Context: an optimization exercise on an open-source flow, tuned for small area. The choices shown serve that exercise and are no tape-out recipe. Where RTL was checked, it was by simulation tests only, not by an equivalence proof against the original. The series may have gaps, and a smaller design here may also do less where the tests do not look. Only the layout flow was run in runs 2 and 3; the RTL was not checked for function there.

==> design.v <==
`timescale 1ns / 1ps
module decoder_3_8(
    a,
    b,
    c,
    out
   );
   input a;
   input b;
   input c;
   output [7:0]out;
   reg[7:0]out;
   always@(*)begin
        case({a,b,c})
            3'b000:out=8'b11111110;
            3'b001:out=8'b11111101;
            3'b010:out=8'b11111011;
            3'b011:out=8'b11110111;
            3'b100:out=8'b11101111;
            3'b101:out=8'b11011111;
            3'b110:out=8'b10111111;
            3'b111:out=8'b01111111;
        endcase         
   end
endmodule
`timescale 1ns / 1ps
module hex8(
    Clk,
    Reset_n,
    Disp_Data,
    SEL,
    SEG
    );
    input Clk;
    input Reset_n;
    input [31:0]Disp_Data;
    output wire[7:0]SEL;
    output reg[7:0]SEG;
    reg [29:0]cnt;
    reg [2:0]cnt_sel;
    reg [3:0]data_temp;
    parameter MCNT=1-1;  
    parameter MCNT_sel=8-1;
    always@(posedge Clk or negedge Reset_n)
    if(!Reset_n)
        cnt<=0;
    else if(cnt==MCNT)
        cnt<=0;
    else 
        cnt<=cnt+1'b1;
    always@(posedge Clk or negedge Reset_n)
    if(!Reset_n)
        cnt_sel<=0;
    else if(cnt==MCNT)begin
        if(cnt_sel==MCNT_sel)
            cnt_sel<=0;
        else
            cnt_sel<=cnt_sel+1'b1;
        end
    decoder_3_8 decoder_3_8_inst(
    .a(cnt_sel[2]),
    .b(cnt_sel[1]),
    .c(cnt_sel[0]),
    .out(SEL)
   );
    always@(posedge Clk)
    case(data_temp)
        0:SEG<=8'b1100_0000;
        1:SEG<=8'b1111_1001;
        2:SEG<=8'b1010_0100;            
        3:SEG<=8'b1011_0000;
        4:SEG<=8'b1001_1001;
        5:SEG<=8'b1001_0010;
        6:SEG<=8'b1000_0010;
        7:SEG<=8'b1111_1000;
        8:SEG<=8'b1000_0000;
        9:SEG<=8'b1001_0000;
        10:SEG<=8'b1011_1111;
        11:SEG<=8'b1111_1111;
        default:SEG<=8'b0000_0000;
    endcase
    always@(*)
    case(cnt_sel)
        0:data_temp<=Disp_Data[3:0];
        1:data_temp<=Disp_Data[7:4];
        2:data_temp<=Disp_Data[11:8];
        3:data_temp<=Disp_Data[15:12];
        4:data_temp<=Disp_Data[19:16];
        5:data_temp<=Disp_Data[23:20];
        6:data_temp<=Disp_Data[27:24];
        7:data_temp<=Disp_Data[31:28];
    endcase
endmodule
`timescale 1ns / 1ps
module key_filter(
    Clk,
    Reset_n,
    Key,
    Key_P_flag,
    Key_R_flag
    );
    input Clk;
    input Reset_n;
    input Key;
    output reg Key_P_flag;
    output reg Key_R_flag;
    reg sync_d0_Key;
    reg sync_d1_Key;
    reg Key_r;
    reg [1:0]state;
    reg [29:0]cnt;
    wire Key_pedge;
    wire Key_nedge;
    wire timewait_20ms;
    parameter MCNT=20;  
    localparam IDLE=0;
    localparam P_FILTER=1;
    localparam WAIT_R=2;
    localparam R_FILTER=3;
    always@(posedge Clk)
        sync_d0_Key<=Key;
    always@(posedge Clk)
        sync_d1_Key<=sync_d0_Key;
    always@(posedge Clk)
        Key_r<=sync_d1_Key;
    assign Key_pedge=(Key_r==0)&&(sync_d1_Key==1);
    assign Key_nedge=(Key_r==1)&&(sync_d1_Key==0);
    always@(posedge Clk or negedge Reset_n)
    if(!Reset_n)
        cnt<=0;
    else if((state==P_FILTER)||(state==R_FILTER))
        cnt<=cnt+1'b1;
    else
        cnt<=0;
    assign timewait_20ms=cnt>=MCNT;
    always@(posedge Clk or negedge Reset_n)
    if(!Reset_n)begin
        state<=0;
        Key_P_flag<=0;
        Key_R_flag<=0;
    end
    else 
        case(state)
            IDLE:begin
                Key_R_flag<=0;
                if(Key_nedge==1)begin
                    state<=P_FILTER;
                end
            end
            P_FILTER:begin
                if(timewait_20ms)begin
                    Key_P_flag<=1;
                    state<=WAIT_R;
                end
                else if(Key_pedge==1)
                    state<=IDLE;
                else 
                    state<=state;
            end
            WAIT_R:begin
                Key_P_flag<=0;
                if(Key_pedge==1)begin
                    state<=R_FILTER;
                end
            end
            R_FILTER:begin
                if(timewait_20ms)begin
                    Key_R_flag<=1;
                    state<=IDLE;
                end
                else if(Key_nedge==1)
                    state<=WAIT_R;
                else 
                    state<=state;
            end
            endcase
endmodule
`timescale 1ns / 1ps
module calendar(
    Clk,
    Reset_n,
    cnt_inc,
    cnt_dec,
    full_flag,
    Data
    );
    input Clk;
    input Reset_n;
    input [2:0]cnt_inc;
    input [2:0]cnt_dec;
    input full_flag;
    output reg[31:0]Data;
    reg [3:0]cnt_0;
    reg [3:0]cnt_1;
    reg [3:0]cnt_2;
    reg [3:0]cnt_3;
    reg [3:0]cnt_4;
    reg [3:0]cnt_5;
    reg month_b; 
    reg leap_year; 
    reg year_full;
    reg month_full;
    reg day_full;
    always @(*) begin
        month_b=0;  
        if(cnt_3==0)
            case(cnt_2)
                1,3,5,7,8:month_b=1; 
                default:month_b=0; 
            endcase
        else if(cnt_3==1)
            case(cnt_2)
                0,2:month_b=1; 
                default:month_b=0; 
            endcase
    end
    always @(*) begin
        if((cnt_4+cnt_5*10)%4==0)
            leap_year=1; 
        else
            leap_year=0; 
    end
    always @(*) begin
        day_full=0;  
        if((cnt_5==9)&&(cnt_4==9))
            year_full=1;
        else
            year_full=0;
        if ((cnt_3==1)&&(cnt_2==2)) 
            month_full=1;
        else
            month_full=0;
        if(month_b==1) begin
            if((cnt_1==3)&&(cnt_0==1))
                day_full=1;
            else
                day_full=0;
        end
        else if((month_b==0)&&(cnt_2==2))begin
            if(leap_year==1) begin
                if(((cnt_1==2)&&(cnt_0==9))||(cnt_1==3))
                    day_full=1;
                else
                    day_full=0;
            end
            else if(leap_year==0) begin
                if(((cnt_1==2)&&(cnt_0>=8))||(cnt_1==3))
                    day_full=1;
                else
                    day_full=0;
            end
        end
        else if(month_b==0) begin
            if(cnt_1==3)
                day_full=1;
            else
                day_full=0;
        end
    end
    always @(posedge Clk or negedge Reset_n) begin
        if(!Reset_n)begin
            cnt_0<=4'b0001;
            cnt_1<=4'b0000;
            cnt_2<=4'b0001;
            cnt_3<=4'b0000;
            cnt_4<=4'b0000;
            cnt_5<=4'b0000;
        end
        else begin
            if (cnt_inc[0]==1)
                if(day_full==1) begin
                    cnt_0<=1;
                    cnt_1<=0;
                end
                else if(cnt_0==9) begin
                    cnt_0<=0;
                    cnt_1<=cnt_1+1;
                end
                else
                    cnt_0<=cnt_0+1;
            else if (cnt_dec[0]==1)
                if(cnt_0==1&&cnt_1==0) begin
                    if(month_b==1)begin
                        cnt_0<=1;
                        cnt_1<=3;
                    end
                    else if(month_b==0&&cnt_2==2) begin
                        if(leap_year==1) begin
                            cnt_0<=9;
                            cnt_1<=2;
                        end
                        else if(leap_year==0) begin
                            cnt_0<=8;
                            cnt_1<=2;
                        end
                    end
                    else begin
                        cnt_0<=0;
                        cnt_1<=3;
                    end
                end
                else if(cnt_0==0) begin
                    cnt_0<=9;
                    cnt_1<=cnt_1-1;
                end
                else
                    cnt_0<=cnt_0-1;
            if(cnt_inc[1]==1)
                if(month_full==1)begin
                    cnt_2<=1;
                    cnt_3<=0;
                end
                else if((cnt_2==9))begin
                    cnt_2<=0;
                    cnt_3<=cnt_3+1;
                end
                else
                    cnt_2<=cnt_2+1;
            else if(cnt_dec[1]==1)
                if(cnt_2==1&&cnt_3==0)begin
                    cnt_2<=2;
                    cnt_3<=1;
                end
                else if(cnt_2==0)begin
                    cnt_2<=9;
                    cnt_3<=cnt_3-1;
                end
                else
                    cnt_2<=cnt_2-1;
            if(cnt_inc[2]==1)
                if((year_full==1)) begin
                    cnt_4<=0;
                    cnt_5<=0;
                end
                else if((cnt_4==9))begin
                    cnt_4<=0;
                    cnt_5<=cnt_5+1;
                end
                else
                    cnt_4<=cnt_4+1;
            else if(cnt_dec[2]==1)
                if(cnt_4==0&&cnt_5==0)begin
                    cnt_4<=9;
                    cnt_5<=9;
                end
                else if(cnt_4==0)begin
                    cnt_4<=9;
                    cnt_5<=cnt_5-1;
                end
                else
                    cnt_4<=cnt_4-1;
            if(full_flag==1) begin
                if(day_full==1)begin
                    cnt_0<=1;
                    cnt_1<=0;
                    if(month_full==1)begin
                        cnt_2<=1;
                        cnt_3<=0;
                        if(year_full==1) begin
                            cnt_4<=0;
                            cnt_5<=0;
                        end
                        else if((cnt_4==9))begin
                            cnt_4<=0;
                            cnt_5<=cnt_5+1;
                        end
                        else
                            cnt_4<=cnt_4+1;
                    end
                    else if((cnt_2==9))begin
                        cnt_2<=0;
                        cnt_3<=cnt_3+1;
                    end
                    else
                        cnt_2<=cnt_2+1;
                end
                else if(cnt_0==9) begin
                    cnt_0<=0;
                    cnt_1<=cnt_1+1;
                end
                else
                    cnt_0<=cnt_0+1;
            end
        end
    end
    always@(posedge Clk)begin
        Data<={cnt_0,cnt_1,cnt_2,cnt_3,cnt_4,cnt_5,4'b0000,4'b0010};
    end
endmodule
`timescale 1ns / 1ps
module alarm(
    Clk,
    Reset_n,
    cnt_inc,
    cnt_dec,
    Data
    );
    input Clk;
    input Reset_n;
    input [2:0]cnt_inc;
    input [2:0]cnt_dec;
    output reg[31:0]Data;
    reg [3:0]cnt_0;
    reg [3:0]cnt_1;
    reg [3:0]cnt_2;
    reg [3:0]cnt_3;
    reg [3:0]cnt_4;
    reg [3:0]cnt_5;
    always @(posedge Clk or negedge Reset_n) begin
        if (!Reset_n) begin
            cnt_0 <= 0;
            cnt_1 <= 0;
            cnt_2 <= 0;
            cnt_3 <= 0;
            cnt_4 <= 0;
            cnt_5 <= 0;
        end else begin
            if(cnt_inc[0]==1)
                if(cnt_0==9)begin
                    cnt_0<=0;
                    if(cnt_1==5)begin
                        cnt_1<=0;
                    end
                    else
                        cnt_1<=cnt_1+1;
                end
                else
                    cnt_0<=cnt_0+1;
            else if(cnt_dec[0]==1)
                if(cnt_0==0)begin
                    cnt_0<=9;
                    if(cnt_1==0)begin
                        cnt_1<=5;
                    end
                    else
                        cnt_1<=cnt_1-1;
                end
                else
                    cnt_0<=cnt_0-1;
            if(cnt_inc[1]==1)
                if(cnt_2==9)begin
                    cnt_2<=0;
                    if(cnt_3==5)begin
                        cnt_3<=0;
                    end
                    else
                        cnt_3<=cnt_3+1;
                end
                else
                    cnt_2<=cnt_2+1;
            else if(cnt_dec[1]==1)
                if(cnt_2==0)begin
                    cnt_2<=9;
                    if(cnt_3==0)begin
                        cnt_3<=5;
                    end
                    else
                        cnt_3<=cnt_3-1;
                end
                else
                    cnt_2<=cnt_2-1;
            if(cnt_inc[2]==1)
                if(cnt_4==3&&cnt_5==2)begin
                    cnt_4<=0;
                    cnt_5<=0;
                end
                else if(cnt_4==9)begin
                    cnt_4<=0;
                    cnt_5<=cnt_5+1;
                end
                else
                    cnt_4<=cnt_4+1;
            else if(cnt_dec[2]==1)
                if(cnt_4==0)begin
                    if(cnt_5==0)begin
                        cnt_4<=3;
                        cnt_5<=2;
                    end
                    else begin
                        cnt_4<=9;
                        cnt_5<=cnt_5-1;
                    end
                end
                else
                    cnt_4<=cnt_4-1;
        end
    end
    always@(*) begin
        Data={cnt_0,cnt_1,4'hA,cnt_2,cnt_3,4'hA,cnt_4,cnt_5};
    end
endmodule
`timescale 1ns / 1ps
module counter_down(
    Clk,
    Reset_n,
    cnt_inc,
    cnt_dec,
    cnt_down,
    Data,
    start_flag,
    reset_flag
    );
    input Clk;
    input Reset_n;
    input [2:0] cnt_inc;
    input [2:0] cnt_dec;
    input cnt_down;
    input start_flag;
    input reset_flag;
    output reg [31:0] Data;
    reg [31:0] Data_last;
    reg start_flag_r;
    reg [3:0]cnt_0;
    reg [3:0]cnt_1;
    reg [3:0]cnt_2;
    reg [3:0]cnt_3;
    reg [3:0]cnt_4;
    reg [3:0]cnt_5;
    always @(posedge Clk or negedge Reset_n) begin
        if(!Reset_n)begin
            cnt_0 <= 4'd0;
            cnt_1 <= 4'd0;
            cnt_2 <= 4'd0;
            cnt_3 <= 4'd0;
            cnt_4 <= 4'd0;  
            cnt_5 <= 4'd0;
        end
        else if(reset_flag==1)begin
            cnt_0 <= Data_last[31:28];
            cnt_1 <= Data_last[27:24];
            cnt_2 <= Data_last[19:16];
            cnt_3 <= Data_last[15:12];
            cnt_4 <= Data_last[7:4];
            cnt_5 <= Data_last[3:0];
        end
        else begin
            if(cnt_inc[0]==1)begin
                if(cnt_0==9)begin
                    cnt_0<=0;
                    if(cnt_1==5)
                        cnt_1<=0;
                    else
                        cnt_1<=cnt_1+1;
                end
                else
                    cnt_0<=cnt_0+1;
            end
            else if(cnt_dec[0]==1)begin
                if(cnt_0==0)begin
                    cnt_0<=9;
                    if(cnt_1==0)
                        cnt_1<=5;
                    else
                        cnt_1<=cnt_1-1;
                end
                else
                    cnt_0<=cnt_0-1;
            end
            if(cnt_inc[1]==1)begin
                if(cnt_2==9)begin
                    cnt_2<=0;
                    if(cnt_3==5)
                        cnt_3<=0;
                    else
                        cnt_3<=cnt_3+1;
                end
                else
                    cnt_2<=cnt_2+1;
            end
            else if(cnt_dec[1]==1)begin
                if(cnt_2==0)begin
                    cnt_2<=9;
                    if(cnt_3==0)
                        cnt_3<=5;
                    else
                        cnt_3<=cnt_3-1;
                end
                else
                    cnt_2<=cnt_2-1;
            end
            if(cnt_inc[2]==1)begin
                if(cnt_4==3&&cnt_5==2)begin
                    cnt_4<=0;
                    cnt_5<=0;
                end
                else if(cnt_4==9)begin
                    cnt_4<=0;
                    cnt_5<=cnt_5+1;
                end
                else
                    cnt_4<=cnt_4+1;
            end
            else if(cnt_dec[2]==1)begin
                if(cnt_4==0)begin
                    if(cnt_5==0)begin
                        cnt_4<=3;
                        cnt_5<=2;
                    end
                    else begin
                            cnt_4<=9;
                            cnt_5<=cnt_5-1;
                        end
                end
                else
                    cnt_4<=cnt_4-1;
            end
            if(cnt_down==1)begin
                if(cnt_0==0)begin
                    cnt_0<=9;
                    if(cnt_1==0)begin
                        cnt_1<=5;
                        if(cnt_2==0)begin
                            cnt_2<=9;
                            if(cnt_3==0)begin
                                cnt_3<=5;
                                if(cnt_4==0)begin
                                    if(cnt_5==0)begin
                                        cnt_5<=2;
                                        cnt_4<=3;
                                    end
                                    else begin
                                        cnt_4<=9;
                                        cnt_5<=cnt_5-1;
                                    end
                                end
                                else
                                    cnt_4<=cnt_4-1;
                            end
                            else
                                cnt_3<=cnt_3-1;
                        end
                        else begin
                            cnt_2<=cnt_2-1;
                        end
                    end
                    else
                        cnt_1<=cnt_1-1;
                end
                else
                    cnt_0<=cnt_0-1;
            end
        end
    end
    always @(posedge Clk) begin
        start_flag_r<=start_flag;
    end
    always @(posedge Clk or negedge Reset_n) begin
        if(!Reset_n) begin
            Data<=0;
            Data_last<=0;
        end
        else if(start_flag_r==1) begin
            Data_last<={cnt_0,cnt_1,4'hA,cnt_2,cnt_3,4'hA,cnt_4,cnt_5};
        end
        else begin
            Data<={cnt_0,cnt_1,4'hA,cnt_2,cnt_3,4'hA,cnt_4,cnt_5};
        end
    end
endmodule
`timescale 1ns / 1ps
module electric_clock(
    Clk,
    Reset_n,
    Key,
    LED,
    SEL,
    SEG
    );
    input Clk;
    input Reset_n;
    input [3:0]Key;
    output [3:0]LED;
    reg LED_3;  
    output [7:0]SEL;
    output [7:0]SEG;
    reg [31:0]Data;
    wire [31:0]Data_clock;
    wire [31:0]Data_calendar;
    wire [31:0]Data_alarm;
    reg [31:0]Data_alarm_s1;
    reg [31:0]Data_alarm_s2;
    reg [31:0]Data_alarm_s3;
    wire [31:0]Data_counter_down;
    reg [2:0]state1;
    reg [2:0]state2;
    reg[1:0]key_state;
    reg[1:0]alarm_state;
    wire[3:0]Point;
    wire [3:0]Key_P_flag;
    wire [3:0]Key_R_flag;
    assign Point=4'hA;
    reg[29:0]cnt_s;
    reg[29:0]cnt_flash; 
    reg[29:0]cnt_key_time;
    reg[29:0]cnt_alarm_time;
    reg[29:0]cnt_counter_down_flash;
    reg[3:0]cnt_0;
    reg[3:0]cnt_1;
    reg[3:0]cnt_2;
    reg[3:0]cnt_3;
    reg[3:0]cnt_4;
    reg[3:0]cnt_5;
    reg[5:0]cnt_inc; 
    reg[5:0]cnt_dec; 
    reg[2:0]cnt_inc_c;
    reg[2:0]cnt_dec_c;
    reg[2:0]cnt_inc_a;
    reg[2:0]cnt_dec_a;
    reg[2:0]cnt_inc_d;
    reg[2:0]cnt_dec_d;
    reg f_clear;
    reg [2:0]alarm_set;
    reg [29:0]cnt_down;
    reg count_d;
    reg start_flag;
    reg reset_flag;
    parameter MCNT_F=500-1;  
    parameter MCNT_S=1000-1;
    parameter MCNT_2S =2000-1;
    parameter MCNT_5S =5000-1;
    parameter MCNT_10S=10000-1;
    localparam CLOCK=0;
    localparam CLOCK_C=1;
    localparam CALENDAR=2;
    localparam CALENDAR_C=3;
    localparam ALARM=4;
    localparam COUNTER_D_SET=5;
    localparam COUNTER_D_START=6;
    hex8 hex8_inst(
    .Clk(Clk),
    .Reset_n(Reset_n),
    .Disp_Data(Data),
    .SEL(SEL),
    .SEG(SEG)
    );
    key_filter key_filter_inst0( 
    .Clk(Clk),
    .Reset_n(Reset_n),
    .Key(Key[0]),
    .Key_P_flag(Key_P_flag[0]),
    .Key_R_flag(Key_R_flag[0])
    );
    key_filter key_filter_inst1( 
    .Clk(Clk),
    .Reset_n(Reset_n),
    .Key(Key[1]),
    .Key_P_flag(Key_P_flag[1]),
    .Key_R_flag(Key_R_flag[1])
    );
    key_filter key_filter_inst2( 
    .Clk(Clk),
    .Reset_n(Reset_n),
    .Key(Key[2]),
    .Key_P_flag(Key_P_flag[2]),
    .Key_R_flag(Key_R_flag[2])
    );
    key_filter key_filter_inst3( 
    .Clk(Clk),
    .Reset_n(Reset_n),
    .Key(Key[3]),
    .Key_P_flag(Key_P_flag[3]),
    .Key_R_flag(Key_R_flag[3])
    );
    always@(posedge Clk or negedge Reset_n)begin
        if(!Reset_n) begin
            cnt_s<=0;
            cnt_0<=0;
            cnt_1<=0;
            cnt_2<=0;
            cnt_3<=0;
            cnt_4<=0;
            cnt_5<=0;
            f_clear<=0;
            cnt_inc[1]<=0;
            cnt_inc[3]<=0;
            cnt_inc[5]<=0;
            cnt_dec[1]<=0;
            cnt_dec[3]<=0;
            cnt_dec[5]<=0;
        end
        else begin
            if(cnt_s==MCNT_S)
                cnt_s<=0;
            else 
                cnt_s<=cnt_s+1'b1;
            if(cnt_inc[0]==1)
                if(cnt_0==9)begin
                    cnt_0<=0;
                    cnt_inc[1]<=1;
                end
                else 
                    cnt_0<=cnt_0+1'b1;
            else if (cnt_dec[0]==1)
                if(cnt_0==0)begin
                    cnt_0<=9;
                    cnt_dec[1]<=1;
                end
                else 
                    cnt_0<=cnt_0-1'b1;
            else if (cnt_inc[1]==1)
                cnt_inc[1]<=0;
            else if (cnt_dec[1]==1)
                cnt_dec[1]<=0; 
            else if(cnt_s==MCNT_S)
                if(cnt_0==9)
                    cnt_0<=0;
                else
                    cnt_0<=cnt_0+1'b1;
            if(cnt_inc[1]==1)
                if(cnt_1==5)
                    cnt_1<=0;
                else
                    cnt_1<=cnt_1+1'b1;
            else if (cnt_dec[1]==1)
                if(cnt_1==0)
                    cnt_1<=5;
                else 
                    cnt_1<=cnt_1-1'b1;
            else if((cnt_0==9)&&(cnt_s==MCNT_S))begin
                if(cnt_1==5)
                    cnt_1<=0;
                else
                    cnt_1<=cnt_1+1'b1;
            end   
            if(cnt_inc[2]==1)
                if(cnt_2==9)begin
                    cnt_2<=0;
                    cnt_inc[3]<=1;
                end
                else 
                    cnt_2<=cnt_2+1'b1;
            else if (cnt_dec[2]==1)
                if(cnt_2==0)begin
                    cnt_2<=9;
                    cnt_dec[3]<=1;
                end
                else 
                    cnt_2<=cnt_2-1'b1;
            else if (cnt_dec[3]==1)
                cnt_dec[3]<=0; 
            else if (cnt_inc[3]==1)
                cnt_inc[3]<=0;  
            else if((cnt_1==5)&&(cnt_0==9)&&(cnt_s==MCNT_S))
                if(cnt_2==9)
                    cnt_2<=0;
                else
                    cnt_2<=cnt_2+1'b1;
            if(cnt_inc[3]==1)
                if(cnt_3==5)
                    cnt_3<=0;
                else
                    cnt_3<=cnt_3+1'b1;
            else if (cnt_dec[3]==1)
                if(cnt_3==0)
                    cnt_3<=5;
                else 
                    cnt_3<=cnt_3-1'b1;
            else if((cnt_1==5)&&(cnt_0==9)&&(cnt_s==MCNT_S)&&(cnt_2==9))
                if(cnt_3==5)
                    cnt_3<=0;
                else
                    cnt_3<=cnt_3+1'b1; 
            if(cnt_inc[4]==1)
                if((cnt_5==2)&&(cnt_4==3))begin
                    cnt_4<=0;
                    f_clear<=1;
                end
                else if(cnt_4==9)begin
                    cnt_4<=0;
                    cnt_inc[5]<=1;
                end
                else 
                    cnt_4<=cnt_4+1'b1;
            else if (cnt_dec[4]==1)
                if(cnt_4==0)begin
                    if(cnt_5==0)
                        cnt_4<=3;
                    else 
                        cnt_4<=9;
                    cnt_dec[5]<=1;
                end
                else 
                    cnt_4<=cnt_4-1'b1;
            else if (cnt_dec[5]==1)
                cnt_dec[5]<=0; 
            else if (cnt_inc[5]==1)
                cnt_inc[5]<=0;
            else if (f_clear==1)
                f_clear<=0;
            else if((cnt_1==5)&&(cnt_0==9)&&(cnt_s==MCNT_S)&&(cnt_2==9)&&(cnt_3==5)&&(cnt_4==3)&&(cnt_5==2))begin
                f_clear<=1;
                cnt_4<=0;
            end  
            else if((cnt_1==5)&&(cnt_0==9)&&(cnt_s==MCNT_S)&&(cnt_2==9)&&(cnt_3==5))
                if(cnt_4==9)
                    cnt_4<=0;
                else
                    cnt_4<=cnt_4+1'b1;
            if(f_clear==1)
                cnt_5<=0;
            else if(cnt_inc[5]==1)
                cnt_5<=cnt_5+1'b1;
            else if (cnt_dec[5]==1)
                if(cnt_5==0)
                    cnt_5<=2;
                else 
                    cnt_5<=cnt_5-1'b1;
            else if((cnt_1==5)&&(cnt_0==9)&&(cnt_s==MCNT_S)&&(cnt_2==9)&&(cnt_3==5)&&(cnt_4==9))
                    cnt_5<=cnt_5+1'b1;
        end
    end 
    calendar calendar_inst(
    .Clk(Clk),
    .Reset_n(Reset_n),
    .cnt_inc(cnt_inc_c),
    .cnt_dec(cnt_dec_c),
    .full_flag(f_clear),
    .Data(Data_calendar)
    );
    alarm alarm_inst1(
    .Clk(Clk),
    .Reset_n(Reset_n),
    .cnt_inc(cnt_inc_a),
    .cnt_dec(cnt_dec_a),
    .Data(Data_alarm)
    );
    counter_down counter_down_inst(
    .Clk(Clk),
    .Reset_n(Reset_n),
    .cnt_inc(cnt_inc_d),
    .cnt_dec(cnt_dec_d),
    .cnt_down(count_d),
    .start_flag(start_flag),
    .reset_flag(reset_flag),
    .Data(Data_counter_down)
    );
    always@(posedge Clk or negedge Reset_n)begin
    if(!Reset_n)begin
        state1<=0;
        state2<=0;
        alarm_set<=0;
        Data_alarm_s1<=32'hffff_ffff;
        Data_alarm_s2<=32'hffff_ffff;
        Data_alarm_s3<=32'hffff_ffff;
        count_d<=0;
        cnt_down<=0;
        start_flag<=0;
        reset_flag<=0;
        cnt_inc[0]<=0;
        cnt_inc[2]<=0;
        cnt_inc[4]<=0;
        cnt_dec[0]<=0;
        cnt_dec[2]<=0;
        cnt_dec[4]<=0;
        cnt_inc_c<=0;
        cnt_dec_c<=0;
        cnt_inc_a<=0;
        cnt_dec_a<=0;
        cnt_inc_d<=0;
        cnt_dec_d<=0;
        cnt_counter_down_flash<=0;
    end
    else if(cnt_inc[0]==1)
        cnt_inc[0]<=0;
    else if(cnt_inc[2]==1)
        cnt_inc[2]<=0;
    else if(cnt_inc[4]==1)
        cnt_inc[4]<=0;
    else if(cnt_dec[0]==1)
        cnt_dec[0]<=0;
    else if(cnt_dec[2]==1)
        cnt_dec[2]<=0;
    else if(cnt_dec[4]==1)
        cnt_dec[4]<=0;
    else if(cnt_inc_c[0]==1)
        cnt_inc_c[0]<=0;
    else if(cnt_inc_c[1]==1)
        cnt_inc_c[1]<=0;
    else if(cnt_inc_c[2]==1)
        cnt_inc_c[2]<=0;
    else if(cnt_dec_c[0]==1)
        cnt_dec_c[0]<=0;
    else if(cnt_dec_c[1]==1)
        cnt_dec_c[1]<=0;
    else if(cnt_dec_c[2]==1)
        cnt_dec_c[2]<=0;
    else if(cnt_inc_a[0]==1)
        cnt_inc_a[0]<=0;
    else if(cnt_inc_a[1]==1)
        cnt_inc_a[1]<=0;
    else if(cnt_inc_a[2]==1)
        cnt_inc_a[2]<=0;
    else if(cnt_dec_a[0]==1)
        cnt_dec_a[0]<=0;
    else if(cnt_dec_a[1]==1)
        cnt_dec_a[1]<=0;
    else if(cnt_dec_a[2]==1)
        cnt_dec_a[2]<=0;
    else if(cnt_inc_d[0]==1)
        cnt_inc_d[0]<=0;
    else if(cnt_inc_d[1]==1)
        cnt_inc_d[1]<=0;
    else if(cnt_inc_d[2]==1)
        cnt_inc_d[2]<=0;
    else if(cnt_dec_d[0]==1)
        cnt_dec_d[0]<=0;
    else if(cnt_dec_d[1]==1)
        cnt_dec_d[1]<=0;
    else if(cnt_dec_d[2]==1)
        cnt_dec_d[2]<=0;
    else case(state1)
            CLOCK:begin
                state2<=0;
                if(Key_P_flag[3]==1)
                    state1<=CLOCK_C;
            end
            CLOCK_C:begin
                if(Key_P_flag[3]==1)
                    state1<=CALENDAR;
                else if(cnt_s!=MCNT_S)
                    case(state2)
                        0:
                            if(Key_P_flag[2]==1)
                                state2<=1;
                            else if(Key_P_flag[1]==1)
                                cnt_inc[0]<=1; 
                            else if(Key_P_flag[0]==1)
                                cnt_dec[0]<=1; 
                        1:
                            if(Key_P_flag[2]==1)
                                state2<=2;
                            else if(Key_P_flag[1]==1)
                                cnt_inc[2]<=1;
                            else if(Key_P_flag[0]==1)
                                cnt_dec[2]<=1;
                        2:
                            if(Key_P_flag[2]==1)
                                state2<=0;
                            else if(Key_P_flag[1]==1)
                                cnt_inc[4]<=1;
                            else if(Key_P_flag[0]==1)   
                                cnt_dec[4]<=1;
                        default:
                            state2<=0;
                    endcase
            end
            CALENDAR:begin  
                state2<=0;
                if(Key_P_flag[3]==1)
                    state1<=CALENDAR_C;
            end
            CALENDAR_C:begin
                if(Key_P_flag[3]==1)
                    state1<=ALARM;
                else
                    case(state2)
                            0:
                                if(Key_P_flag[2]==1)
                                    state2<=1;
                                else if(Key_P_flag[1]==1)
                                    cnt_inc_c[0]<=1;
                                else if(Key_P_flag[0]==1)
                                    cnt_dec_c[0]<=1;
                            1:
                                if(Key_P_flag[2]==1)
                                    state2<=2;
                                else if(Key_P_flag[1]==1)
                                    cnt_inc_c[1]<=1;
                                else if(Key_P_flag[0]==1)
                                    cnt_dec_c[1]<=1;
                            2:
                                if(Key_P_flag[2]==1)
                                    state2<=0;
                                else if(Key_P_flag[1]==1)
                                    cnt_inc_c[2]<=1;
                                else if(Key_P_flag[0]==1)
                                    cnt_dec_c[2]<=1;
                            default:
                                state2<=0;
                endcase
            end
            ALARM:begin
                if(Key_P_flag[3]==1)begin
                    state1<=COUNTER_D_SET;
                    state2<=0;
                end
                else if(key_state==3)begin
                    if(alarm_set[0]==0)begin
                        alarm_set[0]<=1;
                        Data_alarm_s1<=Data_alarm;
                    end
                    else if(alarm_set[1]==0)begin
                        alarm_set[1]<=1;
                        Data_alarm_s2<=Data_alarm;
                    end
                    else if(alarm_set[2]==0)begin
                        alarm_set[2]<=1;
                        Data_alarm_s3<=Data_alarm;
                    end
                    else begin
                        Data_alarm_s1<=32'hffff_ffff;
                        Data_alarm_s2<=32'hffff_ffff;
                        Data_alarm_s3<=32'hffff_ffff;
                        alarm_set<=0;
                    end    
                end   
                else
                    case(state2)
                        0:
                            if(key_state==2)
                                state2<=1;
                            else if(Key_P_flag[1]==1)
                                cnt_inc_a[0]<=1;
                            else if(Key_P_flag[0]==1)
                                cnt_dec_a[0]<=1;
                        1:
                            if(key_state==2)
                                state2<=2;
                            else if(Key_P_flag[1]==1)
                                cnt_inc_a[1]<=1;
                            else if(Key_P_flag[0]==1)
                                cnt_dec_a[1]<=1;
                        2:
                            if(key_state==2)
                                state2<=0;
                            else if(Key_P_flag[1]==1)
                                cnt_inc_a[2]<=1;
                            else if(Key_P_flag[0]==1)   
                                cnt_dec_a[2]<=1;
                        default:
                            state2<=0;
                    endcase
            end
            COUNTER_D_SET:begin
                reset_flag<=0;
                if(Key_P_flag[3]==1)
                    state1<=CLOCK;
                else if(key_state==3)begin
                    state1<=COUNTER_D_START;
                    start_flag<=1;
                    state2<=0;
                end
                else
                    case(state2)
                        0:
                            if(key_state==2)
                                state2<=1;
                            else if(Key_P_flag[1]==1)
                                cnt_inc_d[0]<=1;
                            else if(Key_P_flag[0]==1)
                                cnt_dec_d[0]<=1;
                        1:
                            if(key_state==2)
                                state2<=2;
                            else if(Key_P_flag[1]==1)
                                cnt_inc_d[1]<=1;
                            else if(Key_P_flag[0]==1)
                                cnt_dec_d[1]<=1;
                        2:
                            if(key_state==2)
                                state2<=0;
                            else if(Key_P_flag[1]==1)
                                cnt_inc_d[2]<=1;
                            else if(Key_P_flag[0]==1)   
                                cnt_dec_d[2]<=1;
                        default:
                            state2<=0;
                    endcase
            end
            COUNTER_D_START:begin
                start_flag<=0;
                case(state2)
                    0:begin
                        if(key_state==2)begin
                            state2<=1;
                            cnt_down<=0;
                        end
                        else if(Key_P_flag[3]==1)begin
                            state1<=CLOCK;
                            state2<=0;
                            cnt_down<=0;
                        end
                        else if(Data_counter_down=={4'h0,4'h0,4'hA,4'h0,4'h0,4'hA,4'h0,4'h0})begin
                            count_d<=0;
                            cnt_down<=0;
                            state2<=2;
                        end
                        else if(cnt_down==MCNT_S)begin
                            cnt_down<=0;
                            count_d<=1;
                        end
                        else begin
                            count_d<=0;
                            cnt_down<=cnt_down+1'b1;
                        end
                    end
                    1:begin
                        count_d<=0;
                        if(key_state==2)
                            state2<=0;
                        else if(key_state==3)begin
                            reset_flag<=1;
                            cnt_down<=0;
                            state2<=0;
                            state1<=COUNTER_D_SET;
                        end
                        else if(Key_P_flag[3]==1)begin
                            state1<=CLOCK;
                            state2<=0;
                            cnt_down<=0;
                        end
                    end
                    2:begin
                        cnt_counter_down_flash<=cnt_counter_down_flash+1'b1;
                        if(cnt_counter_down_flash==MCNT_5S)begin
                            cnt_counter_down_flash<=0;
                            state2<=0;
                            state1<=CLOCK;
                        end
                        if(Key_P_flag[3]==1)begin
                            state1<=CLOCK;
                            state2<=0;
                            cnt_counter_down_flash<=0;
                        end
                    end
                    default:begin
                        state2<=0;
                        count_d<=0;
                    end
                endcase
            end
            default:
                state1<=CLOCK;
        endcase
    end
    always@(posedge Clk or negedge Reset_n)begin
        if(!Reset_n)begin
            key_state<=0;
            cnt_key_time<=0;
        end
        else begin
            case(key_state)
                0:
                    if(Key_P_flag[2]==1)begin
                        key_state<=1;
                        cnt_key_time<=0;
                    end
                1:
                    if(Key_R_flag[2]==1)begin
                        key_state<=2;
                        cnt_key_time<=0;
                    end
                    else if(cnt_key_time==MCNT_2S)begin
                        key_state<=3;
                        cnt_key_time<=0;
                    end
                    else begin
                        cnt_key_time<=cnt_key_time+1;
                    end
                default:
                    key_state<=0;
            endcase
        end
    end
    always@(posedge Clk or negedge Reset_n)begin
        if(!Reset_n)
            cnt_flash<=0;
        else
            if(cnt_flash==MCNT_F)
                cnt_flash<=0;
            else
                cnt_flash<=cnt_flash+1;
    end
    always@(posedge Clk)begin
        case(state1)
            CLOCK:
                Data<={cnt_0,cnt_1,Point,cnt_2,cnt_3,Point,cnt_4,cnt_5};
            CLOCK_C:
                if(cnt_flash<MCNT_F/2)
                    Data<={cnt_0,cnt_1,Point,cnt_2,cnt_3,Point,cnt_4,cnt_5};
                else if(state2==0)
                    Data<={4'hB,4'hB,Point,cnt_2,cnt_3,Point,cnt_4,cnt_5};
                else if(state2==1)
                    Data<={cnt_0,cnt_1,Point,4'hB,4'hB,Point,cnt_4,cnt_5};
                else if(state2==2)
                    Data<={cnt_0,cnt_1,Point,cnt_2,cnt_3,Point,4'hB,4'hB};
                else
                    Data<={cnt_0,cnt_1,Point,cnt_2,cnt_3,Point,cnt_4,cnt_5};
            CALENDAR:
                Data<=Data_calendar;
            CALENDAR_C:
                if(cnt_flash<MCNT_F/2)
                    Data<=Data_calendar;
                else if(state2==0)
                    Data<={4'hB,4'hB,Data_calendar[23:20],Data_calendar[19:16],Data_calendar[15:12],Data_calendar[11:8],Data_calendar[7:4],Data_calendar[3:0]};
                else if(state2==1)
                    Data<={Data_calendar[31:28],Data_calendar[27:24],4'hB,4'hB,Data_calendar[15:12],Data_calendar[11:8],Data_calendar[7:4],Data_calendar[3:0]};
                else if(state2==2)
                    Data<={Data_calendar[31:28],Data_calendar[27:24],Data_calendar[23:20],Data_calendar[19:16],4'hB,4'hB,4'hB,4'hB};
                else
                    Data<=Data_calendar;
            ALARM:
                if(cnt_flash<MCNT_F/2)
                    Data<=Data_alarm;
                else if(state2==0)
                    Data<={4'hB,4'hB,Data_alarm[23:20],Data_alarm[19:16],Data_alarm[15:12],Data_alarm[11:8],Data_alarm[7:4],Data_alarm[3:0]};
                else if(state2==1) 
                    Data<={Data_alarm[31:28],Data_alarm[27:24],Data_alarm[23:20],4'hB,4'hB,Data_alarm[11:8],Data_alarm[7:4],Data_alarm[3:0]};
                else if(state2==2)
                    Data<={Data_alarm[31:28],Data_alarm[27:24],Data_alarm[23:20],Data_alarm[19:16],Data_alarm[15:12],Data_alarm[11:8],4'hB,4'hB};
                else
                    Data<=Data_alarm;
            COUNTER_D_SET:
                if(cnt_flash<MCNT_F/2)
                    Data<=Data_counter_down;
                else if(state2==0)
                    Data<={4'hB,4'hB,Data_counter_down[23:20],Data_counter_down[19:16],Data_counter_down[15:12],Data_counter_down[11:8],Data_counter_down[7:4],Data_counter_down[3:0]};
                else if(state2==1) 
                    Data<={Data_counter_down[31:28],Data_counter_down[27:24],Data_counter_down[23:20],4'hB,4'hB,Data_counter_down[11:8],Data_counter_down[7:4],Data_counter_down[3:0]};
                else if(state2==2)
                    Data<={Data_counter_down[31:28],Data_counter_down[27:24],Data_counter_down[23:20],Data_counter_down[19:16],Data_counter_down[15:12],Data_counter_down[11:8],4'hB,4'hB};
                else
                    Data<=Data_counter_down;
            COUNTER_D_START:
                Data<=Data_counter_down;
            default:
                Data<={cnt_0,cnt_1,Point,cnt_2,cnt_3,Point,cnt_4,cnt_5};
        endcase
    end
    assign LED={LED_3,alarm_set};
    assign Data_clock={cnt_0,cnt_1,Point,cnt_2,cnt_3,Point,cnt_4,cnt_5};
    always@(posedge Clk or negedge Reset_n)begin
        if(!Reset_n)begin
            LED_3<=0;
            alarm_state<=0;
            cnt_alarm_time<=0;
        end
        else if(state1==COUNTER_D_START&&state2==2)
            if(cnt_flash<MCNT_F/2)
                LED_3<=1;
            else
                LED_3<=0;
        else
            case(alarm_state)
                0:begin
                    LED_3<=0;
                    cnt_alarm_time<=0;
                    if(Data_clock==Data_alarm_s1||Data_clock==Data_alarm_s2||Data_clock==Data_alarm_s3)
                        alarm_state<=1;
                end
                1:begin
                    cnt_alarm_time<=cnt_alarm_time+1'b1;
                    if(Key_P_flag[2]==1)
                        alarm_state<=0;
                    else if(cnt_alarm_time==MCNT_5S)begin
                        alarm_state<=2;
                        cnt_alarm_time<=0;
                    end
                    if(cnt_flash<MCNT_F/2)
                        LED_3<=1;
                    else
                        LED_3<=0;
                end
                2:begin
                    cnt_alarm_time<=cnt_alarm_time+1'b1;
                    if(Key_P_flag[2]==1)
                        alarm_state<=0;
                    else if(cnt_alarm_time==MCNT_10S)begin
                        alarm_state<=3;
                        cnt_alarm_time<=0;
                    end
                    LED_3<=0;
                end
                3:begin
                    cnt_alarm_time<=cnt_alarm_time+1'b1;
                    if(Key_P_flag[2]==1)
                        alarm_state<=0;
                    else if(cnt_alarm_time==MCNT_5S)begin
                        alarm_state<=0;
                        cnt_alarm_time<=0;
                    end
                    if(cnt_flash<MCNT_F/2)
                        LED_3<=1;
                    else
                        LED_3<=0;
                end
                default:
                    alarm_state<=0;
            endcase
    end
endmodule
==> run.sh <==
#!/bin/bash
# synth_recipe.tcl (not shown) runs the flow's synth.tcl, then flattens the netlist and writes it again
# the make line also repeats each setting of config.mk as NAME=value (left out here)
make -C /OpenROAD-flow-scripts/flow DESIGN_CONFIG=/design/flow/config.mk WORK_HOME=/design/flow/orfs CLKGATE_MAP_FILE= SYNTH_SCRIPT=/design/flow/synth_recipe.tcl finish
==> config.mk <==
export PLATFORM = sky130hd
export DESIGN_NAME = electric_clock
export DESIGN_NICKNAME = electric_clock
export VERILOG_FILES = /design/flow/design.v
export SDC_FILE = /design/flow/constraint.sdc
export NUM_CORES = 4
export LEC_CHECK = 0
export CAP_MARGIN = 20
export CORE_MARGIN = 2
export CORE_UTILIZATION = 40
export PLACE_DENSITY = 0.6
export SLEW_MARGIN = 20
==> constraint.sdc <==
create_clock -name core_clock -period 20.0 [get_ports {Clk}]
set_input_delay 4.0000 -clock core_clock [delete_from_list [all_inputs] [get_ports {Clk}]]
set_output_delay 4.0000 -clock core_clock [all_outputs]
set_load 0.01 [all_outputs]
Run 1, routing view:
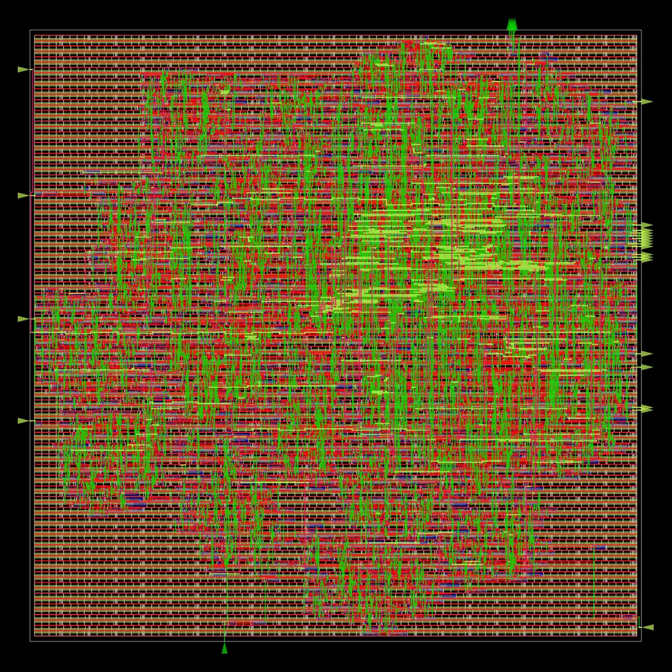
metal2 WL: 41.0 mm
met3 wire length: 4.57 mm
GRT Overall Usage: 0.193
DR vias: 29,400

Run 1, hierarchy map of the flops:
(1.5 px per um) Other sequential cells in the stronger grey, the rest of the logic in the fainter grey.
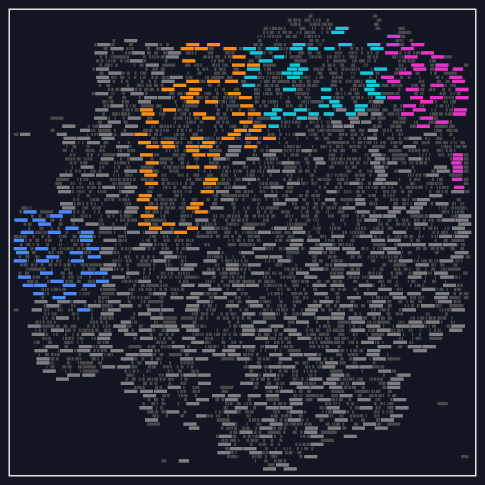
Cyan shows `calendar_inst`, flops 48. Orange shows `counter_down_inst`, flops 74. Blue shows `key_filter_inst2`, flops 37, where middle left. Magenta shows `hex8_inst`, flops 41, where upper right.
Another 491 sequential cells are not coloured.
die area: 96,100 um2
Finished Layout Cells: 5,277
Layout Utilization: 0.444

Run 1, signal wires by layer:
(2 px per um)
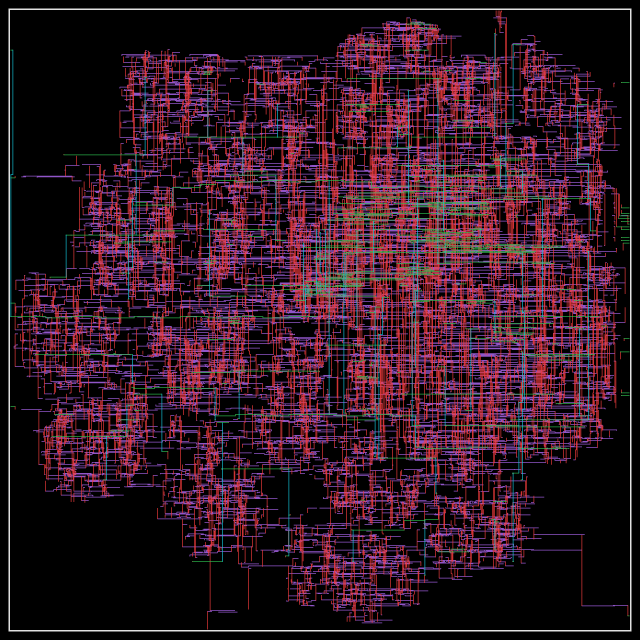
Red shows metal 2, wire length 41.0 mm. Cyan shows metal 4, wire length 2,450 um. Purple shows metal 1, wire length 44.7 mm. Green shows metal 3, wire length 4,570 um.
mean routed wirelength per cell: 17.6 um
drt total wl: 92.6 mm

Run 1, pin map:
(1.5 px per um) Pins as bars across the die edge, other pins in grey.
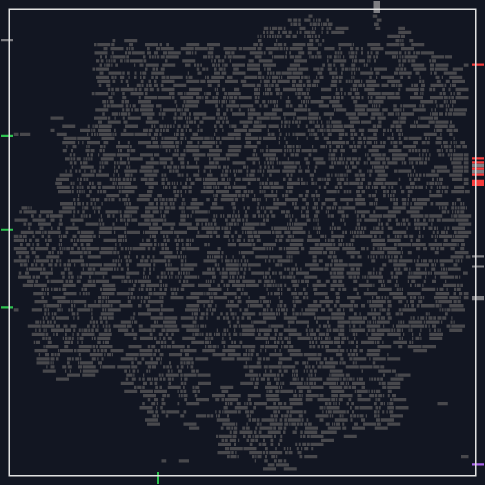
Green shows `Key`, pins 4, direction input, edge 3 left, 1 bottom. Red shows `SEG`, pins 8, direction output, edge right. Purple shows `Reset_n`, pins 1, direction input, edge right.

## run 1: layout make-up
cell class,instances,area [um2],area share
Multi-Input combinational cell,3027,19200,0.464
Sequential cell,691,17000,0.412
Clock buffer,122,2420,0.0586
Tap cell,1254,1570,0.0380
Timing Repair Buffer,50,477,0.0115
Inverter,111,417,0.0101
Clock inverter,22,263,0.00636
## run 1: worst max-delay path, stage by stage
cell and delay, ns:
buf_8 0.51, buf_12 0.55, buf_4 0.85, buf_4 0.82
## run 1: worst max path at each step
stage                                             to  slack (ns)
3_3_place_gp   key_filter_inst3.state[1]$_DFFE_PN0P_       12.65
3_5_place_dp   key_filter_inst3.state[1]$_DFFE_PN0P_       12.66
5_1_grt                     cnt_dec_d[0]$_DFFE_PN0P_       12.97
2_1_floorplan                                 SEL[1]       14.85
4_1_cts            key_filter_inst3.cnt[1]$_DFF_PN0_       13.34
6_report                    cnt_dec_d[0]$_DFFE_PN0P_       13.49
## run 1: cell usage after synthesis, types with 12 or more instances
cell type,number
dfrtp_1,537
nor2_1,385
nand2_1,353
o21ai_0,264
xnor2_1,216
nand3_1,188
clkbuf_1,169
xor2_1,157
a21oi_1,148
and2_1,125
nand4_1,115
inv_1,107
nor3_1,107
nor4_1,105
dfstp_2,77
dfxtp_1,77
ha_1,62
mux2_2,62
and3_1,57
o31ai_1,51
mux2i_1,49
a31oi_1,41
nor2b_1,38
buf_2,37
a22oi_1,31
or3_1,31
nand2b_1,30
and4_1,28
o22a_1,27
o22ai_1,23
o211ai_1,19
o221ai_1,17
or4_1,17
a22o_1,16
buf_1,16
a21boi_0,14
o32ai_1,14
or2_2,14
a21o_1,12
nand3b_1,12
nor3b_1,12
## run 1: logic make-up after synthesis
family	count (synthesis)	share of synthesized area
simple gates	1676	0.230
compound gates	804	0.140
flops	691	0.454
xor+xnor	373	0.0872
buf+inv	340	0.0358
mux	111	0.0317
fa+ha+maj	63	0.0210
## run 1: stage by stage
stage | util | setup slack (ns) | instance area (um2) | hold WS, ns
6_report | 0.444 | 13.49 | 41300 | 0.345
2_1_floorplan | - | 14.85 | 37500 | 0.310
4_1_cts | 0.444 | 13.34 | 41300 | 0.350
5_1_grt | 0.444 | 12.97 | 41300 | 0.359
3_3_place_gp | 0.415 | 12.65 | 38600 | 0.345
3_5_place_dp | 0.415 | 12.66 | 38600 | 0.338
## run 1: layer usage
layer	global-route usage	share of wire	wire, um	vias to the layer above
met3	0.0313	0.049	4570	154
met1	0.281	0.48	44700	14300
met5	0	0	0	-
li1	-	-	-	14300
met4	0.0554	0.026	2450	0
met2	0.296	0.44	41000	642
==> metrics.md, run 1 <==
| Metric | Value |
|---|---|
| Max-Cap Viols | 0 |
| Synth area leader | dfrtp_1 |
| Worst hold path startpoint | key_filter_inst1.sync_d0_Key$_DFF_P_ |
| Synth Warn # | 7 |
| Worst Skew | about 0.032 ns |
| Crit. End Element | asynchronous set/reset pin |
| CP Max Fanout | 155 |
| Outcome | timing/DRC/antenna clean |
| TritonCTS Buffers | 80 |
| Most common cell after layout, fill and taps aside | dfrtp_1 |
| Die extent in y | 310 um |
| Critical path arrival | 7.15 ns |
| Critical Path RT | roughly 21 ns |
| Final min period | between 6 and 7 ns |
| Hold Path Class | flip-flop to flip-flop |
| Initial antenna violation count | 0 |
| Setup TNS | 0 ns |
| Final critical-path share of the clock period | 0.326 |
| RSZ-0062 raised after global routing | no |
| Global-route wire length before repair | 152 mm |
| Reg2reg setup slack | roughly 17 ns |
| Cell count after placement | 5,132 |
| #FFs+latches synth | 691 |
| R2R depth | 7 |
| CTS tree | yes |
| Cells after Synth | 4,058 |
| Worst-path clk slew | 0.06 ns |
| Post-synth net total | between 4,000 and 5,000 |
| Area Growth Syn to Fin | 10.3% |
| Avg Vias per Cell | about 5.6 |
| # nets final | ~4,000 |
| Reg2reg end | cnt_inc_d[2]$_DFFE_PN0P_ |
| CTS Hold Bufs | 0 |
| Share of cells above drive strength 1 | 0.0887 |
| # setup viols final | 0 |
| Clk sinks | roughly 700 |
| Syn_area_per_cell | 9.23 um2 |
| Postcts setup bufs | 0 |
| Initial Utilization | 0.403 |
| Worst Setup Start Kind | primary input |
| Commonest non-fill, non-tap cells in the layout | 534 x dfrtp_1, 384 x nor2_1, 353 x nand2_1 |
| # rows | around 110 |
| Synth async-reset ratio | 0.889 |
| Rel. slew slack | 0.311 |
| Largest register FFs | 32 |
| Largest register by flop count | Data |
| Ant diodes | 0 |
| Clock latency (worst-skew pair) | 0.65 ns |
| Seq/Total Area, Yosys | 0.454 |
| Worst Hold End | key_filter_inst1.sync_d1_Key$_DFF_P_ |
| Die width | a little over 300 um |
| Post-DP HPWL | 62.4 mm |
| Synth area leaders | dfrtp_1 36%, dfstp_2 5.4%, xnor2_1 5.0% |
| Cts repair resizes | 0 |
| Setup crit start | Reset_n |
| Iteration-0 DRC Markers | 2,385 |
| Antenna viol nets, final | 0 |
| Core footprint | approximately 93,000 um2 |
| Total grt overflow | 0 |
| Clock tree root buffer cell | clkbuf_16 |
| Slew Viols, Final | 0 |
| Slew @ Worst Pin | 1.03 ns |
| Drt drc | 0 |
| FF-to-FF Start | state1[0]$_DFFE_PN0P_ |
| Final Hold Violating Endpoints | 0 |
| Fmax | 0.154 GHz |
| Pre-antenna DRT Iters | 6 |
| Vias in the first global route | 27,800 |
| Post-synth top area share | 0.359 |
| H-tree depth | 3 |
| Netlist cell types | between 100 and 150 |
| Synth Flop Type | dfrtp_1 |
| EDFF count, synth | 0 |
| Fill cells | about 9,100 |
| Final GP Congestion | between 0.8 and 0.9 |
| Hold path cells | 0 |
| CTS Buffer Depth | 3 |
| Syn Std Cell Area | 37,500 um2 |
| Maximum number of pins on one net before global-route repair | roughly 160 |
| Critical path class | primary input to asynchronous set/reset pin |
| I/O Pins | 26 |
| IO buf count | 25 |
Run 1, gate-type map:
(1.5 px per um)
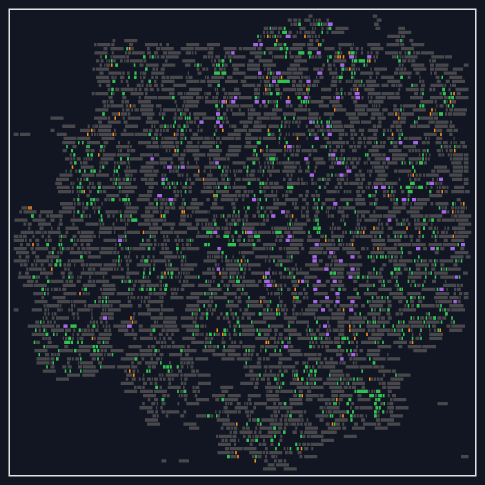

==> run 2: a larger rewrite; changed files in full <==
removed: run.sh
==> design.v <==
module key_filter #(parameter TW = 5'd27, parameter DONE = 5'd22) (
    input  Clk,
    input  Reset_n,
    input  Key,
    output P,
    output R
);
    reg s0, s1, kr;
    always @(posedge Clk) begin
        s0 <= Key;
        s1 <= s0;
        kr <= s1;
    end
    reg [1:0] st;
    reg [4:0] cnt;
    wire tw = cnt == TW;
    wire abort = s1 ^ st[1];
    wire trig = st[1] ? (s1 & ~kr) : (kr & ~s1);
    always @(posedge Clk or negedge Reset_n)
        if (!Reset_n)
            st <= 2'b00;
        else if (st[0]) begin
            if (tw)
                st <= {~st[1], 1'b0};
            else if (abort)
                st <= {st[1], 1'b0};
        end else if (trig)
            st <= {st[1], 1'b1};
    always @(posedge Clk)
        cnt <= st[0] ? {cnt[3:0], ~(cnt[4] ^ cnt[2])} : 5'd0;
    wire done = cnt == DONE;
    assign P = (st == 2'b10) & done;
    assign R = (st == 2'b00) & done;
endmodule
`timescale 1ns / 1ps
module electric_clock(
    Clk,
    Reset_n,
    Key,
    LED,
    SEL,
    SEG
    );
    input Clk;
    input Reset_n;
    input [3:0]Key;
    output [3:0]LED;
    output [7:0]SEL;
    output [7:0]SEG;
    localparam KTW  = 5'd27;    
    localparam KDONE = 5'd22;
    localparam NF   = 500;
    localparam FH   = 249;
    localparam NS   = 1000;
    localparam N2S  = 2000;
    localparam N5S  = 5000;
    localparam N10S = 10000;
    localparam FW   = 9;      
    localparam FOFF = 7;      
    localparam [10:0] K_2S  = 11'd1491;    
    localparam [12:0] T_1S  = 13'd8168;    
    localparam [12:0] T_5S  = 13'd1729;    
    localparam [13:0] A_5S  = 14'd15875;   
    localparam [13:0] A_10S = 14'd16371;   
    localparam CLOCK=0;
    localparam CLOCK_C=1;
    localparam CALENDAR=2;
    localparam CALENDAR_C=3;
    localparam ALARM=4;
    localparam COUNTER_D_SET=5;
    localparam COUNTER_D_START=6;
    wire [3:0] P;
    wire [3:0] R;
    key_filter #(.TW(KTW), .DONE(KDONE)) key_filter_inst0(.Clk(Clk), .Reset_n(Reset_n), .Key(Key[0]), .P(P[0]), .R(R[0]));
    key_filter #(.TW(KTW), .DONE(KDONE)) key_filter_inst1(.Clk(Clk), .Reset_n(Reset_n), .Key(Key[1]), .P(P[1]), .R(R[1]));
    key_filter #(.TW(KTW), .DONE(KDONE)) key_filter_inst2(.Clk(Clk), .Reset_n(Reset_n), .Key(Key[2]), .P(P[2]), .R(R[2]));
    key_filter #(.TW(KTW), .DONE(KDONE)) key_filter_inst3(.Clk(Clk), .Reset_n(Reset_n), .Key(Key[3]), .P(P[3]), .R(R[3]));
    reg half;
    reg [FW-1:0] cf;
    wire cf_end = (cf & (NF - 1 + FOFF)) == (NF - 1 + FOFF);
    wire tick = half & cf_end;
    wire flash_on = cf < (FH + FOFF);
    always @(posedge Clk or negedge Reset_n)
        if (!Reset_n) begin
            half <= 1'b0;
            cf <= FOFF;
        end else begin
            half <= half ^ cf_end;
            cf <= cf_end ? FOFF : cf + 1'b1;
        end
    reg [2:0] state1;
    reg [1:0] state2;
    reg [1:0] key_state;
    reg adj;             
    reg inc;             
    reg adj_d, inc_d;    
    reg [2:0] alarm_set;
    reg count_d, start_flag, reset_flag;
    reg start_flag_r, count_d_d, reset_flag_d;
    wire s2_0 = state2 == 2'd0;
    wire s2_1 = state2 == 2'd1;
    wire s2_2 = state2 == 2'd2;
    wire in_clock_c = state1 == CLOCK_C;
    wire in_cal_c   = state1 == CALENDAR_C;
    wire in_alarm   = state1 == ALARM;
    wire in_set     = state1 == COUNTER_D_SET;
    wire in_start   = state1 == COUNTER_D_START;
    wire ci0 = adj &  inc & in_clock_c & s2_0;
    wire cd0 = adj & ~inc & in_clock_c & s2_0;
    wire ci2 = adj &  inc & in_clock_c & s2_1;
    wire cd2 = adj & ~inc & in_clock_c & s2_1;
    wire ci4 = adj &  inc & in_clock_c & s2_2;
    wire cd4 = adj & ~inc & in_clock_c & s2_2;
    wire ai0 = adj &  inc & in_alarm & s2_0;
    wire ad0 = adj & ~inc & in_alarm & s2_0;
    wire ai1 = adj &  inc & in_alarm & s2_1;
    wire ad1 = adj & ~inc & in_alarm & s2_1;
    wire ai2 = adj &  inc & in_alarm & s2_2;
    wire ad2 = adj & ~inc & in_alarm & s2_2;
    wire ki0 = adj_d &  inc_d & in_cal_c & s2_0;
    wire kd0 = adj_d & ~inc_d & in_cal_c & s2_0;
    wire ki1 = adj_d &  inc_d & in_cal_c & s2_1;
    wire kd1 = adj_d & ~inc_d & in_cal_c & s2_1;
    wire ki2 = adj_d &  inc_d & in_cal_c & s2_2;
    wire kd2 = adj_d & ~inc_d & in_cal_c & s2_2;
    wire di0 = adj_d &  inc_d & in_set & s2_0;
    wire dd0 = adj_d & ~inc_d & in_set & s2_0;
    wire di1 = adj_d &  inc_d & in_set & s2_1;
    wire dd1 = adj_d & ~inc_d & in_set & s2_1;
    wire di2 = adj_d &  inc_d & in_set & s2_2;
    wire dd2 = adj_d & ~inc_d & in_set & s2_2;
    reg [3:0] c0;    
    reg [2:0] c1;
    reg [3:0] c2;    
    reg [2:0] c3;
    reg [3:0] c4;    
    reg [3:0] c5;
    reg cd5, f_clear;
    wire clk_adj_d = adj_d & in_clock_c;
    wire ci1 = clk_adj_d &  inc_d & s2_0 & (c0 == 0);
    wire cd1 = clk_adj_d & ~inc_d & s2_0 & (c0 == 9);
    wire ci3 = clk_adj_d &  inc_d & s2_1 & (c2 == 0);
    wire cd3 = clk_adj_d & ~inc_d & s2_1 & (c2 == 9);
    wire ci5 = clk_adj_d &  inc_d & s2_2 & (c4 == 0) & ~f_clear;
    wire t1 = (c0 == 9) & tick;
    wire t2 = t1 & (c1 == 5);
    wire t3 = t2 & (c2 == 9);
    wire t4 = t3 & (c3 == 5);
    always @(posedge Clk or negedge Reset_n)
        if (!Reset_n) begin
            c0 <= 0; c1 <= 0; c2 <= 0; c3 <= 0; c4 <= 0; c5 <= 0;
            cd5 <= 0;
            f_clear <= 0;
        end else begin
            if (ci0) begin
                if (c0 == 9) c0 <= 0;
                else c0 <= c0 + 1'b1;
            end else if (cd0) begin
                if (c0 == 0) c0 <= 9;
                else c0 <= c0 - 1'b1;
            end else if (ci1 | cd1)
                ;
            else if (tick)
                c0 <= (c0 == 9) ? 4'd0 : c0 + 1'b1;
            if (ci1)
                c1 <= (c1 == 5) ? 3'd0 : c1 + 1'b1;
            else if (cd1)
                c1 <= (c1 == 0) ? 3'd5 : c1 - 1'b1;
            else if (t1)
                c1 <= (c1 == 5) ? 3'd0 : c1 + 1'b1;
            if (ci2) begin
                if (c2 == 9) c2 <= 0;
                else c2 <= c2 + 1'b1;
            end else if (cd2) begin
                if (c2 == 0) c2 <= 9;
                else c2 <= c2 - 1'b1;
            end else if (cd3 | ci3)
                ;
            else if (t2)
                c2 <= (c2 == 9) ? 4'd0 : c2 + 1'b1;
            if (ci3)
                c3 <= (c3 == 5) ? 3'd0 : c3 + 1'b1;
            else if (cd3)
                c3 <= (c3 == 0) ? 3'd5 : c3 - 1'b1;
            else if (t3)
                c3 <= (c3 == 5) ? 3'd0 : c3 + 1'b1;
            if (ci4) begin
                if (c5 == 2 && c4 == 3) begin c4 <= 0; f_clear <= 1; end
                else if (c4 == 9) c4 <= 0;
                else c4 <= c4 + 1'b1;
            end else if (cd4) begin
                if (c4 == 0) begin
                    c4 <= (c5 == 0) ? 4'd3 : 4'd9;
                    cd5 <= 1;
                end else
                    c4 <= c4 - 1'b1;
            end else if (cd5)
                cd5 <= 0;
            else if (ci5)
                ;
            else if (f_clear)
                f_clear <= 0;
            else if (t4 && c4 == 3 && c5 == 2) begin
                f_clear <= 1;
                c4 <= 0;
            end else if (t4)
                c4 <= (c4 == 9) ? 4'd0 : c4 + 1'b1;
            if (f_clear)
                c5 <= 0;
            else if (ci5)
                c5 <= c5 + 1'b1;
            else if (cd5)
                c5 <= (c5 == 0) ? 4'd2 : c5 - 1'b1;
            else if (t4 && c4 == 9)
                c5 <= c5 + 1'b1;
        end
    reg f_clear_d;
    reg [3:0] k0;    
    reg [1:0] k1;
    reg [3:0] k2;    
    reg       k3;
    reg [3:0] k4;    
    reg [3:0] k5;
    wire month_b = k3 ? (k2 == 0 || k2 == 2)
                      : (k2 == 1 || k2 == 3 || k2 == 5 || k2 == 7 || k2 == 8);
    wire leap_year = ~k4[0] & ~(k4[1] ^ k5[0]);
    wire year_full = (k5 == 9) && (k4 == 9);
    wire month_full = k3 && (k2 == 2);
    wire day_full = month_b ? (k1 == 3 && k0 == 1)
                  : (k2 == 2) ? ((k1 == 2 && (leap_year ? k0 == 9 : k0 >= 8)) || k1 == 3)
                  : (k1 == 3);
    always @(posedge Clk or negedge Reset_n)
        if (!Reset_n) begin
            k0 <= 1; k1 <= 0; k2 <= 1; k3 <= 0; k4 <= 0; k5 <= 0;
        end else begin
            if (ki0)
                if (day_full) begin k0 <= 1; k1 <= 0; end
                else if (k0 == 9) begin k0 <= 0; k1 <= k1 + 1'b1; end
                else k0 <= k0 + 1'b1;
            else if (kd0)
                if (k0 == 1 && k1 == 0) begin
                    if (month_b) begin k0 <= 1; k1 <= 3; end
                    else if (k2 == 2) begin k0 <= leap_year ? 4'd9 : 4'd8; k1 <= 2; end
                    else begin k0 <= 0; k1 <= 3; end
                end
                else if (k0 == 0) begin k0 <= 9; k1 <= k1 - 1'b1; end
                else k0 <= k0 - 1'b1;
            if (ki1)
                if (month_full) begin k2 <= 1; k3 <= 0; end
                else if (k2 == 9) begin k2 <= 0; k3 <= 1; end
                else k2 <= k2 + 1'b1;
            else if (kd1)
                if (k2 == 1 && k3 == 0) begin k2 <= 2; k3 <= 1; end
                else if (k2 == 0) begin k2 <= 9; k3 <= 0; end
                else k2 <= k2 - 1'b1;
            if (ki2)
                if (year_full) begin k4 <= 0; k5 <= 0; end
                else if (k4 == 9) begin k4 <= 0; k5 <= k5 + 1'b1; end
                else k4 <= k4 + 1'b1;
            else if (kd2)
                if (k4 == 0 && k5 == 0) begin k4 <= 9; k5 <= 9; end
                else if (k4 == 0) begin k4 <= 9; k5 <= k5 - 1'b1; end
                else k4 <= k4 - 1'b1;
            if (f_clear_d) begin
                if (day_full) begin
                    k0 <= 1; k1 <= 0;
                    if (month_full) begin
                        k2 <= 1; k3 <= 0;
                        if (year_full) begin k4 <= 0; k5 <= 0; end
                        else if (k4 == 9) begin k4 <= 0; k5 <= k5 + 1'b1; end
                        else k4 <= k4 + 1'b1;
                    end
                    else if (k2 == 9) begin k2 <= 0; k3 <= 1; end
                    else k2 <= k2 + 1'b1;
                end
                else if (k0 == 9) begin k0 <= 0; k1 <= k1 + 1'b1; end
                else k0 <= k0 + 1'b1;
            end
        end
    reg [3:0] a0;
    reg [2:0] a1;
    reg [3:0] a2;
    reg [2:0] a3;
    reg [3:0] a4;
    reg [1:0] a5;
    always @(posedge Clk or negedge Reset_n)
        if (!Reset_n) begin
            a0 <= 0; a1 <= 0; a2 <= 0; a3 <= 0; a4 <= 0; a5 <= 0;
        end else begin
            if (ai0)
                if (a0 == 9) begin a0 <= 0; a1 <= (a1 == 5) ? 3'd0 : a1 + 1'b1; end
                else a0 <= a0 + 1'b1;
            else if (ad0)
                if (a0 == 0) begin a0 <= 9; a1 <= (a1 == 0) ? 3'd5 : a1 - 1'b1; end
                else a0 <= a0 - 1'b1;
            if (ai1)
                if (a2 == 9) begin a2 <= 0; a3 <= (a3 == 5) ? 3'd0 : a3 + 1'b1; end
                else a2 <= a2 + 1'b1;
            else if (ad1)
                if (a2 == 0) begin a2 <= 9; a3 <= (a3 == 0) ? 3'd5 : a3 - 1'b1; end
                else a2 <= a2 - 1'b1;
            if (ai2)
                if (a4 == 3 && a5 == 2) begin a4 <= 0; a5 <= 0; end
                else if (a4 == 9) begin a4 <= 0; a5 <= a5 + 1'b1; end
                else a4 <= a4 + 1'b1;
            else if (ad2)
                if (a4 == 0) begin
                    if (a5 == 0) begin a4 <= 3; a5 <= 2; end
                    else begin a4 <= 9; a5 <= a5 - 1'b1; end
                end
                else a4 <= a4 - 1'b1;
        end
    reg [3:0] d0;
    reg [2:0] d1;
    reg [3:0] d2;
    reg [2:0] d3;
    reg [3:0] d4;
    reg [1:0] d5;
    reg [3:0] l0;    
    reg [2:0] l1;
    reg [3:0] l2;
    reg [2:0] l3;
    reg [3:0] l4;
    reg [1:0] l5;
    reg [3:0] n0;
    reg [2:0] n1;
    reg [3:0] n2;
    reg [2:0] n3;
    reg [3:0] n4;
    reg [1:0] n5;
    always @(*) begin
        n0 = d0; n1 = d1; n2 = d2; n3 = d3; n4 = d4; n5 = d5;
        if (reset_flag_d) begin
            n0 = l0; n1 = l1; n2 = l2; n3 = l3; n4 = l4; n5 = l5;
        end else begin
            if (di0)
                if (d0 == 9) begin n0 = 0; n1 = (d1 == 5) ? 3'd0 : d1 + 1'b1; end
                else n0 = d0 + 1'b1;
            else if (dd0)
                if (d0 == 0) begin n0 = 9; n1 = (d1 == 0) ? 3'd5 : d1 - 1'b1; end
                else n0 = d0 - 1'b1;
            if (di1)
                if (d2 == 9) begin n2 = 0; n3 = (d3 == 5) ? 3'd0 : d3 + 1'b1; end
                else n2 = d2 + 1'b1;
            else if (dd1)
                if (d2 == 0) begin n2 = 9; n3 = (d3 == 0) ? 3'd5 : d3 - 1'b1; end
                else n2 = d2 - 1'b1;
            if (di2)
                if (d4 == 3 && d5 == 2) begin n4 = 0; n5 = 0; end
                else if (d4 == 9) begin n4 = 0; n5 = d5 + 1'b1; end
                else n4 = d4 + 1'b1;
            else if (dd2)
                if (d4 == 0) begin
                    if (d5 == 0) begin n4 = 3; n5 = 2; end
                    else begin n4 = 9; n5 = d5 - 1'b1; end
                end
                else n4 = d4 - 1'b1;
            if (count_d_d) begin
                if (d0 == 0) begin
                    n0 = 9;
                    if (d1 == 0) begin
                        n1 = 5;
                        if (d2 == 0) begin
                            n2 = 9;
                            if (d3 == 0) begin
                                n3 = 5;
                                if (d4 == 0) begin
                                    if (d5 == 0) begin n5 = 2; n4 = 3; end
                                    else begin n4 = 9; n5 = d5 - 1'b1; end
                                end else
                                    n4 = d4 - 1'b1;
                            end else
                                n3 = d3 - 1'b1;
                        end else
                            n2 = d2 - 1'b1;
                    end else
                        n1 = d1 - 1'b1;
                end else
                    n0 = d0 - 1'b1;
            end
        end
    end
    wire hold = start_flag_r & in_start;
    always @(posedge Clk or negedge Reset_n)
        if (!Reset_n) begin
            d0 <= 0; d1 <= 0; d2 <= 0; d3 <= 0; d4 <= 0; d5 <= 0;
            count_d_d <= 0;
        end else if (!hold) begin
            d0 <= n0; d1 <= n1; d2 <= n2; d3 <= n3; d4 <= n4; d5 <= n5;
            count_d_d <= count_d;
        end
    always @(posedge Clk)
        if (start_flag_r) begin
            l0 <= n0; l1 <= n1; l2 <= n2; l3 <= n3; l4 <= n4; l5 <= n5;
        end
    wire cd_zero = (d0 == 0) && (d1 == 0) && (d2 == 0) && (d3 == 0) && (d4 == 0) && (d5 == 0);
    reg [10:0] ktime;
    always @(posedge Clk or negedge Reset_n)
        if (!Reset_n)
            key_state <= 0;
        else case (key_state)
            0: if (P[2]) key_state <= 1;
            1: if (R[2]) key_state <= 2;
               else if (ktime == K_2S) key_state <= 3;
            default: key_state <= 0;
        endcase
    always @(posedge Clk)
        ktime <= (key_state == 1) ? {ktime[9:0], ~(ktime[10] ^ ktime[8])} : 11'd0;
    reg [12:0] tcnt;
    wire t_sec = tcnt == T_1S;
    wire t_5s  = tcnt == T_5S;
    wire [12:0] tcnt_n = {tcnt[11:0], ~(tcnt[12] ^ tcnt[3] ^ tcnt[2] ^ tcnt[0])};
    always @(posedge Clk or negedge Reset_n)
        if (!Reset_n) begin
            state1 <= 0;
            state2 <= 0;
            alarm_set <= 0;
            count_d <= 0;
            start_flag <= 0;
            reset_flag <= 0;
            adj <= 0;
        end else if (adj)
            adj <= 0;
        else case (state1)
            CLOCK: begin
                state2 <= 0;
                if (P[3]) state1 <= CLOCK_C;
            end
            CLOCK_C: begin
                if (P[3])
                    state1 <= CALENDAR;
                else if (!tick) begin
                    if (P[2])
                        state2 <= s2_0 ? 2'd1 : s2_1 ? 2'd2 : 2'd0;
                    else if (P[1] | P[0])
                        adj <= 1;
                end
            end
            CALENDAR: begin
                state2 <= 0;
                if (P[3]) state1 <= CALENDAR_C;
            end
            CALENDAR_C: begin
                if (P[3])
                    state1 <= ALARM;
                else if (P[2])
                    state2 <= s2_0 ? 2'd1 : s2_1 ? 2'd2 : 2'd0;
                else if (P[1] | P[0])
                    adj <= 1;
            end
            ALARM: begin
                if (P[3]) begin
                    state1 <= COUNTER_D_SET;
                    state2 <= 0;
                end else if (key_state == 3) begin
                    if (!alarm_set[0]) alarm_set[0] <= 1;
                    else if (!alarm_set[1]) alarm_set[1] <= 1;
                    else if (!alarm_set[2]) alarm_set[2] <= 1;
                    else alarm_set <= 0;
                end else if (key_state == 2)
                    state2 <= s2_0 ? 2'd1 : s2_1 ? 2'd2 : 2'd0;
                else if (P[1] | P[0])
                    adj <= 1;
            end
            COUNTER_D_SET: begin
                reset_flag <= 0;
                if (P[3])
                    state1 <= CLOCK;
                else if (key_state == 3) begin
                    state1 <= COUNTER_D_START;
                    start_flag <= 1;
                    state2 <= 0;
                end else if (key_state == 2)
                    state2 <= s2_0 ? 2'd1 : s2_1 ? 2'd2 : 2'd0;
                else if (P[1] | P[0])
                    adj <= 1;
            end
            COUNTER_D_START: begin
                start_flag <= 0;
                case (state2)
                    0: begin
                        if (key_state == 2)
                            state2 <= 1;
                        else if (P[3]) begin
                            state1 <= CLOCK;
                            state2 <= 0;
                        end else if (cd_zero) begin
                            count_d <= 0;
                            state2 <= 2;
                        end else
                            count_d <= t_sec;
                    end
                    1: begin
                        count_d <= 0;
                        if (key_state == 2)
                            state2 <= 0;
                        else if (key_state == 3) begin
                            reset_flag <= 1;
                            state2 <= 0;
                            state1 <= COUNTER_D_SET;
                        end else if (P[3]) begin
                            state1 <= CLOCK;
                            state2 <= 0;
                        end
                    end
                    2: begin
                        if (t_5s || P[3]) begin
                            state2 <= 0;
                            state1 <= CLOCK;
                        end
                    end
                    default: begin
                        state2 <= 0;
                        count_d <= 0;
                    end
                endcase
            end
            default:
                state1 <= CLOCK;
        endcase
    always @(posedge Clk)
        inc <= P[1];
    always @(posedge Clk) begin
        adj_d <= adj;
        inc_d <= inc;
        f_clear_d <= f_clear;
        reset_flag_d <= reset_flag;
        start_flag_r <= start_flag;
    end
    always @(posedge Clk)
        if (in_start && state2 == 0 && !(key_state == 2) && !P[3] && !cd_zero && !t_sec)
            tcnt <= tcnt_n;
        else if (in_start && state2 == 2 && !t_5s && !P[3])
            tcnt <= tcnt_n;
        else
            tcnt <= 0;
    reg [3:0] s0_0, s1_0, s2_0r;
    reg [2:0] s0_1, s1_1, s2_1r;
    reg [3:0] s0_2, s1_2, s2_2r;
    reg [2:0] s0_3, s1_3, s2_3r;
    reg [3:0] s0_4, s1_4, s2_4r;
    reg [1:0] s0_5, s1_5, s2_5r;
    wire store = ~adj & in_alarm & ~P[3] & (key_state == 3);
    always @(posedge Clk) begin
        if (store & ~alarm_set[0]) begin
            s0_0 <= a0; s0_1 <= a1; s0_2 <= a2; s0_3 <= a3; s0_4 <= a4; s0_5 <= a5;
        end
        if (store & alarm_set[0] & ~alarm_set[1]) begin
            s1_0 <= a0; s1_1 <= a1; s1_2 <= a2; s1_3 <= a3; s1_4 <= a4; s1_5 <= a5;
        end
        if (store & alarm_set[0] & alarm_set[1] & ~alarm_set[2]) begin
            s2_0r <= a0; s2_1r <= a1; s2_2r <= a2; s2_3r <= a3; s2_4r <= a4; s2_5r <= a5;
        end
    end
    wire hh_ok = c5[3:2] == 2'b00;
    wire m0 = alarm_set[0] && hh_ok && c0 == s0_0 && c1 == s0_1 && c2 == s0_2 && c3 == s0_3 && c4 == s0_4 && c5[1:0] == s0_5;
    wire m1 = alarm_set[1] && hh_ok && c0 == s1_0 && c1 == s1_1 && c2 == s1_2 && c3 == s1_3 && c4 == s1_4 && c5[1:0] == s1_5;
    wire m2 = alarm_set[2] && hh_ok && c0 == s2_0r && c1 == s2_1r && c2 == s2_2r && c3 == s2_3r && c4 == s2_4r && c5[1:0] == s2_5r;
    wire alarm_hit = m0 | m1 | m2;
    reg LED_3;
    reg [1:0] alarm_state;
    reg [13:0] atime;
    wire a_5s  = atime == A_5S;
    wire a_10s = atime == A_10S;
    always @(posedge Clk or negedge Reset_n)
        if (!Reset_n) begin
            LED_3 <= 0;
            alarm_state <= 0;
        end else if (in_start && state2 == 2)
            LED_3 <= flash_on;
        else case (alarm_state)
            0: begin
                LED_3 <= 0;
                if (alarm_hit) alarm_state <= 1;
            end
            1: begin
                if (P[2]) alarm_state <= 0;
                else if (a_5s) alarm_state <= 2;
                LED_3 <= flash_on;
            end
            2: begin
                if (P[2]) alarm_state <= 0;
                else if (a_10s) alarm_state <= 3;
                LED_3 <= 0;
            end
            default: begin
                if (P[2]) alarm_state <= 0;
                else if (a_5s) alarm_state <= 0;
                LED_3 <= flash_on;
            end
        endcase
    always @(posedge Clk)
        if (in_start && state2 == 2)
            atime <= atime;
        else if (alarm_state == 0)
            atime <= 0;
        else if (!P[2] && ((alarm_state == 2) ? a_10s : a_5s))
            atime <= 0;
        else
            atime <= {atime[12:0], ~(atime[13] ^ atime[4] ^ atime[2] ^ atime[0])};
    assign LED = {LED_3, alarm_set};
    localparam [3:0] PT = 4'hA;
    localparam [3:0] BL = 4'hB;
    wire [31:0] dclk = {c0, 1'b0, c1, PT, c2, 1'b0, c3, PT, c4, c5};
    wire [31:0] dcal = {k0, 2'b00, k1, k2, 3'b000, k3, k4, k5, 4'h0, 4'h2};
    wire [31:0] dal  = {a0, 1'b0, a1, PT, a2, 1'b0, a3, PT, a4, 2'b00, a5};
    wire [31:0] dcd  = {d0, 1'b0, d1, PT, d2, 1'b0, d3, PT, d4, 2'b00, d5};
    reg [31:0] M;
    always @(*) begin
        case (state1)
            CLOCK_C:
                if (flash_on) M = dclk;
                else if (s2_0) M = {BL, BL, dclk[23:0]};
                else if (s2_1) M = {dclk[31:20], BL, BL, dclk[11:0]};
                else if (s2_2) M = {dclk[31:8], BL, BL};
                else M = dclk;
            CALENDAR:
                M = dcal;
            CALENDAR_C:
                if (flash_on) M = dcal;
                else if (s2_0) M = {BL, BL, dcal[23:0]};
                else if (s2_1) M = {dcal[31:24], BL, BL, dcal[15:0]};
                else if (s2_2) M = {dcal[31:16], BL, BL, BL, BL};
                else M = dcal;
            ALARM:
                if (flash_on) M = dal;
                else if (s2_0) M = {BL, BL, dal[23:0]};
                else if (s2_1) M = {dal[31:20], BL, BL, dal[11:0]};
                else if (s2_2) M = {dal[31:8], BL, BL};
                else M = dal;
            COUNTER_D_SET:
                if (flash_on) M = dcd;
                else if (s2_0) M = {BL, BL, dcd[23:0]};
                else if (s2_1) M = {dcd[31:20], BL, BL, dcd[11:0]};
                else if (s2_2) M = {dcd[31:8], BL, BL};
                else M = dcd;
            COUNTER_D_START:
                M = dcd;
            default:
                M = dclk;
        endcase
    end
    reg [2:0] cnt_sel;
    always @(posedge Clk or negedge Reset_n)
        if (!Reset_n) cnt_sel <= 0;
        else cnt_sel <= cnt_sel + 1'b1;
    reg [3:0] nib1, nib2;
    wire [2:0] nsel = cnt_sel + 1'b1;
    always @(posedge Clk or negedge Reset_n)
        if (!Reset_n) nib1 <= 0;
        else nib1 <= M[{nsel, 2'b00} +: 4];
    always @(posedge Clk)
        nib2 <= nib1;
    assign SEL = ~(8'b1 << cnt_sel);
    wire [3:0] n = nib2;
    assign SEG = (n == 0)  ? 8'b1100_0000 :
                 (n == 1)  ? 8'b1111_1001 :
                 (n == 2)  ? 8'b1010_0100 :
                 (n == 3)  ? 8'b1011_0000 :
                 (n == 4)  ? 8'b1001_1001 :
                 (n == 5)  ? 8'b1001_0010 :
                 (n == 6)  ? 8'b1000_0010 :
                 (n == 7)  ? 8'b1111_1000 :
                 (n == 8)  ? 8'b1000_0000 :
                 (n == 9)  ? 8'b1001_0000 :
                 (n == 10) ? 8'b1011_1111 :
                 (n == 11) ? 8'b1111_1111 : 8'b0000_0000;
endmodule
==> flow/run.sh <==
#!/bin/bash
# The standard layout, except that the standard synthesis maps the
# combinational logic with an area-oriented ABC script (flow/abc_area.script)
# instead of ORFS's delay-oriented one. Registers are not touched.
set -euo pipefail
HERE=$(pwd)
{
  echo 'proc abc {args} {'
  echo '  set i [lsearch $args -script]'
  echo "  set args [lreplace \$args \$i [expr {\$i+1}] -script $HERE/flow/abc_area.script]"
  echo '  set j [lsearch $args -D]'
  echo '  if {$j >= 0} { set args [lreplace $args $j [expr {$j+1}]] }'
  echo '  yosys abc {*}$args'
  echo '}'
  cat synth_recipe.tcl
} > flow_synth.tcl
sed "s#SYNTH_SCRIPT=[^ ]*#SYNTH_SCRIPT=$HERE/flow_synth.tcl#" standard.sh > flow_standard.sh
bash flow_standard.sh > flow_make.log 2>&1
==> flow/abc_area.script <==
&get -n
&st
&dch -f
&nf -R 1000 -p
&st
&syn2
&dch -f
&nf -R 1000 -p
&st
&dch -f
&nf -R 1000 -p
&put
==> standard.sh <==
#!/bin/bash
# synth_recipe.tcl (not shown) runs the flow's synth.tcl, then flattens the netlist and writes it again
# the make line also repeats each setting of config.mk as NAME=value (left out here)
make -C /OpenROAD-flow-scripts/flow DESIGN_CONFIG=/design/flow/config.mk WORK_HOME=/design/flow/orfs CLKGATE_MAP_FILE= SYNTH_SCRIPT=/design/flow/synth_recipe.tcl "${@:-finish}"
Run 2, gate-type map:
(2 px per um)
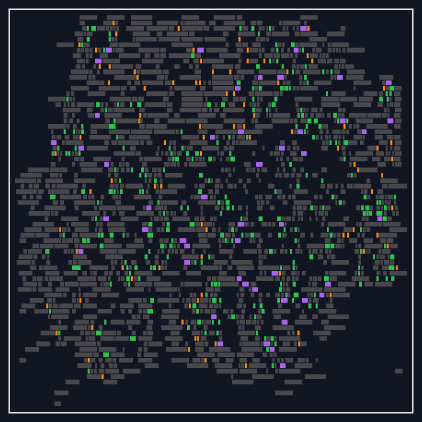
Orange shows inv cells, cells 93, most used clkinv_1, where widely spread. Green shows nor cells, cells 263, most used nor2_1. Purple shows non-inverting ao/oa cells, cells 49, most used a22o_1.

Run 2, pin map:
(2 px per um) Pins as bars across the die edge, other pins in grey.
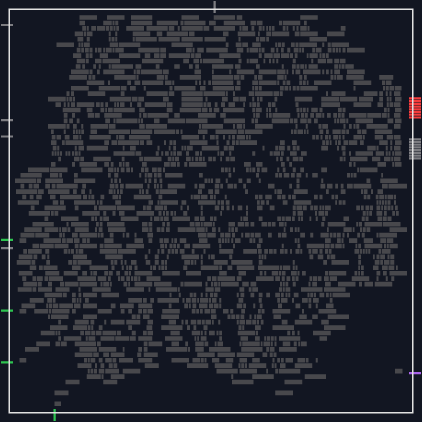
Red shows `SEG`, pins 8, direction output, edge right. Purple shows `Reset_n`, pins 1, direction input, edge right. Green shows `Key`, pins 4, direction input, edge 3 left, 1 bottom.
die width: 201 um
die extent in y: 201 um
IO buf count: 25

==> run 2 against run 1 <==
  * Still clean
  * Worst setup slack got worse by 0.82 ns
  * Utilization increased by 1.3 points
  * Wire length decreased by 52%
  * Worst hold slack got worse by 0.020 ns
  * Sequential cell count decreased by 405
  * Synthesized cell count decreased by 59%
==> metrics.md, run 2 <==
| Metric | Value |
|---|---|
| Avg Vias per Cell | 5.88 (was 5.58) |
| Post-synth top cells | 174 x nand2_1, 150 x nor2_1, 126 x o21ai_0, 122 x a21oi_1, 121 x dfrtp_1 (was 537 x dfrtp_1, 385 x nor2_1, 353 x nand2_1, 264 x o21ai_0, 216 x xnor2_1) |
| Synth Flop Type | dfrtp_1 (unchanged) |
| Outcome | timing/DRC/antenna clean (unchanged) |
| Clock tree root buffer cell | clkbuf_16 (unchanged) |
| Final critical-path share of the clock period | 0.367 (was 0.326) |
| Slew @ Worst Pin | 1.06 ns (was 1.03 ns) |
| Setup TNS | 0 ns (unchanged) |
| Final min period | 7.33 ns (was 6.51 ns) |
| Synth Warn # | 2 (was 7) |
| Crit. End Element | output port (was asynchronous set/reset pin) |
| Hold Path Class | flip-flop to flip-flop (unchanged) |
| Syn Std Cell Area | 15,500 um2 (was 37,500 um2) |
| # nets final | 1,790 (was 4,029) |
| Total grt overflow | 0 (unchanged) |
| Mean routed wirelength per cell | 19.5 um (was 17.6 um) |
| Die area | 40,400 um2 (was 96,100 um2) |
| GRT Overall Usage | 0.217 (was 0.193) |
| Fmax | 0.136 GHz (was 0.154 GHz) |
| CTS Buffer Depth | 3 (unchanged) |
| Worst Skew | 0.0402 ns (was 0.0317 ns) |
| Critical path class | flip-flop to output port (was primary input to asynchronous set/reset pin) |
| Finished Layout Cells | 2,279 (was 5,277) |
| Most common cell after layout, fill and taps aside | nand2_1 (was dfrtp_1) |
| Slew Viols, Final | 0 (unchanged) |
| Share of cells above drive strength 1 | 0.0426 (was 0.0887) |
| Maximum number of pins on one net before global-route repair | 66 (was 156) |
| Largest register FFs | 14 (was 32) |
| CTS tree | yes (unchanged) |
| Seq/Total Area, Yosys | 0.471 (was 0.454) |
| Pre-CTS setup slack | 13.31 ns (was 12.66 ns) |
| Cells after Synth | 1,665 (was 4,058) |
| Iteration-0 DRC Markers | 1,218 (was 2,385) |
| Largest register by flop count | atime (was Data) |
| Drt total wl | 44.5 mm (was 92.6 mm) |
| Final Hold Violating Endpoints | 0 (unchanged) |
| # rows | 72 (was 112) |
| CP delay by family, top | buffers and inverters (unchanged) |
| Worst setup margin | 12.67 ns (was 13.49 ns) |
| Vias in the first global route | 12,700 (was 27,800) |
| Pre-antenna DRT Iters | 7 (was 6) |
| Clock latency (worst-skew pair) | 0.61 ns (was 0.65 ns) |
| DR vias | 13,400 (was 29,400) |
| Post-DP HPWL | 31.3 mm (was 62.4 mm) |
| Syn_area_per_cell | 9.32 um2 (was 9.23 um2) |
| Max-Cap Viols | 0 (unchanged) |
| Postcts setup bufs | 0 (unchanged) |
| Initial antenna violation count | 0 (unchanged) |
| Cell count after placement | 2,221 (was 5,132) |
| Final GP Congestion | 0.927 (was 0.875) |
| Worst-path clk slew | 0.06 ns (about the same) |
| Synth area leaders | dfrtp_1 20%, edfxtp_1 18%, dfxtp_1 8.5% (was dfrtp_1 36%, dfstp_2 5.4%, xnor2_1 5.0%) |
| Post-synth top area share | 0.195 (was 0.359) |
| Post-synth net total | 1,719 (was 4,126) |
| Critical path arrival | 3.33 ns (was 7.15 ns) |
| CP cell instances | clkinv_1 -> ha_1 -> nand2_1 -> clkdlybuf4s50_1 (was buf_8 -> buf_12 -> buf_4 -> buf_4) |
| CP max-delay cell | dfrtp_1 (was buf_4) |
| Core footprint | 38,500 um2 (was 93,000 um2) |
| Max stage delay on crit path | 1.03 ns (was 0.85 ns) |
| H-tree depth | 1 (was 3) |
| Worst Setup Start Kind | flip-flop (was primary input) |
| Commonest non-fill, non-tap cells in the layout | 173 x nand2_1, 150 x nor2_1, 126 x o21ai_0 (was 534 x dfrtp_1, 384 x nor2_1, 353 x nand2_1) |
| # setup viols final | 0 (unchanged) |
| Antenna viol nets, final | 0 (unchanged) |
| Initial Utilization | 0.403 (about the same) |
| Ant diodes | 0 (unchanged) |
| EDFF count, synth | 94 (was 0) |
| WP buf/inv | 2 (was 4) |
| Fill cells | 3,686 (was 9,079) |
| I/O Pins | 26 (unchanged) |
| TritonCTS Buffers | 31 (was 80) |
| RSZ-0062 raised after global routing | no (unchanged) |
| Cts repair resizes | 0 (unchanged) |
| Synth area leader | dfrtp_1 (unchanged) |
| Area Growth Syn to Fin | 13.2% (was 10.3%) |
| Cell with the most instances after synthesis | nand2_1 (was dfrtp_1) |
| Rel. slew slack | 0.295 (was 0.311) |
| Netlist cell types | 68 (was 105) |
| CTS Hold Bufs | 0 (unchanged) |
| #FFs+latches synth | 286 (was 691) |
| Global-route wire length before repair | 70.5 mm (was 152 mm) |
| Critical Path RT | 16.00 ns (was 20.63 ns) |
| Clk sinks | 286 (was 691) |
| Hold_ws | 0.324 ns (was 0.345 ns) |
| Synth async-reset ratio | 0.441 (was 0.889) |
| CP Max Fanout | 28 (was 155) |
| Top flop regs | atime (14), tcnt (13), ktime (11) |
| Drt drc | 0 (unchanged) |
Run 2, placed cells, one colour a class:
(3 px per um)
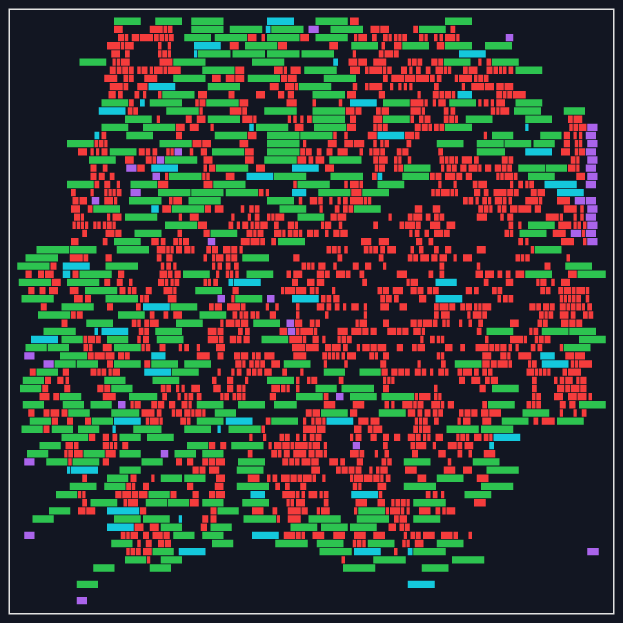
Red shows combinational and other logic, cells 1,378, share of their area 49%. Green shows sequential cells, cells 286, share of their area 43%. Purple shows remaining buffers and delay cells, cells 39, share of their area 2.1%. Cyan shows clock drivers and dummy loads, cells 58, share of their area 6.1%.

[run 2: changes by cell type after synthesis, moves of 94 or more]
| cell | before | now |
|---|---|---|
| and2_1 | 125 | 0 |
| o21ai_0 | 264 | 126 |
| dfrtp_1 | 537 | 121 |
| nand2_1 | 353 | 174 |
| xnor2_1 | 216 | 39 |
| nor2_1 | 385 | 150 |
| edfxtp_1 | 0 | 94 |
| nand3_1 | 188 | 62 |
| inv_1 | 107 | 0 |
| xor2_1 | 157 | 31 |
| clkbuf_1 | 169 | 0 |
[run 2: layer usage]
layer / GRT usage / routed length (um) / part of all wire / vias up
met5: 0 / 0 / 0 / -
met4: 0.0706 / 1410 / 0.032 / 0
met2: 0.340 / 19900 / 0.45 / 454
met1: 0.305 / 20200 / 0.45 / 6511
met3: 0.0381 / 3050 / 0.068 / 82
li1: - / - / - / 6359
[run 2: final timing paths]
kind	cells past startpoint	to	slack, ns	startpoint
min	0	key_filter_inst1.s1$_DFF_P_	0.32	key_filter_inst1.s0$_DFF_P_
max	4	SEL[2]	12.67	cnt_sel[0]$_DFF_PN0_
max reg2reg	10	a5[1]$_DFFE_PN0P_	16.26	state1[2]$_DFFE_PN0P_
min reg2reg	0	key_filter_inst1.s1$_DFF_P_	0.32	key_filter_inst1.s0$_DFF_P_
min in group asynchronous	1	k5[3]$_DFF_PN0_	3.38	Reset_n
max in group asynchronous	2	a5[1]$_DFFE_PN0P_	15.21	Reset_n
[run 2: logic make-up after synthesis]
kind of cell             after synthesis  synth area share
AO/OA/AOI/OAI                        471             0.195
adder cells (fa/ha/maj)               48            0.0387
multiplexers                          29            0.0203
AND/OR/NAND/NOR                      667             0.213
XOR/XNOR                              70            0.0395
flip-flops                           286             0.471
buffers and inverters                 94            0.0230
[run 2: layout make-up]
cell class              instances  area, um2  area share
well taps                     518        648      0.0369
inverters                      93        349      0.0199
multi-input cells            1285       7870       0.448
clock inverters                10        115     0.00655
clock buffers                  48        921      0.0524
repair buffers                 39        357      0.0203
flip-flops and latches        286       7300       0.416
[run 2: per-stage QoR]
stage | utilization | cell area [um2]
3_3_place_gp | 0.430 | 16500
4_1_cts | 0.457 | 17600
3_5_place_dp | 0.430 | 16500
2_1_floorplan | - | 15500
5_1_grt | 0.457 | 17600
6_report | 0.457 | 17600
Run 2, routing view:
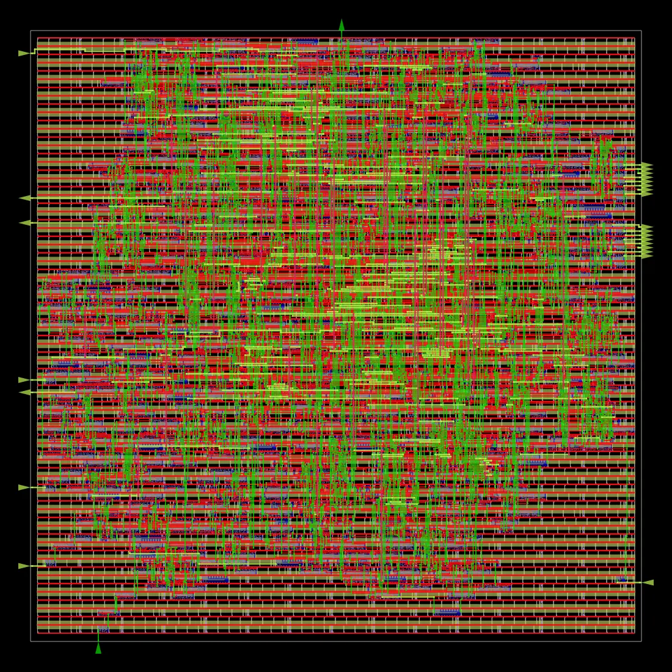

==> run 3: changes to the inputs <==
==> config.mk (replaced) <==
export PLATFORM = sky130hd
export DESIGN_NAME = electric_clock
export DESIGN_NICKNAME = electric_clock
export VERILOG_FILES = /design/flow/design.v
export SDC_FILE = /design/flow/constraint.sdc
export NUM_CORES = 4
export LEC_CHECK = 0
export CAP_MARGIN = 0
export CORE_MARGIN = 2
export CORE_UTILIZATION = 60
export CTS_BUF_LIST = sky130_fd_sc_hd__clkbuf_4 sky130_fd_sc_hd__clkbuf_8
export PLACE_DENSITY = 0.75
export SLEW_MARGIN = 0
Run 3, routing view:
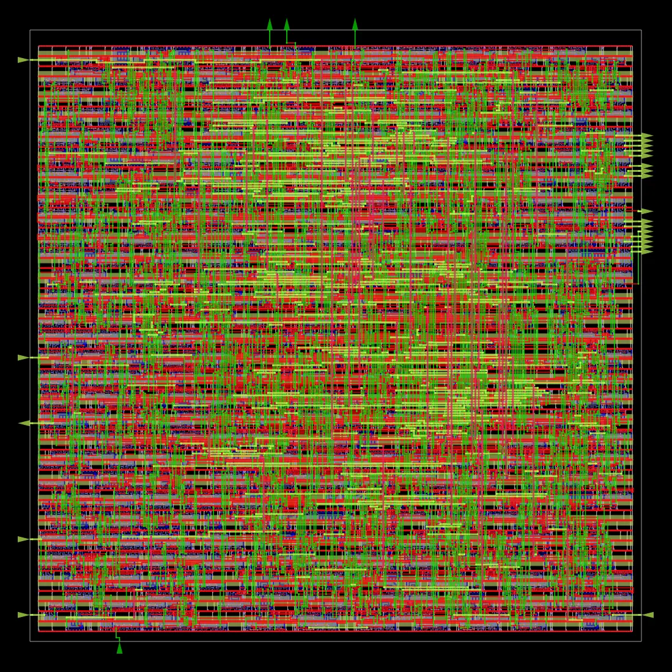
DR vias: 13,600
mean routed wirelength per cell: 20.8 um

Run 3, gate-type map:
(3 px per um)
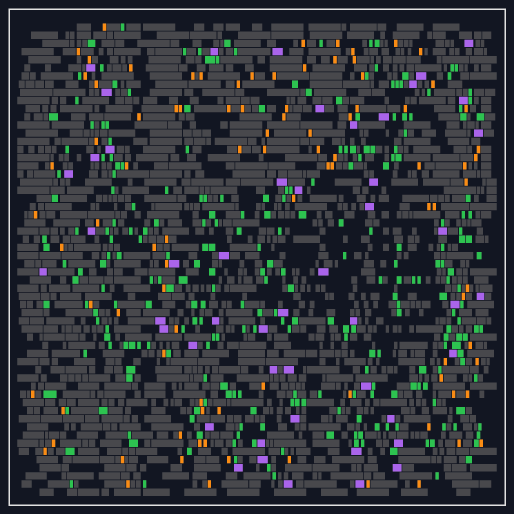
Purple shows non-inverting ao/oa cells, cells 49, most used a22o_1, where widely spread. Orange shows inv cells, cells 93, most used clkinv_1, where widely spread. Green shows nor cells, cells 263, most used nor2_1, where widely spread.
most common cell after layout, fill and taps aside: nand2_1
multi-input combinational area share: 0.452
Finished Layout Cells: 2,120

==> run 3 against run 2 <==
  * Still clean
  * Sequential share of layout area is 0.37 points higher
  * Cell count is 7.0% lower
  * Sequential cell count stayed put
  * Largest cell class unchanged
==> metrics.md, run 3 <==
| Metric | Value |
|---|---|
| Outcome | timing/DRC/antenna clean (unchanged) |
| Clock tree root buffer cell | clkbuf_8 (was clkbuf_16) |
| Die area | 27,200 um2 (was 40,400 um2) |
| Synth Flop Type | dfrtp_1 (unchanged) |
| Worst Setup Start Kind | flip-flop (unchanged) |
| Worst-path clk slew | 0.06 ns (about the same) |
| # nets final | 1,804 (was 1,790) |
| Initial antenna violation count | 0 (unchanged) |
| Initial Utilization | 0.614 (was 0.403) |
| CTS Hold Bufs | 0 (unchanged) |
| Synth Warn # | 2 (unchanged) |
| I/O Pins | 26 (unchanged) |
| Netlist cell types | 68 (unchanged) |
| Reg2reg setup slack | 15.96 ns (was 16.26 ns) |
| Synth area leader | dfrtp_1 (unchanged) |
| Die width | 165 um (was 201 um) |
| Cell mode on critical path | ha_1 |
| GRT Overall Usage | 0.328 (was 0.217) |
| Hold path cells | 0 (unchanged) |
| IO buf count | 25 (unchanged) |
| Drt total wl | 44.0 mm (was 44.5 mm) |
| Drt drc | 0 (unchanged) |
| CP delay by family, top | buffers and inverters (unchanged) |
| Critical Path RT | 16.00 ns (about the same) |
| Post-synth top area share | 0.195 (unchanged) |
| Maximum number of pins on one net before global-route repair | 75 (was 66) |
| Clock latency (worst-skew pair) | 0.60 ns (was 0.61 ns) |
| Vias in the first global route | 12,900 (was 12,700) |
| Share of cells above drive strength 1 | 0.0609 (was 0.0426) |
| Pre-antenna DRT Iters | 6 (was 7) |
| Critical path arrival | 2.22 ns (was 3.33 ns) |
| Post-DP HPWL | 30.6 mm (was 31.3 mm) |
| Worst hold path startpoint | key_filter_inst3.s0$_DFF_P_ (was key_filter_inst1.s0$_DFF_P_) |
| CTS Buffer Depth | 3 (unchanged) |
| Final min period | 6.22 ns (was 7.33 ns) |
| Setup TNS | 0 ns (unchanged) |
| Final critical-path share of the clock period | 0.311 (was 0.367) |
| Synth async-reset ratio | 0.441 (unchanged) |
| Crit. End Element | output port (unchanged) |
| Cts repair resizes | 0 (unchanged) |
| Area of the multi-input gates | 7870 um2 (unchanged) |
| Syn_area_per_cell | 9.32 um2 (unchanged) |
| Pre-CTS setup slack | 14.40 ns (was 13.31 ns) |
| WP buf/inv | 3 (was 2) |
| Antenna viol nets, final | 0 (unchanged) |
| Sequential cell area | 7300 um2 (about the same) |
| CP Max Fanout | 27 (was 28) |
| Die extent in y | 165 um (was 201 um) |
| Worst setup margin | 13.78 ns (was 12.67 ns) |
| Fmax | 0.161 GHz (was 0.136 GHz) |
| Cells after Synth | 1,665 (unchanged) |
| Final GP Congestion | 1.00 (was 0.927) |
| Seq/Total Area, Yosys | 0.471 (unchanged) |
| Global-route wire length before repair | 69.4 mm (was 70.5 mm) |
| TritonCTS Buffers | 48 (was 31) |
| Critical path class | flip-flop to output port (unchanged) |
| # setup viols final | 0 (unchanged) |
| CP cell instances | buf_4 -> ha_1 -> ha_1 -> clkinv_1 -> clkdlybuf4s50_1 (was clkinv_1 -> ha_1 -> nand2_1 -> clkdlybuf4s50_1) |
| R2R depth | 9 (was 10) |
| Post-synth net total | 1,719 (unchanged) |
| # rows | 58 (was 72) |
| Ant diodes | 0 (unchanged) |
| RSZ-0062 raised after global routing | no (unchanged) |
| #FFs+latches synth | 286 (unchanged) |
| CP max-delay cell | clkdlybuf4s50_1 (was dfrtp_1) |
| EDFF count, synth | 94 (unchanged) |
| Worst Hold End | key_filter_inst3.s1$_DFF_P_ (was key_filter_inst1.s1$_DFF_P_) |
| Iteration-0 DRC Markers | 1,514 (was 1,218) |
| Cell with the most instances after synthesis | nand2_1 (unchanged) |
| Total grt overflow | 0 (unchanged) |
| Syn Std Cell Area | 15,500 um2 (unchanged) |
| Postcts setup bufs | 0 (unchanged) |
| Slew Viols, Final | 0 (unchanged) |
| Area Growth Syn to Fin | 12.2% (was 13.2%) |
| Clk sinks | 286 (unchanged) |
| Synth area leaders | dfrtp_1 20%, edfxtp_1 18%, dfxtp_1 8.5% (unchanged) |
| Commonest non-fill, non-tap cells in the layout | 174 x nand2_1, 149 x nor2_1, 126 x o21ai_0 (was 173 x nand2_1, 150 x nor2_1, 126 x o21ai_0) |
| Hold Path Class | flip-flop to flip-flop (unchanged) |
| Top flop regs | atime (14), tcnt (13), ktime (11) (unchanged) |
| H-tree depth | 2 (was 1) |
| Avg Vias per Cell | 6.43 (was 5.88) |
| Worst Skew | 0.0296 ns (was 0.0402 ns) |
| Largest register by flop count | atime (unchanged) |
| Fill cells | 2,023 (was 3,686) |
| CTS tree | yes (unchanged) |
| FF-to-FF Start | state1[2]$_DFFE_PN0P_ (unchanged) |
| Max-Cap Viols | 0 (unchanged) |
| Largest register FFs | 14 (unchanged) |
| Final Hold Violating Endpoints | 0 (unchanged) |
| Reg2reg end | a1[1]$_DFFE_PN0P_ (was a5[1]$_DFFE_PN0P_) |
| Slew @ Worst Pin | 1.07 ns (was 1.06 ns) |
| Layout Utilization | 0.689 (was 0.457) |
| Rel. slew slack | 0.284 (was 0.295) |
| Max stage delay on crit path | 0.52 ns (was 1.03 ns) |
| Core footprint | 25,300 um2 (was 38,500 um2) |
| Post-synth top cells | 174 x nand2_1, 150 x nor2_1, 126 x o21ai_0, 122 x a21oi_1, 121 x dfrtp_1 (unchanged) |
Run 3, placed cells, one colour a class:
(3 px per um)
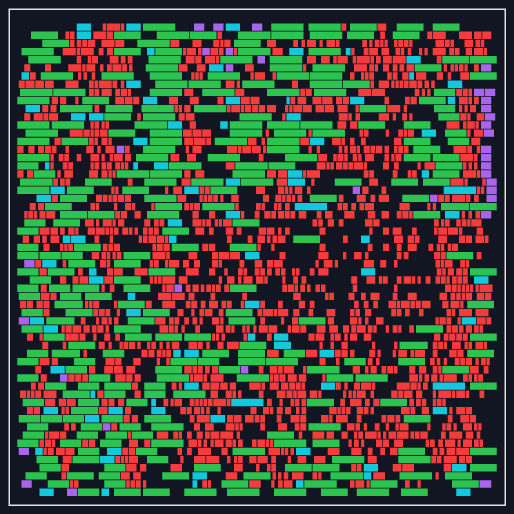
Red shows combinational and other logic, cells 1,378, share of their area 48%. Purple shows remaining buffers and delay cells, cells 36, share of their area 2.0%. Green shows sequential cells, cells 286, share of their area 43%. Cyan shows clock drivers and dummy loads, cells 90, share of their area 6.7%.

[run 3: cell counts after synthesis]
Identical to the previous run, type by type.
[run 3: logic make-up (layout without fill, tap and decap cells)]
family          count (synthesis)  after routing  share of synthesized area
simple gates                  667            667                      0.213
fa+ha+maj                      48             48                     0.0387
buf+inv                        94            219                     0.0230
flops                         286            286                      0.471
mux                            29             29                     0.0203
xor+xnor                       70             70                     0.0395
compound gates                471            471                      0.195
[run 3: how the worst max path moves through the flow]
stage	endpoint	start	cells past startpoint
after detailed placement	SEL[7]	cnt_sel[0]$_DFF_PN0_	5
after global placement	SEL[7]	cnt_sel[0]$_DFF_PN0_	5
after CTS	SEL[7]	cnt_sel[0]$_DFF_PN0_	5
final	SEL[7]	cnt_sel[0]$_DFF_PN0_	5
after global routing	SEL[7]	cnt_sel[0]$_DFF_PN0_	5
after floorplan	SEL[0]	cnt_sel[0]$_DFF_PN0_	3
[run 3: area by class of cell]
cell class	count	share of cell area
multi-input combinational	1285	0.452
sequential	286	0.420
clock buffer	74	0.0535
tap	330	0.0237
inverter	93	0.0201
timing repair buffer	36	0.0192
clock inverter	16	0.0119
[run 3: routing by layer]
metal	share of wire	vias up	track usage
met4	0.037	0	0.130
met1	0.42	6481	0.449
met2	0.45	645	0.512
met5	0	-	0
li1	-	6391	-
met3	0.090	118	0.0693
[run 3: metrics by stage]
| stage | instances | hold slack [ns] | instance area [um2] |
|---|---|---|---|
| finish | 2120 | 0.324 | 17400 |
| global route | 2120 | 0.333 | 17400 |
| CTS | 2120 | 0.327 | 17400 |
| detailed placement | 2030 | 0.312 | 16300 |
| global placement | 2030 | 0.311 | 16300 |
| floorplan | 1665 | 0.310 | 15500 |
[run 3: worst reg2reg max path, cell delays in order (launching register included)]
cell and delay, ns:
dfrtp_1 0.82, nand2b_1 0.49, nor2_2 0.90, and3_1 0.50, nand2_1 0.12, a2111oi_0 0.41
buf_4 0.21, nand2_1 0.09, o31a_1 0.25, o22ai_1 0.15
Run 3, clock tree after CTS:
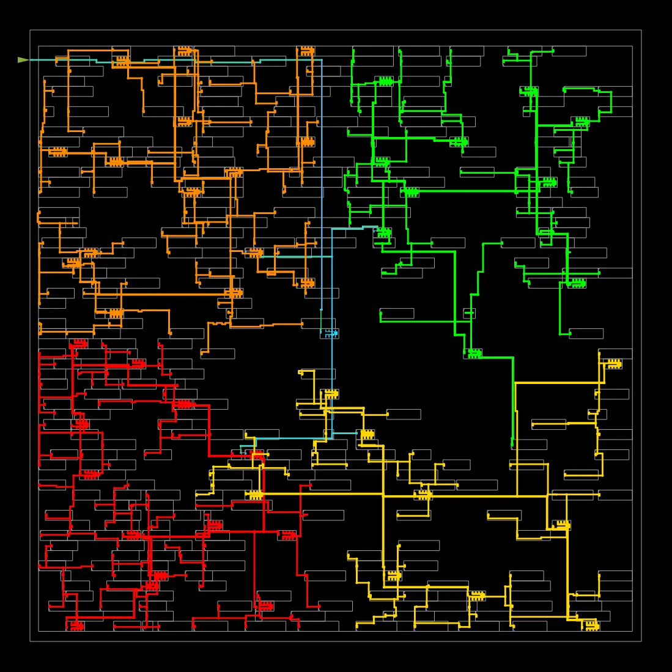

==> run 4: changes to the inputs <==
--- a/design.v
+++ b/design.v
@@ -1,4 +1,4 @@
-module key_filter #(parameter TW = 5'd27, parameter DONE = 5'd22) (
+module key_filter #(parameter KF = 20) (
     input  Clk,
     input  Reset_n,
     input  Key,
@@ -13,7 +13,7 @@
     end
     reg [1:0] st;
     reg [4:0] cnt;
-    wire tw = cnt == TW;
+    wire tw = (cnt & KF) == KF;
     wire abort = s1 ^ st[1];
     wire trig = st[1] ? (s1 & ~kr) : (kr & ~s1);
     always @(posedge Clk or negedge Reset_n)
@@ -27,8 +27,8 @@
         end else if (trig)
             st <= {st[1], 1'b1};
     always @(posedge Clk)
-        cnt <= st[0] ? {cnt[3:0], ~(cnt[4] ^ cnt[2])} : 5'd0;
-    wire done = cnt == DONE;
+        cnt <= st[0] ? cnt + 1'b1 : 5'd0;
+    wire done = (cnt & (KF + 1)) == (KF + 1);
     assign P = (st == 2'b10) & done;
     assign R = (st == 2'b00) & done;
 endmodule
@@ -47,8 +47,7 @@
     output [3:0]LED;
     output [7:0]SEL;
     output [7:0]SEG;
-    localparam KTW  = 5'd27;    
-    localparam KDONE = 5'd22;
+    localparam KF   = 20;
     localparam NF   = 500;
     localparam FH   = 249;
     localparam NS   = 1000;
@@ -57,11 +56,6 @@
     localparam N10S = 10000;
     localparam FW   = 9;      
     localparam FOFF = 7;      
-    localparam [10:0] K_2S  = 11'd1491;    
-    localparam [12:0] T_1S  = 13'd8168;    
-    localparam [12:0] T_5S  = 13'd1729;    
-    localparam [13:0] A_5S  = 14'd15875;   
-    localparam [13:0] A_10S = 14'd16371;   
     localparam CLOCK=0;
     localparam CLOCK_C=1;
     localparam CALENDAR=2;
@@ -71,10 +65,10 @@
     localparam COUNTER_D_START=6;
     wire [3:0] P;
     wire [3:0] R;
-    key_filter #(.TW(KTW), .DONE(KDONE)) key_filter_inst0(.Clk(Clk), .Reset_n(Reset_n), .Key(Key[0]), .P(P[0]), .R(R[0]));
-    key_filter #(.TW(KTW), .DONE(KDONE)) key_filter_inst1(.Clk(Clk), .Reset_n(Reset_n), .Key(Key[1]), .P(P[1]), .R(R[1]));
-    key_filter #(.TW(KTW), .DONE(KDONE)) key_filter_inst2(.Clk(Clk), .Reset_n(Reset_n), .Key(Key[2]), .P(P[2]), .R(R[2]));
-    key_filter #(.TW(KTW), .DONE(KDONE)) key_filter_inst3(.Clk(Clk), .Reset_n(Reset_n), .Key(Key[3]), .P(P[3]), .R(R[3]));
+    key_filter #(.KF(KF)) key_filter_inst0(.Clk(Clk), .Reset_n(Reset_n), .Key(Key[0]), .P(P[0]), .R(R[0]));
+    key_filter #(.KF(KF)) key_filter_inst1(.Clk(Clk), .Reset_n(Reset_n), .Key(Key[1]), .P(P[1]), .R(R[1]));
+    key_filter #(.KF(KF)) key_filter_inst2(.Clk(Clk), .Reset_n(Reset_n), .Key(Key[2]), .P(P[2]), .R(R[2]));
+    key_filter #(.KF(KF)) key_filter_inst3(.Clk(Clk), .Reset_n(Reset_n), .Key(Key[3]), .P(P[3]), .R(R[3]));
     reg half;
     reg [FW-1:0] cf;
     wire cf_end = (cf & (NF - 1 + FOFF)) == (NF - 1 + FOFF);
@@ -135,13 +129,7 @@
     reg [2:0] c3;
     reg [3:0] c4;    
     reg [3:0] c5;
-    reg cd5, f_clear;
-    wire clk_adj_d = adj_d & in_clock_c;
-    wire ci1 = clk_adj_d &  inc_d & s2_0 & (c0 == 0);
-    wire cd1 = clk_adj_d & ~inc_d & s2_0 & (c0 == 9);
-    wire ci3 = clk_adj_d &  inc_d & s2_1 & (c2 == 0);
-    wire cd3 = clk_adj_d & ~inc_d & s2_1 & (c2 == 9);
-    wire ci5 = clk_adj_d &  inc_d & s2_2 & (c4 == 0) & ~f_clear;
+    reg ci1, cd1, ci3, cd3, ci5, cd5, f_clear;
     wire t1 = (c0 == 9) & tick;
     wire t2 = t1 & (c1 == 5);
     wire t3 = t2 & (c2 == 9);
@@ -149,17 +137,19 @@
     always @(posedge Clk or negedge Reset_n)
         if (!Reset_n) begin
             c0 <= 0; c1 <= 0; c2 <= 0; c3 <= 0; c4 <= 0; c5 <= 0;
-            cd5 <= 0;
+            ci1 <= 0; cd1 <= 0; ci3 <= 0; cd3 <= 0; ci5 <= 0; cd5 <= 0;
             f_clear <= 0;
         end else begin
             if (ci0) begin
-                if (c0 == 9) c0 <= 0;
+                if (c0 == 9) begin c0 <= 0; ci1 <= 1; end
                 else c0 <= c0 + 1'b1;
             end else if (cd0) begin
-                if (c0 == 0) c0 <= 9;
+                if (c0 == 0) begin c0 <= 9; cd1 <= 1; end
                 else c0 <= c0 - 1'b1;
-            end else if (ci1 | cd1)
-                ;
+            end else if (ci1)
+                ci1 <= 0;
+            else if (cd1)
+                cd1 <= 0;
             else if (tick)
                 c0 <= (c0 == 9) ? 4'd0 : c0 + 1'b1;
             if (ci1)
@@ -169,13 +159,15 @@
             else if (t1)
                 c1 <= (c1 == 5) ? 3'd0 : c1 + 1'b1;
             if (ci2) begin
-                if (c2 == 9) c2 <= 0;
+                if (c2 == 9) begin c2 <= 0; ci3 <= 1; end
                 else c2 <= c2 + 1'b1;
             end else if (cd2) begin
-                if (c2 == 0) c2 <= 9;
+                if (c2 == 0) begin c2 <= 9; cd3 <= 1; end
                 else c2 <= c2 - 1'b1;
-            end else if (cd3 | ci3)
-                ;
+            end else if (cd3)
+                cd3 <= 0;
+            else if (ci3)
+                ci3 <= 0;
             else if (t2)
                 c2 <= (c2 == 9) ? 4'd0 : c2 + 1'b1;
             if (ci3)
@@ -186,7 +178,7 @@
                 c3 <= (c3 == 5) ? 3'd0 : c3 + 1'b1;
             if (ci4) begin
                 if (c5 == 2 && c4 == 3) begin c4 <= 0; f_clear <= 1; end
-                else if (c4 == 9) c4 <= 0;
+                else if (c4 == 9) begin c4 <= 0; ci5 <= 1; end
                 else c4 <= c4 + 1'b1;
             end else if (cd4) begin
                 if (c4 == 0) begin
@@ -197,7 +189,7 @@
             end else if (cd5)
                 cd5 <= 0;
             else if (ci5)
-                ;
+                ci5 <= 0;
             else if (f_clear)
                 f_clear <= 0;
             else if (t4 && c4 == 3 && c5 == 2) begin
@@ -401,15 +393,14 @@
         else case (key_state)
             0: if (P[2]) key_state <= 1;
             1: if (R[2]) key_state <= 2;
-               else if (ktime == K_2S) key_state <= 3;
+               else if ((ktime & (N2S - 1)) == (N2S - 1)) key_state <= 3;
             default: key_state <= 0;
         endcase
     always @(posedge Clk)
-        ktime <= (key_state == 1) ? {ktime[9:0], ~(ktime[10] ^ ktime[8])} : 11'd0;
+        ktime <= (key_state == 1) ? ktime + 1'b1 : 11'd0;
     reg [12:0] tcnt;
-    wire t_sec = tcnt == T_1S;
-    wire t_5s  = tcnt == T_5S;
-    wire [12:0] tcnt_n = {tcnt[11:0], ~(tcnt[12] ^ tcnt[3] ^ tcnt[2] ^ tcnt[0])};
+    wire t_sec = (tcnt & (NS - 1)) == (NS - 1);
+    wire t_5s  = (tcnt & (N5S - 1)) == (N5S - 1);
     always @(posedge Clk or negedge Reset_n)
         if (!Reset_n) begin
             state1 <= 0;
@@ -529,9 +520,9 @@
     end
     always @(posedge Clk)
         if (in_start && state2 == 0 && !(key_state == 2) && !P[3] && !cd_zero && !t_sec)
-            tcnt <= tcnt_n;
+            tcnt <= tcnt + 1'b1;
         else if (in_start && state2 == 2 && !t_5s && !P[3])
-            tcnt <= tcnt_n;
+            tcnt <= tcnt + 1'b1;
         else
             tcnt <= 0;
     reg [3:0] s0_0, s1_0, s2_0r;
@@ -560,8 +551,8 @@
     reg LED_3;
     reg [1:0] alarm_state;
     reg [13:0] atime;
-    wire a_5s  = atime == A_5S;
-    wire a_10s = atime == A_10S;
+    wire a_5s  = (atime & (N5S - 1)) == (N5S - 1);
+    wire a_10s = (atime & (N10S - 1)) == (N10S - 1);
     always @(posedge Clk or negedge Reset_n)
         if (!Reset_n) begin
             LED_3 <= 0;
@@ -597,7 +588,7 @@
         else if (!P[2] && ((alarm_state == 2) ? a_10s : a_5s))
             atime <= 0;
         else
-            atime <= {atime[12:0], ~(atime[13] ^ atime[4] ^ atime[2] ^ atime[0])};
+            atime <= atime + 1'b1;
     assign LED = {LED_3, alarm_set};
     localparam [3:0] PT = 4'hA;
     localparam [3:0] BL = 4'hB;
@@ -652,17 +643,22 @@
     always @(posedge Clk)
         nib2 <= nib1;
     assign SEL = ~(8'b1 << cnt_sel);
-    wire [3:0] n = nib2;
-    assign SEG = (n == 0)  ? 8'b1100_0000 :
-                 (n == 1)  ? 8'b1111_1001 :
-                 (n == 2)  ? 8'b1010_0100 :
-                 (n == 3)  ? 8'b1011_0000 :
-                 (n == 4)  ? 8'b1001_1001 :
-                 (n == 5)  ? 8'b1001_0010 :
-                 (n == 6)  ? 8'b1000_0010 :
-                 (n == 7)  ? 8'b1111_1000 :
-                 (n == 8)  ? 8'b1000_0000 :
-                 (n == 9)  ? 8'b1001_0000 :
-                 (n == 10) ? 8'b1011_1111 :
-                 (n == 11) ? 8'b1111_1111 : 8'b0000_0000;
+    reg [7:0] seg_c;
+    always @(*)
+        case (nib2)
+            0: seg_c = 8'b1100_0000;
+            1: seg_c = 8'b1111_1001;
+            2: seg_c = 8'b1010_0100;
+            3: seg_c = 8'b1011_0000;
+            4: seg_c = 8'b1001_1001;
+            5: seg_c = 8'b1001_0010;
+            6: seg_c = 8'b1000_0010;
+            7: seg_c = 8'b1111_1000;
+            8: seg_c = 8'b1000_0000;
+            9: seg_c = 8'b1001_0000;
+            10: seg_c = 8'b1011_1111;
+            11: seg_c = 8'b1111_1111;
+            default: seg_c = 8'b0000_0000;
+        endcase
+    assign SEG = seg_c;
 endmodule
==> run.sh (new file) <==
#!/bin/bash
# synth_recipe.tcl (not shown) runs the flow's synth.tcl, then flattens the netlist and writes it again
# the make line also repeats each setting of config.mk as NAME=value (left out here)
make -C /OpenROAD-flow-scripts/flow DESIGN_CONFIG=/design/flow/config.mk WORK_HOME=/design/flow/orfs CLKGATE_MAP_FILE= SYNTH_SCRIPT=/design/flow/synth_recipe.tcl finish
==> config.mk (replaced) <==
export PLATFORM = sky130hd
export DESIGN_NAME = electric_clock
export DESIGN_NICKNAME = electric_clock
export VERILOG_FILES = /design/flow/design.v
export SDC_FILE = /design/flow/constraint.sdc
export NUM_CORES = 4
export LEC_CHECK = 0
export CAP_MARGIN = 20
export CORE_MARGIN = 2
export CORE_UTILIZATION = 40
export PLACE_DENSITY = 0.6
export SLEW_MARGIN = 20
removed: flow/run.sh
removed: flow/abc_area.script
removed: standard.sh
Run 4, clock tree after CTS:
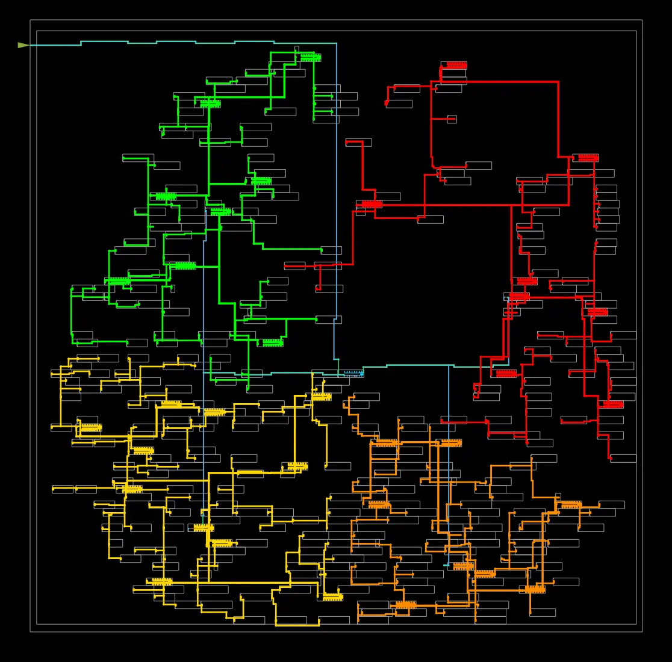
clock tree root buffer cell: clkbuf_16
sequential cell count: 295
clk sinks: 295
H-tree depth: 2

Run 4, routing view:
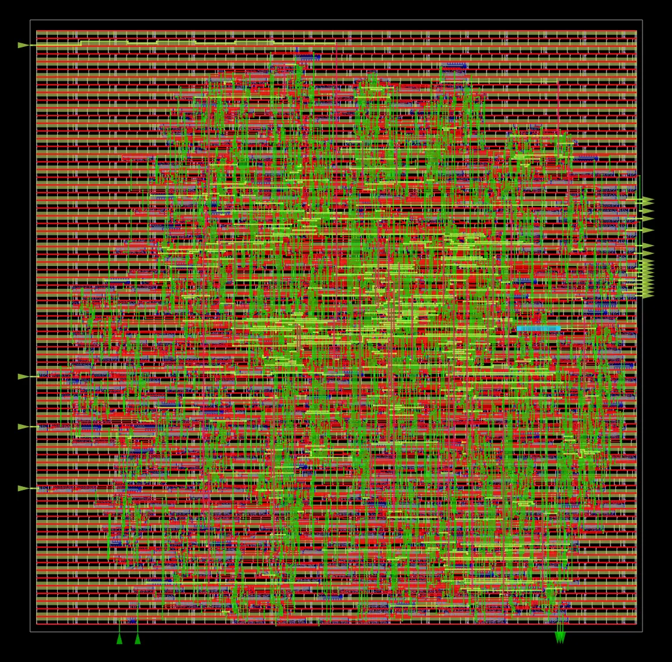
metal2 WL: 22.7 mm
drt total wl: 49.6 mm
mean routed wirelength per cell: 19.5 um

==> run 4 against run 3 <==
  * Still clean on timing, DRC and antenna
  * Worst hold slack better by 0.0033 ns
  * Die area up 72%
  * Wire length up 13%
  * Synthesized cell count up 20%
  * Clock skew down 0.0053 ns
  * Non-clock buffer count up 1
  * Global-route usage down 12 points
  * Sequential cell count up 9
  * First-iteration DRC count up 1.5%
  * Largest cell class unchanged
  * Highest routed layer is now met5
==> metrics.md, run 4 <==
| Metric | Value |
|---|---|
| GRT Overall Usage | 0.211 (was 0.328) |
| Layout Utilization | 0.445 (was 0.689) |
| Reg2reg end | state2[1]$_DFFE_PN0P_ (was a1[1]$_DFFE_PN0P_) |
| Die width | 216 um (was 165 um) |
| Top flop regs | atime (14), tcnt (13), ktime (11) (unchanged) |
| Global-route wire length before repair | 79.6 mm (was 69.4 mm) |
| Synth area leaders | dfrtp_1 18%, edfxtp_1 16%, dfxtp_1 7.8% (was dfrtp_1 20%, edfxtp_1 18%, dfxtp_1 8.5%) |
| Hold_ws | 0.327 ns (was 0.324 ns) |
| Final min period | 6.58 ns (was 6.22 ns) |
| CTS tree | yes (unchanged) |
| Max stage delay on crit path | 0.54 ns (was 0.52 ns) |
| CP cell instances | buf_4 -> inv_1 -> ha_1 -> nand2_1 -> clkdlybuf4s50_1 (was buf_4 -> ha_1 -> ha_1 -> clkinv_1 -> clkdlybuf4s50_1) |
| CTS Hold Bufs | 0 (unchanged) |
| Vias in the first global route | 14,500 (was 12,900) |
| WP depth | 5 (unchanged) |
| Die area | 46,700 um2 (was 27,200 um2) |
| Drt drc | 0 (unchanged) |
| Cells after Synth | 1,990 (was 1,665) |
| Slew Viols, Final | 0 (unchanged) |
| TritonCTS Buffers | 36 (was 48) |
| Reg2reg setup slack | 16.50 ns (was 15.96 ns) |
| Postcts setup bufs | 0 (unchanged) |
| Total grt overflow | 0 (unchanged) |
| I/O Pins | 26 (unchanged) |
| Pre-CTS setup slack | 14.03 ns (was 14.40 ns) |
| WP buf/inv | 3 (unchanged) |
| Post-synth top area share | 0.175 (was 0.195) |
| CP Max Fanout | 36 (was 27) |
| Syn Std Cell Area | 18,000 um2 (was 15,500 um2) |
| R2R depth | 8 (was 9) |
| Most common cell after layout, fill and taps aside | nor2_1 (was nand2_1) |
| Cts repair resizes | 0 (unchanged) |
| Rel. slew slack | 0.318 (was 0.284) |
| Syn_area_per_cell | 9.04 um2 (was 9.32 um2) |
| Post-synth net total | 2,055 (was 1,719) |
| Placed Area | 18,500 um2 (was 16,300 um2) |
| Outcome | timing/DRC/antenna clean (unchanged) |
| Setup TNS | 0 ns (unchanged) |
| Cell count after placement | 2,478 (was 2,030) |
| # nets final | 1,989 (was 1,804) |
| Initial antenna violation count | 1 (was 0) |
| Worst-path clk slew | 0.06 ns (about the same) |
| IO buf count | 25 (unchanged) |
| Crit path to | SEL[6] (was SEL[7]) |
| Clock latency (worst-skew pair) | 0.57 ns (was 0.60 ns) |
| Pre-antenna DRT Iters | 6 (unchanged) |
| Maximum number of pins on one net before global-route repair | 71 (was 75) |
| Ant diodes | 0 (unchanged) |
| Crit. End Element | output port (unchanged) |
| CTS Buffer Depth | 3 (unchanged) |
| Routing usage on met2 | 0.336 (was 0.512) |
| Initial Utilization | 0.406 (was 0.614) |
| Critical path class | flip-flop to output port (unchanged) |
| Antenna viol nets, final | 0 (unchanged) |
| Cell with the most instances after synthesis | nor2_1 (was nand2_1) |
| Met3 Track Usage GR | 0.0313 (was 0.0693) |
| M1 GR Usage | 0.289 (was 0.449) |
| Synth async-reset ratio | 0.444 (was 0.441) |
| Synth Warn # | 2 (unchanged) |
| Setup crit start | cnt_sel[0]$_DFF_PN0_ (unchanged) |
| Iteration-0 DRC Markers | 1,536 (was 1,514) |
| EDFF count, synth | 94 (unchanged) |
| Fmax | 0.152 GHz (was 0.161 GHz) |
| Slew @ Worst Pin | 1.02 ns (was 1.07 ns) |
| Worst setup margin | 13.42 ns (was 13.78 ns) |
| #FFs+latches synth | 295 (was 286) |
| Seq/Total Area, Yosys | 0.418 (was 0.471) |
| Final GP Congestion | 0.919 (was 1.00) |
| # setup viols final | 0 (unchanged) |
| Largest register by flop count | atime (unchanged) |
| CP max-delay cell | clkdlybuf4s50_1 (unchanged) |
| RSZ-0062 raised after global routing | no (unchanged) |
| Largest register FFs | 14 (unchanged) |
| Final critical-path share of the clock period | 0.329 (was 0.311) |
| Worst Setup Start Kind | flip-flop (unchanged) |
| Critical path arrival | 2.58 ns (was 2.22 ns) |
| Synth Flop Type | dfrtp_1 (unchanged) |
| Area Growth Syn to Fin | 9.75% (was 12.2%) |
| Post-synth top cells | 171 x nor2_1, 169 x nand2_1, 135 x o21ai_0, 126 x dfrtp_1, 99 x a21oi_1 (was 174 x nand2_1, 150 x nor2_1, 126 x o21ai_0, 122 x a21oi_1, 121 x dfrtp_1) |
| Max-Cap Viols | 0 (unchanged) |
| Share of cells above drive strength 1 | 0.0681 (was 0.0609) |
| FF-to-FF Start | state2[0]$_DFFE_PN0P_ (was state1[2]$_DFFE_PN0P_) |
| Post-DP HPWL | 34.3 mm (was 30.6 mm) |
| Hold Path Class | flip-flop to flip-flop (unchanged) |
| Finished Layout Cells | 2,544 (was 2,120) |
| Die extent in y | 216 um (was 165 um) |
| Commonest non-fill, non-tap cells in the layout | 171 x nor2_1, 169 x nand2_1, 135 x o21ai_0 (was 174 x nand2_1, 149 x nor2_1, 126 x o21ai_0) |
| Design area | 19,700 um2 (was 17,400 um2) |
| Final Hold Violating Endpoints | 0 (unchanged) |
| CP delay by family, top | buffers and inverters (unchanged) |
| Worst Skew | 0.0243 ns (was 0.0296 ns) |
| # rows | 77 (was 58) |
| Netlist cell types | 99 (was 68) |
| Critical Path RT | 16.00 ns (about the same) |
| Grt peak-use layer | met2 (unchanged) |
| Avg Vias per Cell | 5.92 (was 6.43) |
| DR vias | 15,100 (was 13,600) |
| Synth area leader | dfrtp_1 (unchanged) |
Run 4, placed cells, one colour a class:
(3 px per um)
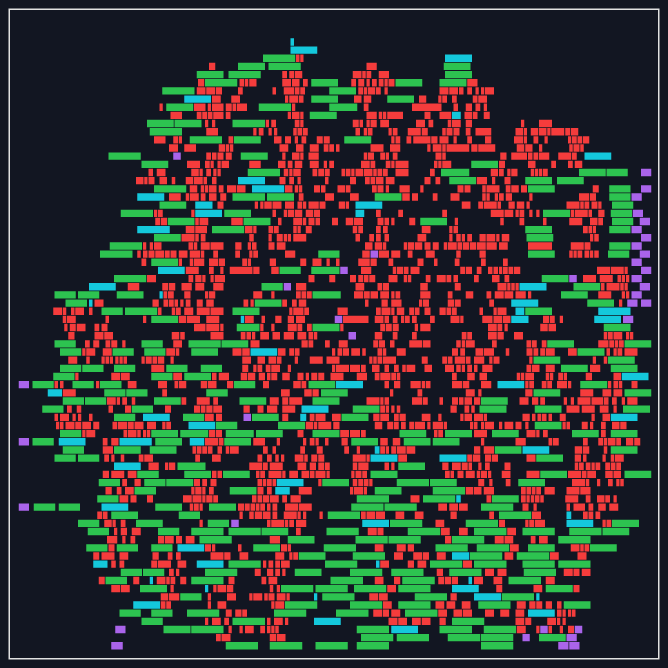
register share of the cell area: 0.381
core footprint: 44,300 um2

==> run 4: cell count changes after synthesis, sizes merged, moves of 12 or more <==
cell	previous run	this run
nor2	150	172
nand3	62	90
o31ai	14	26
a21oi	122	102
clkbuf	0	98
xor2	31	65
xnor2	39	78
or3	4	19
inv	0	73
and3	20	33
and2	64	36
buf	1	43
mux2i	9	28
clkinv	93	0
==> run 4: worst reg2reg max path, delay by kind of cell (launching register included) <==
family	cells	cell delay (ns)
and+or+nand+nor	3	1.18
AOI/OAI and AO/OA	3	0.81
adders and majority gates	1	0.77
DFF	1	0.48
buffers and inverters	1	0.19
==> run 4: worst min-delay path by stage <==
stage | start | endpoint | slack (ns) | cells after the start
floorplan | key_filter_inst0.s0$_DFF_P_ | key_filter_inst0.s1$_DFF_P_ | 0.31 | 0
global placement | key_filter_inst0.s0$_DFF_P_ | key_filter_inst0.s1$_DFF_P_ | 0.32 | 0
detailed placement | key_filter_inst0.s0$_DFF_P_ | key_filter_inst0.s1$_DFF_P_ | 0.31 | 0
CTS | key_filter_inst0.s0$_DFF_P_ | key_filter_inst0.s1$_DFF_P_ | 0.33 | 0
global route | key_filter_inst0.s0$_DFF_P_ | key_filter_inst0.s1$_DFF_P_ | 0.33 | 0
finish | key_filter_inst0.s0$_DFF_P_ | key_filter_inst0.s1$_DFF_P_ | 0.33 | 0
==> run 4: cells by family after synthesis <==
kind of cell | synth area share
muxes | 0.0256
and+or+nand+nor | 0.213
adders and majority gates | 0.0422
AOI/OAI and AO/OA | 0.184
buffers and inverters | 0.0482
xor gates and xnor gates | 0.0697
DFF | 0.418
==> run 4: metal layers <==
metal | share of wire | vias up
met3 | 0.070 | 107
met2 | 0.46 | 567
met1 | 0.44 | 7284
met4 | 0.029 | 2
met5 | 0.00026 | -
li1 | - | 7107
==> run 4: cell type report <==
| class | count | area (um2) |
|---|---|---|
| Fill cell | 4277 | 24600 |
| Multi-Input combinational cell | 1481 | 9600 |
| Sequential cell | 295 | 7510 |
| Tap cell | 592 | 741 |
| Clock buffer | 49 | 1030 |
| Clock inverter | 17 | 228 |
| Timing Repair Buffer | 37 | 342 |
| Inverter | 73 | 274 |
Run 4, gate-type map:
(2 px per um)
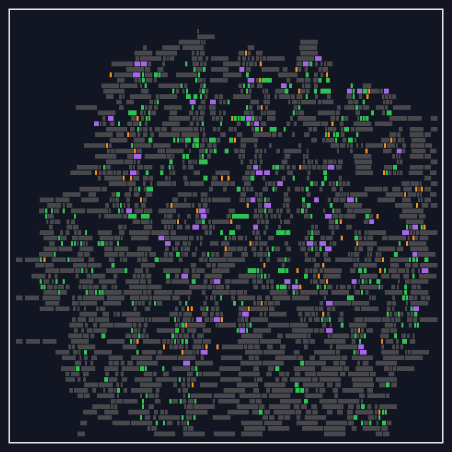

## Run 5: files that changed since run 4, shown whole
removed: run.sh
==> design.v <==
module key_filter #(parameter TW = 5'd27, parameter DONE = 5'd22) (
    input  Clk,
    input  Reset_n,
    input  Key,
    output P,
    output R
);
    reg s0, s1, kr;
    always @(posedge Clk) begin
        s0 <= Key;
        s1 <= s0;
        kr <= s1;
    end
    reg [1:0] st;
    reg [4:0] cnt;
    wire tw = cnt == TW;
    wire abort = s1 ^ st[1];
    wire trig = st[1] ? (s1 & ~kr) : (kr & ~s1);
    always @(posedge Clk or negedge Reset_n)
        if (!Reset_n)
            st <= 2'b00;
        else if (st[0]) begin
            if (tw)
                st <= {~st[1], 1'b0};
            else if (abort)
                st <= {st[1], 1'b0};
        end else if (trig)
            st <= {st[1], 1'b1};
    always @(posedge Clk)
        cnt <= st[0] ? {cnt[3:0], ~(cnt[4] ^ cnt[2])} : 5'd0;
    wire done = cnt == DONE;
    assign P = (st == 2'b10) & done;
    assign R = (st == 2'b00) & done;
endmodule
`timescale 1ns / 1ps
module electric_clock(
    Clk,
    Reset_n,
    Key,
    LED,
    SEL,
    SEG
    );
    input Clk;
    input Reset_n;
    input [3:0]Key;
    output [3:0]LED;
    output [7:0]SEL;
    output [7:0]SEG;
    localparam KTW  = 5'd27;    
    localparam KDONE = 5'd22;
    localparam NF   = 500;
    localparam FH   = 249;
    localparam NS   = 1000;
    localparam N2S  = 2000;
    localparam N5S  = 5000;
    localparam N10S = 10000;
    localparam FW   = 9;      
    localparam FOFF = 7;      
    localparam [10:0] K_2S  = 11'd1491;    
    localparam [12:0] T_1S  = 13'd8168;    
    localparam [12:0] T_5S  = 13'd1729;    
    localparam [13:0] A_5S  = 14'd15875;   
    localparam [13:0] A_10S = 14'd16371;   
    localparam CLOCK=0;
    localparam CLOCK_C=1;
    localparam CALENDAR=2;
    localparam CALENDAR_C=3;
    localparam ALARM=4;
    localparam COUNTER_D_SET=5;
    localparam COUNTER_D_START=6;
    function [3:0] inc10;
        input [3:0] d;
        inc10 = (d[3] & d[0]) ? 4'd0 : d + 1'b1;
    endfunction
    function [3:0] dec10;
        input [3:0] d;
        dec10 = (d == 0) ? 4'd9 : d - 1'b1;
    endfunction
    function [2:0] inc6;
        input [2:0] d;
        inc6 = (d[2] & d[0]) ? 3'd0 : d + 1'b1;
    endfunction
    function [2:0] dec6;
        input [2:0] d;
        dec6 = (d == 0) ? 3'd5 : d - 1'b1;
    endfunction
    wire [3:0] P;
    wire [3:0] R;
    key_filter #(.TW(KTW), .DONE(KDONE)) key_filter_inst0(.Clk(Clk), .Reset_n(Reset_n), .Key(Key[0]), .P(P[0]), .R(R[0]));
    key_filter #(.TW(KTW), .DONE(KDONE)) key_filter_inst1(.Clk(Clk), .Reset_n(Reset_n), .Key(Key[1]), .P(P[1]), .R(R[1]));
    key_filter #(.TW(KTW), .DONE(KDONE)) key_filter_inst2(.Clk(Clk), .Reset_n(Reset_n), .Key(Key[2]), .P(P[2]), .R(R[2]));
    key_filter #(.TW(KTW), .DONE(KDONE)) key_filter_inst3(.Clk(Clk), .Reset_n(Reset_n), .Key(Key[3]), .P(P[3]), .R(R[3]));
    reg half;
    reg [FW-1:0] cf;
    wire cf_end = (cf & (NF - 1 + FOFF)) == (NF - 1 + FOFF);
    wire tick = half & cf_end;
    wire flash_on = cf < (FH + FOFF);
    always @(posedge Clk or negedge Reset_n)
        if (!Reset_n) begin
            half <= 1'b0;
            cf <= FOFF;
        end else begin
            half <= half ^ cf_end;
            cf <= cf_end ? FOFF : cf + 1'b1;
        end
    reg [2:0] state1;
    reg [1:0] state2;
    reg [1:0] key_state;
    reg adj;             
    reg inc;             
    reg adj_d, inc_d;    
    reg [2:0] alarm_set;
    reg count_d, start_flag, reset_flag;
    reg start_flag_r, count_d_d, reset_flag_d;
    wire s2_0 = state2 == 2'd0;
    wire s2_1 = state2 == 2'd1;
    wire s2_2 = state2 == 2'd2;
    wire in_clock_c = state1 == CLOCK_C;
    wire in_cal_c   = state1 == CALENDAR_C;
    wire in_alarm   = state1 == ALARM;
    wire in_set     = state1 == COUNTER_D_SET;
    wire in_start   = state1 == COUNTER_D_START;
    wire ci0 = adj &  inc & in_clock_c & s2_0;
    wire cd0 = adj & ~inc & in_clock_c & s2_0;
    wire ci2 = adj &  inc & in_clock_c & s2_1;
    wire cd2 = adj & ~inc & in_clock_c & s2_1;
    wire ci4 = adj &  inc & in_clock_c & s2_2;
    wire cd4 = adj & ~inc & in_clock_c & s2_2;
    wire ai0 = adj &  inc & in_alarm & s2_0;
    wire ad0 = adj & ~inc & in_alarm & s2_0;
    wire ai1 = adj &  inc & in_alarm & s2_1;
    wire ad1 = adj & ~inc & in_alarm & s2_1;
    wire ai2 = adj &  inc & in_alarm & s2_2;
    wire ad2 = adj & ~inc & in_alarm & s2_2;
    wire ki0 = adj_d &  inc_d & in_cal_c & s2_0;
    wire kd0 = adj_d & ~inc_d & in_cal_c & s2_0;
    wire ki1 = adj_d &  inc_d & in_cal_c & s2_1;
    wire kd1 = adj_d & ~inc_d & in_cal_c & s2_1;
    wire ki2 = adj_d &  inc_d & in_cal_c & s2_2;
    wire kd2 = adj_d & ~inc_d & in_cal_c & s2_2;
    wire di0 = adj_d &  inc_d & in_set & s2_0;
    wire dd0 = adj_d & ~inc_d & in_set & s2_0;
    wire di1 = adj_d &  inc_d & in_set & s2_1;
    wire dd1 = adj_d & ~inc_d & in_set & s2_1;
    wire di2 = adj_d &  inc_d & in_set & s2_2;
    wire dd2 = adj_d & ~inc_d & in_set & s2_2;
    reg [3:0] c0;    
    reg [2:0] c1;
    reg [3:0] c2;    
    reg [2:0] c3;
    reg [3:0] c4;    
    reg [3:0] c5;
    reg cd5, f_clear;
    wire clk_adj_d = adj_d & in_clock_c;
    wire ci1 = clk_adj_d &  inc_d & s2_0 & (c0 == 0);
    wire cd1 = clk_adj_d & ~inc_d & s2_0 & (c0 == 9);
    wire ci3 = clk_adj_d &  inc_d & s2_1 & (c2 == 0);
    wire cd3 = clk_adj_d & ~inc_d & s2_1 & (c2 == 9);
    wire ci5 = clk_adj_d &  inc_d & s2_2 & (c4 == 0) & ~f_clear;
    wire c0_9 = c0[3] & c0[0];
    wire c1_5 = c1[2] & c1[0];
    wire c2_9 = c2[3] & c2[0];
    wire c3_5 = c3[2] & c3[0];
    wire c4_9 = c4[3] & c4[0];
    wire c4_3 = ~c4[2] & c4[1] & c4[0];
    wire h23 = (c5 == 2) & c4_3;
    wire t1 = c0_9 & tick;
    wire t2 = t1 & c1_5;
    wire t3 = t2 & c2_9;
    wire t4 = t3 & c3_5;
    always @(posedge Clk or negedge Reset_n)
        if (!Reset_n) begin
            c0 <= 0; c1 <= 0; c2 <= 0; c3 <= 0; c4 <= 0; c5 <= 0;
        end else begin
            if (ci0) begin
                c0 <= inc10(c0);
            end else if (cd0) begin
                c0 <= dec10(c0);
            end else if (ci1 | cd1)
                ;
            else if (tick)
                c0 <= inc10(c0);
            if (ci1 | (t1 & ~cd1))
                c1 <= inc6(c1);
            else if (cd1)
                c1 <= dec6(c1);
            if (ci2) begin
                c2 <= inc10(c2);
            end else if (cd2) begin
                c2 <= dec10(c2);
            end else if (cd3 | ci3)
                ;
            else if (t2)
                c2 <= inc10(c2);
            if (ci3 | (t3 & ~cd3))
                c3 <= inc6(c3);
            else if (cd3)
                c3 <= dec6(c3);
            if (ci4) begin
                if (h23) c4 <= 0;
                else c4 <= inc10(c4);
            end else if (cd4) begin
                if (c4 == 0)
                    c4 <= (c5 == 0) ? 4'd3 : 4'd9;
                else
                    c4 <= c4 - 1'b1;
            end else if (cd5 | ci5 | f_clear)
                ;
            else if (t4 & h23)
                c4 <= 0;
            else if (t4)
                c4 <= inc10(c4);
            if (f_clear)
                c5 <= 0;
            else if (ci5)
                c5 <= c5 + 1'b1;
            else if (cd5)
                c5 <= (c5 == 0) ? 4'd2 : c5 - 1'b1;
            else if (t4 & c4_9)
                c5 <= c5 + 1'b1;
        end
    always @(posedge Clk) begin
        f_clear <= (ci4 & h23) | (~ci4 & ~cd4 & ~cd5 & ~ci5 & ~f_clear & t4 & h23);
        cd5 <= cd4 & (c4 == 0);
    end
    reg f_clear_d;
    reg [3:0] k0;    
    reg [1:0] k1;
    reg [3:0] k2;    
    reg       k3;
    reg [3:0] k4;    
    reg [3:0] k5;
    wire k0_9 = k0[3] & k0[0];
    wire k0_0 = k0 == 0;
    wire k0_1 = k0 == 1;
    wire k1_0 = k1 == 0;
    wire k1_2 = k1[1] & ~k1[0];
    wire k1_3 = k1[1] & k1[0];
    wire k2_9 = k2[3] & k2[0];
    wire k2_0 = k2 == 0;
    wire k2_1 = k2 == 1;
    wire k4_9 = k4[3] & k4[0];
    wire k4_0 = k4 == 0;
    wire k5_9 = k5[3] & k5[0];
    wire k5_0 = k5 == 0;
    wire month_b = k3 ? ~k2[0] : (k2[0] ^ k2[3]);       
    wire feb = ~k3 & k2[1] & ~k2[0] & ~k2[2];
    wire leap_year = ~k4[0] & ~(k4[1] ^ k5[0]);
    wire year_full = k5_9 & k4_9;
    wire month_full = k3 & k2[1];
    wire day_full = (k1_3 & (~month_b | k0[0])) | (feb & k1_2 & k0[3] & (~leap_year | k0[0]));
    wire day_inc = ki0 | f_clear_d;
    wire day_dec = kd0 & ~f_clear_d;
    wire mon_carry = f_clear_d & day_full;
    wire mon_inc = ki1 | mon_carry;
    wire mon_dec = kd1 & ~mon_carry;
    wire yr_carry = mon_carry & month_full;
    wire yr_inc = ki2 | yr_carry;
    wire yr_dec = kd2 & ~yr_carry;
    always @(posedge Clk or negedge Reset_n)
        if (!Reset_n) begin
            k0 <= 1; k1 <= 0; k2 <= 1; k3 <= 0; k4 <= 0; k5 <= 0;
        end else begin
            if (day_inc) begin
                if (day_full) begin k0 <= 1; k1 <= 0; end
                else if (k0_9) begin k0 <= 0; k1 <= k1 + 1'b1; end
                else k0 <= k0 + 1'b1;
            end else if (day_dec) begin
                if (k0_1 & k1_0) begin
                    if (month_b) begin k0 <= 1; k1 <= 3; end
                    else if (feb) begin k0 <= {3'b100, leap_year}; k1 <= 2; end
                    else begin k0 <= 0; k1 <= 3; end
                end
                else if (k0_0) begin k0 <= 9; k1 <= k1 - 1'b1; end
                else k0 <= k0 - 1'b1;
            end
            if (mon_inc) begin
                if (month_full) begin k2 <= 1; k3 <= 0; end
                else if (k2_9) begin k2 <= 0; k3 <= 1; end
                else k2 <= k2 + 1'b1;
            end else if (mon_dec) begin
                if (k2_1 & ~k3) begin k2 <= 2; k3 <= 1; end
                else if (k2_0) begin k2 <= 9; k3 <= 0; end
                else k2 <= k2 - 1'b1;
            end
            if (yr_inc) begin
                if (year_full) begin k4 <= 0; k5 <= 0; end
                else if (k4_9) begin k4 <= 0; k5 <= k5 + 1'b1; end
                else k4 <= k4 + 1'b1;
            end else if (yr_dec) begin
                if (k4_0 & k5_0) begin k4 <= 9; k5 <= 9; end
                else if (k4_0) begin k4 <= 9; k5 <= k5 - 1'b1; end
                else k4 <= k4 - 1'b1;
            end
        end
    reg [3:0] a0;
    reg [2:0] a1;
    reg [3:0] a2;
    reg [2:0] a3;
    reg [3:0] a4;
    reg [1:0] a5;
    always @(posedge Clk or negedge Reset_n)
        if (!Reset_n) begin
            a0 <= 0; a1 <= 0; a2 <= 0; a3 <= 0; a4 <= 0; a5 <= 0;
        end else begin
            if (ai0) begin
                a0 <= inc10(a0);
                if (a0[3] & a0[0]) a1 <= inc6(a1);
            end else if (ad0) begin
                a0 <= dec10(a0);
                if (a0 == 0) a1 <= dec6(a1);
            end
            if (ai1) begin
                a2 <= inc10(a2);
                if (a2[3] & a2[0]) a3 <= inc6(a3);
            end else if (ad1) begin
                a2 <= dec10(a2);
                if (a2 == 0) a3 <= dec6(a3);
            end
            if (ai2) begin
                if (a5[1] & a4[1] & a4[0]) begin a4 <= 0; a5 <= 0; end
                else begin
                    a4 <= inc10(a4);
                    if (a4[3] & a4[0]) a5 <= a5 + 1'b1;
                end
            end else if (ad2) begin
                if (a4 == 0 && a5 == 0) begin a4 <= 3; a5 <= 2; end
                else begin
                    a4 <= dec10(a4);
                    if (a4 == 0) a5 <= a5 - 1'b1;
                end
            end
        end
    reg [3:0] d0;
    reg [2:0] d1;
    reg [3:0] d2;
    reg [2:0] d3;
    reg [3:0] d4;
    reg [1:0] d5;
    reg [3:0] l0;    
    reg [2:0] l1;
    reg [3:0] l2;
    reg [2:0] l3;
    reg [3:0] l4;
    reg [1:0] l5;
    reg [3:0] n0;
    reg [2:0] n1;
    reg [3:0] n2;
    reg [2:0] n3;
    reg [3:0] n4;
    reg [1:0] n5;
    wire d0_z = d0 == 0;
    wire d1_z = d1 == 0;
    wire d2_z = d2 == 0;
    wire d3_z = d3 == 0;
    wire d4_z = d4 == 0;
    wire d5_z = d5 == 0;
    wire d0_9 = d0[3] & d0[0];
    wire d2_9 = d2[3] & d2[0];
    wire d4_9 = d4[3] & d4[0];
    wire d23 = d5[1] & d4[1] & d4[0];
    wire cdn = count_d_d & ~hold;
    wire b1 = cdn & d0_z;
    wire b2 = b1 & d1_z;
    wire b3 = b2 & d2_z;
    wire b4 = b3 & d3_z;
    wire hdn = b4 | dd2;
    always @(*) begin
        if (reset_flag_d) begin
            n0 = l0; n1 = l1; n2 = l2; n3 = l3; n4 = l4; n5 = l5;
        end else begin
            n0 = (cdn | dd0) ? dec10(d0) : di0 ? inc10(d0) : d0;
            n1 = (b1 | (dd0 & d0_z)) ? dec6(d1) : (di0 & d0_9) ? inc6(d1) : d1;
            n2 = (b2 | dd1) ? dec10(d2) : di1 ? inc10(d2) : d2;
            n3 = (b3 | (dd1 & d2_z)) ? dec6(d3) : (di1 & d2_9) ? inc6(d3) : d3;
            n4 = hdn ? ((d4_z & d5_z) ? 4'd3 : dec10(d4)) : di2 ? (d23 ? 4'd0 : inc10(d4)) : d4;
            n5 = (hdn & d4_z) ? (d5_z ? 2'd2 : d5 - 1'b1) : (di2 & d23) ? 2'd0 : (di2 & d4_9) ? d5 + 1'b1 : d5;
        end
    end
    wire hold = start_flag_r & in_start;
    reg hold_d;
    always @(posedge Clk or negedge Reset_n)
        if (!Reset_n) begin
            d0 <= 0; d1 <= 0; d2 <= 0; d3 <= 0; d4 <= 0; d5 <= 0;
        end else begin
            d0 <= n0; d1 <= n1; d2 <= n2; d3 <= n3; d4 <= n4; d5 <= n5;
        end
    always @(posedge Clk) begin
        if (!hold) count_d_d <= count_d;
        hold_d <= hold;
    end
    always @(posedge Clk)
        if ((start_flag_r & ~in_start) | hold_d) begin
            l0 <= n0; l1 <= n1; l2 <= n2; l3 <= n3; l4 <= n4; l5 <= n5;
        end
    wire cd_zero = d0_z & d1_z & d2_z & d3_z & d4_z & d5_z;
    reg [10:0] ktime;
    always @(posedge Clk or negedge Reset_n)
        if (!Reset_n)
            key_state <= 0;
        else case (key_state)
            0: if (P[2]) key_state <= 1;
            1: if (R[2]) key_state <= 2;
               else if (ktime == K_2S) key_state <= 3;
            default: key_state <= 0;
        endcase
    always @(posedge Clk)
        ktime <= (key_state == 1) ? {ktime[9:0], ~(ktime[10] ^ ktime[8])} : 11'd0;
    reg [12:0] tcnt;
    wire t_sec = tcnt == T_1S;
    wire t_5s  = tcnt == T_5S;
    wire [12:0] tcnt_n = {tcnt[11:0], ~(tcnt[12] ^ tcnt[3] ^ tcnt[2] ^ tcnt[0])};
    always @(posedge Clk or negedge Reset_n)
        if (!Reset_n) begin
            state1 <= 0;
            state2 <= 0;
            alarm_set <= 0;
            count_d <= 0;
        end else if (!adj) case (state1)
            CLOCK: begin
                state2 <= 0;
                if (P[3]) state1 <= CLOCK_C;
            end
            CLOCK_C: begin
                if (P[3])
                    state1 <= CALENDAR;
                else if (!tick) begin
                    if (P[2])
                        state2 <= s2_0 ? 2'd1 : s2_1 ? 2'd2 : 2'd0;
                    else if (P[1] | P[0])
                        ;
                end
            end
            CALENDAR: begin
                state2 <= 0;
                if (P[3]) state1 <= CALENDAR_C;
            end
            CALENDAR_C: begin
                if (P[3])
                    state1 <= ALARM;
                else if (P[2])
                    state2 <= s2_0 ? 2'd1 : s2_1 ? 2'd2 : 2'd0;
                else if (P[1] | P[0])
                    ;
            end
            ALARM: begin
                if (P[3]) begin
                    state1 <= COUNTER_D_SET;
                    state2 <= 0;
                end else if (key_state == 3) begin
                    if (!alarm_set[0]) alarm_set[0] <= 1;
                    else if (!alarm_set[1]) alarm_set[1] <= 1;
                    else if (!alarm_set[2]) alarm_set[2] <= 1;
                    else alarm_set <= 0;
                end else if (key_state == 2)
                    state2 <= s2_0 ? 2'd1 : s2_1 ? 2'd2 : 2'd0;
                else if (P[1] | P[0])
                    ;
            end
            COUNTER_D_SET: begin
                if (P[3])
                    state1 <= CLOCK;
                else if (key_state == 3) begin
                    state1 <= COUNTER_D_START;
                    state2 <= 0;
                end else if (key_state == 2)
                    state2 <= s2_0 ? 2'd1 : s2_1 ? 2'd2 : 2'd0;
                else if (P[1] | P[0])
                    ;
            end
            COUNTER_D_START: begin
                case (state2)
                    0: begin
                        if (key_state == 2)
                            state2 <= 1;
                        else if (P[3]) begin
                            state1 <= CLOCK;
                            state2 <= 0;
                        end else if (cd_zero) begin
                            count_d <= 0;
                            state2 <= 2;
                        end else
                            count_d <= t_sec;
                    end
                    1: begin
                        count_d <= 0;
                        if (key_state == 2)
                            state2 <= 0;
                        else if (key_state == 3) begin
                            state2 <= 0;
                            state1 <= COUNTER_D_SET;
                        end else if (P[3]) begin
                            state1 <= CLOCK;
                            state2 <= 0;
                        end
                    end
                    2: begin
                        if (t_5s || P[3]) begin
                            state2 <= 0;
                            state1 <= CLOCK;
                        end
                    end
                    default: begin
                        state2 <= 0;
                        count_d <= 0;
                    end
                endcase
            end
            default:
                state1 <= CLOCK;
        endcase
    wire pm = P[1] | P[0];
    always @(posedge Clk) begin
        adj <= ~adj & pm & ~P[3] & (
                 (in_clock_c & ~tick & ~P[2]) |
                 (in_cal_c & ~P[2]) |
                 ((in_alarm | in_set) & ~key_state[1]));
        start_flag <= ~adj & in_set & ~P[3] & (key_state == 3);
        reset_flag <= in_start & s2_1 & (key_state == 3);
    end
    always @(posedge Clk)
        inc <= P[1];
    always @(posedge Clk) begin
        adj_d <= adj;
        inc_d <= inc;
        f_clear_d <= f_clear;
        reset_flag_d <= reset_flag;
        start_flag_r <= start_flag;
    end
    always @(posedge Clk)
        if (in_start && state2 == 0 && !(key_state == 2) && !P[3] && !cd_zero && !t_sec)
            tcnt <= tcnt_n;
        else if (in_start && state2 == 2 && !t_5s && !P[3])
            tcnt <= tcnt_n;
        else
            tcnt <= 0;
    reg [3:0] s0_0, s1_0, s2_0r;
    reg [2:0] s0_1, s1_1, s2_1r;
    reg [3:0] s0_2, s1_2, s2_2r;
    reg [2:0] s0_3, s1_3, s2_3r;
    reg [3:0] s0_4, s1_4, s2_4r;
    reg [1:0] s0_5, s1_5, s2_5r;
    wire store = ~adj & in_alarm & ~P[3] & (key_state == 3);
    always @(posedge Clk) begin
        if (store & ~alarm_set[0]) begin
            s0_0 <= a0; s0_1 <= a1; s0_2 <= a2; s0_3 <= a3; s0_4 <= a4; s0_5 <= a5;
        end
        if (store & alarm_set[0] & ~alarm_set[1]) begin
            s1_0 <= a0; s1_1 <= a1; s1_2 <= a2; s1_3 <= a3; s1_4 <= a4; s1_5 <= a5;
        end
        if (store & alarm_set[0] & alarm_set[1] & ~alarm_set[2]) begin
            s2_0r <= a0; s2_1r <= a1; s2_2r <= a2; s2_3r <= a3; s2_4r <= a4; s2_5r <= a5;
        end
    end
    wire hh_ok = c5[3:2] == 2'b00;
    wire m0 = alarm_set[0] && hh_ok && c0 == s0_0 && c1 == s0_1 && c2 == s0_2 && c3 == s0_3 && c4 == s0_4 && c5[1:0] == s0_5;
    wire m1 = alarm_set[1] && hh_ok && c0 == s1_0 && c1 == s1_1 && c2 == s1_2 && c3 == s1_3 && c4 == s1_4 && c5[1:0] == s1_5;
    wire m2 = alarm_set[2] && hh_ok && c0 == s2_0r && c1 == s2_1r && c2 == s2_2r && c3 == s2_3r && c4 == s2_4r && c5[1:0] == s2_5r;
    wire alarm_hit = m0 | m1 | m2;
    reg LED_3;
    reg [1:0] alarm_state;
    reg [13:0] atime;
    wire a_5s  = atime == A_5S;
    wire a_10s = atime == A_10S;
    always @(posedge Clk or negedge Reset_n)
        if (!Reset_n)
            alarm_state <= 0;
        else if (!(in_start && state2 == 2)) case (alarm_state)
            0: if (alarm_hit) alarm_state <= 1;
            1: if (P[2]) alarm_state <= 0;
               else if (a_5s) alarm_state <= 2;
            2: if (P[2]) alarm_state <= 0;
               else if (a_10s) alarm_state <= 3;
            default: if (P[2] | a_5s) alarm_state <= 0;
        endcase
    always @(posedge Clk)
        LED_3 <= flash_on & ((in_start & s2_2) | alarm_state[0]);
    always @(posedge Clk)
        if (in_start && state2 == 2)
            atime <= atime;
        else if (alarm_state == 0)
            atime <= 0;
        else if (!P[2] && ((alarm_state == 2) ? a_10s : a_5s))
            atime <= 0;
        else
            atime <= {atime[12:0], ~(atime[13] ^ atime[4] ^ atime[2] ^ atime[0])};
    assign LED = {LED_3, alarm_set};
    localparam [3:0] PT = 4'hA;
    localparam [3:0] BL = 4'hB;
    reg [2:0] cnt_sel;
    always @(posedge Clk or negedge Reset_n)
        if (!Reset_n) cnt_sel <= 0;
        else cnt_sel <= cnt_sel + 1'b1;
    assign SEL = ~(8'b1 << cnt_sel);
    wire [2:0] p = cnt_sel + 1'b1;
    wire use_a = in_alarm;
    wire use_d = in_set | in_start;
    wire use_k = (state1 == CALENDAR) | in_cal_c;
    reg [3:0] cn, an, dn, kn;
    always @(*)
        case (p)
            7: cn = c0; 6: cn = {1'b0, c1}; 4: cn = c2; 3: cn = {1'b0, c3};
            1: cn = c4; 0: cn = c5; default: cn = PT;
        endcase
    always @(*)
        case (p)
            7: an = a0; 6: an = {1'b0, a1}; 4: an = a2; 3: an = {1'b0, a3};
            1: an = a4; 0: an = {2'b00, a5}; default: an = PT;
        endcase
    always @(*)
        case (p)
            7: dn = d0; 6: dn = {1'b0, d1}; 4: dn = d2; 3: dn = {1'b0, d3};
            1: dn = d4; 0: dn = {2'b00, d5}; default: dn = PT;
        endcase
    always @(*)
        case (p)
            7: kn = k0; 6: kn = {2'b00, k1}; 5: kn = k2; 4: kn = {3'b000, k3};
            3: kn = k4; 2: kn = k5; 1: kn = 4'h0; default: kn = 4'h2;
        endcase
    wire setting = in_clock_c | in_cal_c | in_alarm | in_set;
    wire bl_pos = use_k ? (s2_0 ? (p[2] & p[1]) : s2_1 ? (p == 5 || p == 4) : s2_2 ? ~p[2] : 1'b0)
                        : (s2_0 ? (p[2] & p[1]) : s2_1 ? (p == 4 || p == 3) : s2_2 ? (p[2:1] == 0) : 1'b0);
    wire blank = setting & ~flash_on & bl_pos;
    reg [3:0] nib1, nib2;
    always @(posedge Clk)
        nib1 <= blank ? BL : use_k ? kn : use_a ? an : use_d ? dn : cn;
    always @(posedge Clk)
        nib2 <= nib1;
    wire [3:0] n = nib2;
    assign SEG = (n == 0)  ? 8'b1100_0000 :
                 (n == 1)  ? 8'b1111_1001 :
                 (n == 2)  ? 8'b1010_0100 :
                 (n == 3)  ? 8'b1011_0000 :
                 (n == 4)  ? 8'b1001_1001 :
                 (n == 5)  ? 8'b1001_0010 :
                 (n == 6)  ? 8'b1000_0010 :
                 (n == 7)  ? 8'b1111_1000 :
                 (n == 8)  ? 8'b1000_0000 :
                 (n == 9)  ? 8'b1001_0000 :
                 (n == 10) ? 8'b1011_1111 :
                 (n == 11) ? 8'b1111_1111 : 8'b0000_0000;
endmodule
==> flow/run.sh <==
#!/bin/bash
# The standard layout (standard.sh), with three changes:
#  * the standard synthesis maps the combinational logic with an
#    area-oriented ABC script (flow/abc_area.script) instead of ORFS's
#    delay-oriented one; registers are not touched;
#  * the clock tree uses the buffers and clustering in flow/cts_args and no
#    dummy loads;
#  * the port buffers are the smallest buffer cell.
# make's output goes to flow_make.log, ORFS's own logs stay in orfs/logs.
set -euo pipefail
HERE=$(pwd)
{
  echo 'proc abc {args} {'
  echo '  set i [lsearch $args -script]'
  echo "  set args [lreplace \$args \$i [expr {\$i+1}] -script $HERE/flow/abc_area.script]"
  echo '  set j [lsearch $args -D]'
  echo '  if {$j >= 0} { set args [lreplace $args $j [expr {$j+1}]] }'
  echo '  yosys abc {*}$args'
  echo '}'
  cat synth_recipe.tcl
} > flow_synth.tcl
sed "s#SYNTH_SCRIPT=[^ ]*#SYNTH_SCRIPT=$HERE/flow_synth.tcl#" standard.sh > flow_standard.sh
bash flow_standard.sh "CTS_ARGS=$(cat flow/cts_args)" "BUFFER_PORTS_ARGS=-buffer_cell sky130_fd_sc_hd__buf_1" finish > flow_make.log 2>&1
==> flow/abc_area.script <==
&get -n
&st
&syn2
&dch -f
&nf -R 1000 -p
&st
&syn2
&dch -f
&nf -R 1000 -p
&st
&syn2
&dch -f
&nf -R 1000 -p
&st
&dch -f
&nf -R 1000 -p -F 8 -A 4
&put
==> flow/cts_args <==
-sink_clustering_enable -repair_clock_nets -dont_use_dummy_load -buf_list sky130_fd_sc_hd__clkbuf_16 -sink_clustering_size 26 -sink_clustering_max_diameter 100
==> standard.sh <==
#!/bin/bash
# synth_recipe.tcl (not shown) runs the flow's synth.tcl, then flattens the netlist and writes it again
# the make line also repeats each setting of config.mk as NAME=value (left out here)
make -C /OpenROAD-flow-scripts/flow DESIGN_CONFIG=/design/flow/config.mk WORK_HOME=/design/flow/orfs CLKGATE_MAP_FILE= SYNTH_SCRIPT=/design/flow/synth_recipe.tcl "${@:-finish}"
==> config.mk <==
export PLATFORM = sky130hd
export DESIGN_NAME = electric_clock
export DESIGN_NICKNAME = electric_clock
export VERILOG_FILES = /design/flow/design.v
export SDC_FILE = /design/flow/constraint.sdc
export NUM_CORES = 4
export LEC_CHECK = 0
export CAP_MARGIN = 0
export CORE_MARGIN = 2
export CORE_UTILIZATION = 55
export PLACE_DENSITY = 0.7
export SLEW_MARGIN = 0
Run 5, gate-type map:
(3 px per um)
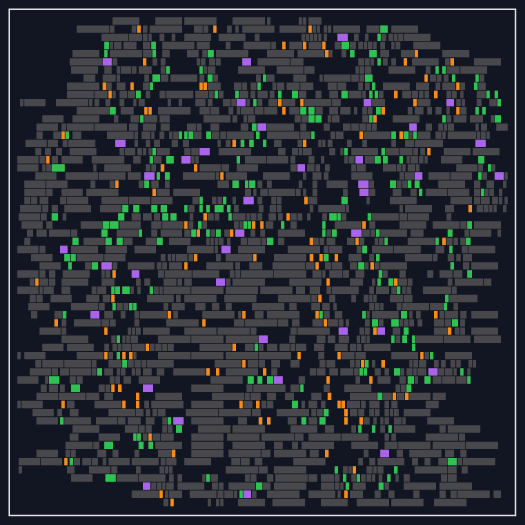
multi-input combinational area share: 0.449
Finished Layout Cells: 1,934

Run 5, clock tree after CTS:
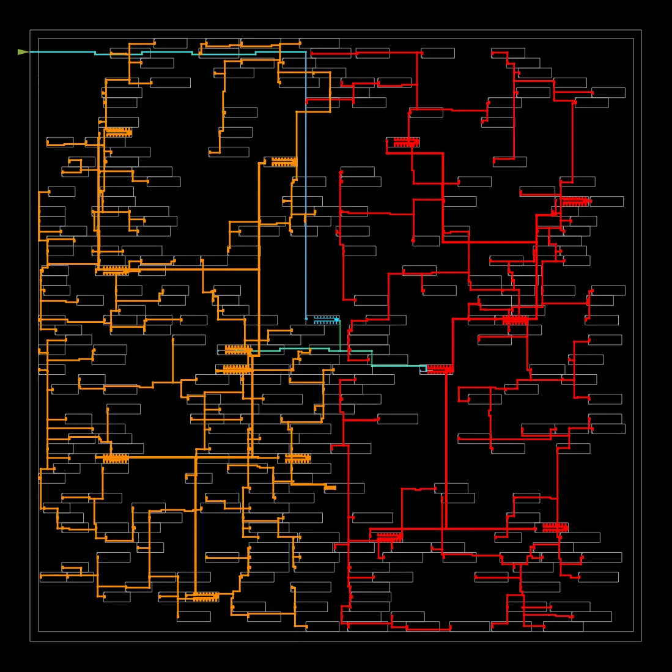
clk sinks: 287
sequential cell count: 287
TritonCTS Buffers: 15

Run 5, signal wires by layer:
(3 px per um)
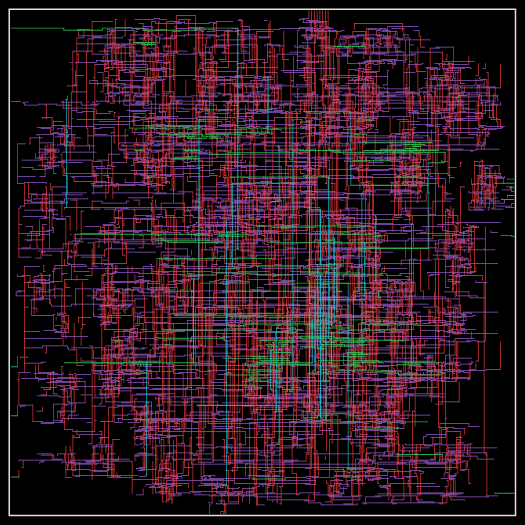
DR vias: 12,200
mean routed wirelength per cell: 19.0 um

==> run 5 against run 4 <==
  * First-iteration DRC count down 20%
  * Worst hold slack better by 0.0066 ns
  * Register-to-register slack better by 0.12 ns
  * Synthesized cell count down 23%
  * Utilization up 15 points
==> metrics.md, run 5 <==
| Metric | Value |
|---|---|
| Outcome | timing/DRC/antenna clean (unchanged) |
| Core footprint | 26,700 um2 (was 44,300 um2) |
| Pre-antenna DRT Iters | 8 (was 6) |
| Critical path class | flip-flop to output port (unchanged) |
| Post-DP HPWL | 26.0 mm (was 34.3 mm) |
| # setup viols final | 0 (unchanged) |
| Total grt overflow | 0 (unchanged) |
| Ant diodes | 0 (unchanged) |
| Seq/Total Area, Yosys | 0.491 (was 0.418) |
| RSZ-0062 raised after global routing | no (unchanged) |
| WP buf/inv | 2 (was 3) |
| EDFF count, synth | 95 (was 94) |
| Share of cells above drive strength 1 | 0.0226 (was 0.0681) |
| Cell with the most instances after synthesis | nand2_1 (was nor2_1) |
| I/O Pins | 26 (unchanged) |
| Worst-path clk slew | 0.09 ns (was 0.06 ns) |
| Hold Path Class | flip-flop to flip-flop (unchanged) |
| Commonest non-fill, non-tap cells in the layout | 147 x nand2_1, 125 x a21oi_1, 120 x clkinv_1 (was 171 x nor2_1, 169 x nand2_1, 135 x o21ai_0) |
| # rows | 60 (was 77) |
| Setup crit start | cnt_sel[0]$_DFF_PN0_ (unchanged) |
| Syn_area_per_cell | 9.63 um2 (was 9.04 um2) |
| Critical path arrival | 1.67 ns (was 2.58 ns) |
| IO buf count | 25 (unchanged) |
| Antenna viol nets, final | 0 (unchanged) |
| Vias in the first global route | 11,300 (was 14,500) |
| CP delay by family, top | flip-flops (was buffers and inverters) |
| Worst Setup Start Kind | flip-flop (unchanged) |
| Setup TNS | 0 ns (unchanged) |
| CTS Hold Bufs | 0 (unchanged) |
| CP max-delay cell | dfrtp_1 (was clkdlybuf4s50_1) |
| Final Hold Violating Endpoints | 0 (unchanged) |
| Final min period | 5.67 ns (was 6.58 ns) |
| # nets final | 1,679 (was 1,989) |
| Cells after Synth | 1,541 (was 1,990) |
| Critical Path RT | 16.00 ns (about the same) |
| Die width | 168 um (was 216 um) |
| Post-synth top area share | 0.192 (was 0.175) |
| Top flop regs | atime (14), tcnt (13), ktime (11) (unchanged) |
| Fill cells | 2,316 (was 4,277) |
| Max-Cap Viols | 0 (unchanged) |
| FF-to-FF Start | state2[0]$_DFFE_PN0P_ (unchanged) |
| Final critical-path share of the clock period | 0.284 (was 0.329) |
| Max stage delay on crit path | 0.44 ns (was 0.54 ns) |
| Most common cell after layout, fill and taps aside | nand2_1 (was nor2_1) |
| Initial antenna violation count | 0 (was 1) |
| Syn Std Cell Area | 14,800 um2 (was 18,000 um2) |
| Synth Flop Type | dfrtp_1 (unchanged) |
| Slew @ Worst Pin | 1.24 ns (was 1.02 ns) |
| Reg2reg setup slack | 16.62 ns (was 16.50 ns) |
| Crit. End Element | output port (unchanged) |
| Slew Viols, Final | 0 (unchanged) |
| Fmax | 0.176 GHz (was 0.152 GHz) |
| Rel. slew slack | 0.167 (was 0.318) |
| Die extent in y | 168 um (was 216 um) |
| Die area | 28,300 um2 (was 46,700 um2) |
| Postcts setup bufs | 0 (unchanged) |
| Area Growth Syn to Fin | 6.74% (was 9.75%) |
| Met3 wire length | 2.39 mm (was 3.48 mm) |
| Post-synth top cells | 147 x nand2_1, 125 x a21oi_1, 120 x clkinv_1, 119 x o21ai_0, 116 x nor2_1 (was 171 x nor2_1, 169 x nand2_1, 135 x o21ai_0, 126 x dfrtp_1, 99 x a21oi_1) |
| #FFs+latches synth | 287 (was 295) |
| CP Max Fanout | 6 (was 36) |
| Reg2reg end | k1[0]$_DFFE_PN0P_ (was state2[1]$_DFFE_PN0P_) |
| Maximum number of pins on one net before global-route repair | 75 (was 71) |
| CTS tree | yes (unchanged) |
| Post-synth net total | 1,625 (was 2,055) |
| M1 WL | 16.5 mm (was 21.9 mm) |
| Initial Utilization | 0.555 (was 0.406) |
| Cts repair resizes | 0 (unchanged) |
| Final GP Congestion | 0.933 (was 0.919) |
| Worst hold path startpoint | key_filter_inst1.s0$_DFF_P_ (was key_filter_inst0.s0$_DFF_P_) |
| Synth area leader | edfxtp_1 (was dfrtp_1) |
| Worst Hold End | key_filter_inst1.s1$_DFF_P_ (was key_filter_inst0.s1$_DFF_P_) |
| Largest register FFs | 14 (unchanged) |
| R2R depth | 11 (was 8) |
[run 5: cell count changes after synthesis, moves of 40 or more]
cell      change
and2_0       +50
clkbuf_1     -98
clkinv_1    +120
inv_1        -73
nand3_1      -40
nor2_1       -55
xnor2_1      -49
xor2_1       -46
[run 5: area by class of cell]
class	instances	area, um2	share of cell area
Clock buffer	15	375	0.0237
Multi-Input combinational cell	1133	7110	0.449
Sequential cell	287	7280	0.460
Tap cell	341	427	0.0269
Inverter	120	450	0.0284
Timing Repair Buffer	38	195	0.0123
[run 5: through the flow]
| step | hold WS, ns | setup WS [ns] | area (um2) | cells |
|---|---|---|---|---|
| detailed placement | 0.312 | 14.37 | 15500 | 1919 |
| global placement | 0.313 | 14.40 | 15500 | 1919 |
| floorplan | 0.310 | 14.95 | 14800 | 1541 |
| finish | 0.334 | 14.33 | 15800 | 1934 |
| CTS | 0.334 | 14.35 | 15800 | 1934 |
| global route | 0.337 | 14.23 | 15800 | 1934 |
[run 5: kinds of logic (layout without fill, tap and decap cells)]
group,count (synthesis),count (layout),share of synthesized area
xor+xnor,48,48,0.0283
mux,15,15,0.0105
fa+ha+maj,78,78,0.0658
flops,287,287,0.491
simple gates,541,541,0.181
compound gates,451,451,0.193
buf+inv,121,173,0.0309
[run 5: worst max-delay path by stage]
stage,to,cells after the start
5_1_grt,SEL[6],4
3_5_place_dp,d4[1]$_DFF_PN0_,2
6_report,SEL[0],4
2_1_floorplan,SEG[3],3
4_1_cts,SEL[4],4
3_3_place_gp,d4[1]$_DFF_PN0_,2
[run 5: layer usage]
| metal | vias up | track usage |
|---|---|---|
| li1 | 5802 | - |
| met1 | 5821 | 0.365 |
| met2 | 460 | 0.417 |
| met3 | 92 | 0.0350 |
| met4 | 0 | 0.0866 |
| met5 | - | 0 |
Run 5, routing view:
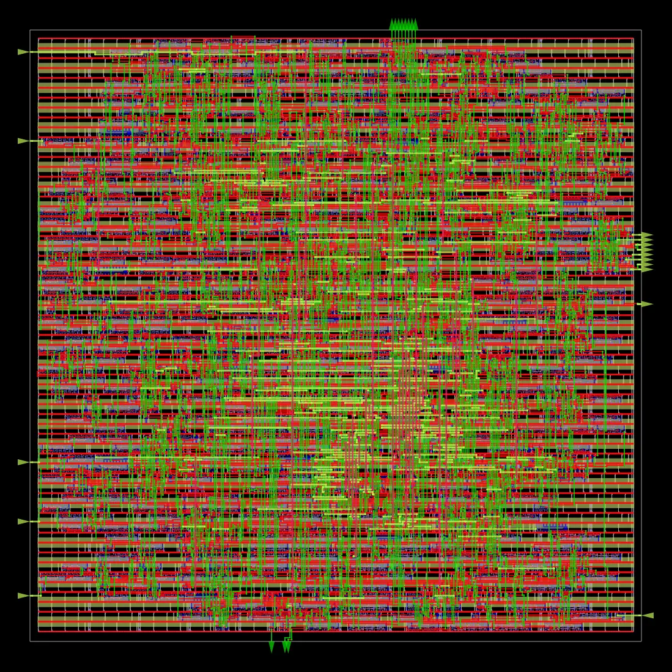

==> run 6: changes to the inputs <==
==> flow/cts_args (replaced) <==
-sink_clustering_enable -repair_clock_nets -dont_use_dummy_load -buf_list sky130_fd_sc_hd__clkbuf_8 -sink_clustering_size 14 -sink_clustering_max_diameter 100
Run 6, routing view:
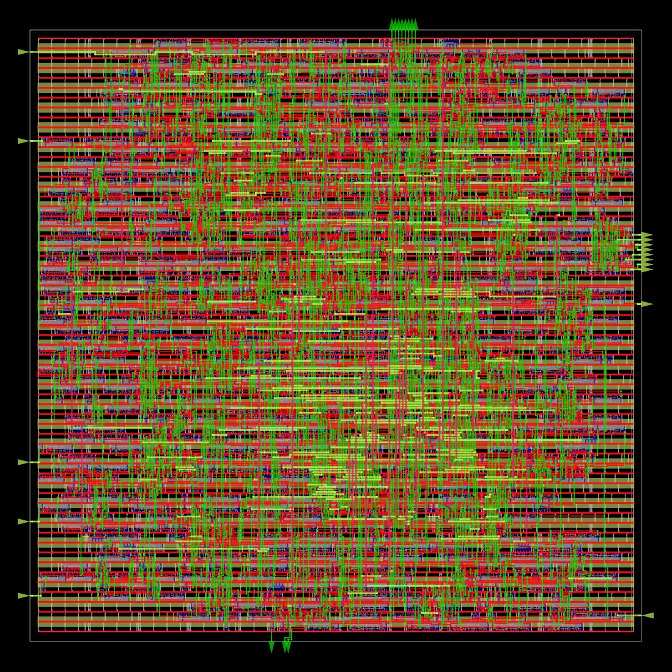
mean routed wirelength per cell: 19.0 um
DR vias: 12,200

Run 6, pin map:
(3 px per um) Pins as bars across the die edge, other pins in grey.
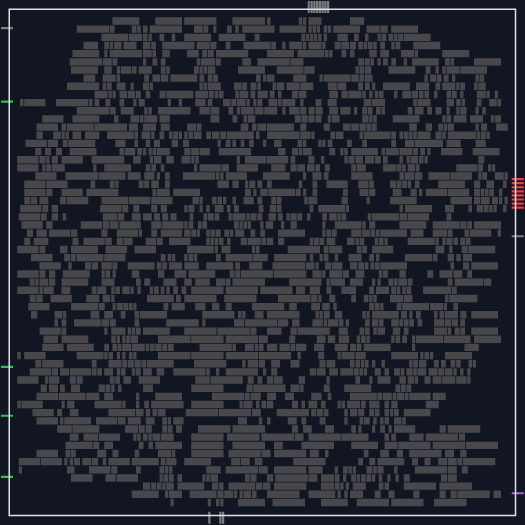
die width: 168 um
die extent in y: 168 um

==> run 6 against run 5 <==
  * Utilization fell by 0.17 points
  * Final area fell by 0.28%
  * Sequential cell count did not move
  * Wire length rose by 0.25%
  * Worst setup slack got worse by 0.085 ns
  * Non-clock buffer count did not move
  * Die area did not move
  * Highest routed layer unchanged
  * Cell count rose by 0.47%
  * Critical path depth did not move
  * Sequential share of layout area rose by 0.13 points
  * Global-route usage barely moved
==> metrics.md, run 6 <==
| Metric | Value |
|---|---|
| Outcome | timing/DRC/antenna clean (unchanged) |
| Slew Viols, Final | 0 (unchanged) |
| FF-to-FF Start | state2[0]$_DFFE_PN0P_ (unchanged) |
| Crit path to | SEL[0] (unchanged) |
| Share of cells above drive strength 1 | 0.0281 (was 0.0226) |
| Critical path class | flip-flop to output port (unchanged) |
| Crit. End Element | output port (unchanged) |
| Ant diodes | 0 (unchanged) |
| Setup TNS | 0 ns (unchanged) |
| Critical Path RT | 16.00 ns (about the same) |
| Reg2reg end | k1[0]$_DFFE_PN0P_ (unchanged) |
| Rel. slew slack | 0.191 (was 0.167) |
| Synth Warn # | 2 (unchanged) |
| CP cell instances | clkinv_1 -> ha_1 -> nand2_1 -> buf_1 (unchanged) |
| Total grt overflow | 0 (unchanged) |
| Top flop regs | atime (14), tcnt (13), ktime (11) (unchanged) |
| Vias in the first global route | 11,300 (about the same) |
| Largest register by flop count | atime (unchanged) |
| Synth area leaders | edfxtp_1 19%, dfrtp_1 19%, dfxtp_1 10% (unchanged) |
| Initial Utilization | 0.555 (unchanged) |
| Commonest non-fill, non-tap cells in the layout | 147 x nand2_1, 125 x a21oi_1, 120 x clkinv_1 (unchanged) |
| Worst Setup Start Kind | flip-flop (unchanged) |
| Final critical-path share of the clock period | 0.288 (was 0.284) |
| Worst-path clk slew | 0.09 ns (about the same) |
| Post-DP HPWL | 26.0 mm (unchanged) |
| H-tree depth | 1 (unchanged) |
| Worst Skew | 0.0454 ns (was 0.0352 ns) |
| Fill cells | 2,325 (was 2,316) |
| IO buf count | 25 (unchanged) |
| Largest register FFs | 14 (unchanged) |
| Final GP Congestion | 0.933 (unchanged) |
| Synth async-reset ratio | 0.401 (unchanged) |
| Iteration-0 DRC Markers | 1,112 (was 1,236) |
| Maximum number of pins on one net before global-route repair | 75 (unchanged) |
| Post-synth net total | 1,625 (unchanged) |
| # nets final | 1,688 (was 1,679) |
| Die area | 28,300 um2 (unchanged) |
| Max stage delay on crit path | 0.44 ns (about the same) |
| Post-synth top cells | 147 x nand2_1, 125 x a21oi_1, 120 x clkinv_1, 119 x o21ai_0, 116 x nor2_1 (unchanged) |
| Setup crit start | cnt_sel[0]$_DFF_PN0_ (unchanged) |
| # setup viols final | 0 (unchanged) |
| Slew @ Worst Pin | 1.20 ns (was 1.24 ns) |
| Placed Area | 15,500 um2 (unchanged) |
| Clock latency (worst-skew pair) | 0.57 ns (was 0.51 ns) |
| Hold Path Class | flip-flop to flip-flop (unchanged) |
| Worst setup margin | 14.24 ns (was 14.33 ns) |
| Global-route wire length before repair | 59.5 mm (was 59.4 mm) |
| Syn_area_per_cell | 9.63 um2 (unchanged) |
| #FFs+latches synth | 287 (unchanged) |
| EDFF count, synth | 95 (unchanged) |
| Initial antenna violation count | 0 (unchanged) |
| Final Hold Violating Endpoints | 0 (unchanged) |
| Drt total wl | 36.9 mm (was 36.8 mm) |
| Area Growth Syn to Fin | 6.44% (was 6.74%) |
| Most common cell after layout, fill and taps aside | nand2_1 (unchanged) |
| Syn Std Cell Area | 14,800 um2 (unchanged) |
| TritonCTS Buffers | 24 (was 15) |
| CP max-delay cell | dfrtp_1 (unchanged) |
| Drt drc | 0 (unchanged) |
| CTS Buffer Depth | 3 (unchanged) |
| Synth area leader | edfxtp_1 (unchanged) |
| Critical path arrival | 1.76 ns (was 1.67 ns) |
| Cts repair resizes | 0 (unchanged) |
| Max-Cap Viols | 0 (unchanged) |
| Antenna viol nets, final | 0 (unchanged) |
| CP Max Fanout | 6 (unchanged) |
| Fmax | 0.174 GHz (was 0.176 GHz) |
| Final min period | 5.76 ns (was 5.67 ns) |
| Cell with the most instances after synthesis | nand2_1 (unchanged) |
| Avg Vias per Cell | 6.26 (was 6.30) |
| Seq/Total Area, Yosys | 0.491 (unchanged) |
Run 6, placed cells, one colour a class:
(3 px per um)
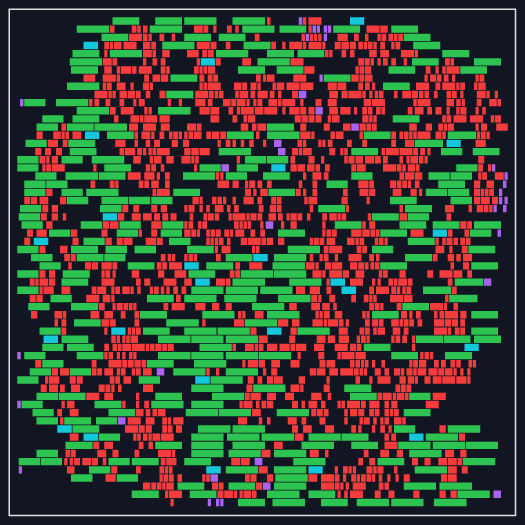
core footprint: 26,700 um2
# rows: 60
Layout Utilization: 0.591
design area: 15,800 um2

run 6: cell counts after synthesis:
Identical to the previous run, type by type.
run 6: per-layer routing:
metal | up-vias | global-route usage | wire [um]
met5 | - | 0 | 0
met4 | 0 | 0.0926 | 1390
met3 | 91 | 0.0367 | 2380
met2 | 420 | 0.413 | 16600
met1 | 5831 | 0.366 | 16600
li1 | 5814 | - | -
run 6: worst min-delay path by stage:
stage	endpoint	start	cells past startpoint
2_1_floorplan	key_filter_inst0.s1$_DFF_P_	key_filter_inst0.s0$_DFF_P_	0
3_3_place_gp	nib2[3]$_DFF_P_	nib1[3]$_SDFF_PP1_	0
3_5_place_dp	key_filter_inst1.s1$_DFF_P_	key_filter_inst1.s0$_DFF_P_	0
4_1_cts	nib2[3]$_DFF_P_	nib1[3]$_SDFF_PP1_	0
5_1_grt	key_filter_inst1.s1$_DFF_P_	key_filter_inst1.s0$_DFF_P_	0
6_report	key_filter_inst0.s1$_DFF_P_	key_filter_inst0.s0$_DFF_P_	0
run 6: final cells by class:
type	count	area, um2	share of cell area
clock buffers	24	330	0.0209
inverters	120	450	0.0285
multi-input cells	1133	7110	0.450
flip-flops and latches	287	7280	0.461
well taps	341	427	0.0270
repair buffers	38	195	0.0124
run 6: cell families (layout without fill, tap and decap cells):
| family | after synthesis | after routing | synth area share |
|---|---|---|---|
| simple gates | 541 | 541 | 0.181 |
| compound gates | 451 | 451 | 0.193 |
| buf+inv | 121 | 182 | 0.0309 |
| flops | 287 | 287 | 0.491 |
| fa+ha+maj | 78 | 78 | 0.0658 |
| mux | 15 | 15 | 0.0105 |
| xor+xnor | 48 | 48 | 0.0283 |
run 6: through the flow:
stage	hold slack, ns	std cells
6_report	0.325	1943
5_1_grt	0.337	1943
4_1_cts	0.328	1943
3_5_place_dp	0.312	1919
3_3_place_gp	0.313	1919
2_1_floorplan	0.310	1541
run 6: worst max-delay path: cells and delay by family, from the launching register on:
kind / cells / cell delay [ns]
AND/OR/NAND/NOR: 1 / 0.10
flip-flops: 1 / 0.44
buffers and inverters: 2 / 0.33
adder cells (fa/ha/maj): 1 / 0.32
Run 6, gate-type map:
(3 px per um)
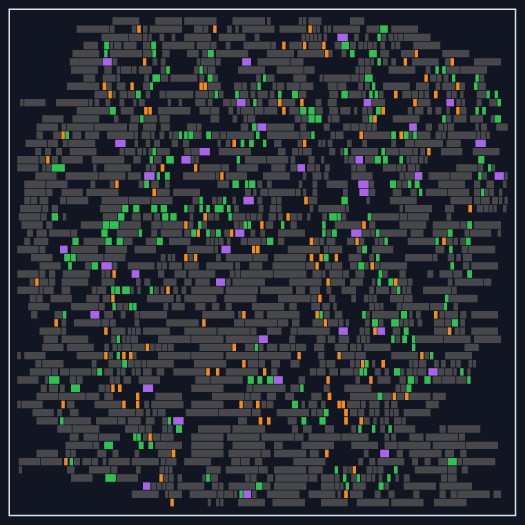

==> run 7: changes to the inputs <==
--- a/flow/run.sh
+++ b/flow/run.sh
@@ -1,15 +1,17 @@
 #!/bin/bash
-# The standard layout (standard.sh), with three changes:
-#  * the standard synthesis maps the combinational logic with an
-#    area-oriented ABC script (flow/abc_area.script) instead of ORFS's
-#    delay-oriented one; registers are not touched;
+# The standard layout (standard.sh), with these changes:
+#  * synthesis: ORFS's synthesis script unchanged, except that adders are
+#    not extracted into half/full-adder cells and the combinational logic
+#    is mapped with an area-oriented ABC script (flow/abc_area.script)
+#    instead of ORFS's delay-oriented one; registers are not touched;
 #  * the clock tree uses the buffers and clustering in flow/cts_args and no
 #    dummy loads;
 #  * the port buffers are the smallest buffer cell.
-# make's output goes to flow_make.log, ORFS's own logs stay in orfs/logs.
+# make's output goes to flow_make.log; ORFS's own logs are in orfs/logs.
 set -euo pipefail
 HERE=$(pwd)
 {
+  echo 'proc extract_fa {args} { puts "flow: extract_fa skipped" }'
   echo 'proc abc {args} {'
   echo '  set i [lsearch $args -script]'
   echo "  set args [lreplace \$args \$i [expr {\$i+1}] -script $HERE/flow/abc_area.script]"
==> flow/abc_area.script (replaced) <==
&get -n
&st
&dch -f
&nf -R 1000 -p
&st
&syn2
&dch -f
&nf -R 1000 -p
&st
&dch -f
&nf -R 1000 -p
&put
--- a/config.mk
+++ b/config.mk
@@ -8,5 +8,7 @@
 export CAP_MARGIN = 0
 export CORE_MARGIN = 2
 export CORE_UTILIZATION = 55
+export GPL_ROUTABILITY_DRIVEN = 0
+export GPL_TIMING_DRIVEN = 0
 export PLACE_DENSITY = 0.7
 export SLEW_MARGIN = 0
Run 7, gate-type map:
(3 px per um)
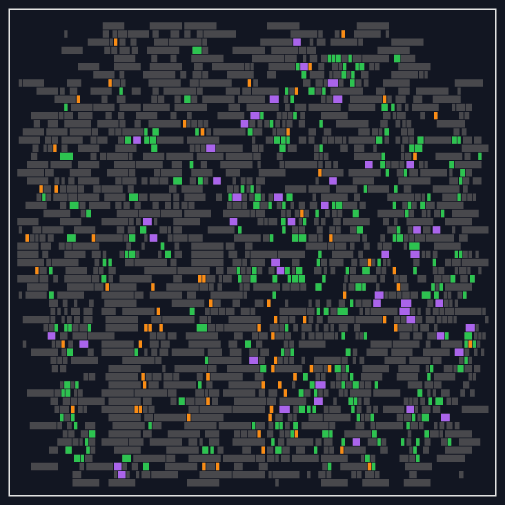
Orange shows inv cells, cells 70, most used clkinv_1, where widely spread. Purple shows non-inverting ao/oa cells, cells 46, most used a21o_1, where widely spread. Green shows nor cells, cells 234, most used nor2_1, where widely spread.
multi-input combinational area share: 0.421
most common cell after layout, fill and taps aside: nor2_1
Finished Layout Cells: 1,771

Run 7, pin map:
(3 px per um) Pins as bars across the die edge, other pins in grey.
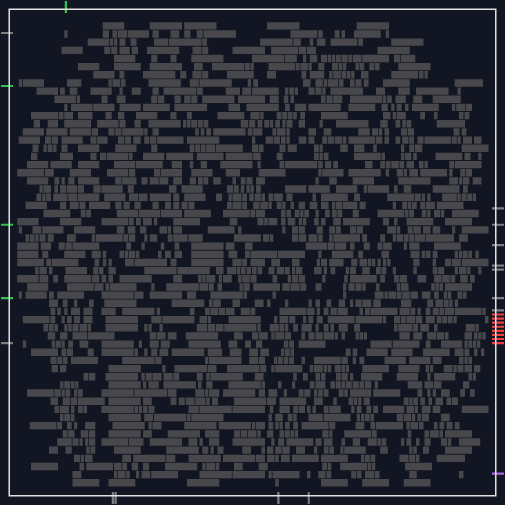
Red shows `SEG`, pins 8, direction output, edge right. Green shows `Key`, pins 4, direction input, edge 3 left, 1 top. Purple shows `Reset_n`, pins 1, direction input, edge right.
All pins by edge: 16 right, 5 left, 4 bottom, 1 top.
die width: 162 um
die extent in y: 162 um

==> run 7 against run 6 <==
  * Utilization grew 0.80 points
  * Cell count shrank 8.9%
  * Wire length shrank 8.6%
  * Final area shrank 7.5%
  * Sequential share of layout area grew 3.7 points
  * Non-clock buffer count shrank 7
  * Synthesized cell count shrank 9.6%
  * Worst hold slack gained 0.0086 ns
  * Register-to-register slack lost 0.28 ns
  * Critical endpoint is now SEL[3]
  * Highest routed layer unchanged
==> metrics.md, run 7 <==
| Metric | Value |
|---|---|
| Largest register by flop count | atime (unchanged) |
| Die area | 26,100 um2 (was 28,300 um2) |
| Netlist cell types | 61 (was 66) |
| Worst hold path startpoint | reset_flag$_DFF_P_ (was key_filter_inst0.s0$_DFF_P_) |
| Sequential cell area | 7280 um2 (unchanged) |
| Final critical-path share of the clock period | 0.337 (was 0.288) |
| RSZ-0062 raised after global routing | no (unchanged) |
| Clk sinks | 287 (unchanged) |
| Post-synth net total | 1,399 (was 1,625) |
| I/O Pins | 26 (unchanged) |
| Cell count after placement | 1,747 (was 1,919) |
| Worst-path clk slew | 0.09 ns (about the same) |
| Mean routed wirelength per cell | 19.0 um (about the same) |
| Fill cells | 2,165 (was 2,325) |
| Crit. End Element | output port (unchanged) |
| Outcome | timing/DRC/antenna clean (unchanged) |
| Maximum number of pins on one net before global-route repair | 37 (was 75) |
| Seq/Total Area, Yosys | 0.532 (was 0.491) |
| Critical path class | flip-flop to output port (unchanged) |
| # rows | 57 (was 60) |
| Largest register FFs | 14 (unchanged) |
| FF-to-FF Start | state2[1]$_DFFE_PN0P_ (was state2[0]$_DFFE_PN0P_) |
| Syn Std Cell Area | 13,700 um2 (was 14,800 um2) |
| CP Max Fanout | 14 (was 6) |
| Slew Viols, Final | 0 (unchanged) |
| Initial Utilization | 0.561 (was 0.555) |
| Clock latency (worst-skew pair) | 0.59 ns (was 0.57 ns) |
| Final min period | 6.74 ns (was 5.76 ns) |
| Cell with the most instances after synthesis | nor2_1 (was nand2_1) |
| Rel. slew slack | 0.166 (was 0.191) |
| Initial antenna violation count | 0 (unchanged) |
| Ant diodes | 0 (unchanged) |
| Final Hold Violating Endpoints | 0 (unchanged) |
| Design area | 14,600 um2 (was 15,800 um2) |
| Reg2reg setup slack | 16.36 ns (was 16.64 ns) |
| Pre-CTS setup slack | 13.91 ns (was 14.37 ns) |
| Worst Setup Start Kind | flip-flop (unchanged) |
| Drt drc | 0 (unchanged) |
| Worst Skew | 0.0583 ns (was 0.0454 ns) |
| EDFF count, synth | 95 (unchanged) |
| Share of cells above drive strength 1 | 0.0283 (was 0.0281) |
| Syn_area_per_cell | 9.82 um2 (was 9.63 um2) |
| Pre-antenna DRT Iters | 6 (was 8) |
| Commonest non-fill, non-tap cells in the layout | 132 x nor2_1, 125 x nand2_1, 110 x dfrtp_1 (was 147 x nand2_1, 125 x a21oi_1, 120 x clkinv_1) |
| Post-synth top cells | 133 x nor2_1, 125 x nand2_1, 110 x dfrtp_1, 101 x a21oi_1, 95 x edfxtp_1 (was 147 x nand2_1, 125 x a21oi_1, 120 x clkinv_1, 119 x o21ai_0, 116 x nor2_1) |
| Critical path arrival | 2.74 ns (was 1.76 ns) |
| GRT Overall Usage | 0.259 (was 0.260) |
| Slew @ Worst Pin | 1.25 ns (was 1.20 ns) |
| Global-route wire length before repair | 54.7 mm (was 59.5 mm) |
| CTS Hold Bufs | 0 (unchanged) |
| Synth Flop Type | dfrtp_1 (unchanged) |
| Cells after Synth | 1,393 (was 1,541) |
| Total grt overflow | 0 (unchanged) |
| Synth Warn # | 2 (unchanged) |
| Postcts setup bufs | 0 (unchanged) |
| Synth area leaders | edfxtp_1 21%, dfrtp_1 20%, dfxtp_1 11% (was edfxtp_1 19%, dfrtp_1 19%, dfxtp_1 10%) |
| Setup TNS | 0 ns (unchanged) |
| Core footprint | 24,400 um2 (was 26,700 um2) |
| # setup viols final | 0 (unchanged) |
| Layout Utilization | 0.599 (was 0.591) |
| Critical Path RT | 16.00 ns (about the same) |
| Synth async-reset ratio | 0.401 (unchanged) |
| DR vias | 11,300 (was 12,200) |
Run 7, clock tree after CTS:
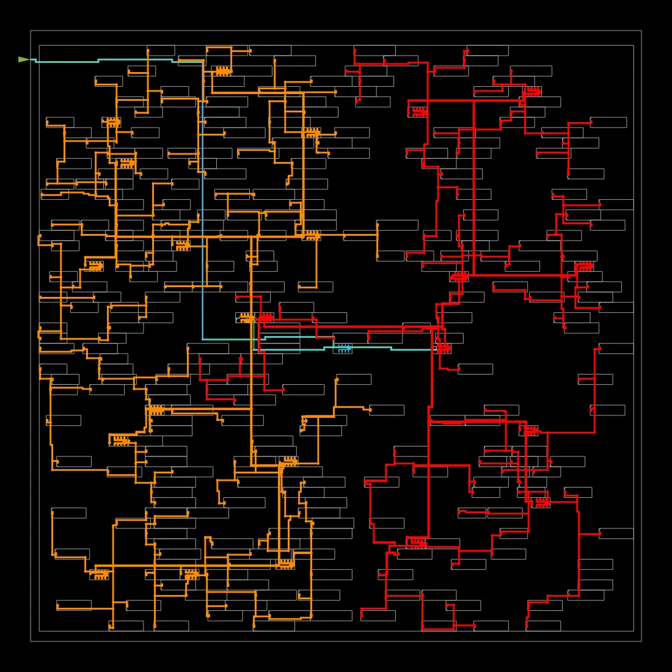
TritonCTS Buffers: 24
H-tree depth: 1

[run 7: cell types whose count changed after synthesis, moves of 8 or more]
cell       before  now
nand3_1        50   32
xor2_1         19   27
nor2b_1        30   15
a2111oi_0       1    9
a21oi_1       125  101
ha_1           78    0
nor2_1        116  133
mux2i_1        11    3
o21ai_0       119   89
nand2_1       147  125
clkinv_1      120   70
and2_0         52   62
a222oi_1       19   10
nor4_1         16   32
[run 7: layer usage]
layer | GRT usage | part of all wire
met1 | 0.368 | 0.44
met2 | 0.406 | 0.45
met3 | 0.0401 | 0.078
met4 | 0.0969 | 0.040
met5 | 0 | 0
[run 7: worst max path at each step]
| stage | from | end |
|---|---|---|
| 2_1_floorplan | cnt_sel[1]$_DFF_PN0_ | SEL[0] |
| 3_3_place_gp | Reset_n | key_filter_inst3.st[0]$_DFF_PN0_ |
| 3_5_place_dp | cnt_sel[1]$_DFF_PN0_ | SEL[5] |
| 4_1_cts | cnt_sel[1]$_DFF_PN0_ | SEL[3] |
| 5_1_grt | cnt_sel[1]$_DFF_PN0_ | SEL[3] |
| 6_report | cnt_sel[1]$_DFF_PN0_ | SEL[3] |
[run 7: cells by family (layout without fill, tap and decap cells)]
family	after synthesis	in the layout	share of synthesized area
mux	10	10	0.00796
compound gates	416	416	0.198
simple gates	548	548	0.203
buf+inv	71	125	0.0198
flops	287	287	0.532
xor+xnor	61	61	0.0391
[run 7: layout make-up]
| class | count | share of cell area |
|---|---|---|
| multi-input combinational | 1035 | 0.421 |
| sequential | 287 | 0.498 |
| buffer | 1 | 0.000514 |
| inverter | 70 | 0.0180 |
| tap | 324 | 0.0278 |
| timing repair buffer | 30 | 0.0119 |
| clock buffer | 24 | 0.0226 |
[run 7: worst max-delay path: stages (launching register included)]
cell and delay (ns):
dfrtp_1 0.51, nand2_1 0.11, nor2_1 0.91, clkinv_1 0.45, buf_1 0.23
Run 7, routing view:
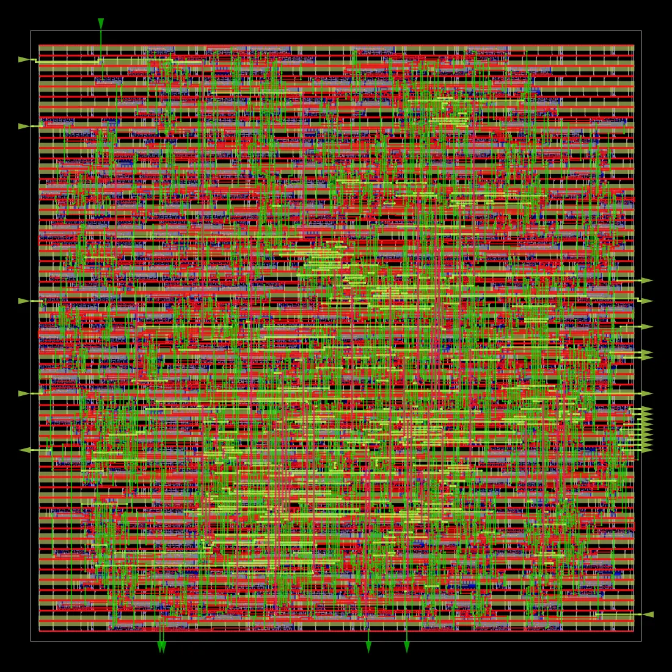

==> run 8: changes to the inputs <==
--- a/config.mk
+++ b/config.mk
@@ -8,7 +8,5 @@
 export CAP_MARGIN = 0
 export CORE_MARGIN = 2
 export CORE_UTILIZATION = 55
-export GPL_ROUTABILITY_DRIVEN = 0
-export GPL_TIMING_DRIVEN = 0
 export PLACE_DENSITY = 0.7
 export SLEW_MARGIN = 0
Run 8, routing view:
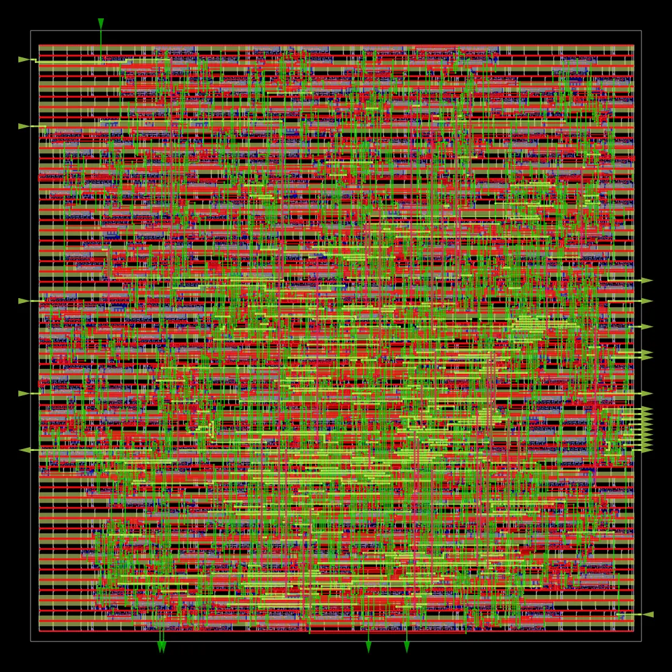
DR vias: 11,400
top layer used by detailed routing: met4
mean routed wirelength per cell: 19.6 um
met3 wire length: 3.22 mm

Run 8, clock tree after CTS:
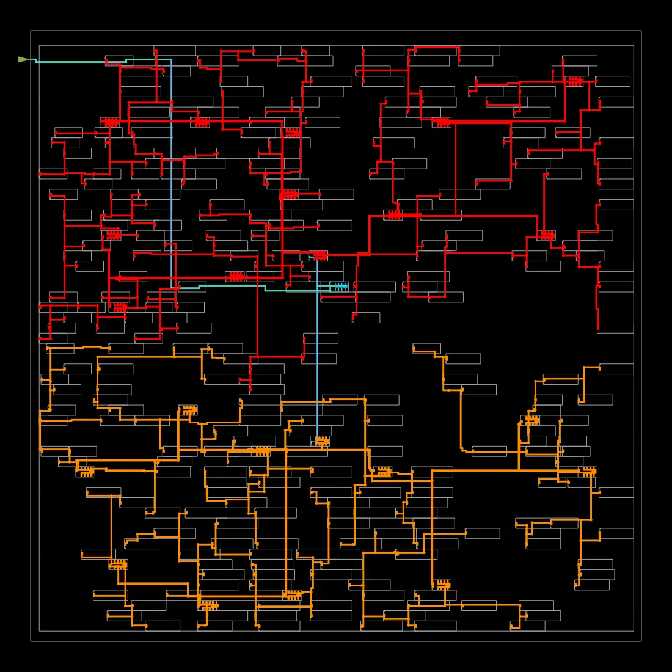
clock tree root buffer cell: clkbuf_8

==> run 8 against run 7 <==
  * Sequential share of layout area is essentially flat
  * Sequential cell count unchanged
  * Maximum frequency increased by 4.3%
  * Die area is the same
  * Worst hold slack worse by 0.0052 ns
  * Register-to-register slack better by 0.14 ns
  * Synthesized cell count stayed put
  * Wire length up 3.2%
  * Final area barely moved
  * Clock-buffer cell count is the same
  * Critical path type unchanged
  * Critical endpoint is now SEL[5]
==> metrics.md, run 8 <==
| Metric | Value |
|---|---|
| Slew @ Worst Pin | 0.992 ns (was 1.25 ns) |
| Most common cell after layout, fill and taps aside | nor2_1 (unchanged) |
| Outcome | timing/DRC/antenna clean (unchanged) |
| Area Growth Syn to Fin | 6.73% (was 6.81%) |
| Largest register by flop count | atime (unchanged) |
| Cts repair resizes | 0 (unchanged) |
| Share of cells above drive strength 1 | 0.0296 (was 0.0283) |
| Crit. End Element | output port (unchanged) |
| Avg Vias per Cell | 6.42 (was 6.37) |
| Global-route wire length before repair | 55.2 mm (was 54.7 mm) |
| Worst setup margin | 13.54 ns (was 13.26 ns) |
| Slew Viols, Final | 0 (unchanged) |
| I/O Pins | 26 (unchanged) |
| Cells after Synth | 1,393 (unchanged) |
| RSZ-0062 raised after global routing | no (unchanged) |
| Final critical-path share of the clock period | 0.323 (was 0.337) |
| CTS tree | yes (unchanged) |
| Initial antenna violation count | 0 (unchanged) |
| CP delay by family, top | simple AND/OR/NAND/NOR gates (unchanged) |
| Post-DP HPWL | 24.6 mm (was 23.9 mm) |
| Synth area leader | edfxtp_1 (unchanged) |
| Iteration-0 DRC Markers | 1,173 (was 1,165) |
| Final Hold Violating Endpoints | 0 (unchanged) |
| CP max-delay cell | nor2b_1 (was nor2_1) |
| Clock latency (worst-skew pair) | 0.55 ns (was 0.59 ns) |
| Total grt overflow | 0 (unchanged) |
| CTS Buffer Depth | 3 (unchanged) |
| Pre-CTS setup slack | 14.16 ns (was 13.91 ns) |
| Top flop regs | atime (14), tcnt (13), ktime (11) (unchanged) |
| Vias in the first global route | 10,300 (was 10,400) |
| Drt total wl | 34.8 mm (was 33.7 mm) |
| Syn_area_per_cell | 9.82 um2 (unchanged) |
| Pre-antenna DRT Iters | 5 (was 6) |
| H-tree depth | 1 (unchanged) |
| Layout Utilization | 0.598 (was 0.599) |
| Die area | 26,100 um2 (unchanged) |
| GRT Overall Usage | 0.265 (was 0.259) |
| Fmax | 0.155 GHz (was 0.148 GHz) |
| Finished Layout Cells | 1,776 (was 1,771) |
| # nets final | 1,460 (was 1,455) |
| Largest register FFs | 14 (unchanged) |
| Seq/Total Area, Yosys | 0.532 (unchanged) |
| #FFs+latches synth | 287 (unchanged) |
| Netlist cell types | 61 (unchanged) |
| Synth Flop Type | dfrtp_1 (unchanged) |
| EDFF count, synth | 95 (unchanged) |
| # setup viols final | 0 (unchanged) |
| TritonCTS Buffers | 24 (unchanged) |
| Synth area leaders | edfxtp_1 21%, dfrtp_1 20%, dfxtp_1 11% (unchanged) |
| Commonest non-fill, non-tap cells in the layout | 133 x nor2_1, 125 x nand2_1, 110 x dfrtp_1 (was 132 x nor2_1, 125 x nand2_1, 110 x dfrtp_1) |
| CP cell instances | nand2b_1 -> nor2b_1 -> clkinv_1 -> buf_1 (was nand2_1 -> nor2_1 -> clkinv_1 -> buf_1) |
| Rel. slew slack | 0.336 (was 0.166) |
| Initial Utilization | 0.561 (unchanged) |
| Core footprint | 24,400 um2 (unchanged) |
| WP buf/inv | 2 (unchanged) |
| Critical path class | flip-flop to output port (unchanged) |
| IO buf count | 25 (unchanged) |
| Final GP Congestion | 0.967 |
| Final min period | 6.46 ns (was 6.74 ns) |
| Worst Setup Start Kind | flip-flop (unchanged) |
| Clk sinks | 287 (unchanged) |
| Cell with the most instances after synthesis | nor2_1 (unchanged) |
| Max stage delay on crit path | 0.72 ns (was 0.91 ns) |
| Synth async-reset ratio | 0.401 (unchanged) |
| Synth Warn # | 2 (unchanged) |
| Post-synth net total | 1,399 (unchanged) |
| Die width | 162 um (unchanged) |
| Post-synth top area share | 0.209 (unchanged) |
| Drt drc | 0 (unchanged) |
| Setup TNS | 0 ns (unchanged) |
| Critical Path RT | 16.00 ns (about the same) |
| Worst Skew | 0.0290 ns (was 0.0583 ns) |
| Worst-path clk slew | 0.09 ns (about the same) |
| # rows | 57 (unchanged) |
| Max-Cap Viols | 0 (unchanged) |
| Die extent in y | 162 um (unchanged) |
| Antenna viol nets, final | 0 (unchanged) |
| Hold Path Class | flip-flop to flip-flop (unchanged) |
| Syn Std Cell Area | 13,700 um2 (unchanged) |
| Maximum number of pins on one net before global-route repair | 65 (was 37) |
| Ant diodes | 0 (unchanged) |
| CP Max Fanout | 12 (was 14) |
| Critical path arrival | 2.46 ns (was 2.74 ns) |
| Postcts setup bufs | 0 (unchanged) |
| CTS Hold Bufs | 0 (unchanged) |
| Cell count after placement | 1,752 (was 1,747) |
| Post-synth top cells | 133 x nor2_1, 125 x nand2_1, 110 x dfrtp_1, 101 x a21oi_1, 95 x edfxtp_1 (unchanged) |
Run 8, gate-type map:
(3 px per um)
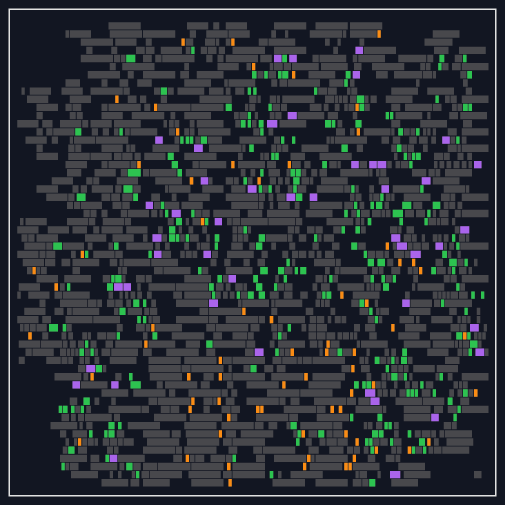
Purple shows non-inverting ao/oa cells, cells 46, most used a21o_1. Green shows nor cells, cells 234, most used nor2_1, where widely spread. Orange shows inv cells, cells 70, most used clkinv_1.

==> run 8: changes by cell type in the layout (fill, tap and decap cells not counted), sizes merged <==
cell and change:
buf +4, clkbuf +1
==> run 8: final timing paths <==
kind                            slack, ns  cells after the start                         from                           to
worst max-delay path                13.54                      4         cnt_sel[1]$_DFF_PN0_                       SEL[5]
worst min-delay path                 0.33                      0  key_filter_inst0.s0$_DFF_P_  key_filter_inst0.s1$_DFF_P_
worst max register to register      16.50                     11              cf[1]$_DFF_PN1_            c4[1]$_DFFE_PN0P_
worst min register to register       0.33                      0  key_filter_inst0.s0$_DFF_P_  key_filter_inst0.s1$_DFF_P_
max in group asynchronous           15.12                      2                      Reset_n     alarm_set[1]$_DFFE_PN0P_
min in group asynchronous            3.52                      1                      Reset_n            c2[3]$_DFFE_PN0P_
==> run 8: logic make-up (layout without fill, tap and decap cells) <==
| kind of cell | Yosys count | after routing | share of synthesized area |
|---|---|---|---|
| simple gates | 548 | 548 | 0.203 |
| flops | 287 | 287 | 0.532 |
| mux | 10 | 10 | 0.00796 |
| xor+xnor | 61 | 61 | 0.0391 |
| compound gates | 416 | 416 | 0.198 |
| buf+inv | 71 | 130 | 0.0198 |
==> run 8: area by class of cell <==
type                       count  area [um2]
tap                          324         405
timing repair buffer          36         180
clock buffer                  24         330
inverter                      70         263
sequential                   287        7280
multi-input combinational   1035        6140
fill                        2150        9800
==> run 8: routing by layer <==
metal,up-vias,track usage,share of wire
li1,5370,-,-
met1,5454,0.383,0.44
met2,503,0.402,0.44
met3,82,0.0521,0.093
met4,0,0.0925,0.031
met5,-,0,0
==> run 8: metrics by stage <==
stage	hold slack, ns	area, um2
6_report	0.328	14600
5_1_grt	0.344	14600
4_1_cts	0.336	14600
3_5_place_dp	0.314	14300
3_3_place_gp	0.311	14300
2_1_floorplan	0.310	13700
Run 8, placed cells, one colour a class:
(4 px per um)
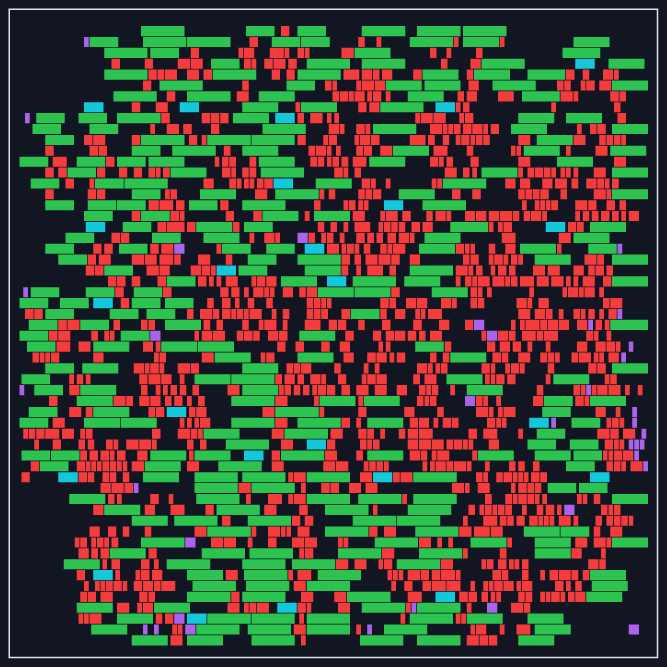

==> run 9: changes to the inputs <==
==> flow/abc_area.script (replaced) <==
&get -n
&st
&deepsyn -T 60 -I 4 -S 7
&dch -f
&nf -R 1000 -p
&put
Run 9, placed cells, one colour a class:
(4 px per um)
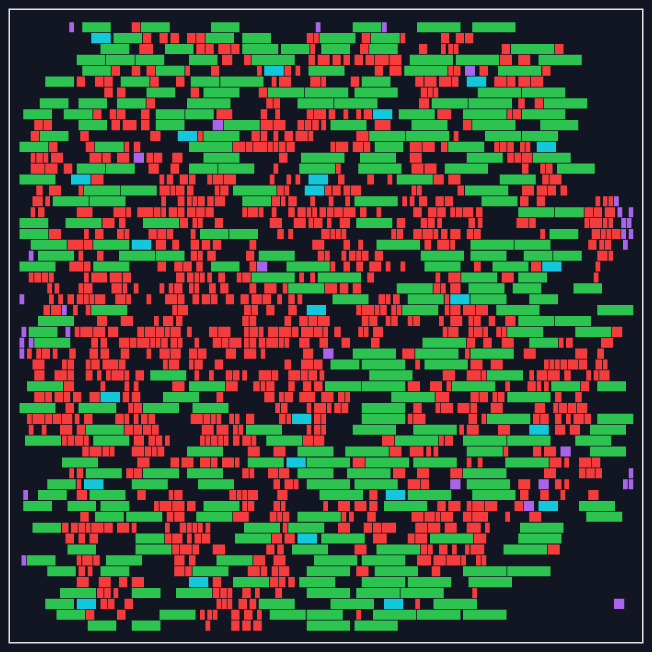
Cyan shows clock drivers, cells 24, share of their area 2.4%. Green shows sequential cells, cells 287, share of their area 54%. Purple shows remaining buffers and delay cells, cells 34, share of their area 1.2%. Red shows combinational and other logic, cells 991, share of their area 43%.

Run 9, signal wires by layer:
(4 px per um)
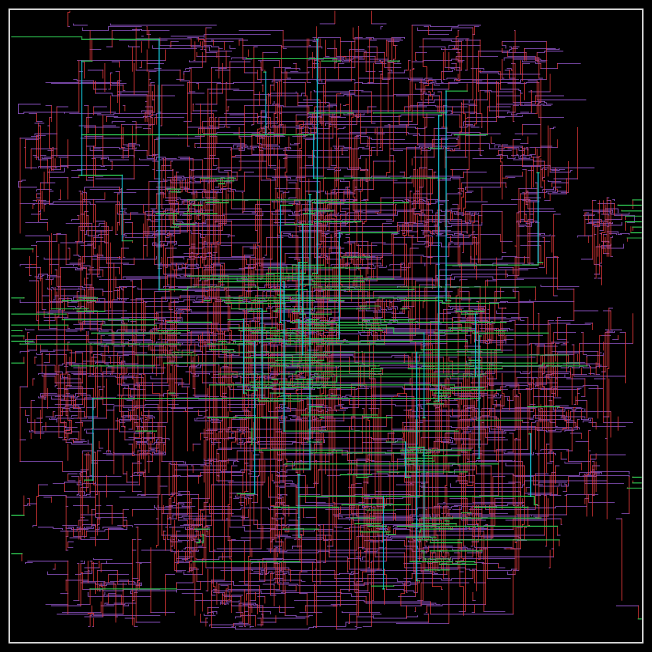
GRT Overall Usage: 0.265
DR vias: 10,200
mean routed wirelength per cell: 19.5 um
drt total wl: 32.3 mm

==> run 9 against run 8 <==
  * Still clean
  * Register-to-register slack got worse by 0.37 ns
  * Clock skew increased by 0.018 ns
  * Sequential cell count unchanged
  * Maximum frequency decreased by 0.61%
  * Critical path type unchanged
  * Largest cell class unchanged
==> metrics.md, run 9 <==
| Metric | Value |
|---|---|
| Maximum number of pins on one net before global-route repair | 63 (was 65) |
| Vias in the first global route | 9,409 (was 10,300) |
| Cells after Synth | 1,279 (was 1,393) |
| Hold Path Class | flip-flop to flip-flop (unchanged) |
| Ant diodes | 0 (unchanged) |
| Worst setup margin | 13.50 ns (was 13.54 ns) |
| Fmax | 0.154 GHz (was 0.155 GHz) |
| Die area | 25,000 um2 (was 26,100 um2) |
| Synth Flop Type | dfrtp_1 (unchanged) |
| Synth area leader | edfxtp_1 (unchanged) |
| Worst Skew | 0.0473 ns (was 0.0290 ns) |
| Post-synth top area share | 0.219 (was 0.209) |
| Critical Path RT | 16.00 ns (about the same) |
| Top flop regs | atime (14), tcnt (13), ktime (11) (unchanged) |
| Fill cells | 2,060 (was 2,150) |
| WP buf/inv | 2 (unchanged) |
| Syn_area_per_cell | 10.2 um2 (was 9.82 um2) |
| Reg2reg setup slack | 16.13 ns (was 16.50 ns) |
| Area Growth Syn to Fin | 6.80% (was 6.73%) |
| Critical path arrival | 2.50 ns (was 2.46 ns) |
| Iteration-0 DRC Markers | 1,009 (was 1,173) |
| RSZ-0062 raised after global routing | no (unchanged) |
| Pre-antenna DRT Iters | 6 (was 5) |
| Total grt overflow | 0 (unchanged) |
| Clock tree root buffer cell | clkbuf_8 (unchanged) |
| Setup TNS | 0 ns (unchanged) |
| Crit. End Element | output port (unchanged) |
| Clock latency (worst-skew pair) | 0.57 ns (was 0.55 ns) |
| Synth Warn # | 2 (unchanged) |
| EDFF count, synth | 95 (unchanged) |
| R2R depth | 11 (unchanged) |
| Drt drc | 0 (unchanged) |
| Core footprint | 23,400 um2 (was 24,400 um2) |
| # nets final | 1,344 (was 1,460) |
| Critical path class | flip-flop to output port (unchanged) |
| Seq/Total Area, Yosys | 0.558 (was 0.532) |
| TritonCTS Buffers | 24 (unchanged) |
| Rel. slew slack | 0.366 (was 0.336) |
| Slew Viols, Final | 0 (unchanged) |
| Pre-CTS setup slack | 14.14 ns (was 14.16 ns) |
| Cts repair resizes | 0 (unchanged) |
| CP delay by family, top | simple AND/OR/NAND/NOR gates (unchanged) |
| Post-DP HPWL | 22.9 mm (was 24.6 mm) |
| Syn Std Cell Area | 13,000 um2 (was 13,700 um2) |
| Antenna viol nets, final | 0 (unchanged) |
| Final min period | 6.50 ns (was 6.46 ns) |
| Netlist cell types | 64 (was 61) |
| Max stage delay on crit path | 0.66 ns (was 0.72 ns) |
| # rows | 56 (was 57) |
| Final GP Congestion | 0.962 (was 0.967) |
| Most common cell after layout, fill and taps aside | nor2_1 (unchanged) |
| # setup viols final | 0 (unchanged) |
| Outcome | timing/DRC/antenna clean (unchanged) |
| Hold path cells | 0 (unchanged) |
| Commonest non-fill, non-tap cells in the layout | 119 x nor2_1, 116 x nand2_1, 110 x dfrtp_1 (was 133 x nor2_1, 125 x nand2_1, 110 x dfrtp_1) |
| CP max-delay cell | nor2_1 (was nor2b_1) |
| Largest register by flop count | atime (unchanged) |
| Final critical-path share of the clock period | 0.325 (was 0.323) |
| CTS Buffer Depth | 3 (unchanged) |
| Worst hold path startpoint | key_filter_inst1.s0$_DFF_P_ (was key_filter_inst0.s0$_DFF_P_) |
| Worst Hold End | key_filter_inst1.s1$_DFF_P_ (was key_filter_inst0.s1$_DFF_P_) |
| Share of cells above drive strength 1 | 0.0292 (was 0.0296) |
| Worst Setup Start Kind | flip-flop (unchanged) |
| FF-to-FF Start | state1[0]$_DFFE_PN0P_ (was cf[1]$_DFF_PN1_) |
| Max-Cap Viols | 0 (unchanged) |
| CP cell instances | nand2_1 -> nor2_1 -> clkinv_1 -> buf_1 (was nand2b_1 -> nor2b_1 -> clkinv_1 -> buf_1) |
| Post-synth top cells | 119 x nor2_1, 116 x nand2_1, 110 x dfrtp_1, 95 x edfxtp_1 (was 133 x nor2_1, 125 x nand2_1, 110 x dfrtp_1, 101 x a21oi_1, 95 x edfxtp_1) |
| Final Hold Violating Endpoints | 0 (unchanged) |
| Postcts setup bufs | 0 (unchanged) |
| Initial Utilization | 0.557 (was 0.561) |
| CTS Hold Bufs | 0 (unchanged) |
| Synth area leaders | edfxtp_1 22%, dfrtp_1 21%, dfxtp_1 12% (was edfxtp_1 21%, dfrtp_1 20%, dfxtp_1 11%) |
| Clk sinks | 287 (unchanged) |
| Synth async-reset ratio | 0.401 (unchanged) |
| #FFs+latches synth | 287 (unchanged) |
| I/O Pins | 26 (unchanged) |
| Worst-path clk slew | 0.09 ns (about the same) |
| CP Max Fanout | 11 (was 12) |
| Avg Vias per Cell | 6.18 (was 6.42) |
| Slew @ Worst Pin | 0.951 ns (was 0.992 ns) |
| H-tree depth | 1 (unchanged) |
| CTS tree | yes (unchanged) |
| Reg2reg end | k1[1]$_DFFE_PN0P_ (was c4[1]$_DFFE_PN0P_) |
| Initial antenna violation count | 0 (unchanged) |
Run 9, pin map:
(3 px per um) Pins as bars across the die edge, other pins in grey.
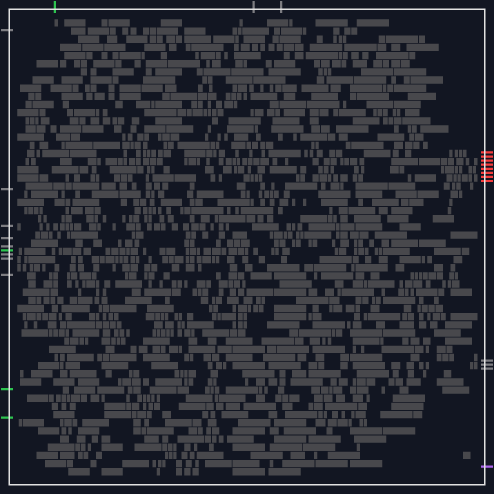
die width: 158 um
die extent in y: 158 um

[run 9: how the worst max path moves through the flow]
stage	depth (start not counted)	from	to	slack (ns)
3_3_place_gp	4	cnt_sel[0]$_DFF_PN0_	SEL[2]	14.20
3_5_place_dp	4	cnt_sel[0]$_DFF_PN0_	SEL[2]	14.14
5_1_grt	4	cnt_sel[0]$_DFF_PN0_	SEL[0]	13.34
6_report	4	cnt_sel[0]$_DFF_PN0_	SEL[5]	13.50
2_1_floorplan	3	cnt_sel[0]$_DFF_PN0_	SEL[2]	14.59
4_1_cts	4	cnt_sel[0]$_DFF_PN0_	SEL[2]	13.52
[run 9: per-stage QoR]
stage          area (um2)  instances  hold WS, ns  utilization
3_5_place_dp        13600       1631        0.312        0.581
6_report            13900       1655        0.325        0.595
4_1_cts             13900       1655        0.327        0.595
2_1_floorplan       13000       1279        0.310            -
3_3_place_gp        13600       1631        0.312        0.581
5_1_grt             13900       1655        0.330        0.595
[run 9: per-layer routing]
layer	vias to the layer above	wire length, um	track usage	share of wire
met1	4900	14300	0.385	0.44
li1	4815	-	-	-
met5	-	0	0	0
met3	66	3030	0.0586	0.094
met4	0	857	0.0742	0.027
met2	453	14000	0.401	0.44
[run 9: cells by family after synthesis]
| group | count (synthesis) | synth area share |
|---|---|---|
| muxes | 7 | 0.00604 |
| and+or+nand+nor | 507 | 0.197 |
| buffers and inverters | 68 | 0.0199 |
| AOI/OAI and AO/OA | 334 | 0.168 |
| DFF | 287 | 0.558 |
| xor gates and xnor gates | 76 | 0.0510 |
[run 9: layout make-up]
| class | count | area [um2] | area share |
|---|---|---|---|
| Timing Repair Buffer | 34 | 165 | 0.0119 |
| Inverter | 67 | 251 | 0.0181 |
| Tap cell | 319 | 399 | 0.0287 |
| Sequential cell | 287 | 7280 | 0.523 |
| Multi-Input combinational cell | 924 | 5500 | 0.395 |
| Clock buffer | 24 | 330 | 0.0237 |
[run 9: worst register-to-register path: cells and delay by family (launching register included)]
kind             cells  cell delay, ns
AO/OA/AOI/OAI        6            1.60
XOR/XNOR             1            0.15
AND/OR/NAND/NOR      4            1.35
flip-flops           1            0.69
Run 9, routing view:
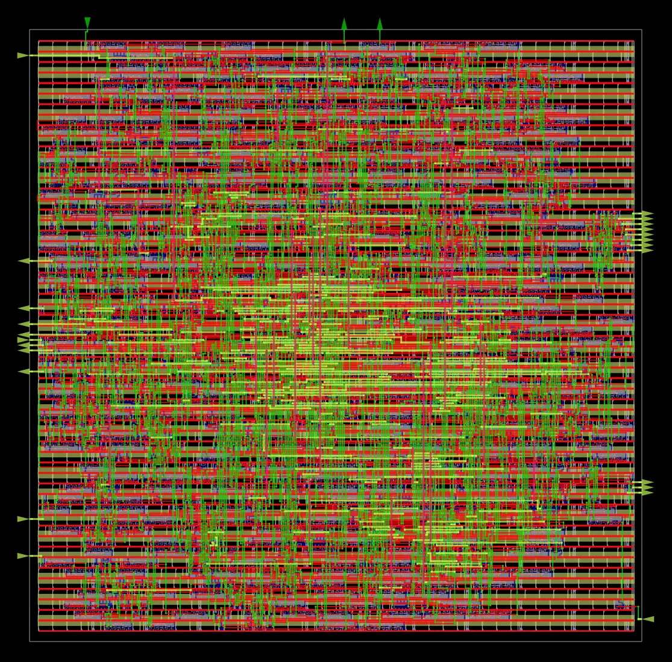

==> run 10: changes to the inputs <==
==> flow/cts_args (replaced) <==
-sink_clustering_enable -repair_clock_nets -dont_use_dummy_load -buf_list sky130_fd_sc_hd__clkbuf_8 -sink_clustering_size 16 -sink_clustering_max_diameter 100
Run 10, routing view:
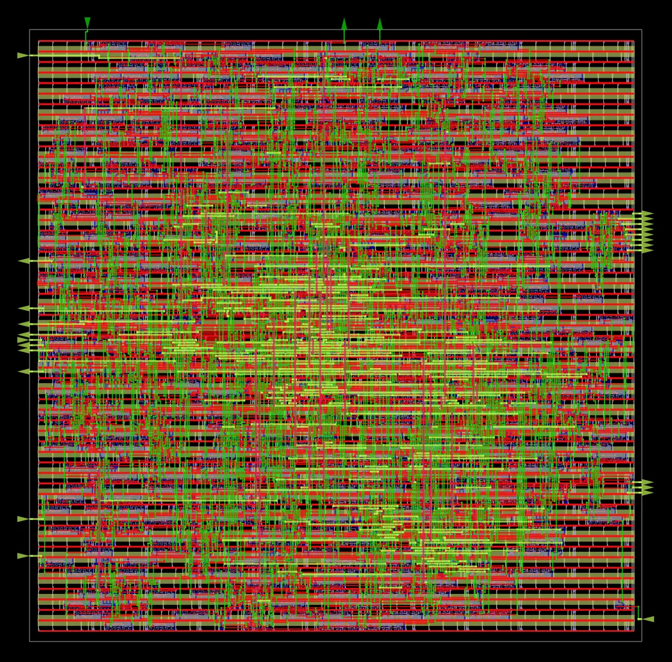
met3 wire length: 3.14 mm
GRT Overall Usage: 0.263
metal2 WL: 14.0 mm

Run 10, gate-type map:
(3 px per um)
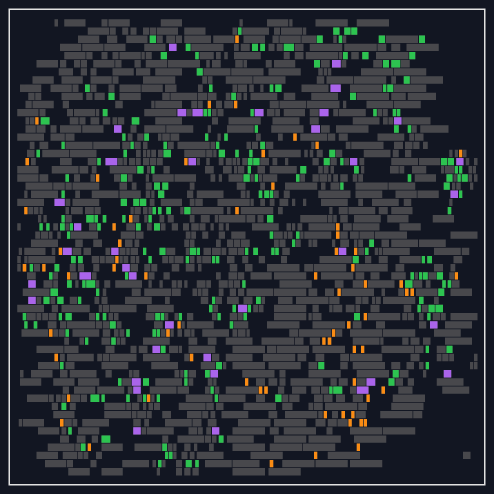
Purple shows non-inverting ao/oa cells, cells 38, most used a21o_1. Orange shows inv cells, cells 67, most used clkinv_1. Green shows nor cells, cells 225, most used nor2_1, where widely spread.
multi-input combinational area share: 0.396
Finished Layout Cells: 1,652

Run 10, signal wires by layer:
(4 px per um)
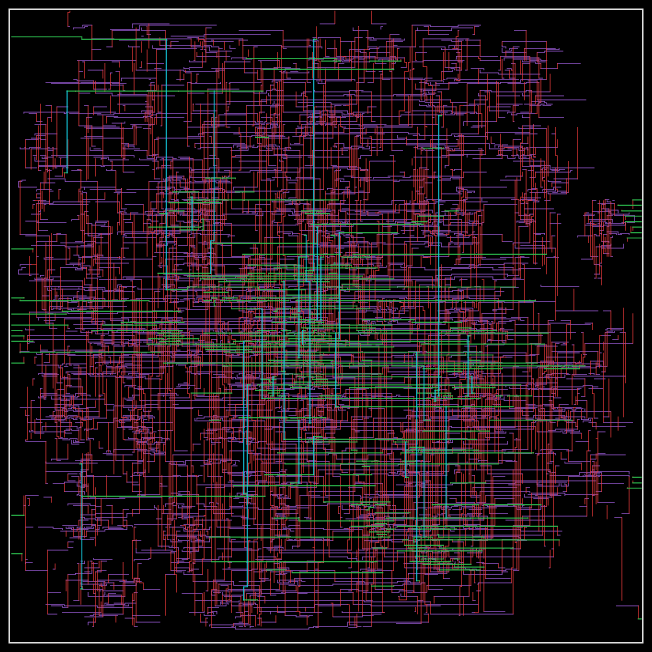
Purple shows metal 1, wire length 14,200 um. Red shows metal 2, wire length 14,000 um. Cyan shows metal 4, wire length 793 um. Green shows metal 3, wire length 3,140 um.
mean routed wirelength per cell: 19.4 um
DR vias: 10,200

==> run 10 against run 9 <==
  * Via count down 0.32%
  * Sequential share of layout area rose by 0.16 points
  * Global-route usage is 0.16 points lower
  * Critical path type unchanged
  * Critical endpoint is now SEL[0]
==> metrics.md, run 10 <==
| Metric | Value |
|---|---|
| Outcome | timing/DRC/antenna clean (unchanged) |
| Pre-CTS setup slack | 14.14 ns (unchanged) |
| Vias in the first global route | 9,353 (was 9,409) |
| # rows | 56 (unchanged) |
| Cell with the most instances after synthesis | nor2_1 (unchanged) |
| CP max-delay cell | nor2_1 (unchanged) |
| Clk sinks | 287 (unchanged) |
| Worst-path clk slew | 0.11 ns (was 0.09 ns) |
| Synth Warn # | 2 (unchanged) |
| IO buf count | 25 (unchanged) |
| Netlist cell types | 64 (unchanged) |
| Avg Vias per Cell | 6.17 (was 6.18) |
| Syn Std Cell Area | 13,000 um2 (unchanged) |
| Worst Setup Start Kind | flip-flop (unchanged) |
| Antenna viol nets, final | 0 (unchanged) |
| Synth area leaders | edfxtp_1 22%, dfrtp_1 21%, dfxtp_1 12% (unchanged) |
| Syn_area_per_cell | 10.2 um2 (unchanged) |
| CTS Hold Bufs | 0 (unchanged) |
| Final min period | 6.59 ns (was 6.50 ns) |
| EDFF count, synth | 95 (unchanged) |
| #FFs+latches synth | 287 (unchanged) |
| Cts repair resizes | 0 (unchanged) |
| Post-synth net total | 1,285 (unchanged) |
| Max-Cap Viols | 0 (unchanged) |
| Top layer used by detailed routing | met4 (unchanged) |
| Postcts setup bufs | 0 (unchanged) |
| Cells after Synth | 1,279 (unchanged) |
| Most common cell after layout, fill and taps aside | nor2_1 (unchanged) |
| Crit. End Element | output port (unchanged) |
| Area Growth Syn to Fin | 6.49% (was 6.80%) |
| Critical path arrival | 2.59 ns (was 2.50 ns) |
| Hold Path Class | flip-flop to flip-flop (unchanged) |
| Ant diodes | 0 (unchanged) |
| Clock tree root buffer cell | clkbuf_8 (unchanged) |
| Critical path class | flip-flop to output port (unchanged) |
| CTS tree | yes (unchanged) |
| Die extent in y | 158 um (unchanged) |
| M1 WL | 14.2 mm (was 14.3 mm) |
| Maximum number of pins on one net before global-route repair | 63 (unchanged) |
| Top flop regs | atime (14), tcnt (13), ktime (11) (unchanged) |
| Setup TNS | 0 ns (unchanged) |
| Largest register by flop count | atime (unchanged) |
| Initial antenna violation count | 0 (unchanged) |
| Post-synth top area share | 0.219 (unchanged) |
| Die width | 158 um (unchanged) |
| Final critical-path share of the clock period | 0.329 (was 0.325) |
| RSZ-0062 raised after global routing | no (unchanged) |
| Iteration-0 DRC Markers | 1,064 (was 1,009) |
| Seq/Total Area, Yosys | 0.558 (unchanged) |
| Share of cells above drive strength 1 | 0.0270 (was 0.0292) |
| Final GP Congestion | 0.962 (unchanged) |
| I/O Pins | 26 (unchanged) |
| Clock latency (worst-skew pair) | 0.56 ns (was 0.57 ns) |
| Max stage delay on crit path | 0.56 ns (was 0.66 ns) |
| CP Max Fanout | 12 (was 11) |
| Final Hold Violating Endpoints | 0 (unchanged) |
| Global-route wire length before repair | 50.9 mm (was 51.1 mm) |
| Slew Viols, Final | 0 (unchanged) |
| # setup viols final | 0 (unchanged) |
| Commonest non-fill, non-tap cells in the layout | 119 x nor2_1, 116 x nand2_1, 110 x dfrtp_1 (unchanged) |
| Drt total wl | 32.1 mm (was 32.3 mm) |
| Core footprint | 23,400 um2 (unchanged) |
| Post-synth top cells | 119 x nor2_1, 116 x nand2_1, 110 x dfrtp_1, 95 x edfxtp_1 (unchanged) |
| H-tree depth | 1 (unchanged) |
| # nets final | 1,341 (was 1,344) |
| Synth Flop Type | dfrtp_1 (unchanged) |
| Largest register FFs | 14 (unchanged) |
| Synth area leader | edfxtp_1 (unchanged) |
| Critical Path RT | 16.00 ns (about the same) |
| Die area | 25,000 um2 (unchanged) |
| Fmax | 0.152 GHz (was 0.154 GHz) |
| Post-DP HPWL | 22.9 mm (unchanged) |
| Slew @ Worst Pin | 0.952 ns (was 0.951 ns) |
| Worst setup margin | 13.41 ns (was 13.50 ns) |
| TritonCTS Buffers | 21 (was 24) |
| CTS Buffer Depth | 3 (unchanged) |
| CP cell instances | or2_0 -> nor2_1 -> clkinv_1 -> buf_1 (was nand2_1 -> nor2_1 -> clkinv_1 -> buf_1) |
| Initial Utilization | 0.557 (unchanged) |
| Synth async-reset ratio | 0.401 (unchanged) |
| Drt drc | 0 (unchanged) |
| Rel. slew slack | 0.365 (was 0.366) |
| Pre-antenna DRT Iters | 8 (was 6) |
| Total grt overflow | 0 (unchanged) |
| Worst Skew | 0.0519 ns (was 0.0473 ns) |
==> run 10: cell counts after synthesis <==
No cell type changed its count.
==> run 10: area by class of cell <==
type	instances	area, um2
sequential	287	7280
multi-input combinational	924	5500
timing repair buffer	34	165
inverter	67	251
fill	2066	9520
clock buffer	21	289
tap	319	399
==> run 10: path summary, 6_finish.rpt <==
check | startpoint | end | slack, ns | depth (start not counted)
setup / recovery | cnt_sel[0]$_DFF_PN0_ | SEL[0] | 13.41 | 4
hold / removal | key_filter_inst1.s0$_DFF_P_ | key_filter_inst1.s1$_DFF_P_ | 0.33 | 0
setup reg to reg | state1[0]$_DFFE_PN0P_ | k1[1]$_DFFE_PN0P_ | 16.10 | 11
hold reg to reg | key_filter_inst1.s0$_DFF_P_ | key_filter_inst1.s1$_DFF_P_ | 0.33 | 0
max in group asynchronous | Reset_n | k1[0]$_DFFE_PN0P_ | 15.13 | 2
min in group asynchronous | Reset_n | c5[3]$_DFFE_PN0P_ | 3.54 | 1
==> run 10: layer usage <==
layer | vias up | GRT usage
met3 | 64 | 0.0591
li1 | 4804 | -
met5 | - | 0
met4 | 0 | 0.0704
met2 | 458 | 0.398
met1 | 4875 | 0.385
==> run 10: cell families after synthesis <==
kind of cell / share of synthesized area
AND/OR/NAND/NOR: 0.197
AO/OA/AOI/OAI: 0.168
flip-flops: 0.558
XOR/XNOR: 0.0510
buffers and inverters: 0.0199
multiplexers: 0.00604
==> run 10: metrics by stage <==
| step | area, um2 | utilization | std cells | hold slack, ns |
|---|---|---|---|---|
| global placement | 13600 | 0.581 | 1631 | 0.312 |
| CTS | 13900 | 0.593 | 1652 | 0.336 |
| global route | 13900 | 0.593 | 1652 | 0.341 |
| floorplan | 13000 | - | 1279 | 0.310 |
| finish | 13900 | 0.593 | 1652 | 0.332 |
| detailed placement | 13600 | 0.581 | 1631 | 0.312 |
==> run 10: worst max-delay path, delay by kind of cell, from the launching register on <==
| family | cells | cell delay [ns] |
|---|---|---|
| simple gates | 2 | 1.05 |
| buf+inv | 2 | 0.47 |
| flops | 1 | 0.50 |
Run 10, placed cells, one colour a class:
(4 px per um)
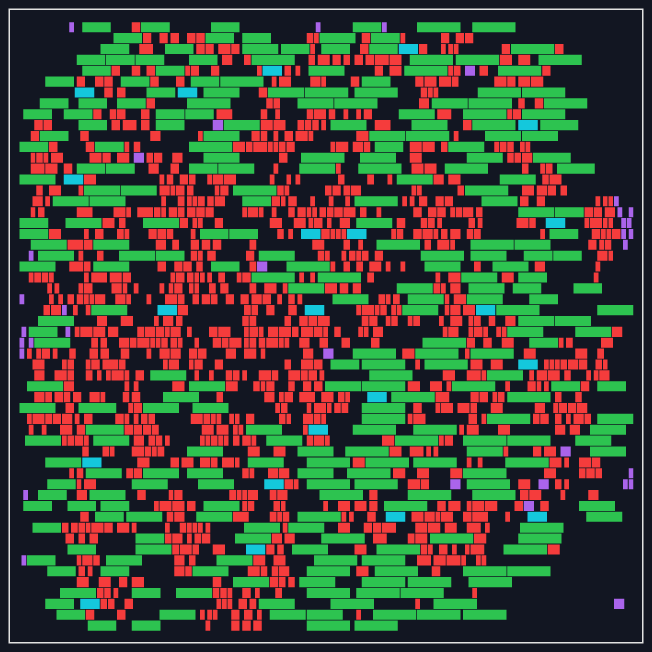

==> run 11: changes to the inputs <==
--- a/design.v
+++ b/design.v
@@ -250,23 +250,15 @@
     wire year_full = k5_9 & k4_9;
     wire month_full = k3 & k2[1];
     wire day_full = (k1_3 & (~month_b | k0[0])) | (feb & k1_2 & k0[3] & (~leap_year | k0[0]));
-    wire day_inc = ki0 | f_clear_d;
-    wire day_dec = kd0 & ~f_clear_d;
-    wire mon_carry = f_clear_d & day_full;
-    wire mon_inc = ki1 | mon_carry;
-    wire mon_dec = kd1 & ~mon_carry;
-    wire yr_carry = mon_carry & month_full;
-    wire yr_inc = ki2 | yr_carry;
-    wire yr_dec = kd2 & ~yr_carry;
     always @(posedge Clk or negedge Reset_n)
         if (!Reset_n) begin
             k0 <= 1; k1 <= 0; k2 <= 1; k3 <= 0; k4 <= 0; k5 <= 0;
         end else begin
-            if (day_inc) begin
+            if (ki0) begin
                 if (day_full) begin k0 <= 1; k1 <= 0; end
                 else if (k0_9) begin k0 <= 0; k1 <= k1 + 1'b1; end
                 else k0 <= k0 + 1'b1;
-            end else if (day_dec) begin
+            end else if (kd0) begin
                 if (k0_1 & k1_0) begin
                     if (month_b) begin k0 <= 1; k1 <= 3; end
                     else if (feb) begin k0 <= {3'b100, leap_year}; k1 <= 2; end
@@ -275,24 +267,39 @@
                 else if (k0_0) begin k0 <= 9; k1 <= k1 - 1'b1; end
                 else k0 <= k0 - 1'b1;
             end
-            if (mon_inc) begin
+            if (ki1) begin
                 if (month_full) begin k2 <= 1; k3 <= 0; end
                 else if (k2_9) begin k2 <= 0; k3 <= 1; end
                 else k2 <= k2 + 1'b1;
-            end else if (mon_dec) begin
+            end else if (kd1) begin
                 if (k2_1 & ~k3) begin k2 <= 2; k3 <= 1; end
                 else if (k2_0) begin k2 <= 9; k3 <= 0; end
                 else k2 <= k2 - 1'b1;
             end
-            if (yr_inc) begin
+            if (ki2) begin
                 if (year_full) begin k4 <= 0; k5 <= 0; end
                 else if (k4_9) begin k4 <= 0; k5 <= k5 + 1'b1; end
                 else k4 <= k4 + 1'b1;
-            end else if (yr_dec) begin
+            end else if (kd2) begin
                 if (k4_0 & k5_0) begin k4 <= 9; k5 <= 9; end
                 else if (k4_0) begin k4 <= 9; k5 <= k5 - 1'b1; end
                 else k4 <= k4 - 1'b1;
             end
+            if (f_clear_d) begin
+                if (day_full) begin
+                    k0 <= 1; k1 <= 0;
+                    if (month_full) begin
+                        k2 <= 1; k3 <= 0;
+                        if (year_full) begin k4 <= 0; k5 <= 0; end
+                        else if (k4_9) begin k4 <= 0; k5 <= k5 + 1'b1; end
+                        else k4 <= k4 + 1'b1;
+                    end
+                    else if (k2_9) begin k2 <= 0; k3 <= 1; end
+                    else k2 <= k2 + 1'b1;
+                end
+                else if (k0_9) begin k0 <= 0; k1 <= k1 + 1'b1; end
+                else k0 <= k0 + 1'b1;
+            end
         end
     reg [3:0] a0;
     reg [2:0] a1;
Run 11, placed cells, one colour a class:
(4 px per um)
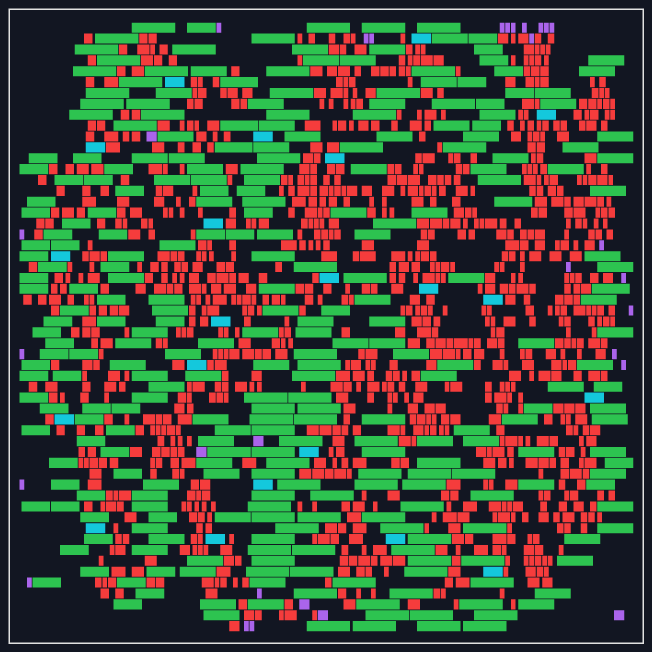
Purple shows remaining buffers and delay cells, cells 30, share of their area 1.0%. Green shows sequential cells, cells 287, share of their area 54%. Red shows combinational and other logic, cells 1,008, share of their area 43%. Cyan shows clock drivers, cells 21, share of their area 2.1%.
design area: 13,900 um2
Layout Utilization: 0.593
core footprint: 23,400 um2
register share of the cell area: 0.524

Run 11, pin map:
(3 px per um) Pins as bars across the die edge, other pins in grey.
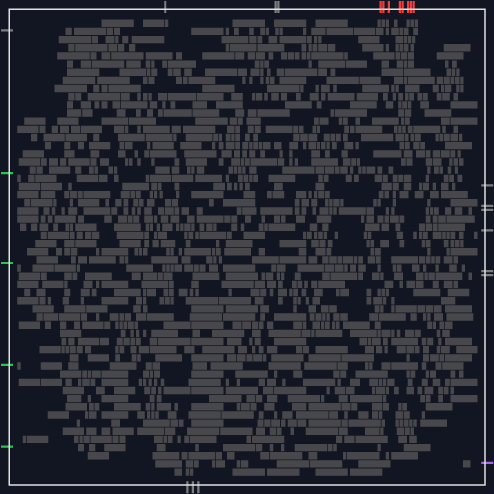
Purple shows `Reset_n`, pins 1, direction input, edge right. Red shows `SEG`, pins 8, direction output, edge top. Green shows `Key`, pins 4, direction input, edge left.
All pins by edge: 11 top, 7 right, 5 left, 3 bottom.
die width: 158 um
die extent in y: 158 um

==> run 11 against run 10 <==
  * Via count is 2.2% higher
  * Clock skew is 0.014 ns lower
  * Clock-buffer cell count stayed put
  * Register-to-register slack better by 0.36 ns
  * Cell count is 0.79% higher
  * Maximum frequency is 2.7% higher
  * Worst hold slack worse by 0.034 ns
  * Die area is 0.15% higher
  * Critical endpoint is now SEL[5]
==> metrics.md, run 11 <==
| Metric | Value |
|---|---|
| Final Hold Violating Endpoints | 0 (unchanged) |
| Largest register FFs | 14 (unchanged) |
| Setup crit start | cnt_sel[0]$_DFF_PN0_ (unchanged) |
| Setup TNS | 0 ns (unchanged) |
| Worst Skew | 0.0381 ns (was 0.0519 ns) |
| FF-to-FF Start | cf[1]$_DFF_PN1_ (was state1[0]$_DFFE_PN0P_) |
| Ant diodes | 0 (unchanged) |
| Most common cell after layout, fill and taps aside | nand2_1 (was nor2_1) |
| Vias in the first global route | 9,587 (was 9,353) |
| Critical Path RT | 16.00 ns (about the same) |
| Syn Std Cell Area | 13,100 um2 (was 13,000 um2) |
| Clock latency (worst-skew pair) | 0.58 ns (was 0.56 ns) |
| Combinational family with the most area after synthesis | simple AND/OR/NAND/NOR gates (unchanged) |
| Initial antenna violation count | 0 (unchanged) |
| Die area | 25,000 um2 (about the same) |
| Cell count after placement | 1,644 (was 1,631) |
| Top layer used by detailed routing | met4 (unchanged) |
| Met3 wire length | 2.55 mm (was 3.14 mm) |
| RSZ-0062 raised after global routing | no (unchanged) |
| Post-synth net total | 1,302 (was 1,285) |
| Largest register by flop count | atime (unchanged) |
| #FFs+latches synth | 287 (unchanged) |
| Clock tree root buffer cell | clkbuf_8 (unchanged) |
| Syn_area_per_cell | 10.1 um2 (was 10.2 um2) |
| Reg2reg end | c4[2]$_DFFE_PN0P_ (was k1[1]$_DFFE_PN0P_) |
| CTS Hold Bufs | 0 (unchanged) |
| Outcome | timing/DRC/antenna clean (unchanged) |
| Netlist cell types | 64 (unchanged) |
| # rows | 56 (unchanged) |
| Hold Path Class | flip-flop to flip-flop (unchanged) |
| Synth Area in Adders | 0 (unchanged) |
| H-tree depth | 1 (unchanged) |
| CP Max Fanout | 11 (was 12) |
| # nets final | 1,354 (was 1,341) |
| R2R depth | 12 (was 11) |
| Cell with the most instances after synthesis | nand2_1 (was nor2_1) |
| Worst Hold End | reset_flag_d$_DFF_P_ (was key_filter_inst1.s1$_DFF_P_) |
| CTS tree | yes (unchanged) |
| Pre-antenna DRT Iters | 5 (was 8) |
| Slew @ Worst Pin | 0.945 ns (was 0.952 ns) |
| M1 WL | 14.0 mm (was 14.2 mm) |
| Post-DP HPWL | 23.3 mm (was 22.9 mm) |
| CTS Buffer Depth | 3 (unchanged) |
| Mux share of post-synthesis cell area | 0.00575 (was 0.00604) |
| Seq/Total Area, Yosys | 0.557 (was 0.558) |
| Hold path cells | 0 (unchanged) |
| Fmax | 0.156 GHz (was 0.152 GHz) |
| Area Growth Syn to Fin | 6.28% (was 6.49%) |
| Synth area leader | edfxtp_1 (unchanged) |
| I/O Pins | 26 (unchanged) |
| Worst hold path startpoint | reset_flag$_DFF_P_ (was key_filter_inst1.s0$_DFF_P_) |
| Total grt overflow | 0 (unchanged) |
| Post-synth top area share | 0.218 (was 0.219) |
| Synth area leaders | edfxtp_1 22%, dfrtp_1 21%, dfxtp_1 12% (unchanged) |
| Compound-Gate Fraction of Synth Area | 0.170 (was 0.168) |
| Synth async-reset ratio | 0.401 (unchanged) |
| Avg Vias per Cell | 6.26 (was 6.17) |
| Top flop regs | atime (14), tcnt (13), ktime (11) (unchanged) |
| Share of cells above drive strength 1 | 0.0245 (was 0.0270) |
| Final min period | 6.41 ns (was 6.59 ns) |
| Drt drc | 0 (unchanged) |
| Hold_ws | 0.298 ns (was 0.332 ns) |
| Max-Cap Viols | 0 (unchanged) |
| Crit. End Element | output port (unchanged) |
| Finished Layout Cells | 1,665 (was 1,652) |
| Initial Utilization | 0.558 (was 0.557) |
| Final critical-path share of the clock period | 0.321 (was 0.329) |
| Iteration-0 DRC Markers | 1,249 (was 1,064) |
| Slew Viols, Final | 0 (unchanged) |
| Commonest non-fill, non-tap cells in the layout | 132 x nand2_1, 127 x nor2_1, 110 x dfrtp_1 (was 119 x nor2_1, 116 x nand2_1, 110 x dfrtp_1) |
| Rel. slew slack | 0.369 (was 0.365) |
| TritonCTS Buffers | 21 (unchanged) |
| Maximum number of pins on one net before global-route repair | 61 (was 63) |
| # setup viols final | 0 (unchanged) |
| Worst Setup Start Kind | flip-flop (unchanged) |
| DR vias | 10,400 (was 10,200) |
| Reg2reg setup slack | 16.46 ns (was 16.10 ns) |
| Final GP Congestion | 0.931 (was 0.962) |
| Synth Warn # | 2 (unchanged) |
| Placed Area | 13,600 um2 (about the same) |
| Synth Flop Type | dfrtp_1 (unchanged) |
| EDFF count, synth | 95 (unchanged) |
| Metal2 WL | 14.6 mm (was 14.0 mm) |
| Clk sinks | 287 (unchanged) |
| Cts repair resizes | 0 (unchanged) |
Run 11, signal wires by layer:
(4 px per um)
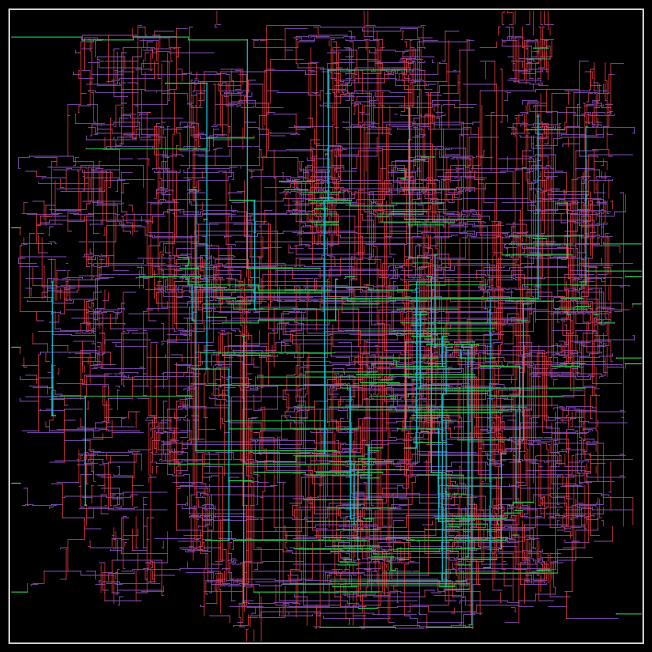
Cyan shows metal 4, wire length 1,310 um. Red shows metal 2, wire length 14,600 um. Purple shows metal 1, wire length 14,000 um. Green shows metal 3, wire length 2,550 um.
GRT Overall Usage: 0.266
drt total wl: 32.5 mm
mean routed wirelength per cell: 19.5 um

-- run 11: area by class of cell --
type / instances / area [um2]
Fill cell: 2042 / 9520
Sequential cell: 287 / 7280
Multi-Input combinational cell: 943 / 5540
Tap cell: 319 / 399
Clock buffer: 21 / 289
Inverter: 65 / 244
Timing Repair Buffer: 30 / 135
-- run 11: cells by family (layout without fill, tap and decap cells) --
| family | after synthesis | count (layout) |
|---|---|---|
| buffers and inverters | 66 | 116 |
| DFF | 287 | 287 |
| muxes | 7 | 7 |
| and+or+nand+nor | 542 | 542 |
| xor gates and xnor gates | 61 | 61 |
| AOI/OAI and AO/OA | 333 | 333 |
-- run 11: metal layers --
metal | vias up | global-route usage
li1 | 4896 | -
met1 | 4991 | 0.387
met2 | 455 | 0.408
met3 | 88 | 0.0359
met4 | 0 | 0.0961
met5 | - | 0
-- run 11: critical path, stage by stage, from the launching register on --
cell and delay, ns:
dfrtp_1 0.58, nand2_1 0.19, nor2_1 0.59, clkinv_1 0.28, buf_1 0.19
-- run 11: worst max path at each step --
stage | slack [ns] | to | cells past startpoint
global placement | 14.24 | SEL[5] | 4
CTS | 13.62 | SEL[5] | 4
floorplan | 14.47 | SEG[4] | 7
finish | 13.59 | SEL[5] | 4
detailed placement | 14.26 | SEL[5] | 4
global route | 13.46 | SEL[0] | 5
-- run 11: metrics by stage --
step           worst slack (ns)
2_1_floorplan             14.47
3_3_place_gp              14.24
3_5_place_dp              14.26
4_1_cts                   13.62
5_1_grt                   13.46
6_report                  13.59
Run 11, routing view:
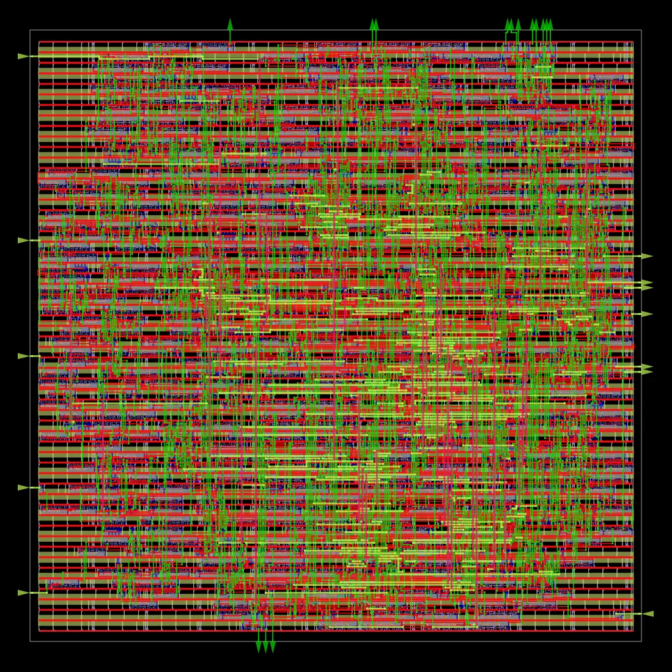

==> run 12: changes to the inputs <==
==> flow/abc_area.script (replaced) <==
&get -n
&st
&deepsyn -T 90 -I 6 -S 7
&dch -f
&nf -R 1000 -p
&put
Run 12, routing view:
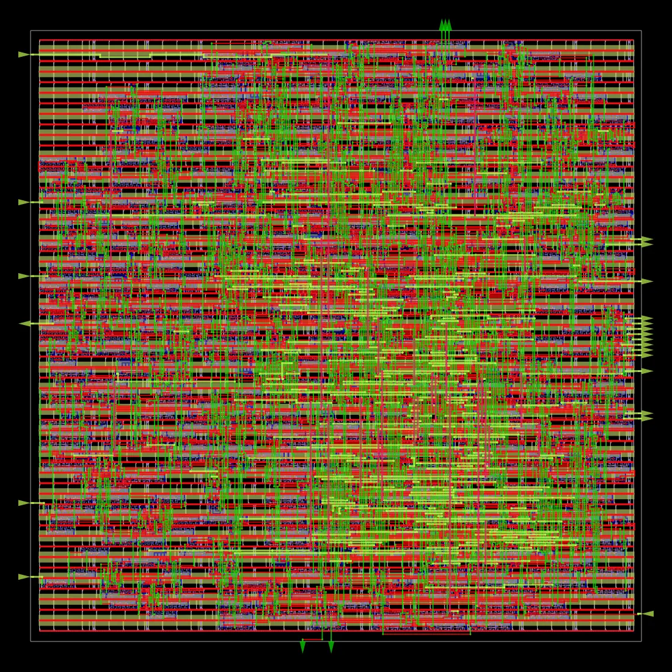
M1 WL: 14.5 mm
drt total wl: 32.9 mm
GRT Overall Usage: 0.270
DR vias: 10,300
metal2 WL: 14.9 mm

Run 12, clock tree after CTS:
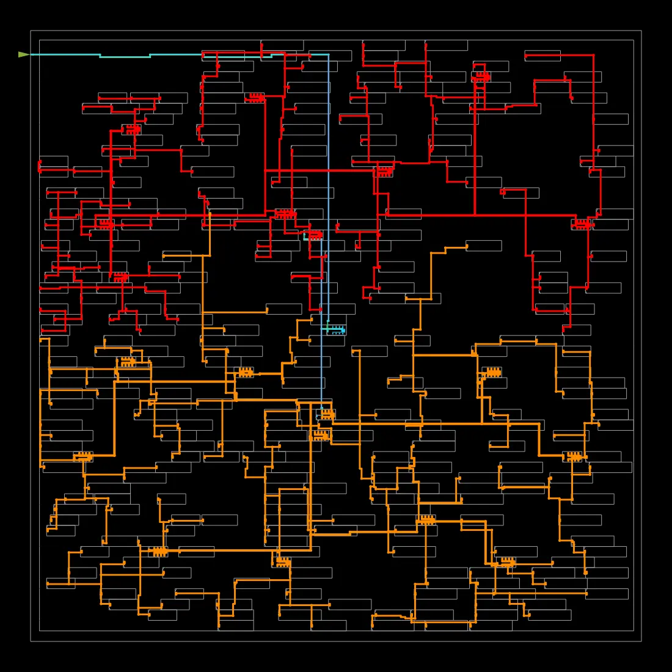
TritonCTS Buffers: 21

Run 12, pin map:
(3 px per um) Pins as bars across the die edge, other pins in grey.
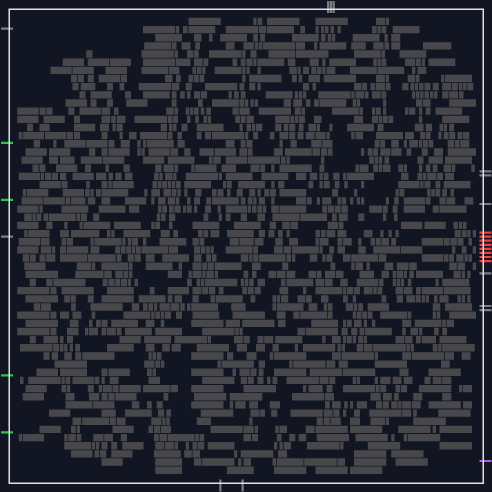
die width: 157 um
die extent in y: 157 um

==> run 12 against run 11 <==
  * Still clean on timing, DRC and antenna
  * Critical path depth stayed put
  * Synthesized cell count is 1.9% lower
  * Final area is 0.61% lower
  * Global-route usage is 0.45 points higher
  * Clock-buffer cell count stayed put
  * Sequential cell count stayed put
  * Utilization is 0.19 points lower
  * Non-clock buffer count is 2 higher
  * Synthesized area is 0.80% lower
  * Critical path type unchanged
  * Largest cell class unchanged
==> metrics.md, run 12 <==
| Metric | Value |
|---|---|
| Xor/xnor share of the synthesized area | 0.0439 (was 0.0409) |
| Compound-Gate Fraction of Synth Area | 0.170 (about the same) |
| Synth async-reset ratio | 0.401 (unchanged) |
| Critical Path RT | 16.00 ns (about the same) |
| Fmax | 0.150 GHz (was 0.156 GHz) |
| Syn Std Cell Area | 13,000 um2 (was 13,100 um2) |
| Outcome | timing/DRC/antenna clean (unchanged) |
| Postcts setup bufs | 0 (unchanged) |
| I/O Pins | 26 (unchanged) |
| H-tree depth | 1 (unchanged) |
| Share of cells above drive strength 1 | 0.0272 (was 0.0245) |
| RSZ-0062 raised after global routing | no (unchanged) |
| Setup TNS | 0 ns (unchanged) |
| Clock tree root buffer cell | clkbuf_8 (unchanged) |
| # nets final | 1,331 (was 1,354) |
| Worst Setup Start Kind | flip-flop (unchanged) |
| Post-DP HPWL | 23.3 mm (about the same) |
| Cells after Synth | 1,271 (was 1,296) |
| Combinational family with the most area after synthesis | simple AND/OR/NAND/NOR gates (unchanged) |
| Total grt overflow | 0 (unchanged) |
| Area Growth Syn to Fin | 6.49% (was 6.28%) |
| Worst-path clk slew | 0.11 ns (was 0.12 ns) |
| Final Hold Violating Endpoints | 0 (unchanged) |
| Synth area leader | edfxtp_1 (unchanged) |
| Ant diodes | 0 (unchanged) |
| Cell count after placement | 1,621 (was 1,644) |
| Initial antenna violation count | 0 (unchanged) |
| #FFs+latches synth | 287 (unchanged) |
| Final critical-path share of the clock period | 0.333 (was 0.321) |
| # setup viols final | 0 (unchanged) |
| Clock latency (worst-skew pair) | 0.57 ns (was 0.58 ns) |
| Max-Cap Viols | 0 (unchanged) |
| IO buf count | 25 (unchanged) |
| Hold Path Class | flip-flop to flip-flop (unchanged) |
| Rel. slew slack | 0.319 (was 0.369) |
| R2R depth | 11 (was 12) |
| Global-route wire length before repair | 52.2 mm (was 51.7 mm) |
| Post-synth top cells | 118 x nor2_1, 117 x nand2_1, 110 x dfrtp_1, 95 x edfxtp_1 (was 132 x nand2_1, 127 x nor2_1, 110 x dfrtp_1, 95 x edfxtp_1) |
| CTS Buffer Depth | 3 (unchanged) |
| Die area | 24,800 um2 (was 25,000 um2) |
| Slew @ Worst Pin | 1.01 ns (was 0.945 ns) |
| Hold path cells | 0 (unchanged) |
| Seq/Total Area, Yosys | 0.562 (was 0.557) |
| Vias in the first global route | 9,516 (was 9,587) |
| CTS tree | yes (unchanged) |
| Critical path arrival | 2.67 ns (was 2.41 ns) |
| CP Max Fanout | 12 (was 11) |
| Final min period | 6.67 ns (was 6.41 ns) |
| Synth area leaders | edfxtp_1 22%, dfrtp_1 21%, dfxtp_1 12% (unchanged) |
| Iteration-0 DRC Markers | 1,341 (was 1,249) |
| Post-synth net total | 1,277 (was 1,302) |
| Synth Warn # | 2 (unchanged) |
| Antenna viol nets, final | 0 (unchanged) |
| Critical path class | flip-flop to output port (unchanged) |
| Most common cell after layout, fill and taps aside | nor2_1 (was nand2_1) |
| Final GP Congestion | 0.958 (was 0.931) |
| Core footprint | 23,300 um2 (was 23,400 um2) |
| Synth Flop Type | dfrtp_1 (unchanged) |
| Avg Vias per Cell | 6.29 (was 6.26) |
| Mux share of post-synthesis cell area | 0.00415 (was 0.00575) |
| Cell with the most instances after synthesis | nor2_1 (was nand2_1) |
| Maximum number of pins on one net before global-route repair | 75 (was 61) |
| Crit. End Element | output port (unchanged) |
| Largest register by flop count | atime (unchanged) |
| CTS Hold Bufs | 0 (unchanged) |
| # rows | 56 (unchanged) |
| Initial Utilization | 0.555 (was 0.558) |
| Simple-Gate Fraction of Synth Area | 0.198 (was 0.207) |
| Worst Skew | 0.0537 ns (was 0.0381 ns) |
| Pre-antenna DRT Iters | 6 (was 5) |
| Clk sinks | 287 (unchanged) |
| Post-synth top area share | 0.220 (was 0.218) |
| Cts repair resizes | 0 (unchanged) |
| Commonest non-fill, non-tap cells in the layout | 118 x nor2_1, 117 x nand2_1, 110 x dfrtp_1 (was 132 x nand2_1, 127 x nor2_1, 110 x dfrtp_1) |
| Mean routed wirelength per cell | 20.0 um (was 19.5 um) |
| Syn_area_per_cell | 10.2 um2 (was 10.1 um2) |
| Top flop regs | atime (14), tcnt (13), ktime (11) (unchanged) |
| Synth Area in Adders | 0 (unchanged) |
| EDFF count, synth | 95 (unchanged) |
| Netlist cell types | 65 (was 64) |
| Reg2reg setup slack | 16.12 ns (was 16.46 ns) |
| Slew Viols, Final | 0 (unchanged) |
| Largest register FFs | 14 (unchanged) |
| Finished Layout Cells | 1,642 (was 1,665) |
| Drt drc | 0 (unchanged) |
run 12: cell families after synthesis:
group | Yosys count
flip-flops | 287
AO/OA/AOI/OAI | 331
buffers and inverters | 73
XOR/XNOR | 65
multiplexers | 5
AND/OR/NAND/NOR | 510
run 12: path summary, 6_finish.rpt:
kind	endpoint	start
min in group asynchronous	alarm_set[2]$_DFFE_PN0P_	Reset_n
max in group asynchronous	d0[1]$_DFF_PN0_	Reset_n
setup / recovery	SEL[6]	cnt_sel[2]$_DFF_PN0_
setup reg to reg	c5[2]$_DFFE_PN0P_	cf[1]$_DFF_PN1_
hold / removal	reset_flag_d$_DFF_P_	reset_flag$_DFF_P_
hold reg to reg	reset_flag_d$_DFF_P_	reset_flag$_DFF_P_
run 12: area by class of cell:
class | count | area (um2)
repair buffers | 32 | 150
multi-input cells | 911 | 5410
inverters | 72 | 270
clock buffers | 21 | 289
flip-flops and latches | 287 | 7280
well taps | 319 | 399
fillers | 2035 | 9540
run 12: per-stage QoR:
| step | area (um2) | hold slack (ns) | utilization | setup WS [ns] |
|---|---|---|---|---|
| finish | 13800 | 0.286 | 0.591 | 13.33 |
| global route | 13800 | 0.299 | 0.591 | 13.23 |
| CTS | 13800 | 0.290 | 0.591 | 13.40 |
| detailed placement | 13500 | 0.313 | 0.579 | 13.99 |
| global placement | 13500 | 0.311 | 0.579 | 14.06 |
| floorplan | 13000 | 0.310 | - | 14.39 |
run 12: critical path, cell delays in order (launching register included):
cell and delay [ns]:
dfrtp_1 0.56, nor2b_1 0.41, and2_0 0.70, clkinv_1 0.28, buf_1 0.19
run 12: per-layer routing:
layer	vias to the layer above	GRT usage	part of all wire
li1	4809	-	-
met1	4996	0.395	0.44
met2	460	0.423	0.45
met3	62	0.0430	0.088
met4	0	0.0680	0.020
met5	-	0	0
Run 12, gate-type map:
(3 px per um)
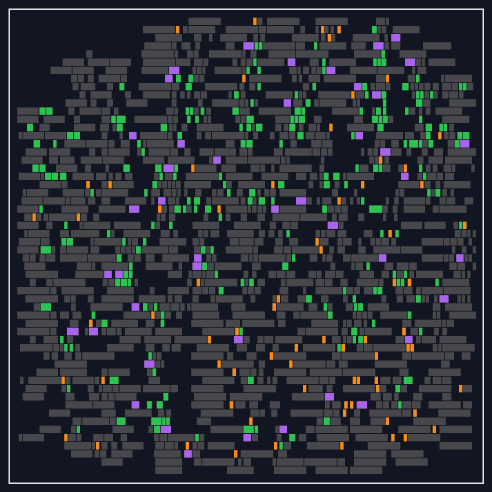

==> run 13: changes to the inputs <==
==> flow/abc_area.script (replaced) <==
&get -n
&st
&deepsyn -T 60 -I 4 -S 7
&dch -f
&nf -R 1000 -p
&put
==> flow/cts_args (replaced) <==
-sink_clustering_enable -repair_clock_nets -dont_use_dummy_load -buf_list sky130_fd_sc_hd__clkbuf_8 -sink_clustering_size 14 -sink_clustering_max_diameter 100
Run 13, gate-type map:
(3 px per um)
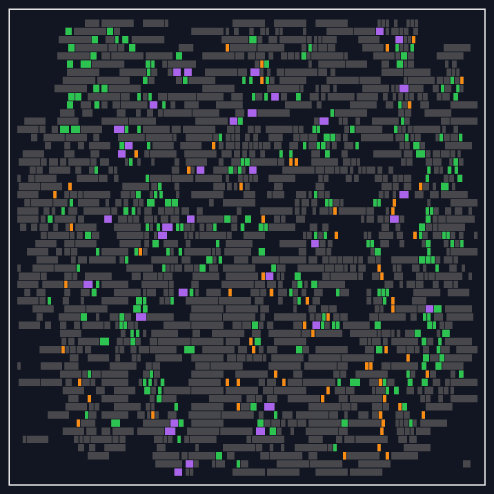
Green shows nor cells, cells 231, most used nor2_1, where widely spread. Purple shows non-inverting ao/oa cells, cells 35, most used a21o_1. Orange shows inv cells, cells 65, most used clkinv_1, where widely spread.
Finished Layout Cells: 1,668
most common cell after layout, fill and taps aside: nand2_1
multi-input combinational area share: 0.398

Run 13, clock tree after CTS:
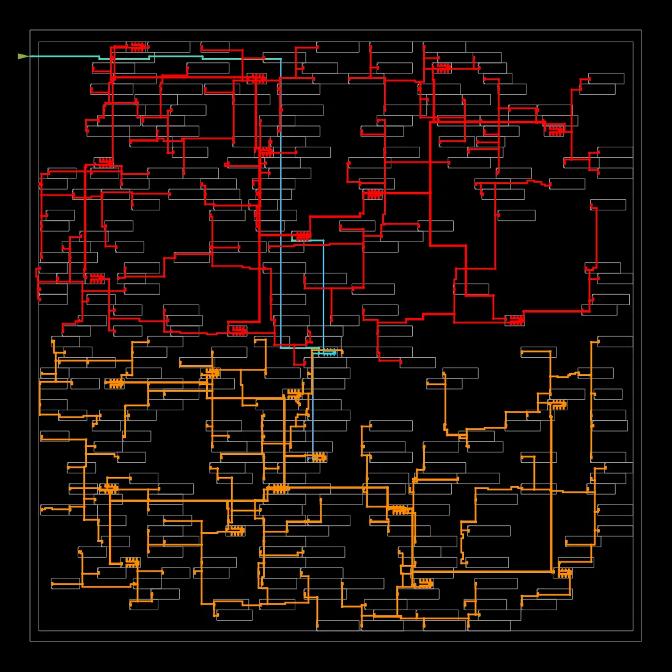
TritonCTS Buffers: 24

==> run 13 against run 12 <==
  * Die area increased by 0.80%
  * Wire length decreased by 1.1%
  * Non-clock buffer count decreased by 2
  * Clock-buffer cell count increased by 3
  * Clock skew decreased by 0.019 ns
  * Utilization increased by 0.36 points
  * Critical path depth unchanged
  * Via count decreased by 0.31%
  * Register-to-register slack improved by 0.34 ns
  * Worst hold slack improved by 0.046 ns
  * Largest cell class unchanged
  * Highest routed layer is now met5
==> metrics.md, run 13 <==
| Metric | Value |
|---|---|
| Outcome | timing/DRC/antenna clean (unchanged) |
| Routing usage on met2 | 0.410 (was 0.423) |
| R2R depth | 12 (was 11) |
| Critical Path RT | 16.00 ns (about the same) |
| Synth area leaders | edfxtp_1 22%, dfrtp_1 21%, dfxtp_1 12% (unchanged) |
| IO buf count | 25 (unchanged) |
| Final Hold Violating Endpoints | 0 (unchanged) |
| Critical path class | flip-flop to output port (unchanged) |
| Ant diodes | 0 (unchanged) |
| Worst Setup Start Kind | flip-flop (unchanged) |
| Die width | 158 um (was 157 um) |
| CTS tree | yes (unchanged) |
| # rows | 56 (unchanged) |
| M1 GR Usage | 0.387 (was 0.395) |
| Clock latency (worst-skew pair) | 0.56 ns (was 0.57 ns) |
| Met3 Track Usage GR | 0.0375 (was 0.0430) |
| Iteration-0 DRC Markers | 1,268 (was 1,341) |
| Post-synth top area share | 0.218 (was 0.220) |
| GRT Overall Usage | 0.267 (was 0.270) |
| Synth Warn # | 2 (unchanged) |
| Crit. End Element | output port (unchanged) |
| Final GP Congestion | 0.931 (was 0.958) |
| H-tree depth | 1 (unchanged) |
| Largest register by flop count | atime (unchanged) |
| Maximum number of pins on one net before global-route repair | 61 (was 75) |
| Antenna viol nets, final | 0 (unchanged) |
| Syn Std Cell Area | 13,100 um2 (was 13,000 um2) |
| Seq/Total Area, Yosys | 0.557 (was 0.562) |
| CP cell instances | nand2_1 -> nor2_1 -> clkinv_1 -> buf_1 (was nor2b_1 -> and2_0 -> clkinv_1 -> buf_1) |
| Final min period | 6.40 ns (was 6.67 ns) |
| Slew @ Worst Pin | 0.992 ns (was 1.01 ns) |
| EDFF count, synth | 95 (unchanged) |
| Reg2reg setup slack | 16.46 ns (was 16.12 ns) |
| Top flop regs | atime (14), tcnt (13), ktime (11) (unchanged) |
| FF-to-FF Start | cf[1]$_DFF_PN1_ (unchanged) |
| Largest register FFs | 14 (unchanged) |
| Worst setup margin | 13.60 ns (was 13.33 ns) |
| RSZ-0062 raised after global routing | no (unchanged) |
| Netlist cell types | 64 (was 65) |
| Clk sinks | 287 (unchanged) |
| Syn_area_per_cell | 10.1 um2 (was 10.2 um2) |
| Post-synth net total | 1,302 (was 1,277) |
| Synth area leader | edfxtp_1 (unchanged) |
| #FFs+latches synth | 287 (unchanged) |
| Vias in the first global route | 9,596 (was 9,516) |
| CTS Buffer Depth | 3 (unchanged) |
| Pre-CTS setup slack | 14.26 ns (was 13.99 ns) |
| Hold Path Class | flip-flop to flip-flop (unchanged) |
| # setup viols final | 0 (unchanged) |
| # nets final | 1,357 (was 1,331) |
| Grt peak-use layer | met2 (unchanged) |
| I/O Pins | 26 (unchanged) |
| Final critical-path share of the clock period | 0.320 (was 0.333) |
| Worst hold path startpoint | key_filter_inst2.s0$_DFF_P_ (was reset_flag$_DFF_P_) |
| Avg Vias per Cell | 6.17 (was 6.29) |
| Clock tree root buffer cell | clkbuf_8 (unchanged) |
| Total grt overflow | 0 (unchanged) |
| Initial antenna violation count | 1 (was 0) |
| Core footprint | 23,400 um2 (was 23,300 um2) |
| Rel. slew slack | 0.338 (was 0.319) |
| Worst Hold End | key_filter_inst2.s1$_DFF_P_ (was reset_flag_d$_DFF_P_) |
| Cts repair resizes | 0 (unchanged) |
| Cells after Synth | 1,296 (was 1,271) |
| CP max-delay cell | nor2_1 (was and2_0) |
| Max stage delay on crit path | 0.59 ns (was 0.70 ns) |
| Drt total wl | 32.5 mm (was 32.9 mm) |
| Global-route wire length before repair | 51.9 mm (was 52.2 mm) |
| Post-DP HPWL | 23.3 mm (about the same) |
| Hold path cells | 0 (unchanged) |
| Synth Flop Type | dfrtp_1 (unchanged) |
| Synth async-reset ratio | 0.401 (unchanged) |
| Postcts setup bufs | 0 (unchanged) |
| Max-Cap Viols | 0 (unchanged) |
| Worst Skew | 0.0344 ns (was 0.0537 ns) |
Run 13, signal wires by layer:
(4 px per um)
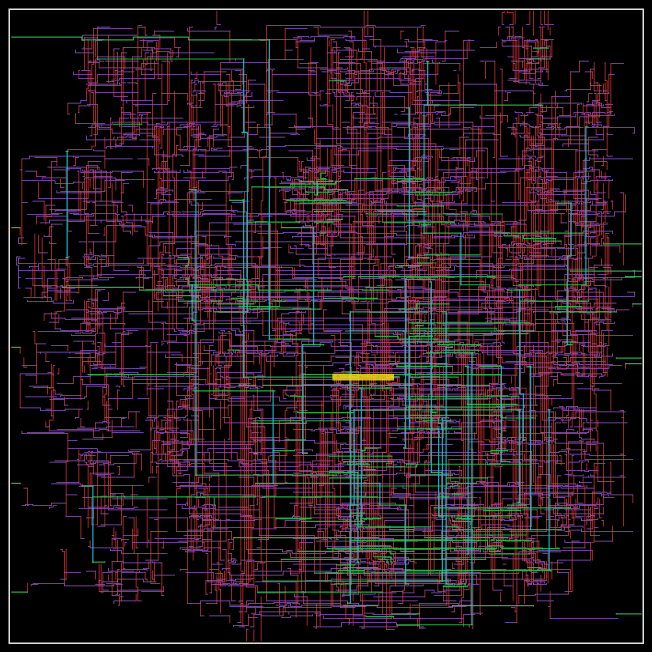
mean routed wirelength per cell: 19.5 um
DR vias: 10,300

==> run 13: how the worst max path moves through the flow <==
stage | from | end | depth (start not counted)
after floorplan | nib2[0]$_DFF_P_ | SEG[4] | 7
after global placement | cnt_sel[0]$_DFF_PN0_ | SEL[5] | 4
after detailed placement | cnt_sel[0]$_DFF_PN0_ | SEL[5] | 4
after CTS | cnt_sel[0]$_DFF_PN0_ | SEL[5] | 4
after global routing | cnt_sel[2]$_DFF_PN0_ | SEL[0] | 5
final | cnt_sel[0]$_DFF_PN0_ | SEL[5] | 4
==> run 13: worst max-delay path: cells and delay by family, from the launching register on <==
family / cells / cell delay, ns
simple gates: 2 / 0.78
flops: 1 / 0.57
buf+inv: 2 / 0.48
==> run 13: area by class of cell <==
class	count	area, um2	share of cell area
Timing Repair Buffer	30	135	0.00971
Sequential cell	287	7280	0.523
Multi-Input combinational cell	943	5540	0.398
Clock buffer	24	330	0.0237
Tap cell	319	399	0.0287
Inverter	65	244	0.0175
==> run 13: through the flow <==
stage	hold slack [ns]	area [um2]	std cells
final	0.332	13900	1668
after CTS	0.333	13900	1668
after global routing	0.338	13900	1668
after global placement	0.311	13600	1644
after detailed placement	0.312	13600	1644
after floorplan	0.310	13100	1296
==> run 13: logic make-up after synthesis <==
logic type      after synthesis  synth area share
flops                       287             0.557
buf+inv                      66            0.0193
mux                           7           0.00575
compound gates              333             0.170
xor+xnor                     61            0.0409
simple gates                542             0.207
==> run 13: metal layers <==
| metal | up-vias | routed length, um |
|---|---|---|
| li1 | 4901 | - |
| met1 | 4877 | 14100 |
| met2 | 428 | 14500 |
| met3 | 87 | 2620 |
| met4 | 2 | 1260 |
| met5 | - | 13 |

## separate check: timing with driven ports
The results above use ideal ports. As a check the final layouts listed here were re-extracted and re-timed, cells and wires unchanged. Step 1: set_driving_cell puts a clkbuf_16 on Clk and a buf_2 on each other input, an assumption about the parent block. Step 2 also shifts input and output timing later by t, the mid clock arrival at the registers, as if the neighbouring blocks saw the same clock. a / b / c = no drivers / after step 1 / after step 2; a / b = the first two.
run | t, ns | slack for setup (ns) | hold WS [ns] | worst setup path after step 2
run 1 | 0.696 | 13.489 / 13.500 / 12.804 | 0.345 / 0.345 / 0.345 | input, reset recovery
run 2 | 0.647 | 12.669 / 12.615 / 13.262 | 0.324 / 0.324 / 0.324 | register to output
run 3 | 0.630 | 13.779 / 13.733 / 14.363 | 0.324 / 0.324 / 0.324 | register to output
run 4 | 0.612 | 13.421 / 13.365 / 13.977 | 0.327 / 0.327 / 0.327 | register to output
run 5 | 0.542 | 14.327 / 14.278 / 14.469 | 0.334 / 0.334 / 0.334 | input, reset recovery
run 6 | 0.597 | 14.243 / 14.197 / 14.506 | 0.325 / 0.325 / 0.325 | input, reset recovery
run 7 | 0.605 | 13.257 / 13.211 / 13.816 | 0.334 / 0.334 / 0.334 | register to output
run 8 | 0.581 | 13.537 / 13.494 / 14.075 | 0.328 / 0.328 / 0.328 | register to output
run 9 | 0.593 | 13.497 / 13.453 / 14.046 | 0.325 / 0.325 / 0.325 | register to output
run 10 | 0.582 | 13.413 / 13.369 / 13.951 | 0.332 / 0.332 / 0.332 | register to output
run 11 | 0.597 | 13.589 / 13.548 / 14.145 | 0.298 / 0.298 / 0.298 | register to output
run 12 | 0.589 | 13.334 / 13.290 / 13.879 | 0.286 / 0.286 / 0.286 | register to output
run 13 | 0.594 | 13.595 / 13.551 / 14.145 | 0.332 / 0.332 / 0.332 | register to output
After both steps setup and hold are still met in every run listed. For run 1, which loses most, drivers alone change the setup slack by +0.011 ns; drivers and shift together by -0.685 ns. The worst setup slack also covers recovery checks on asynchronous resets.
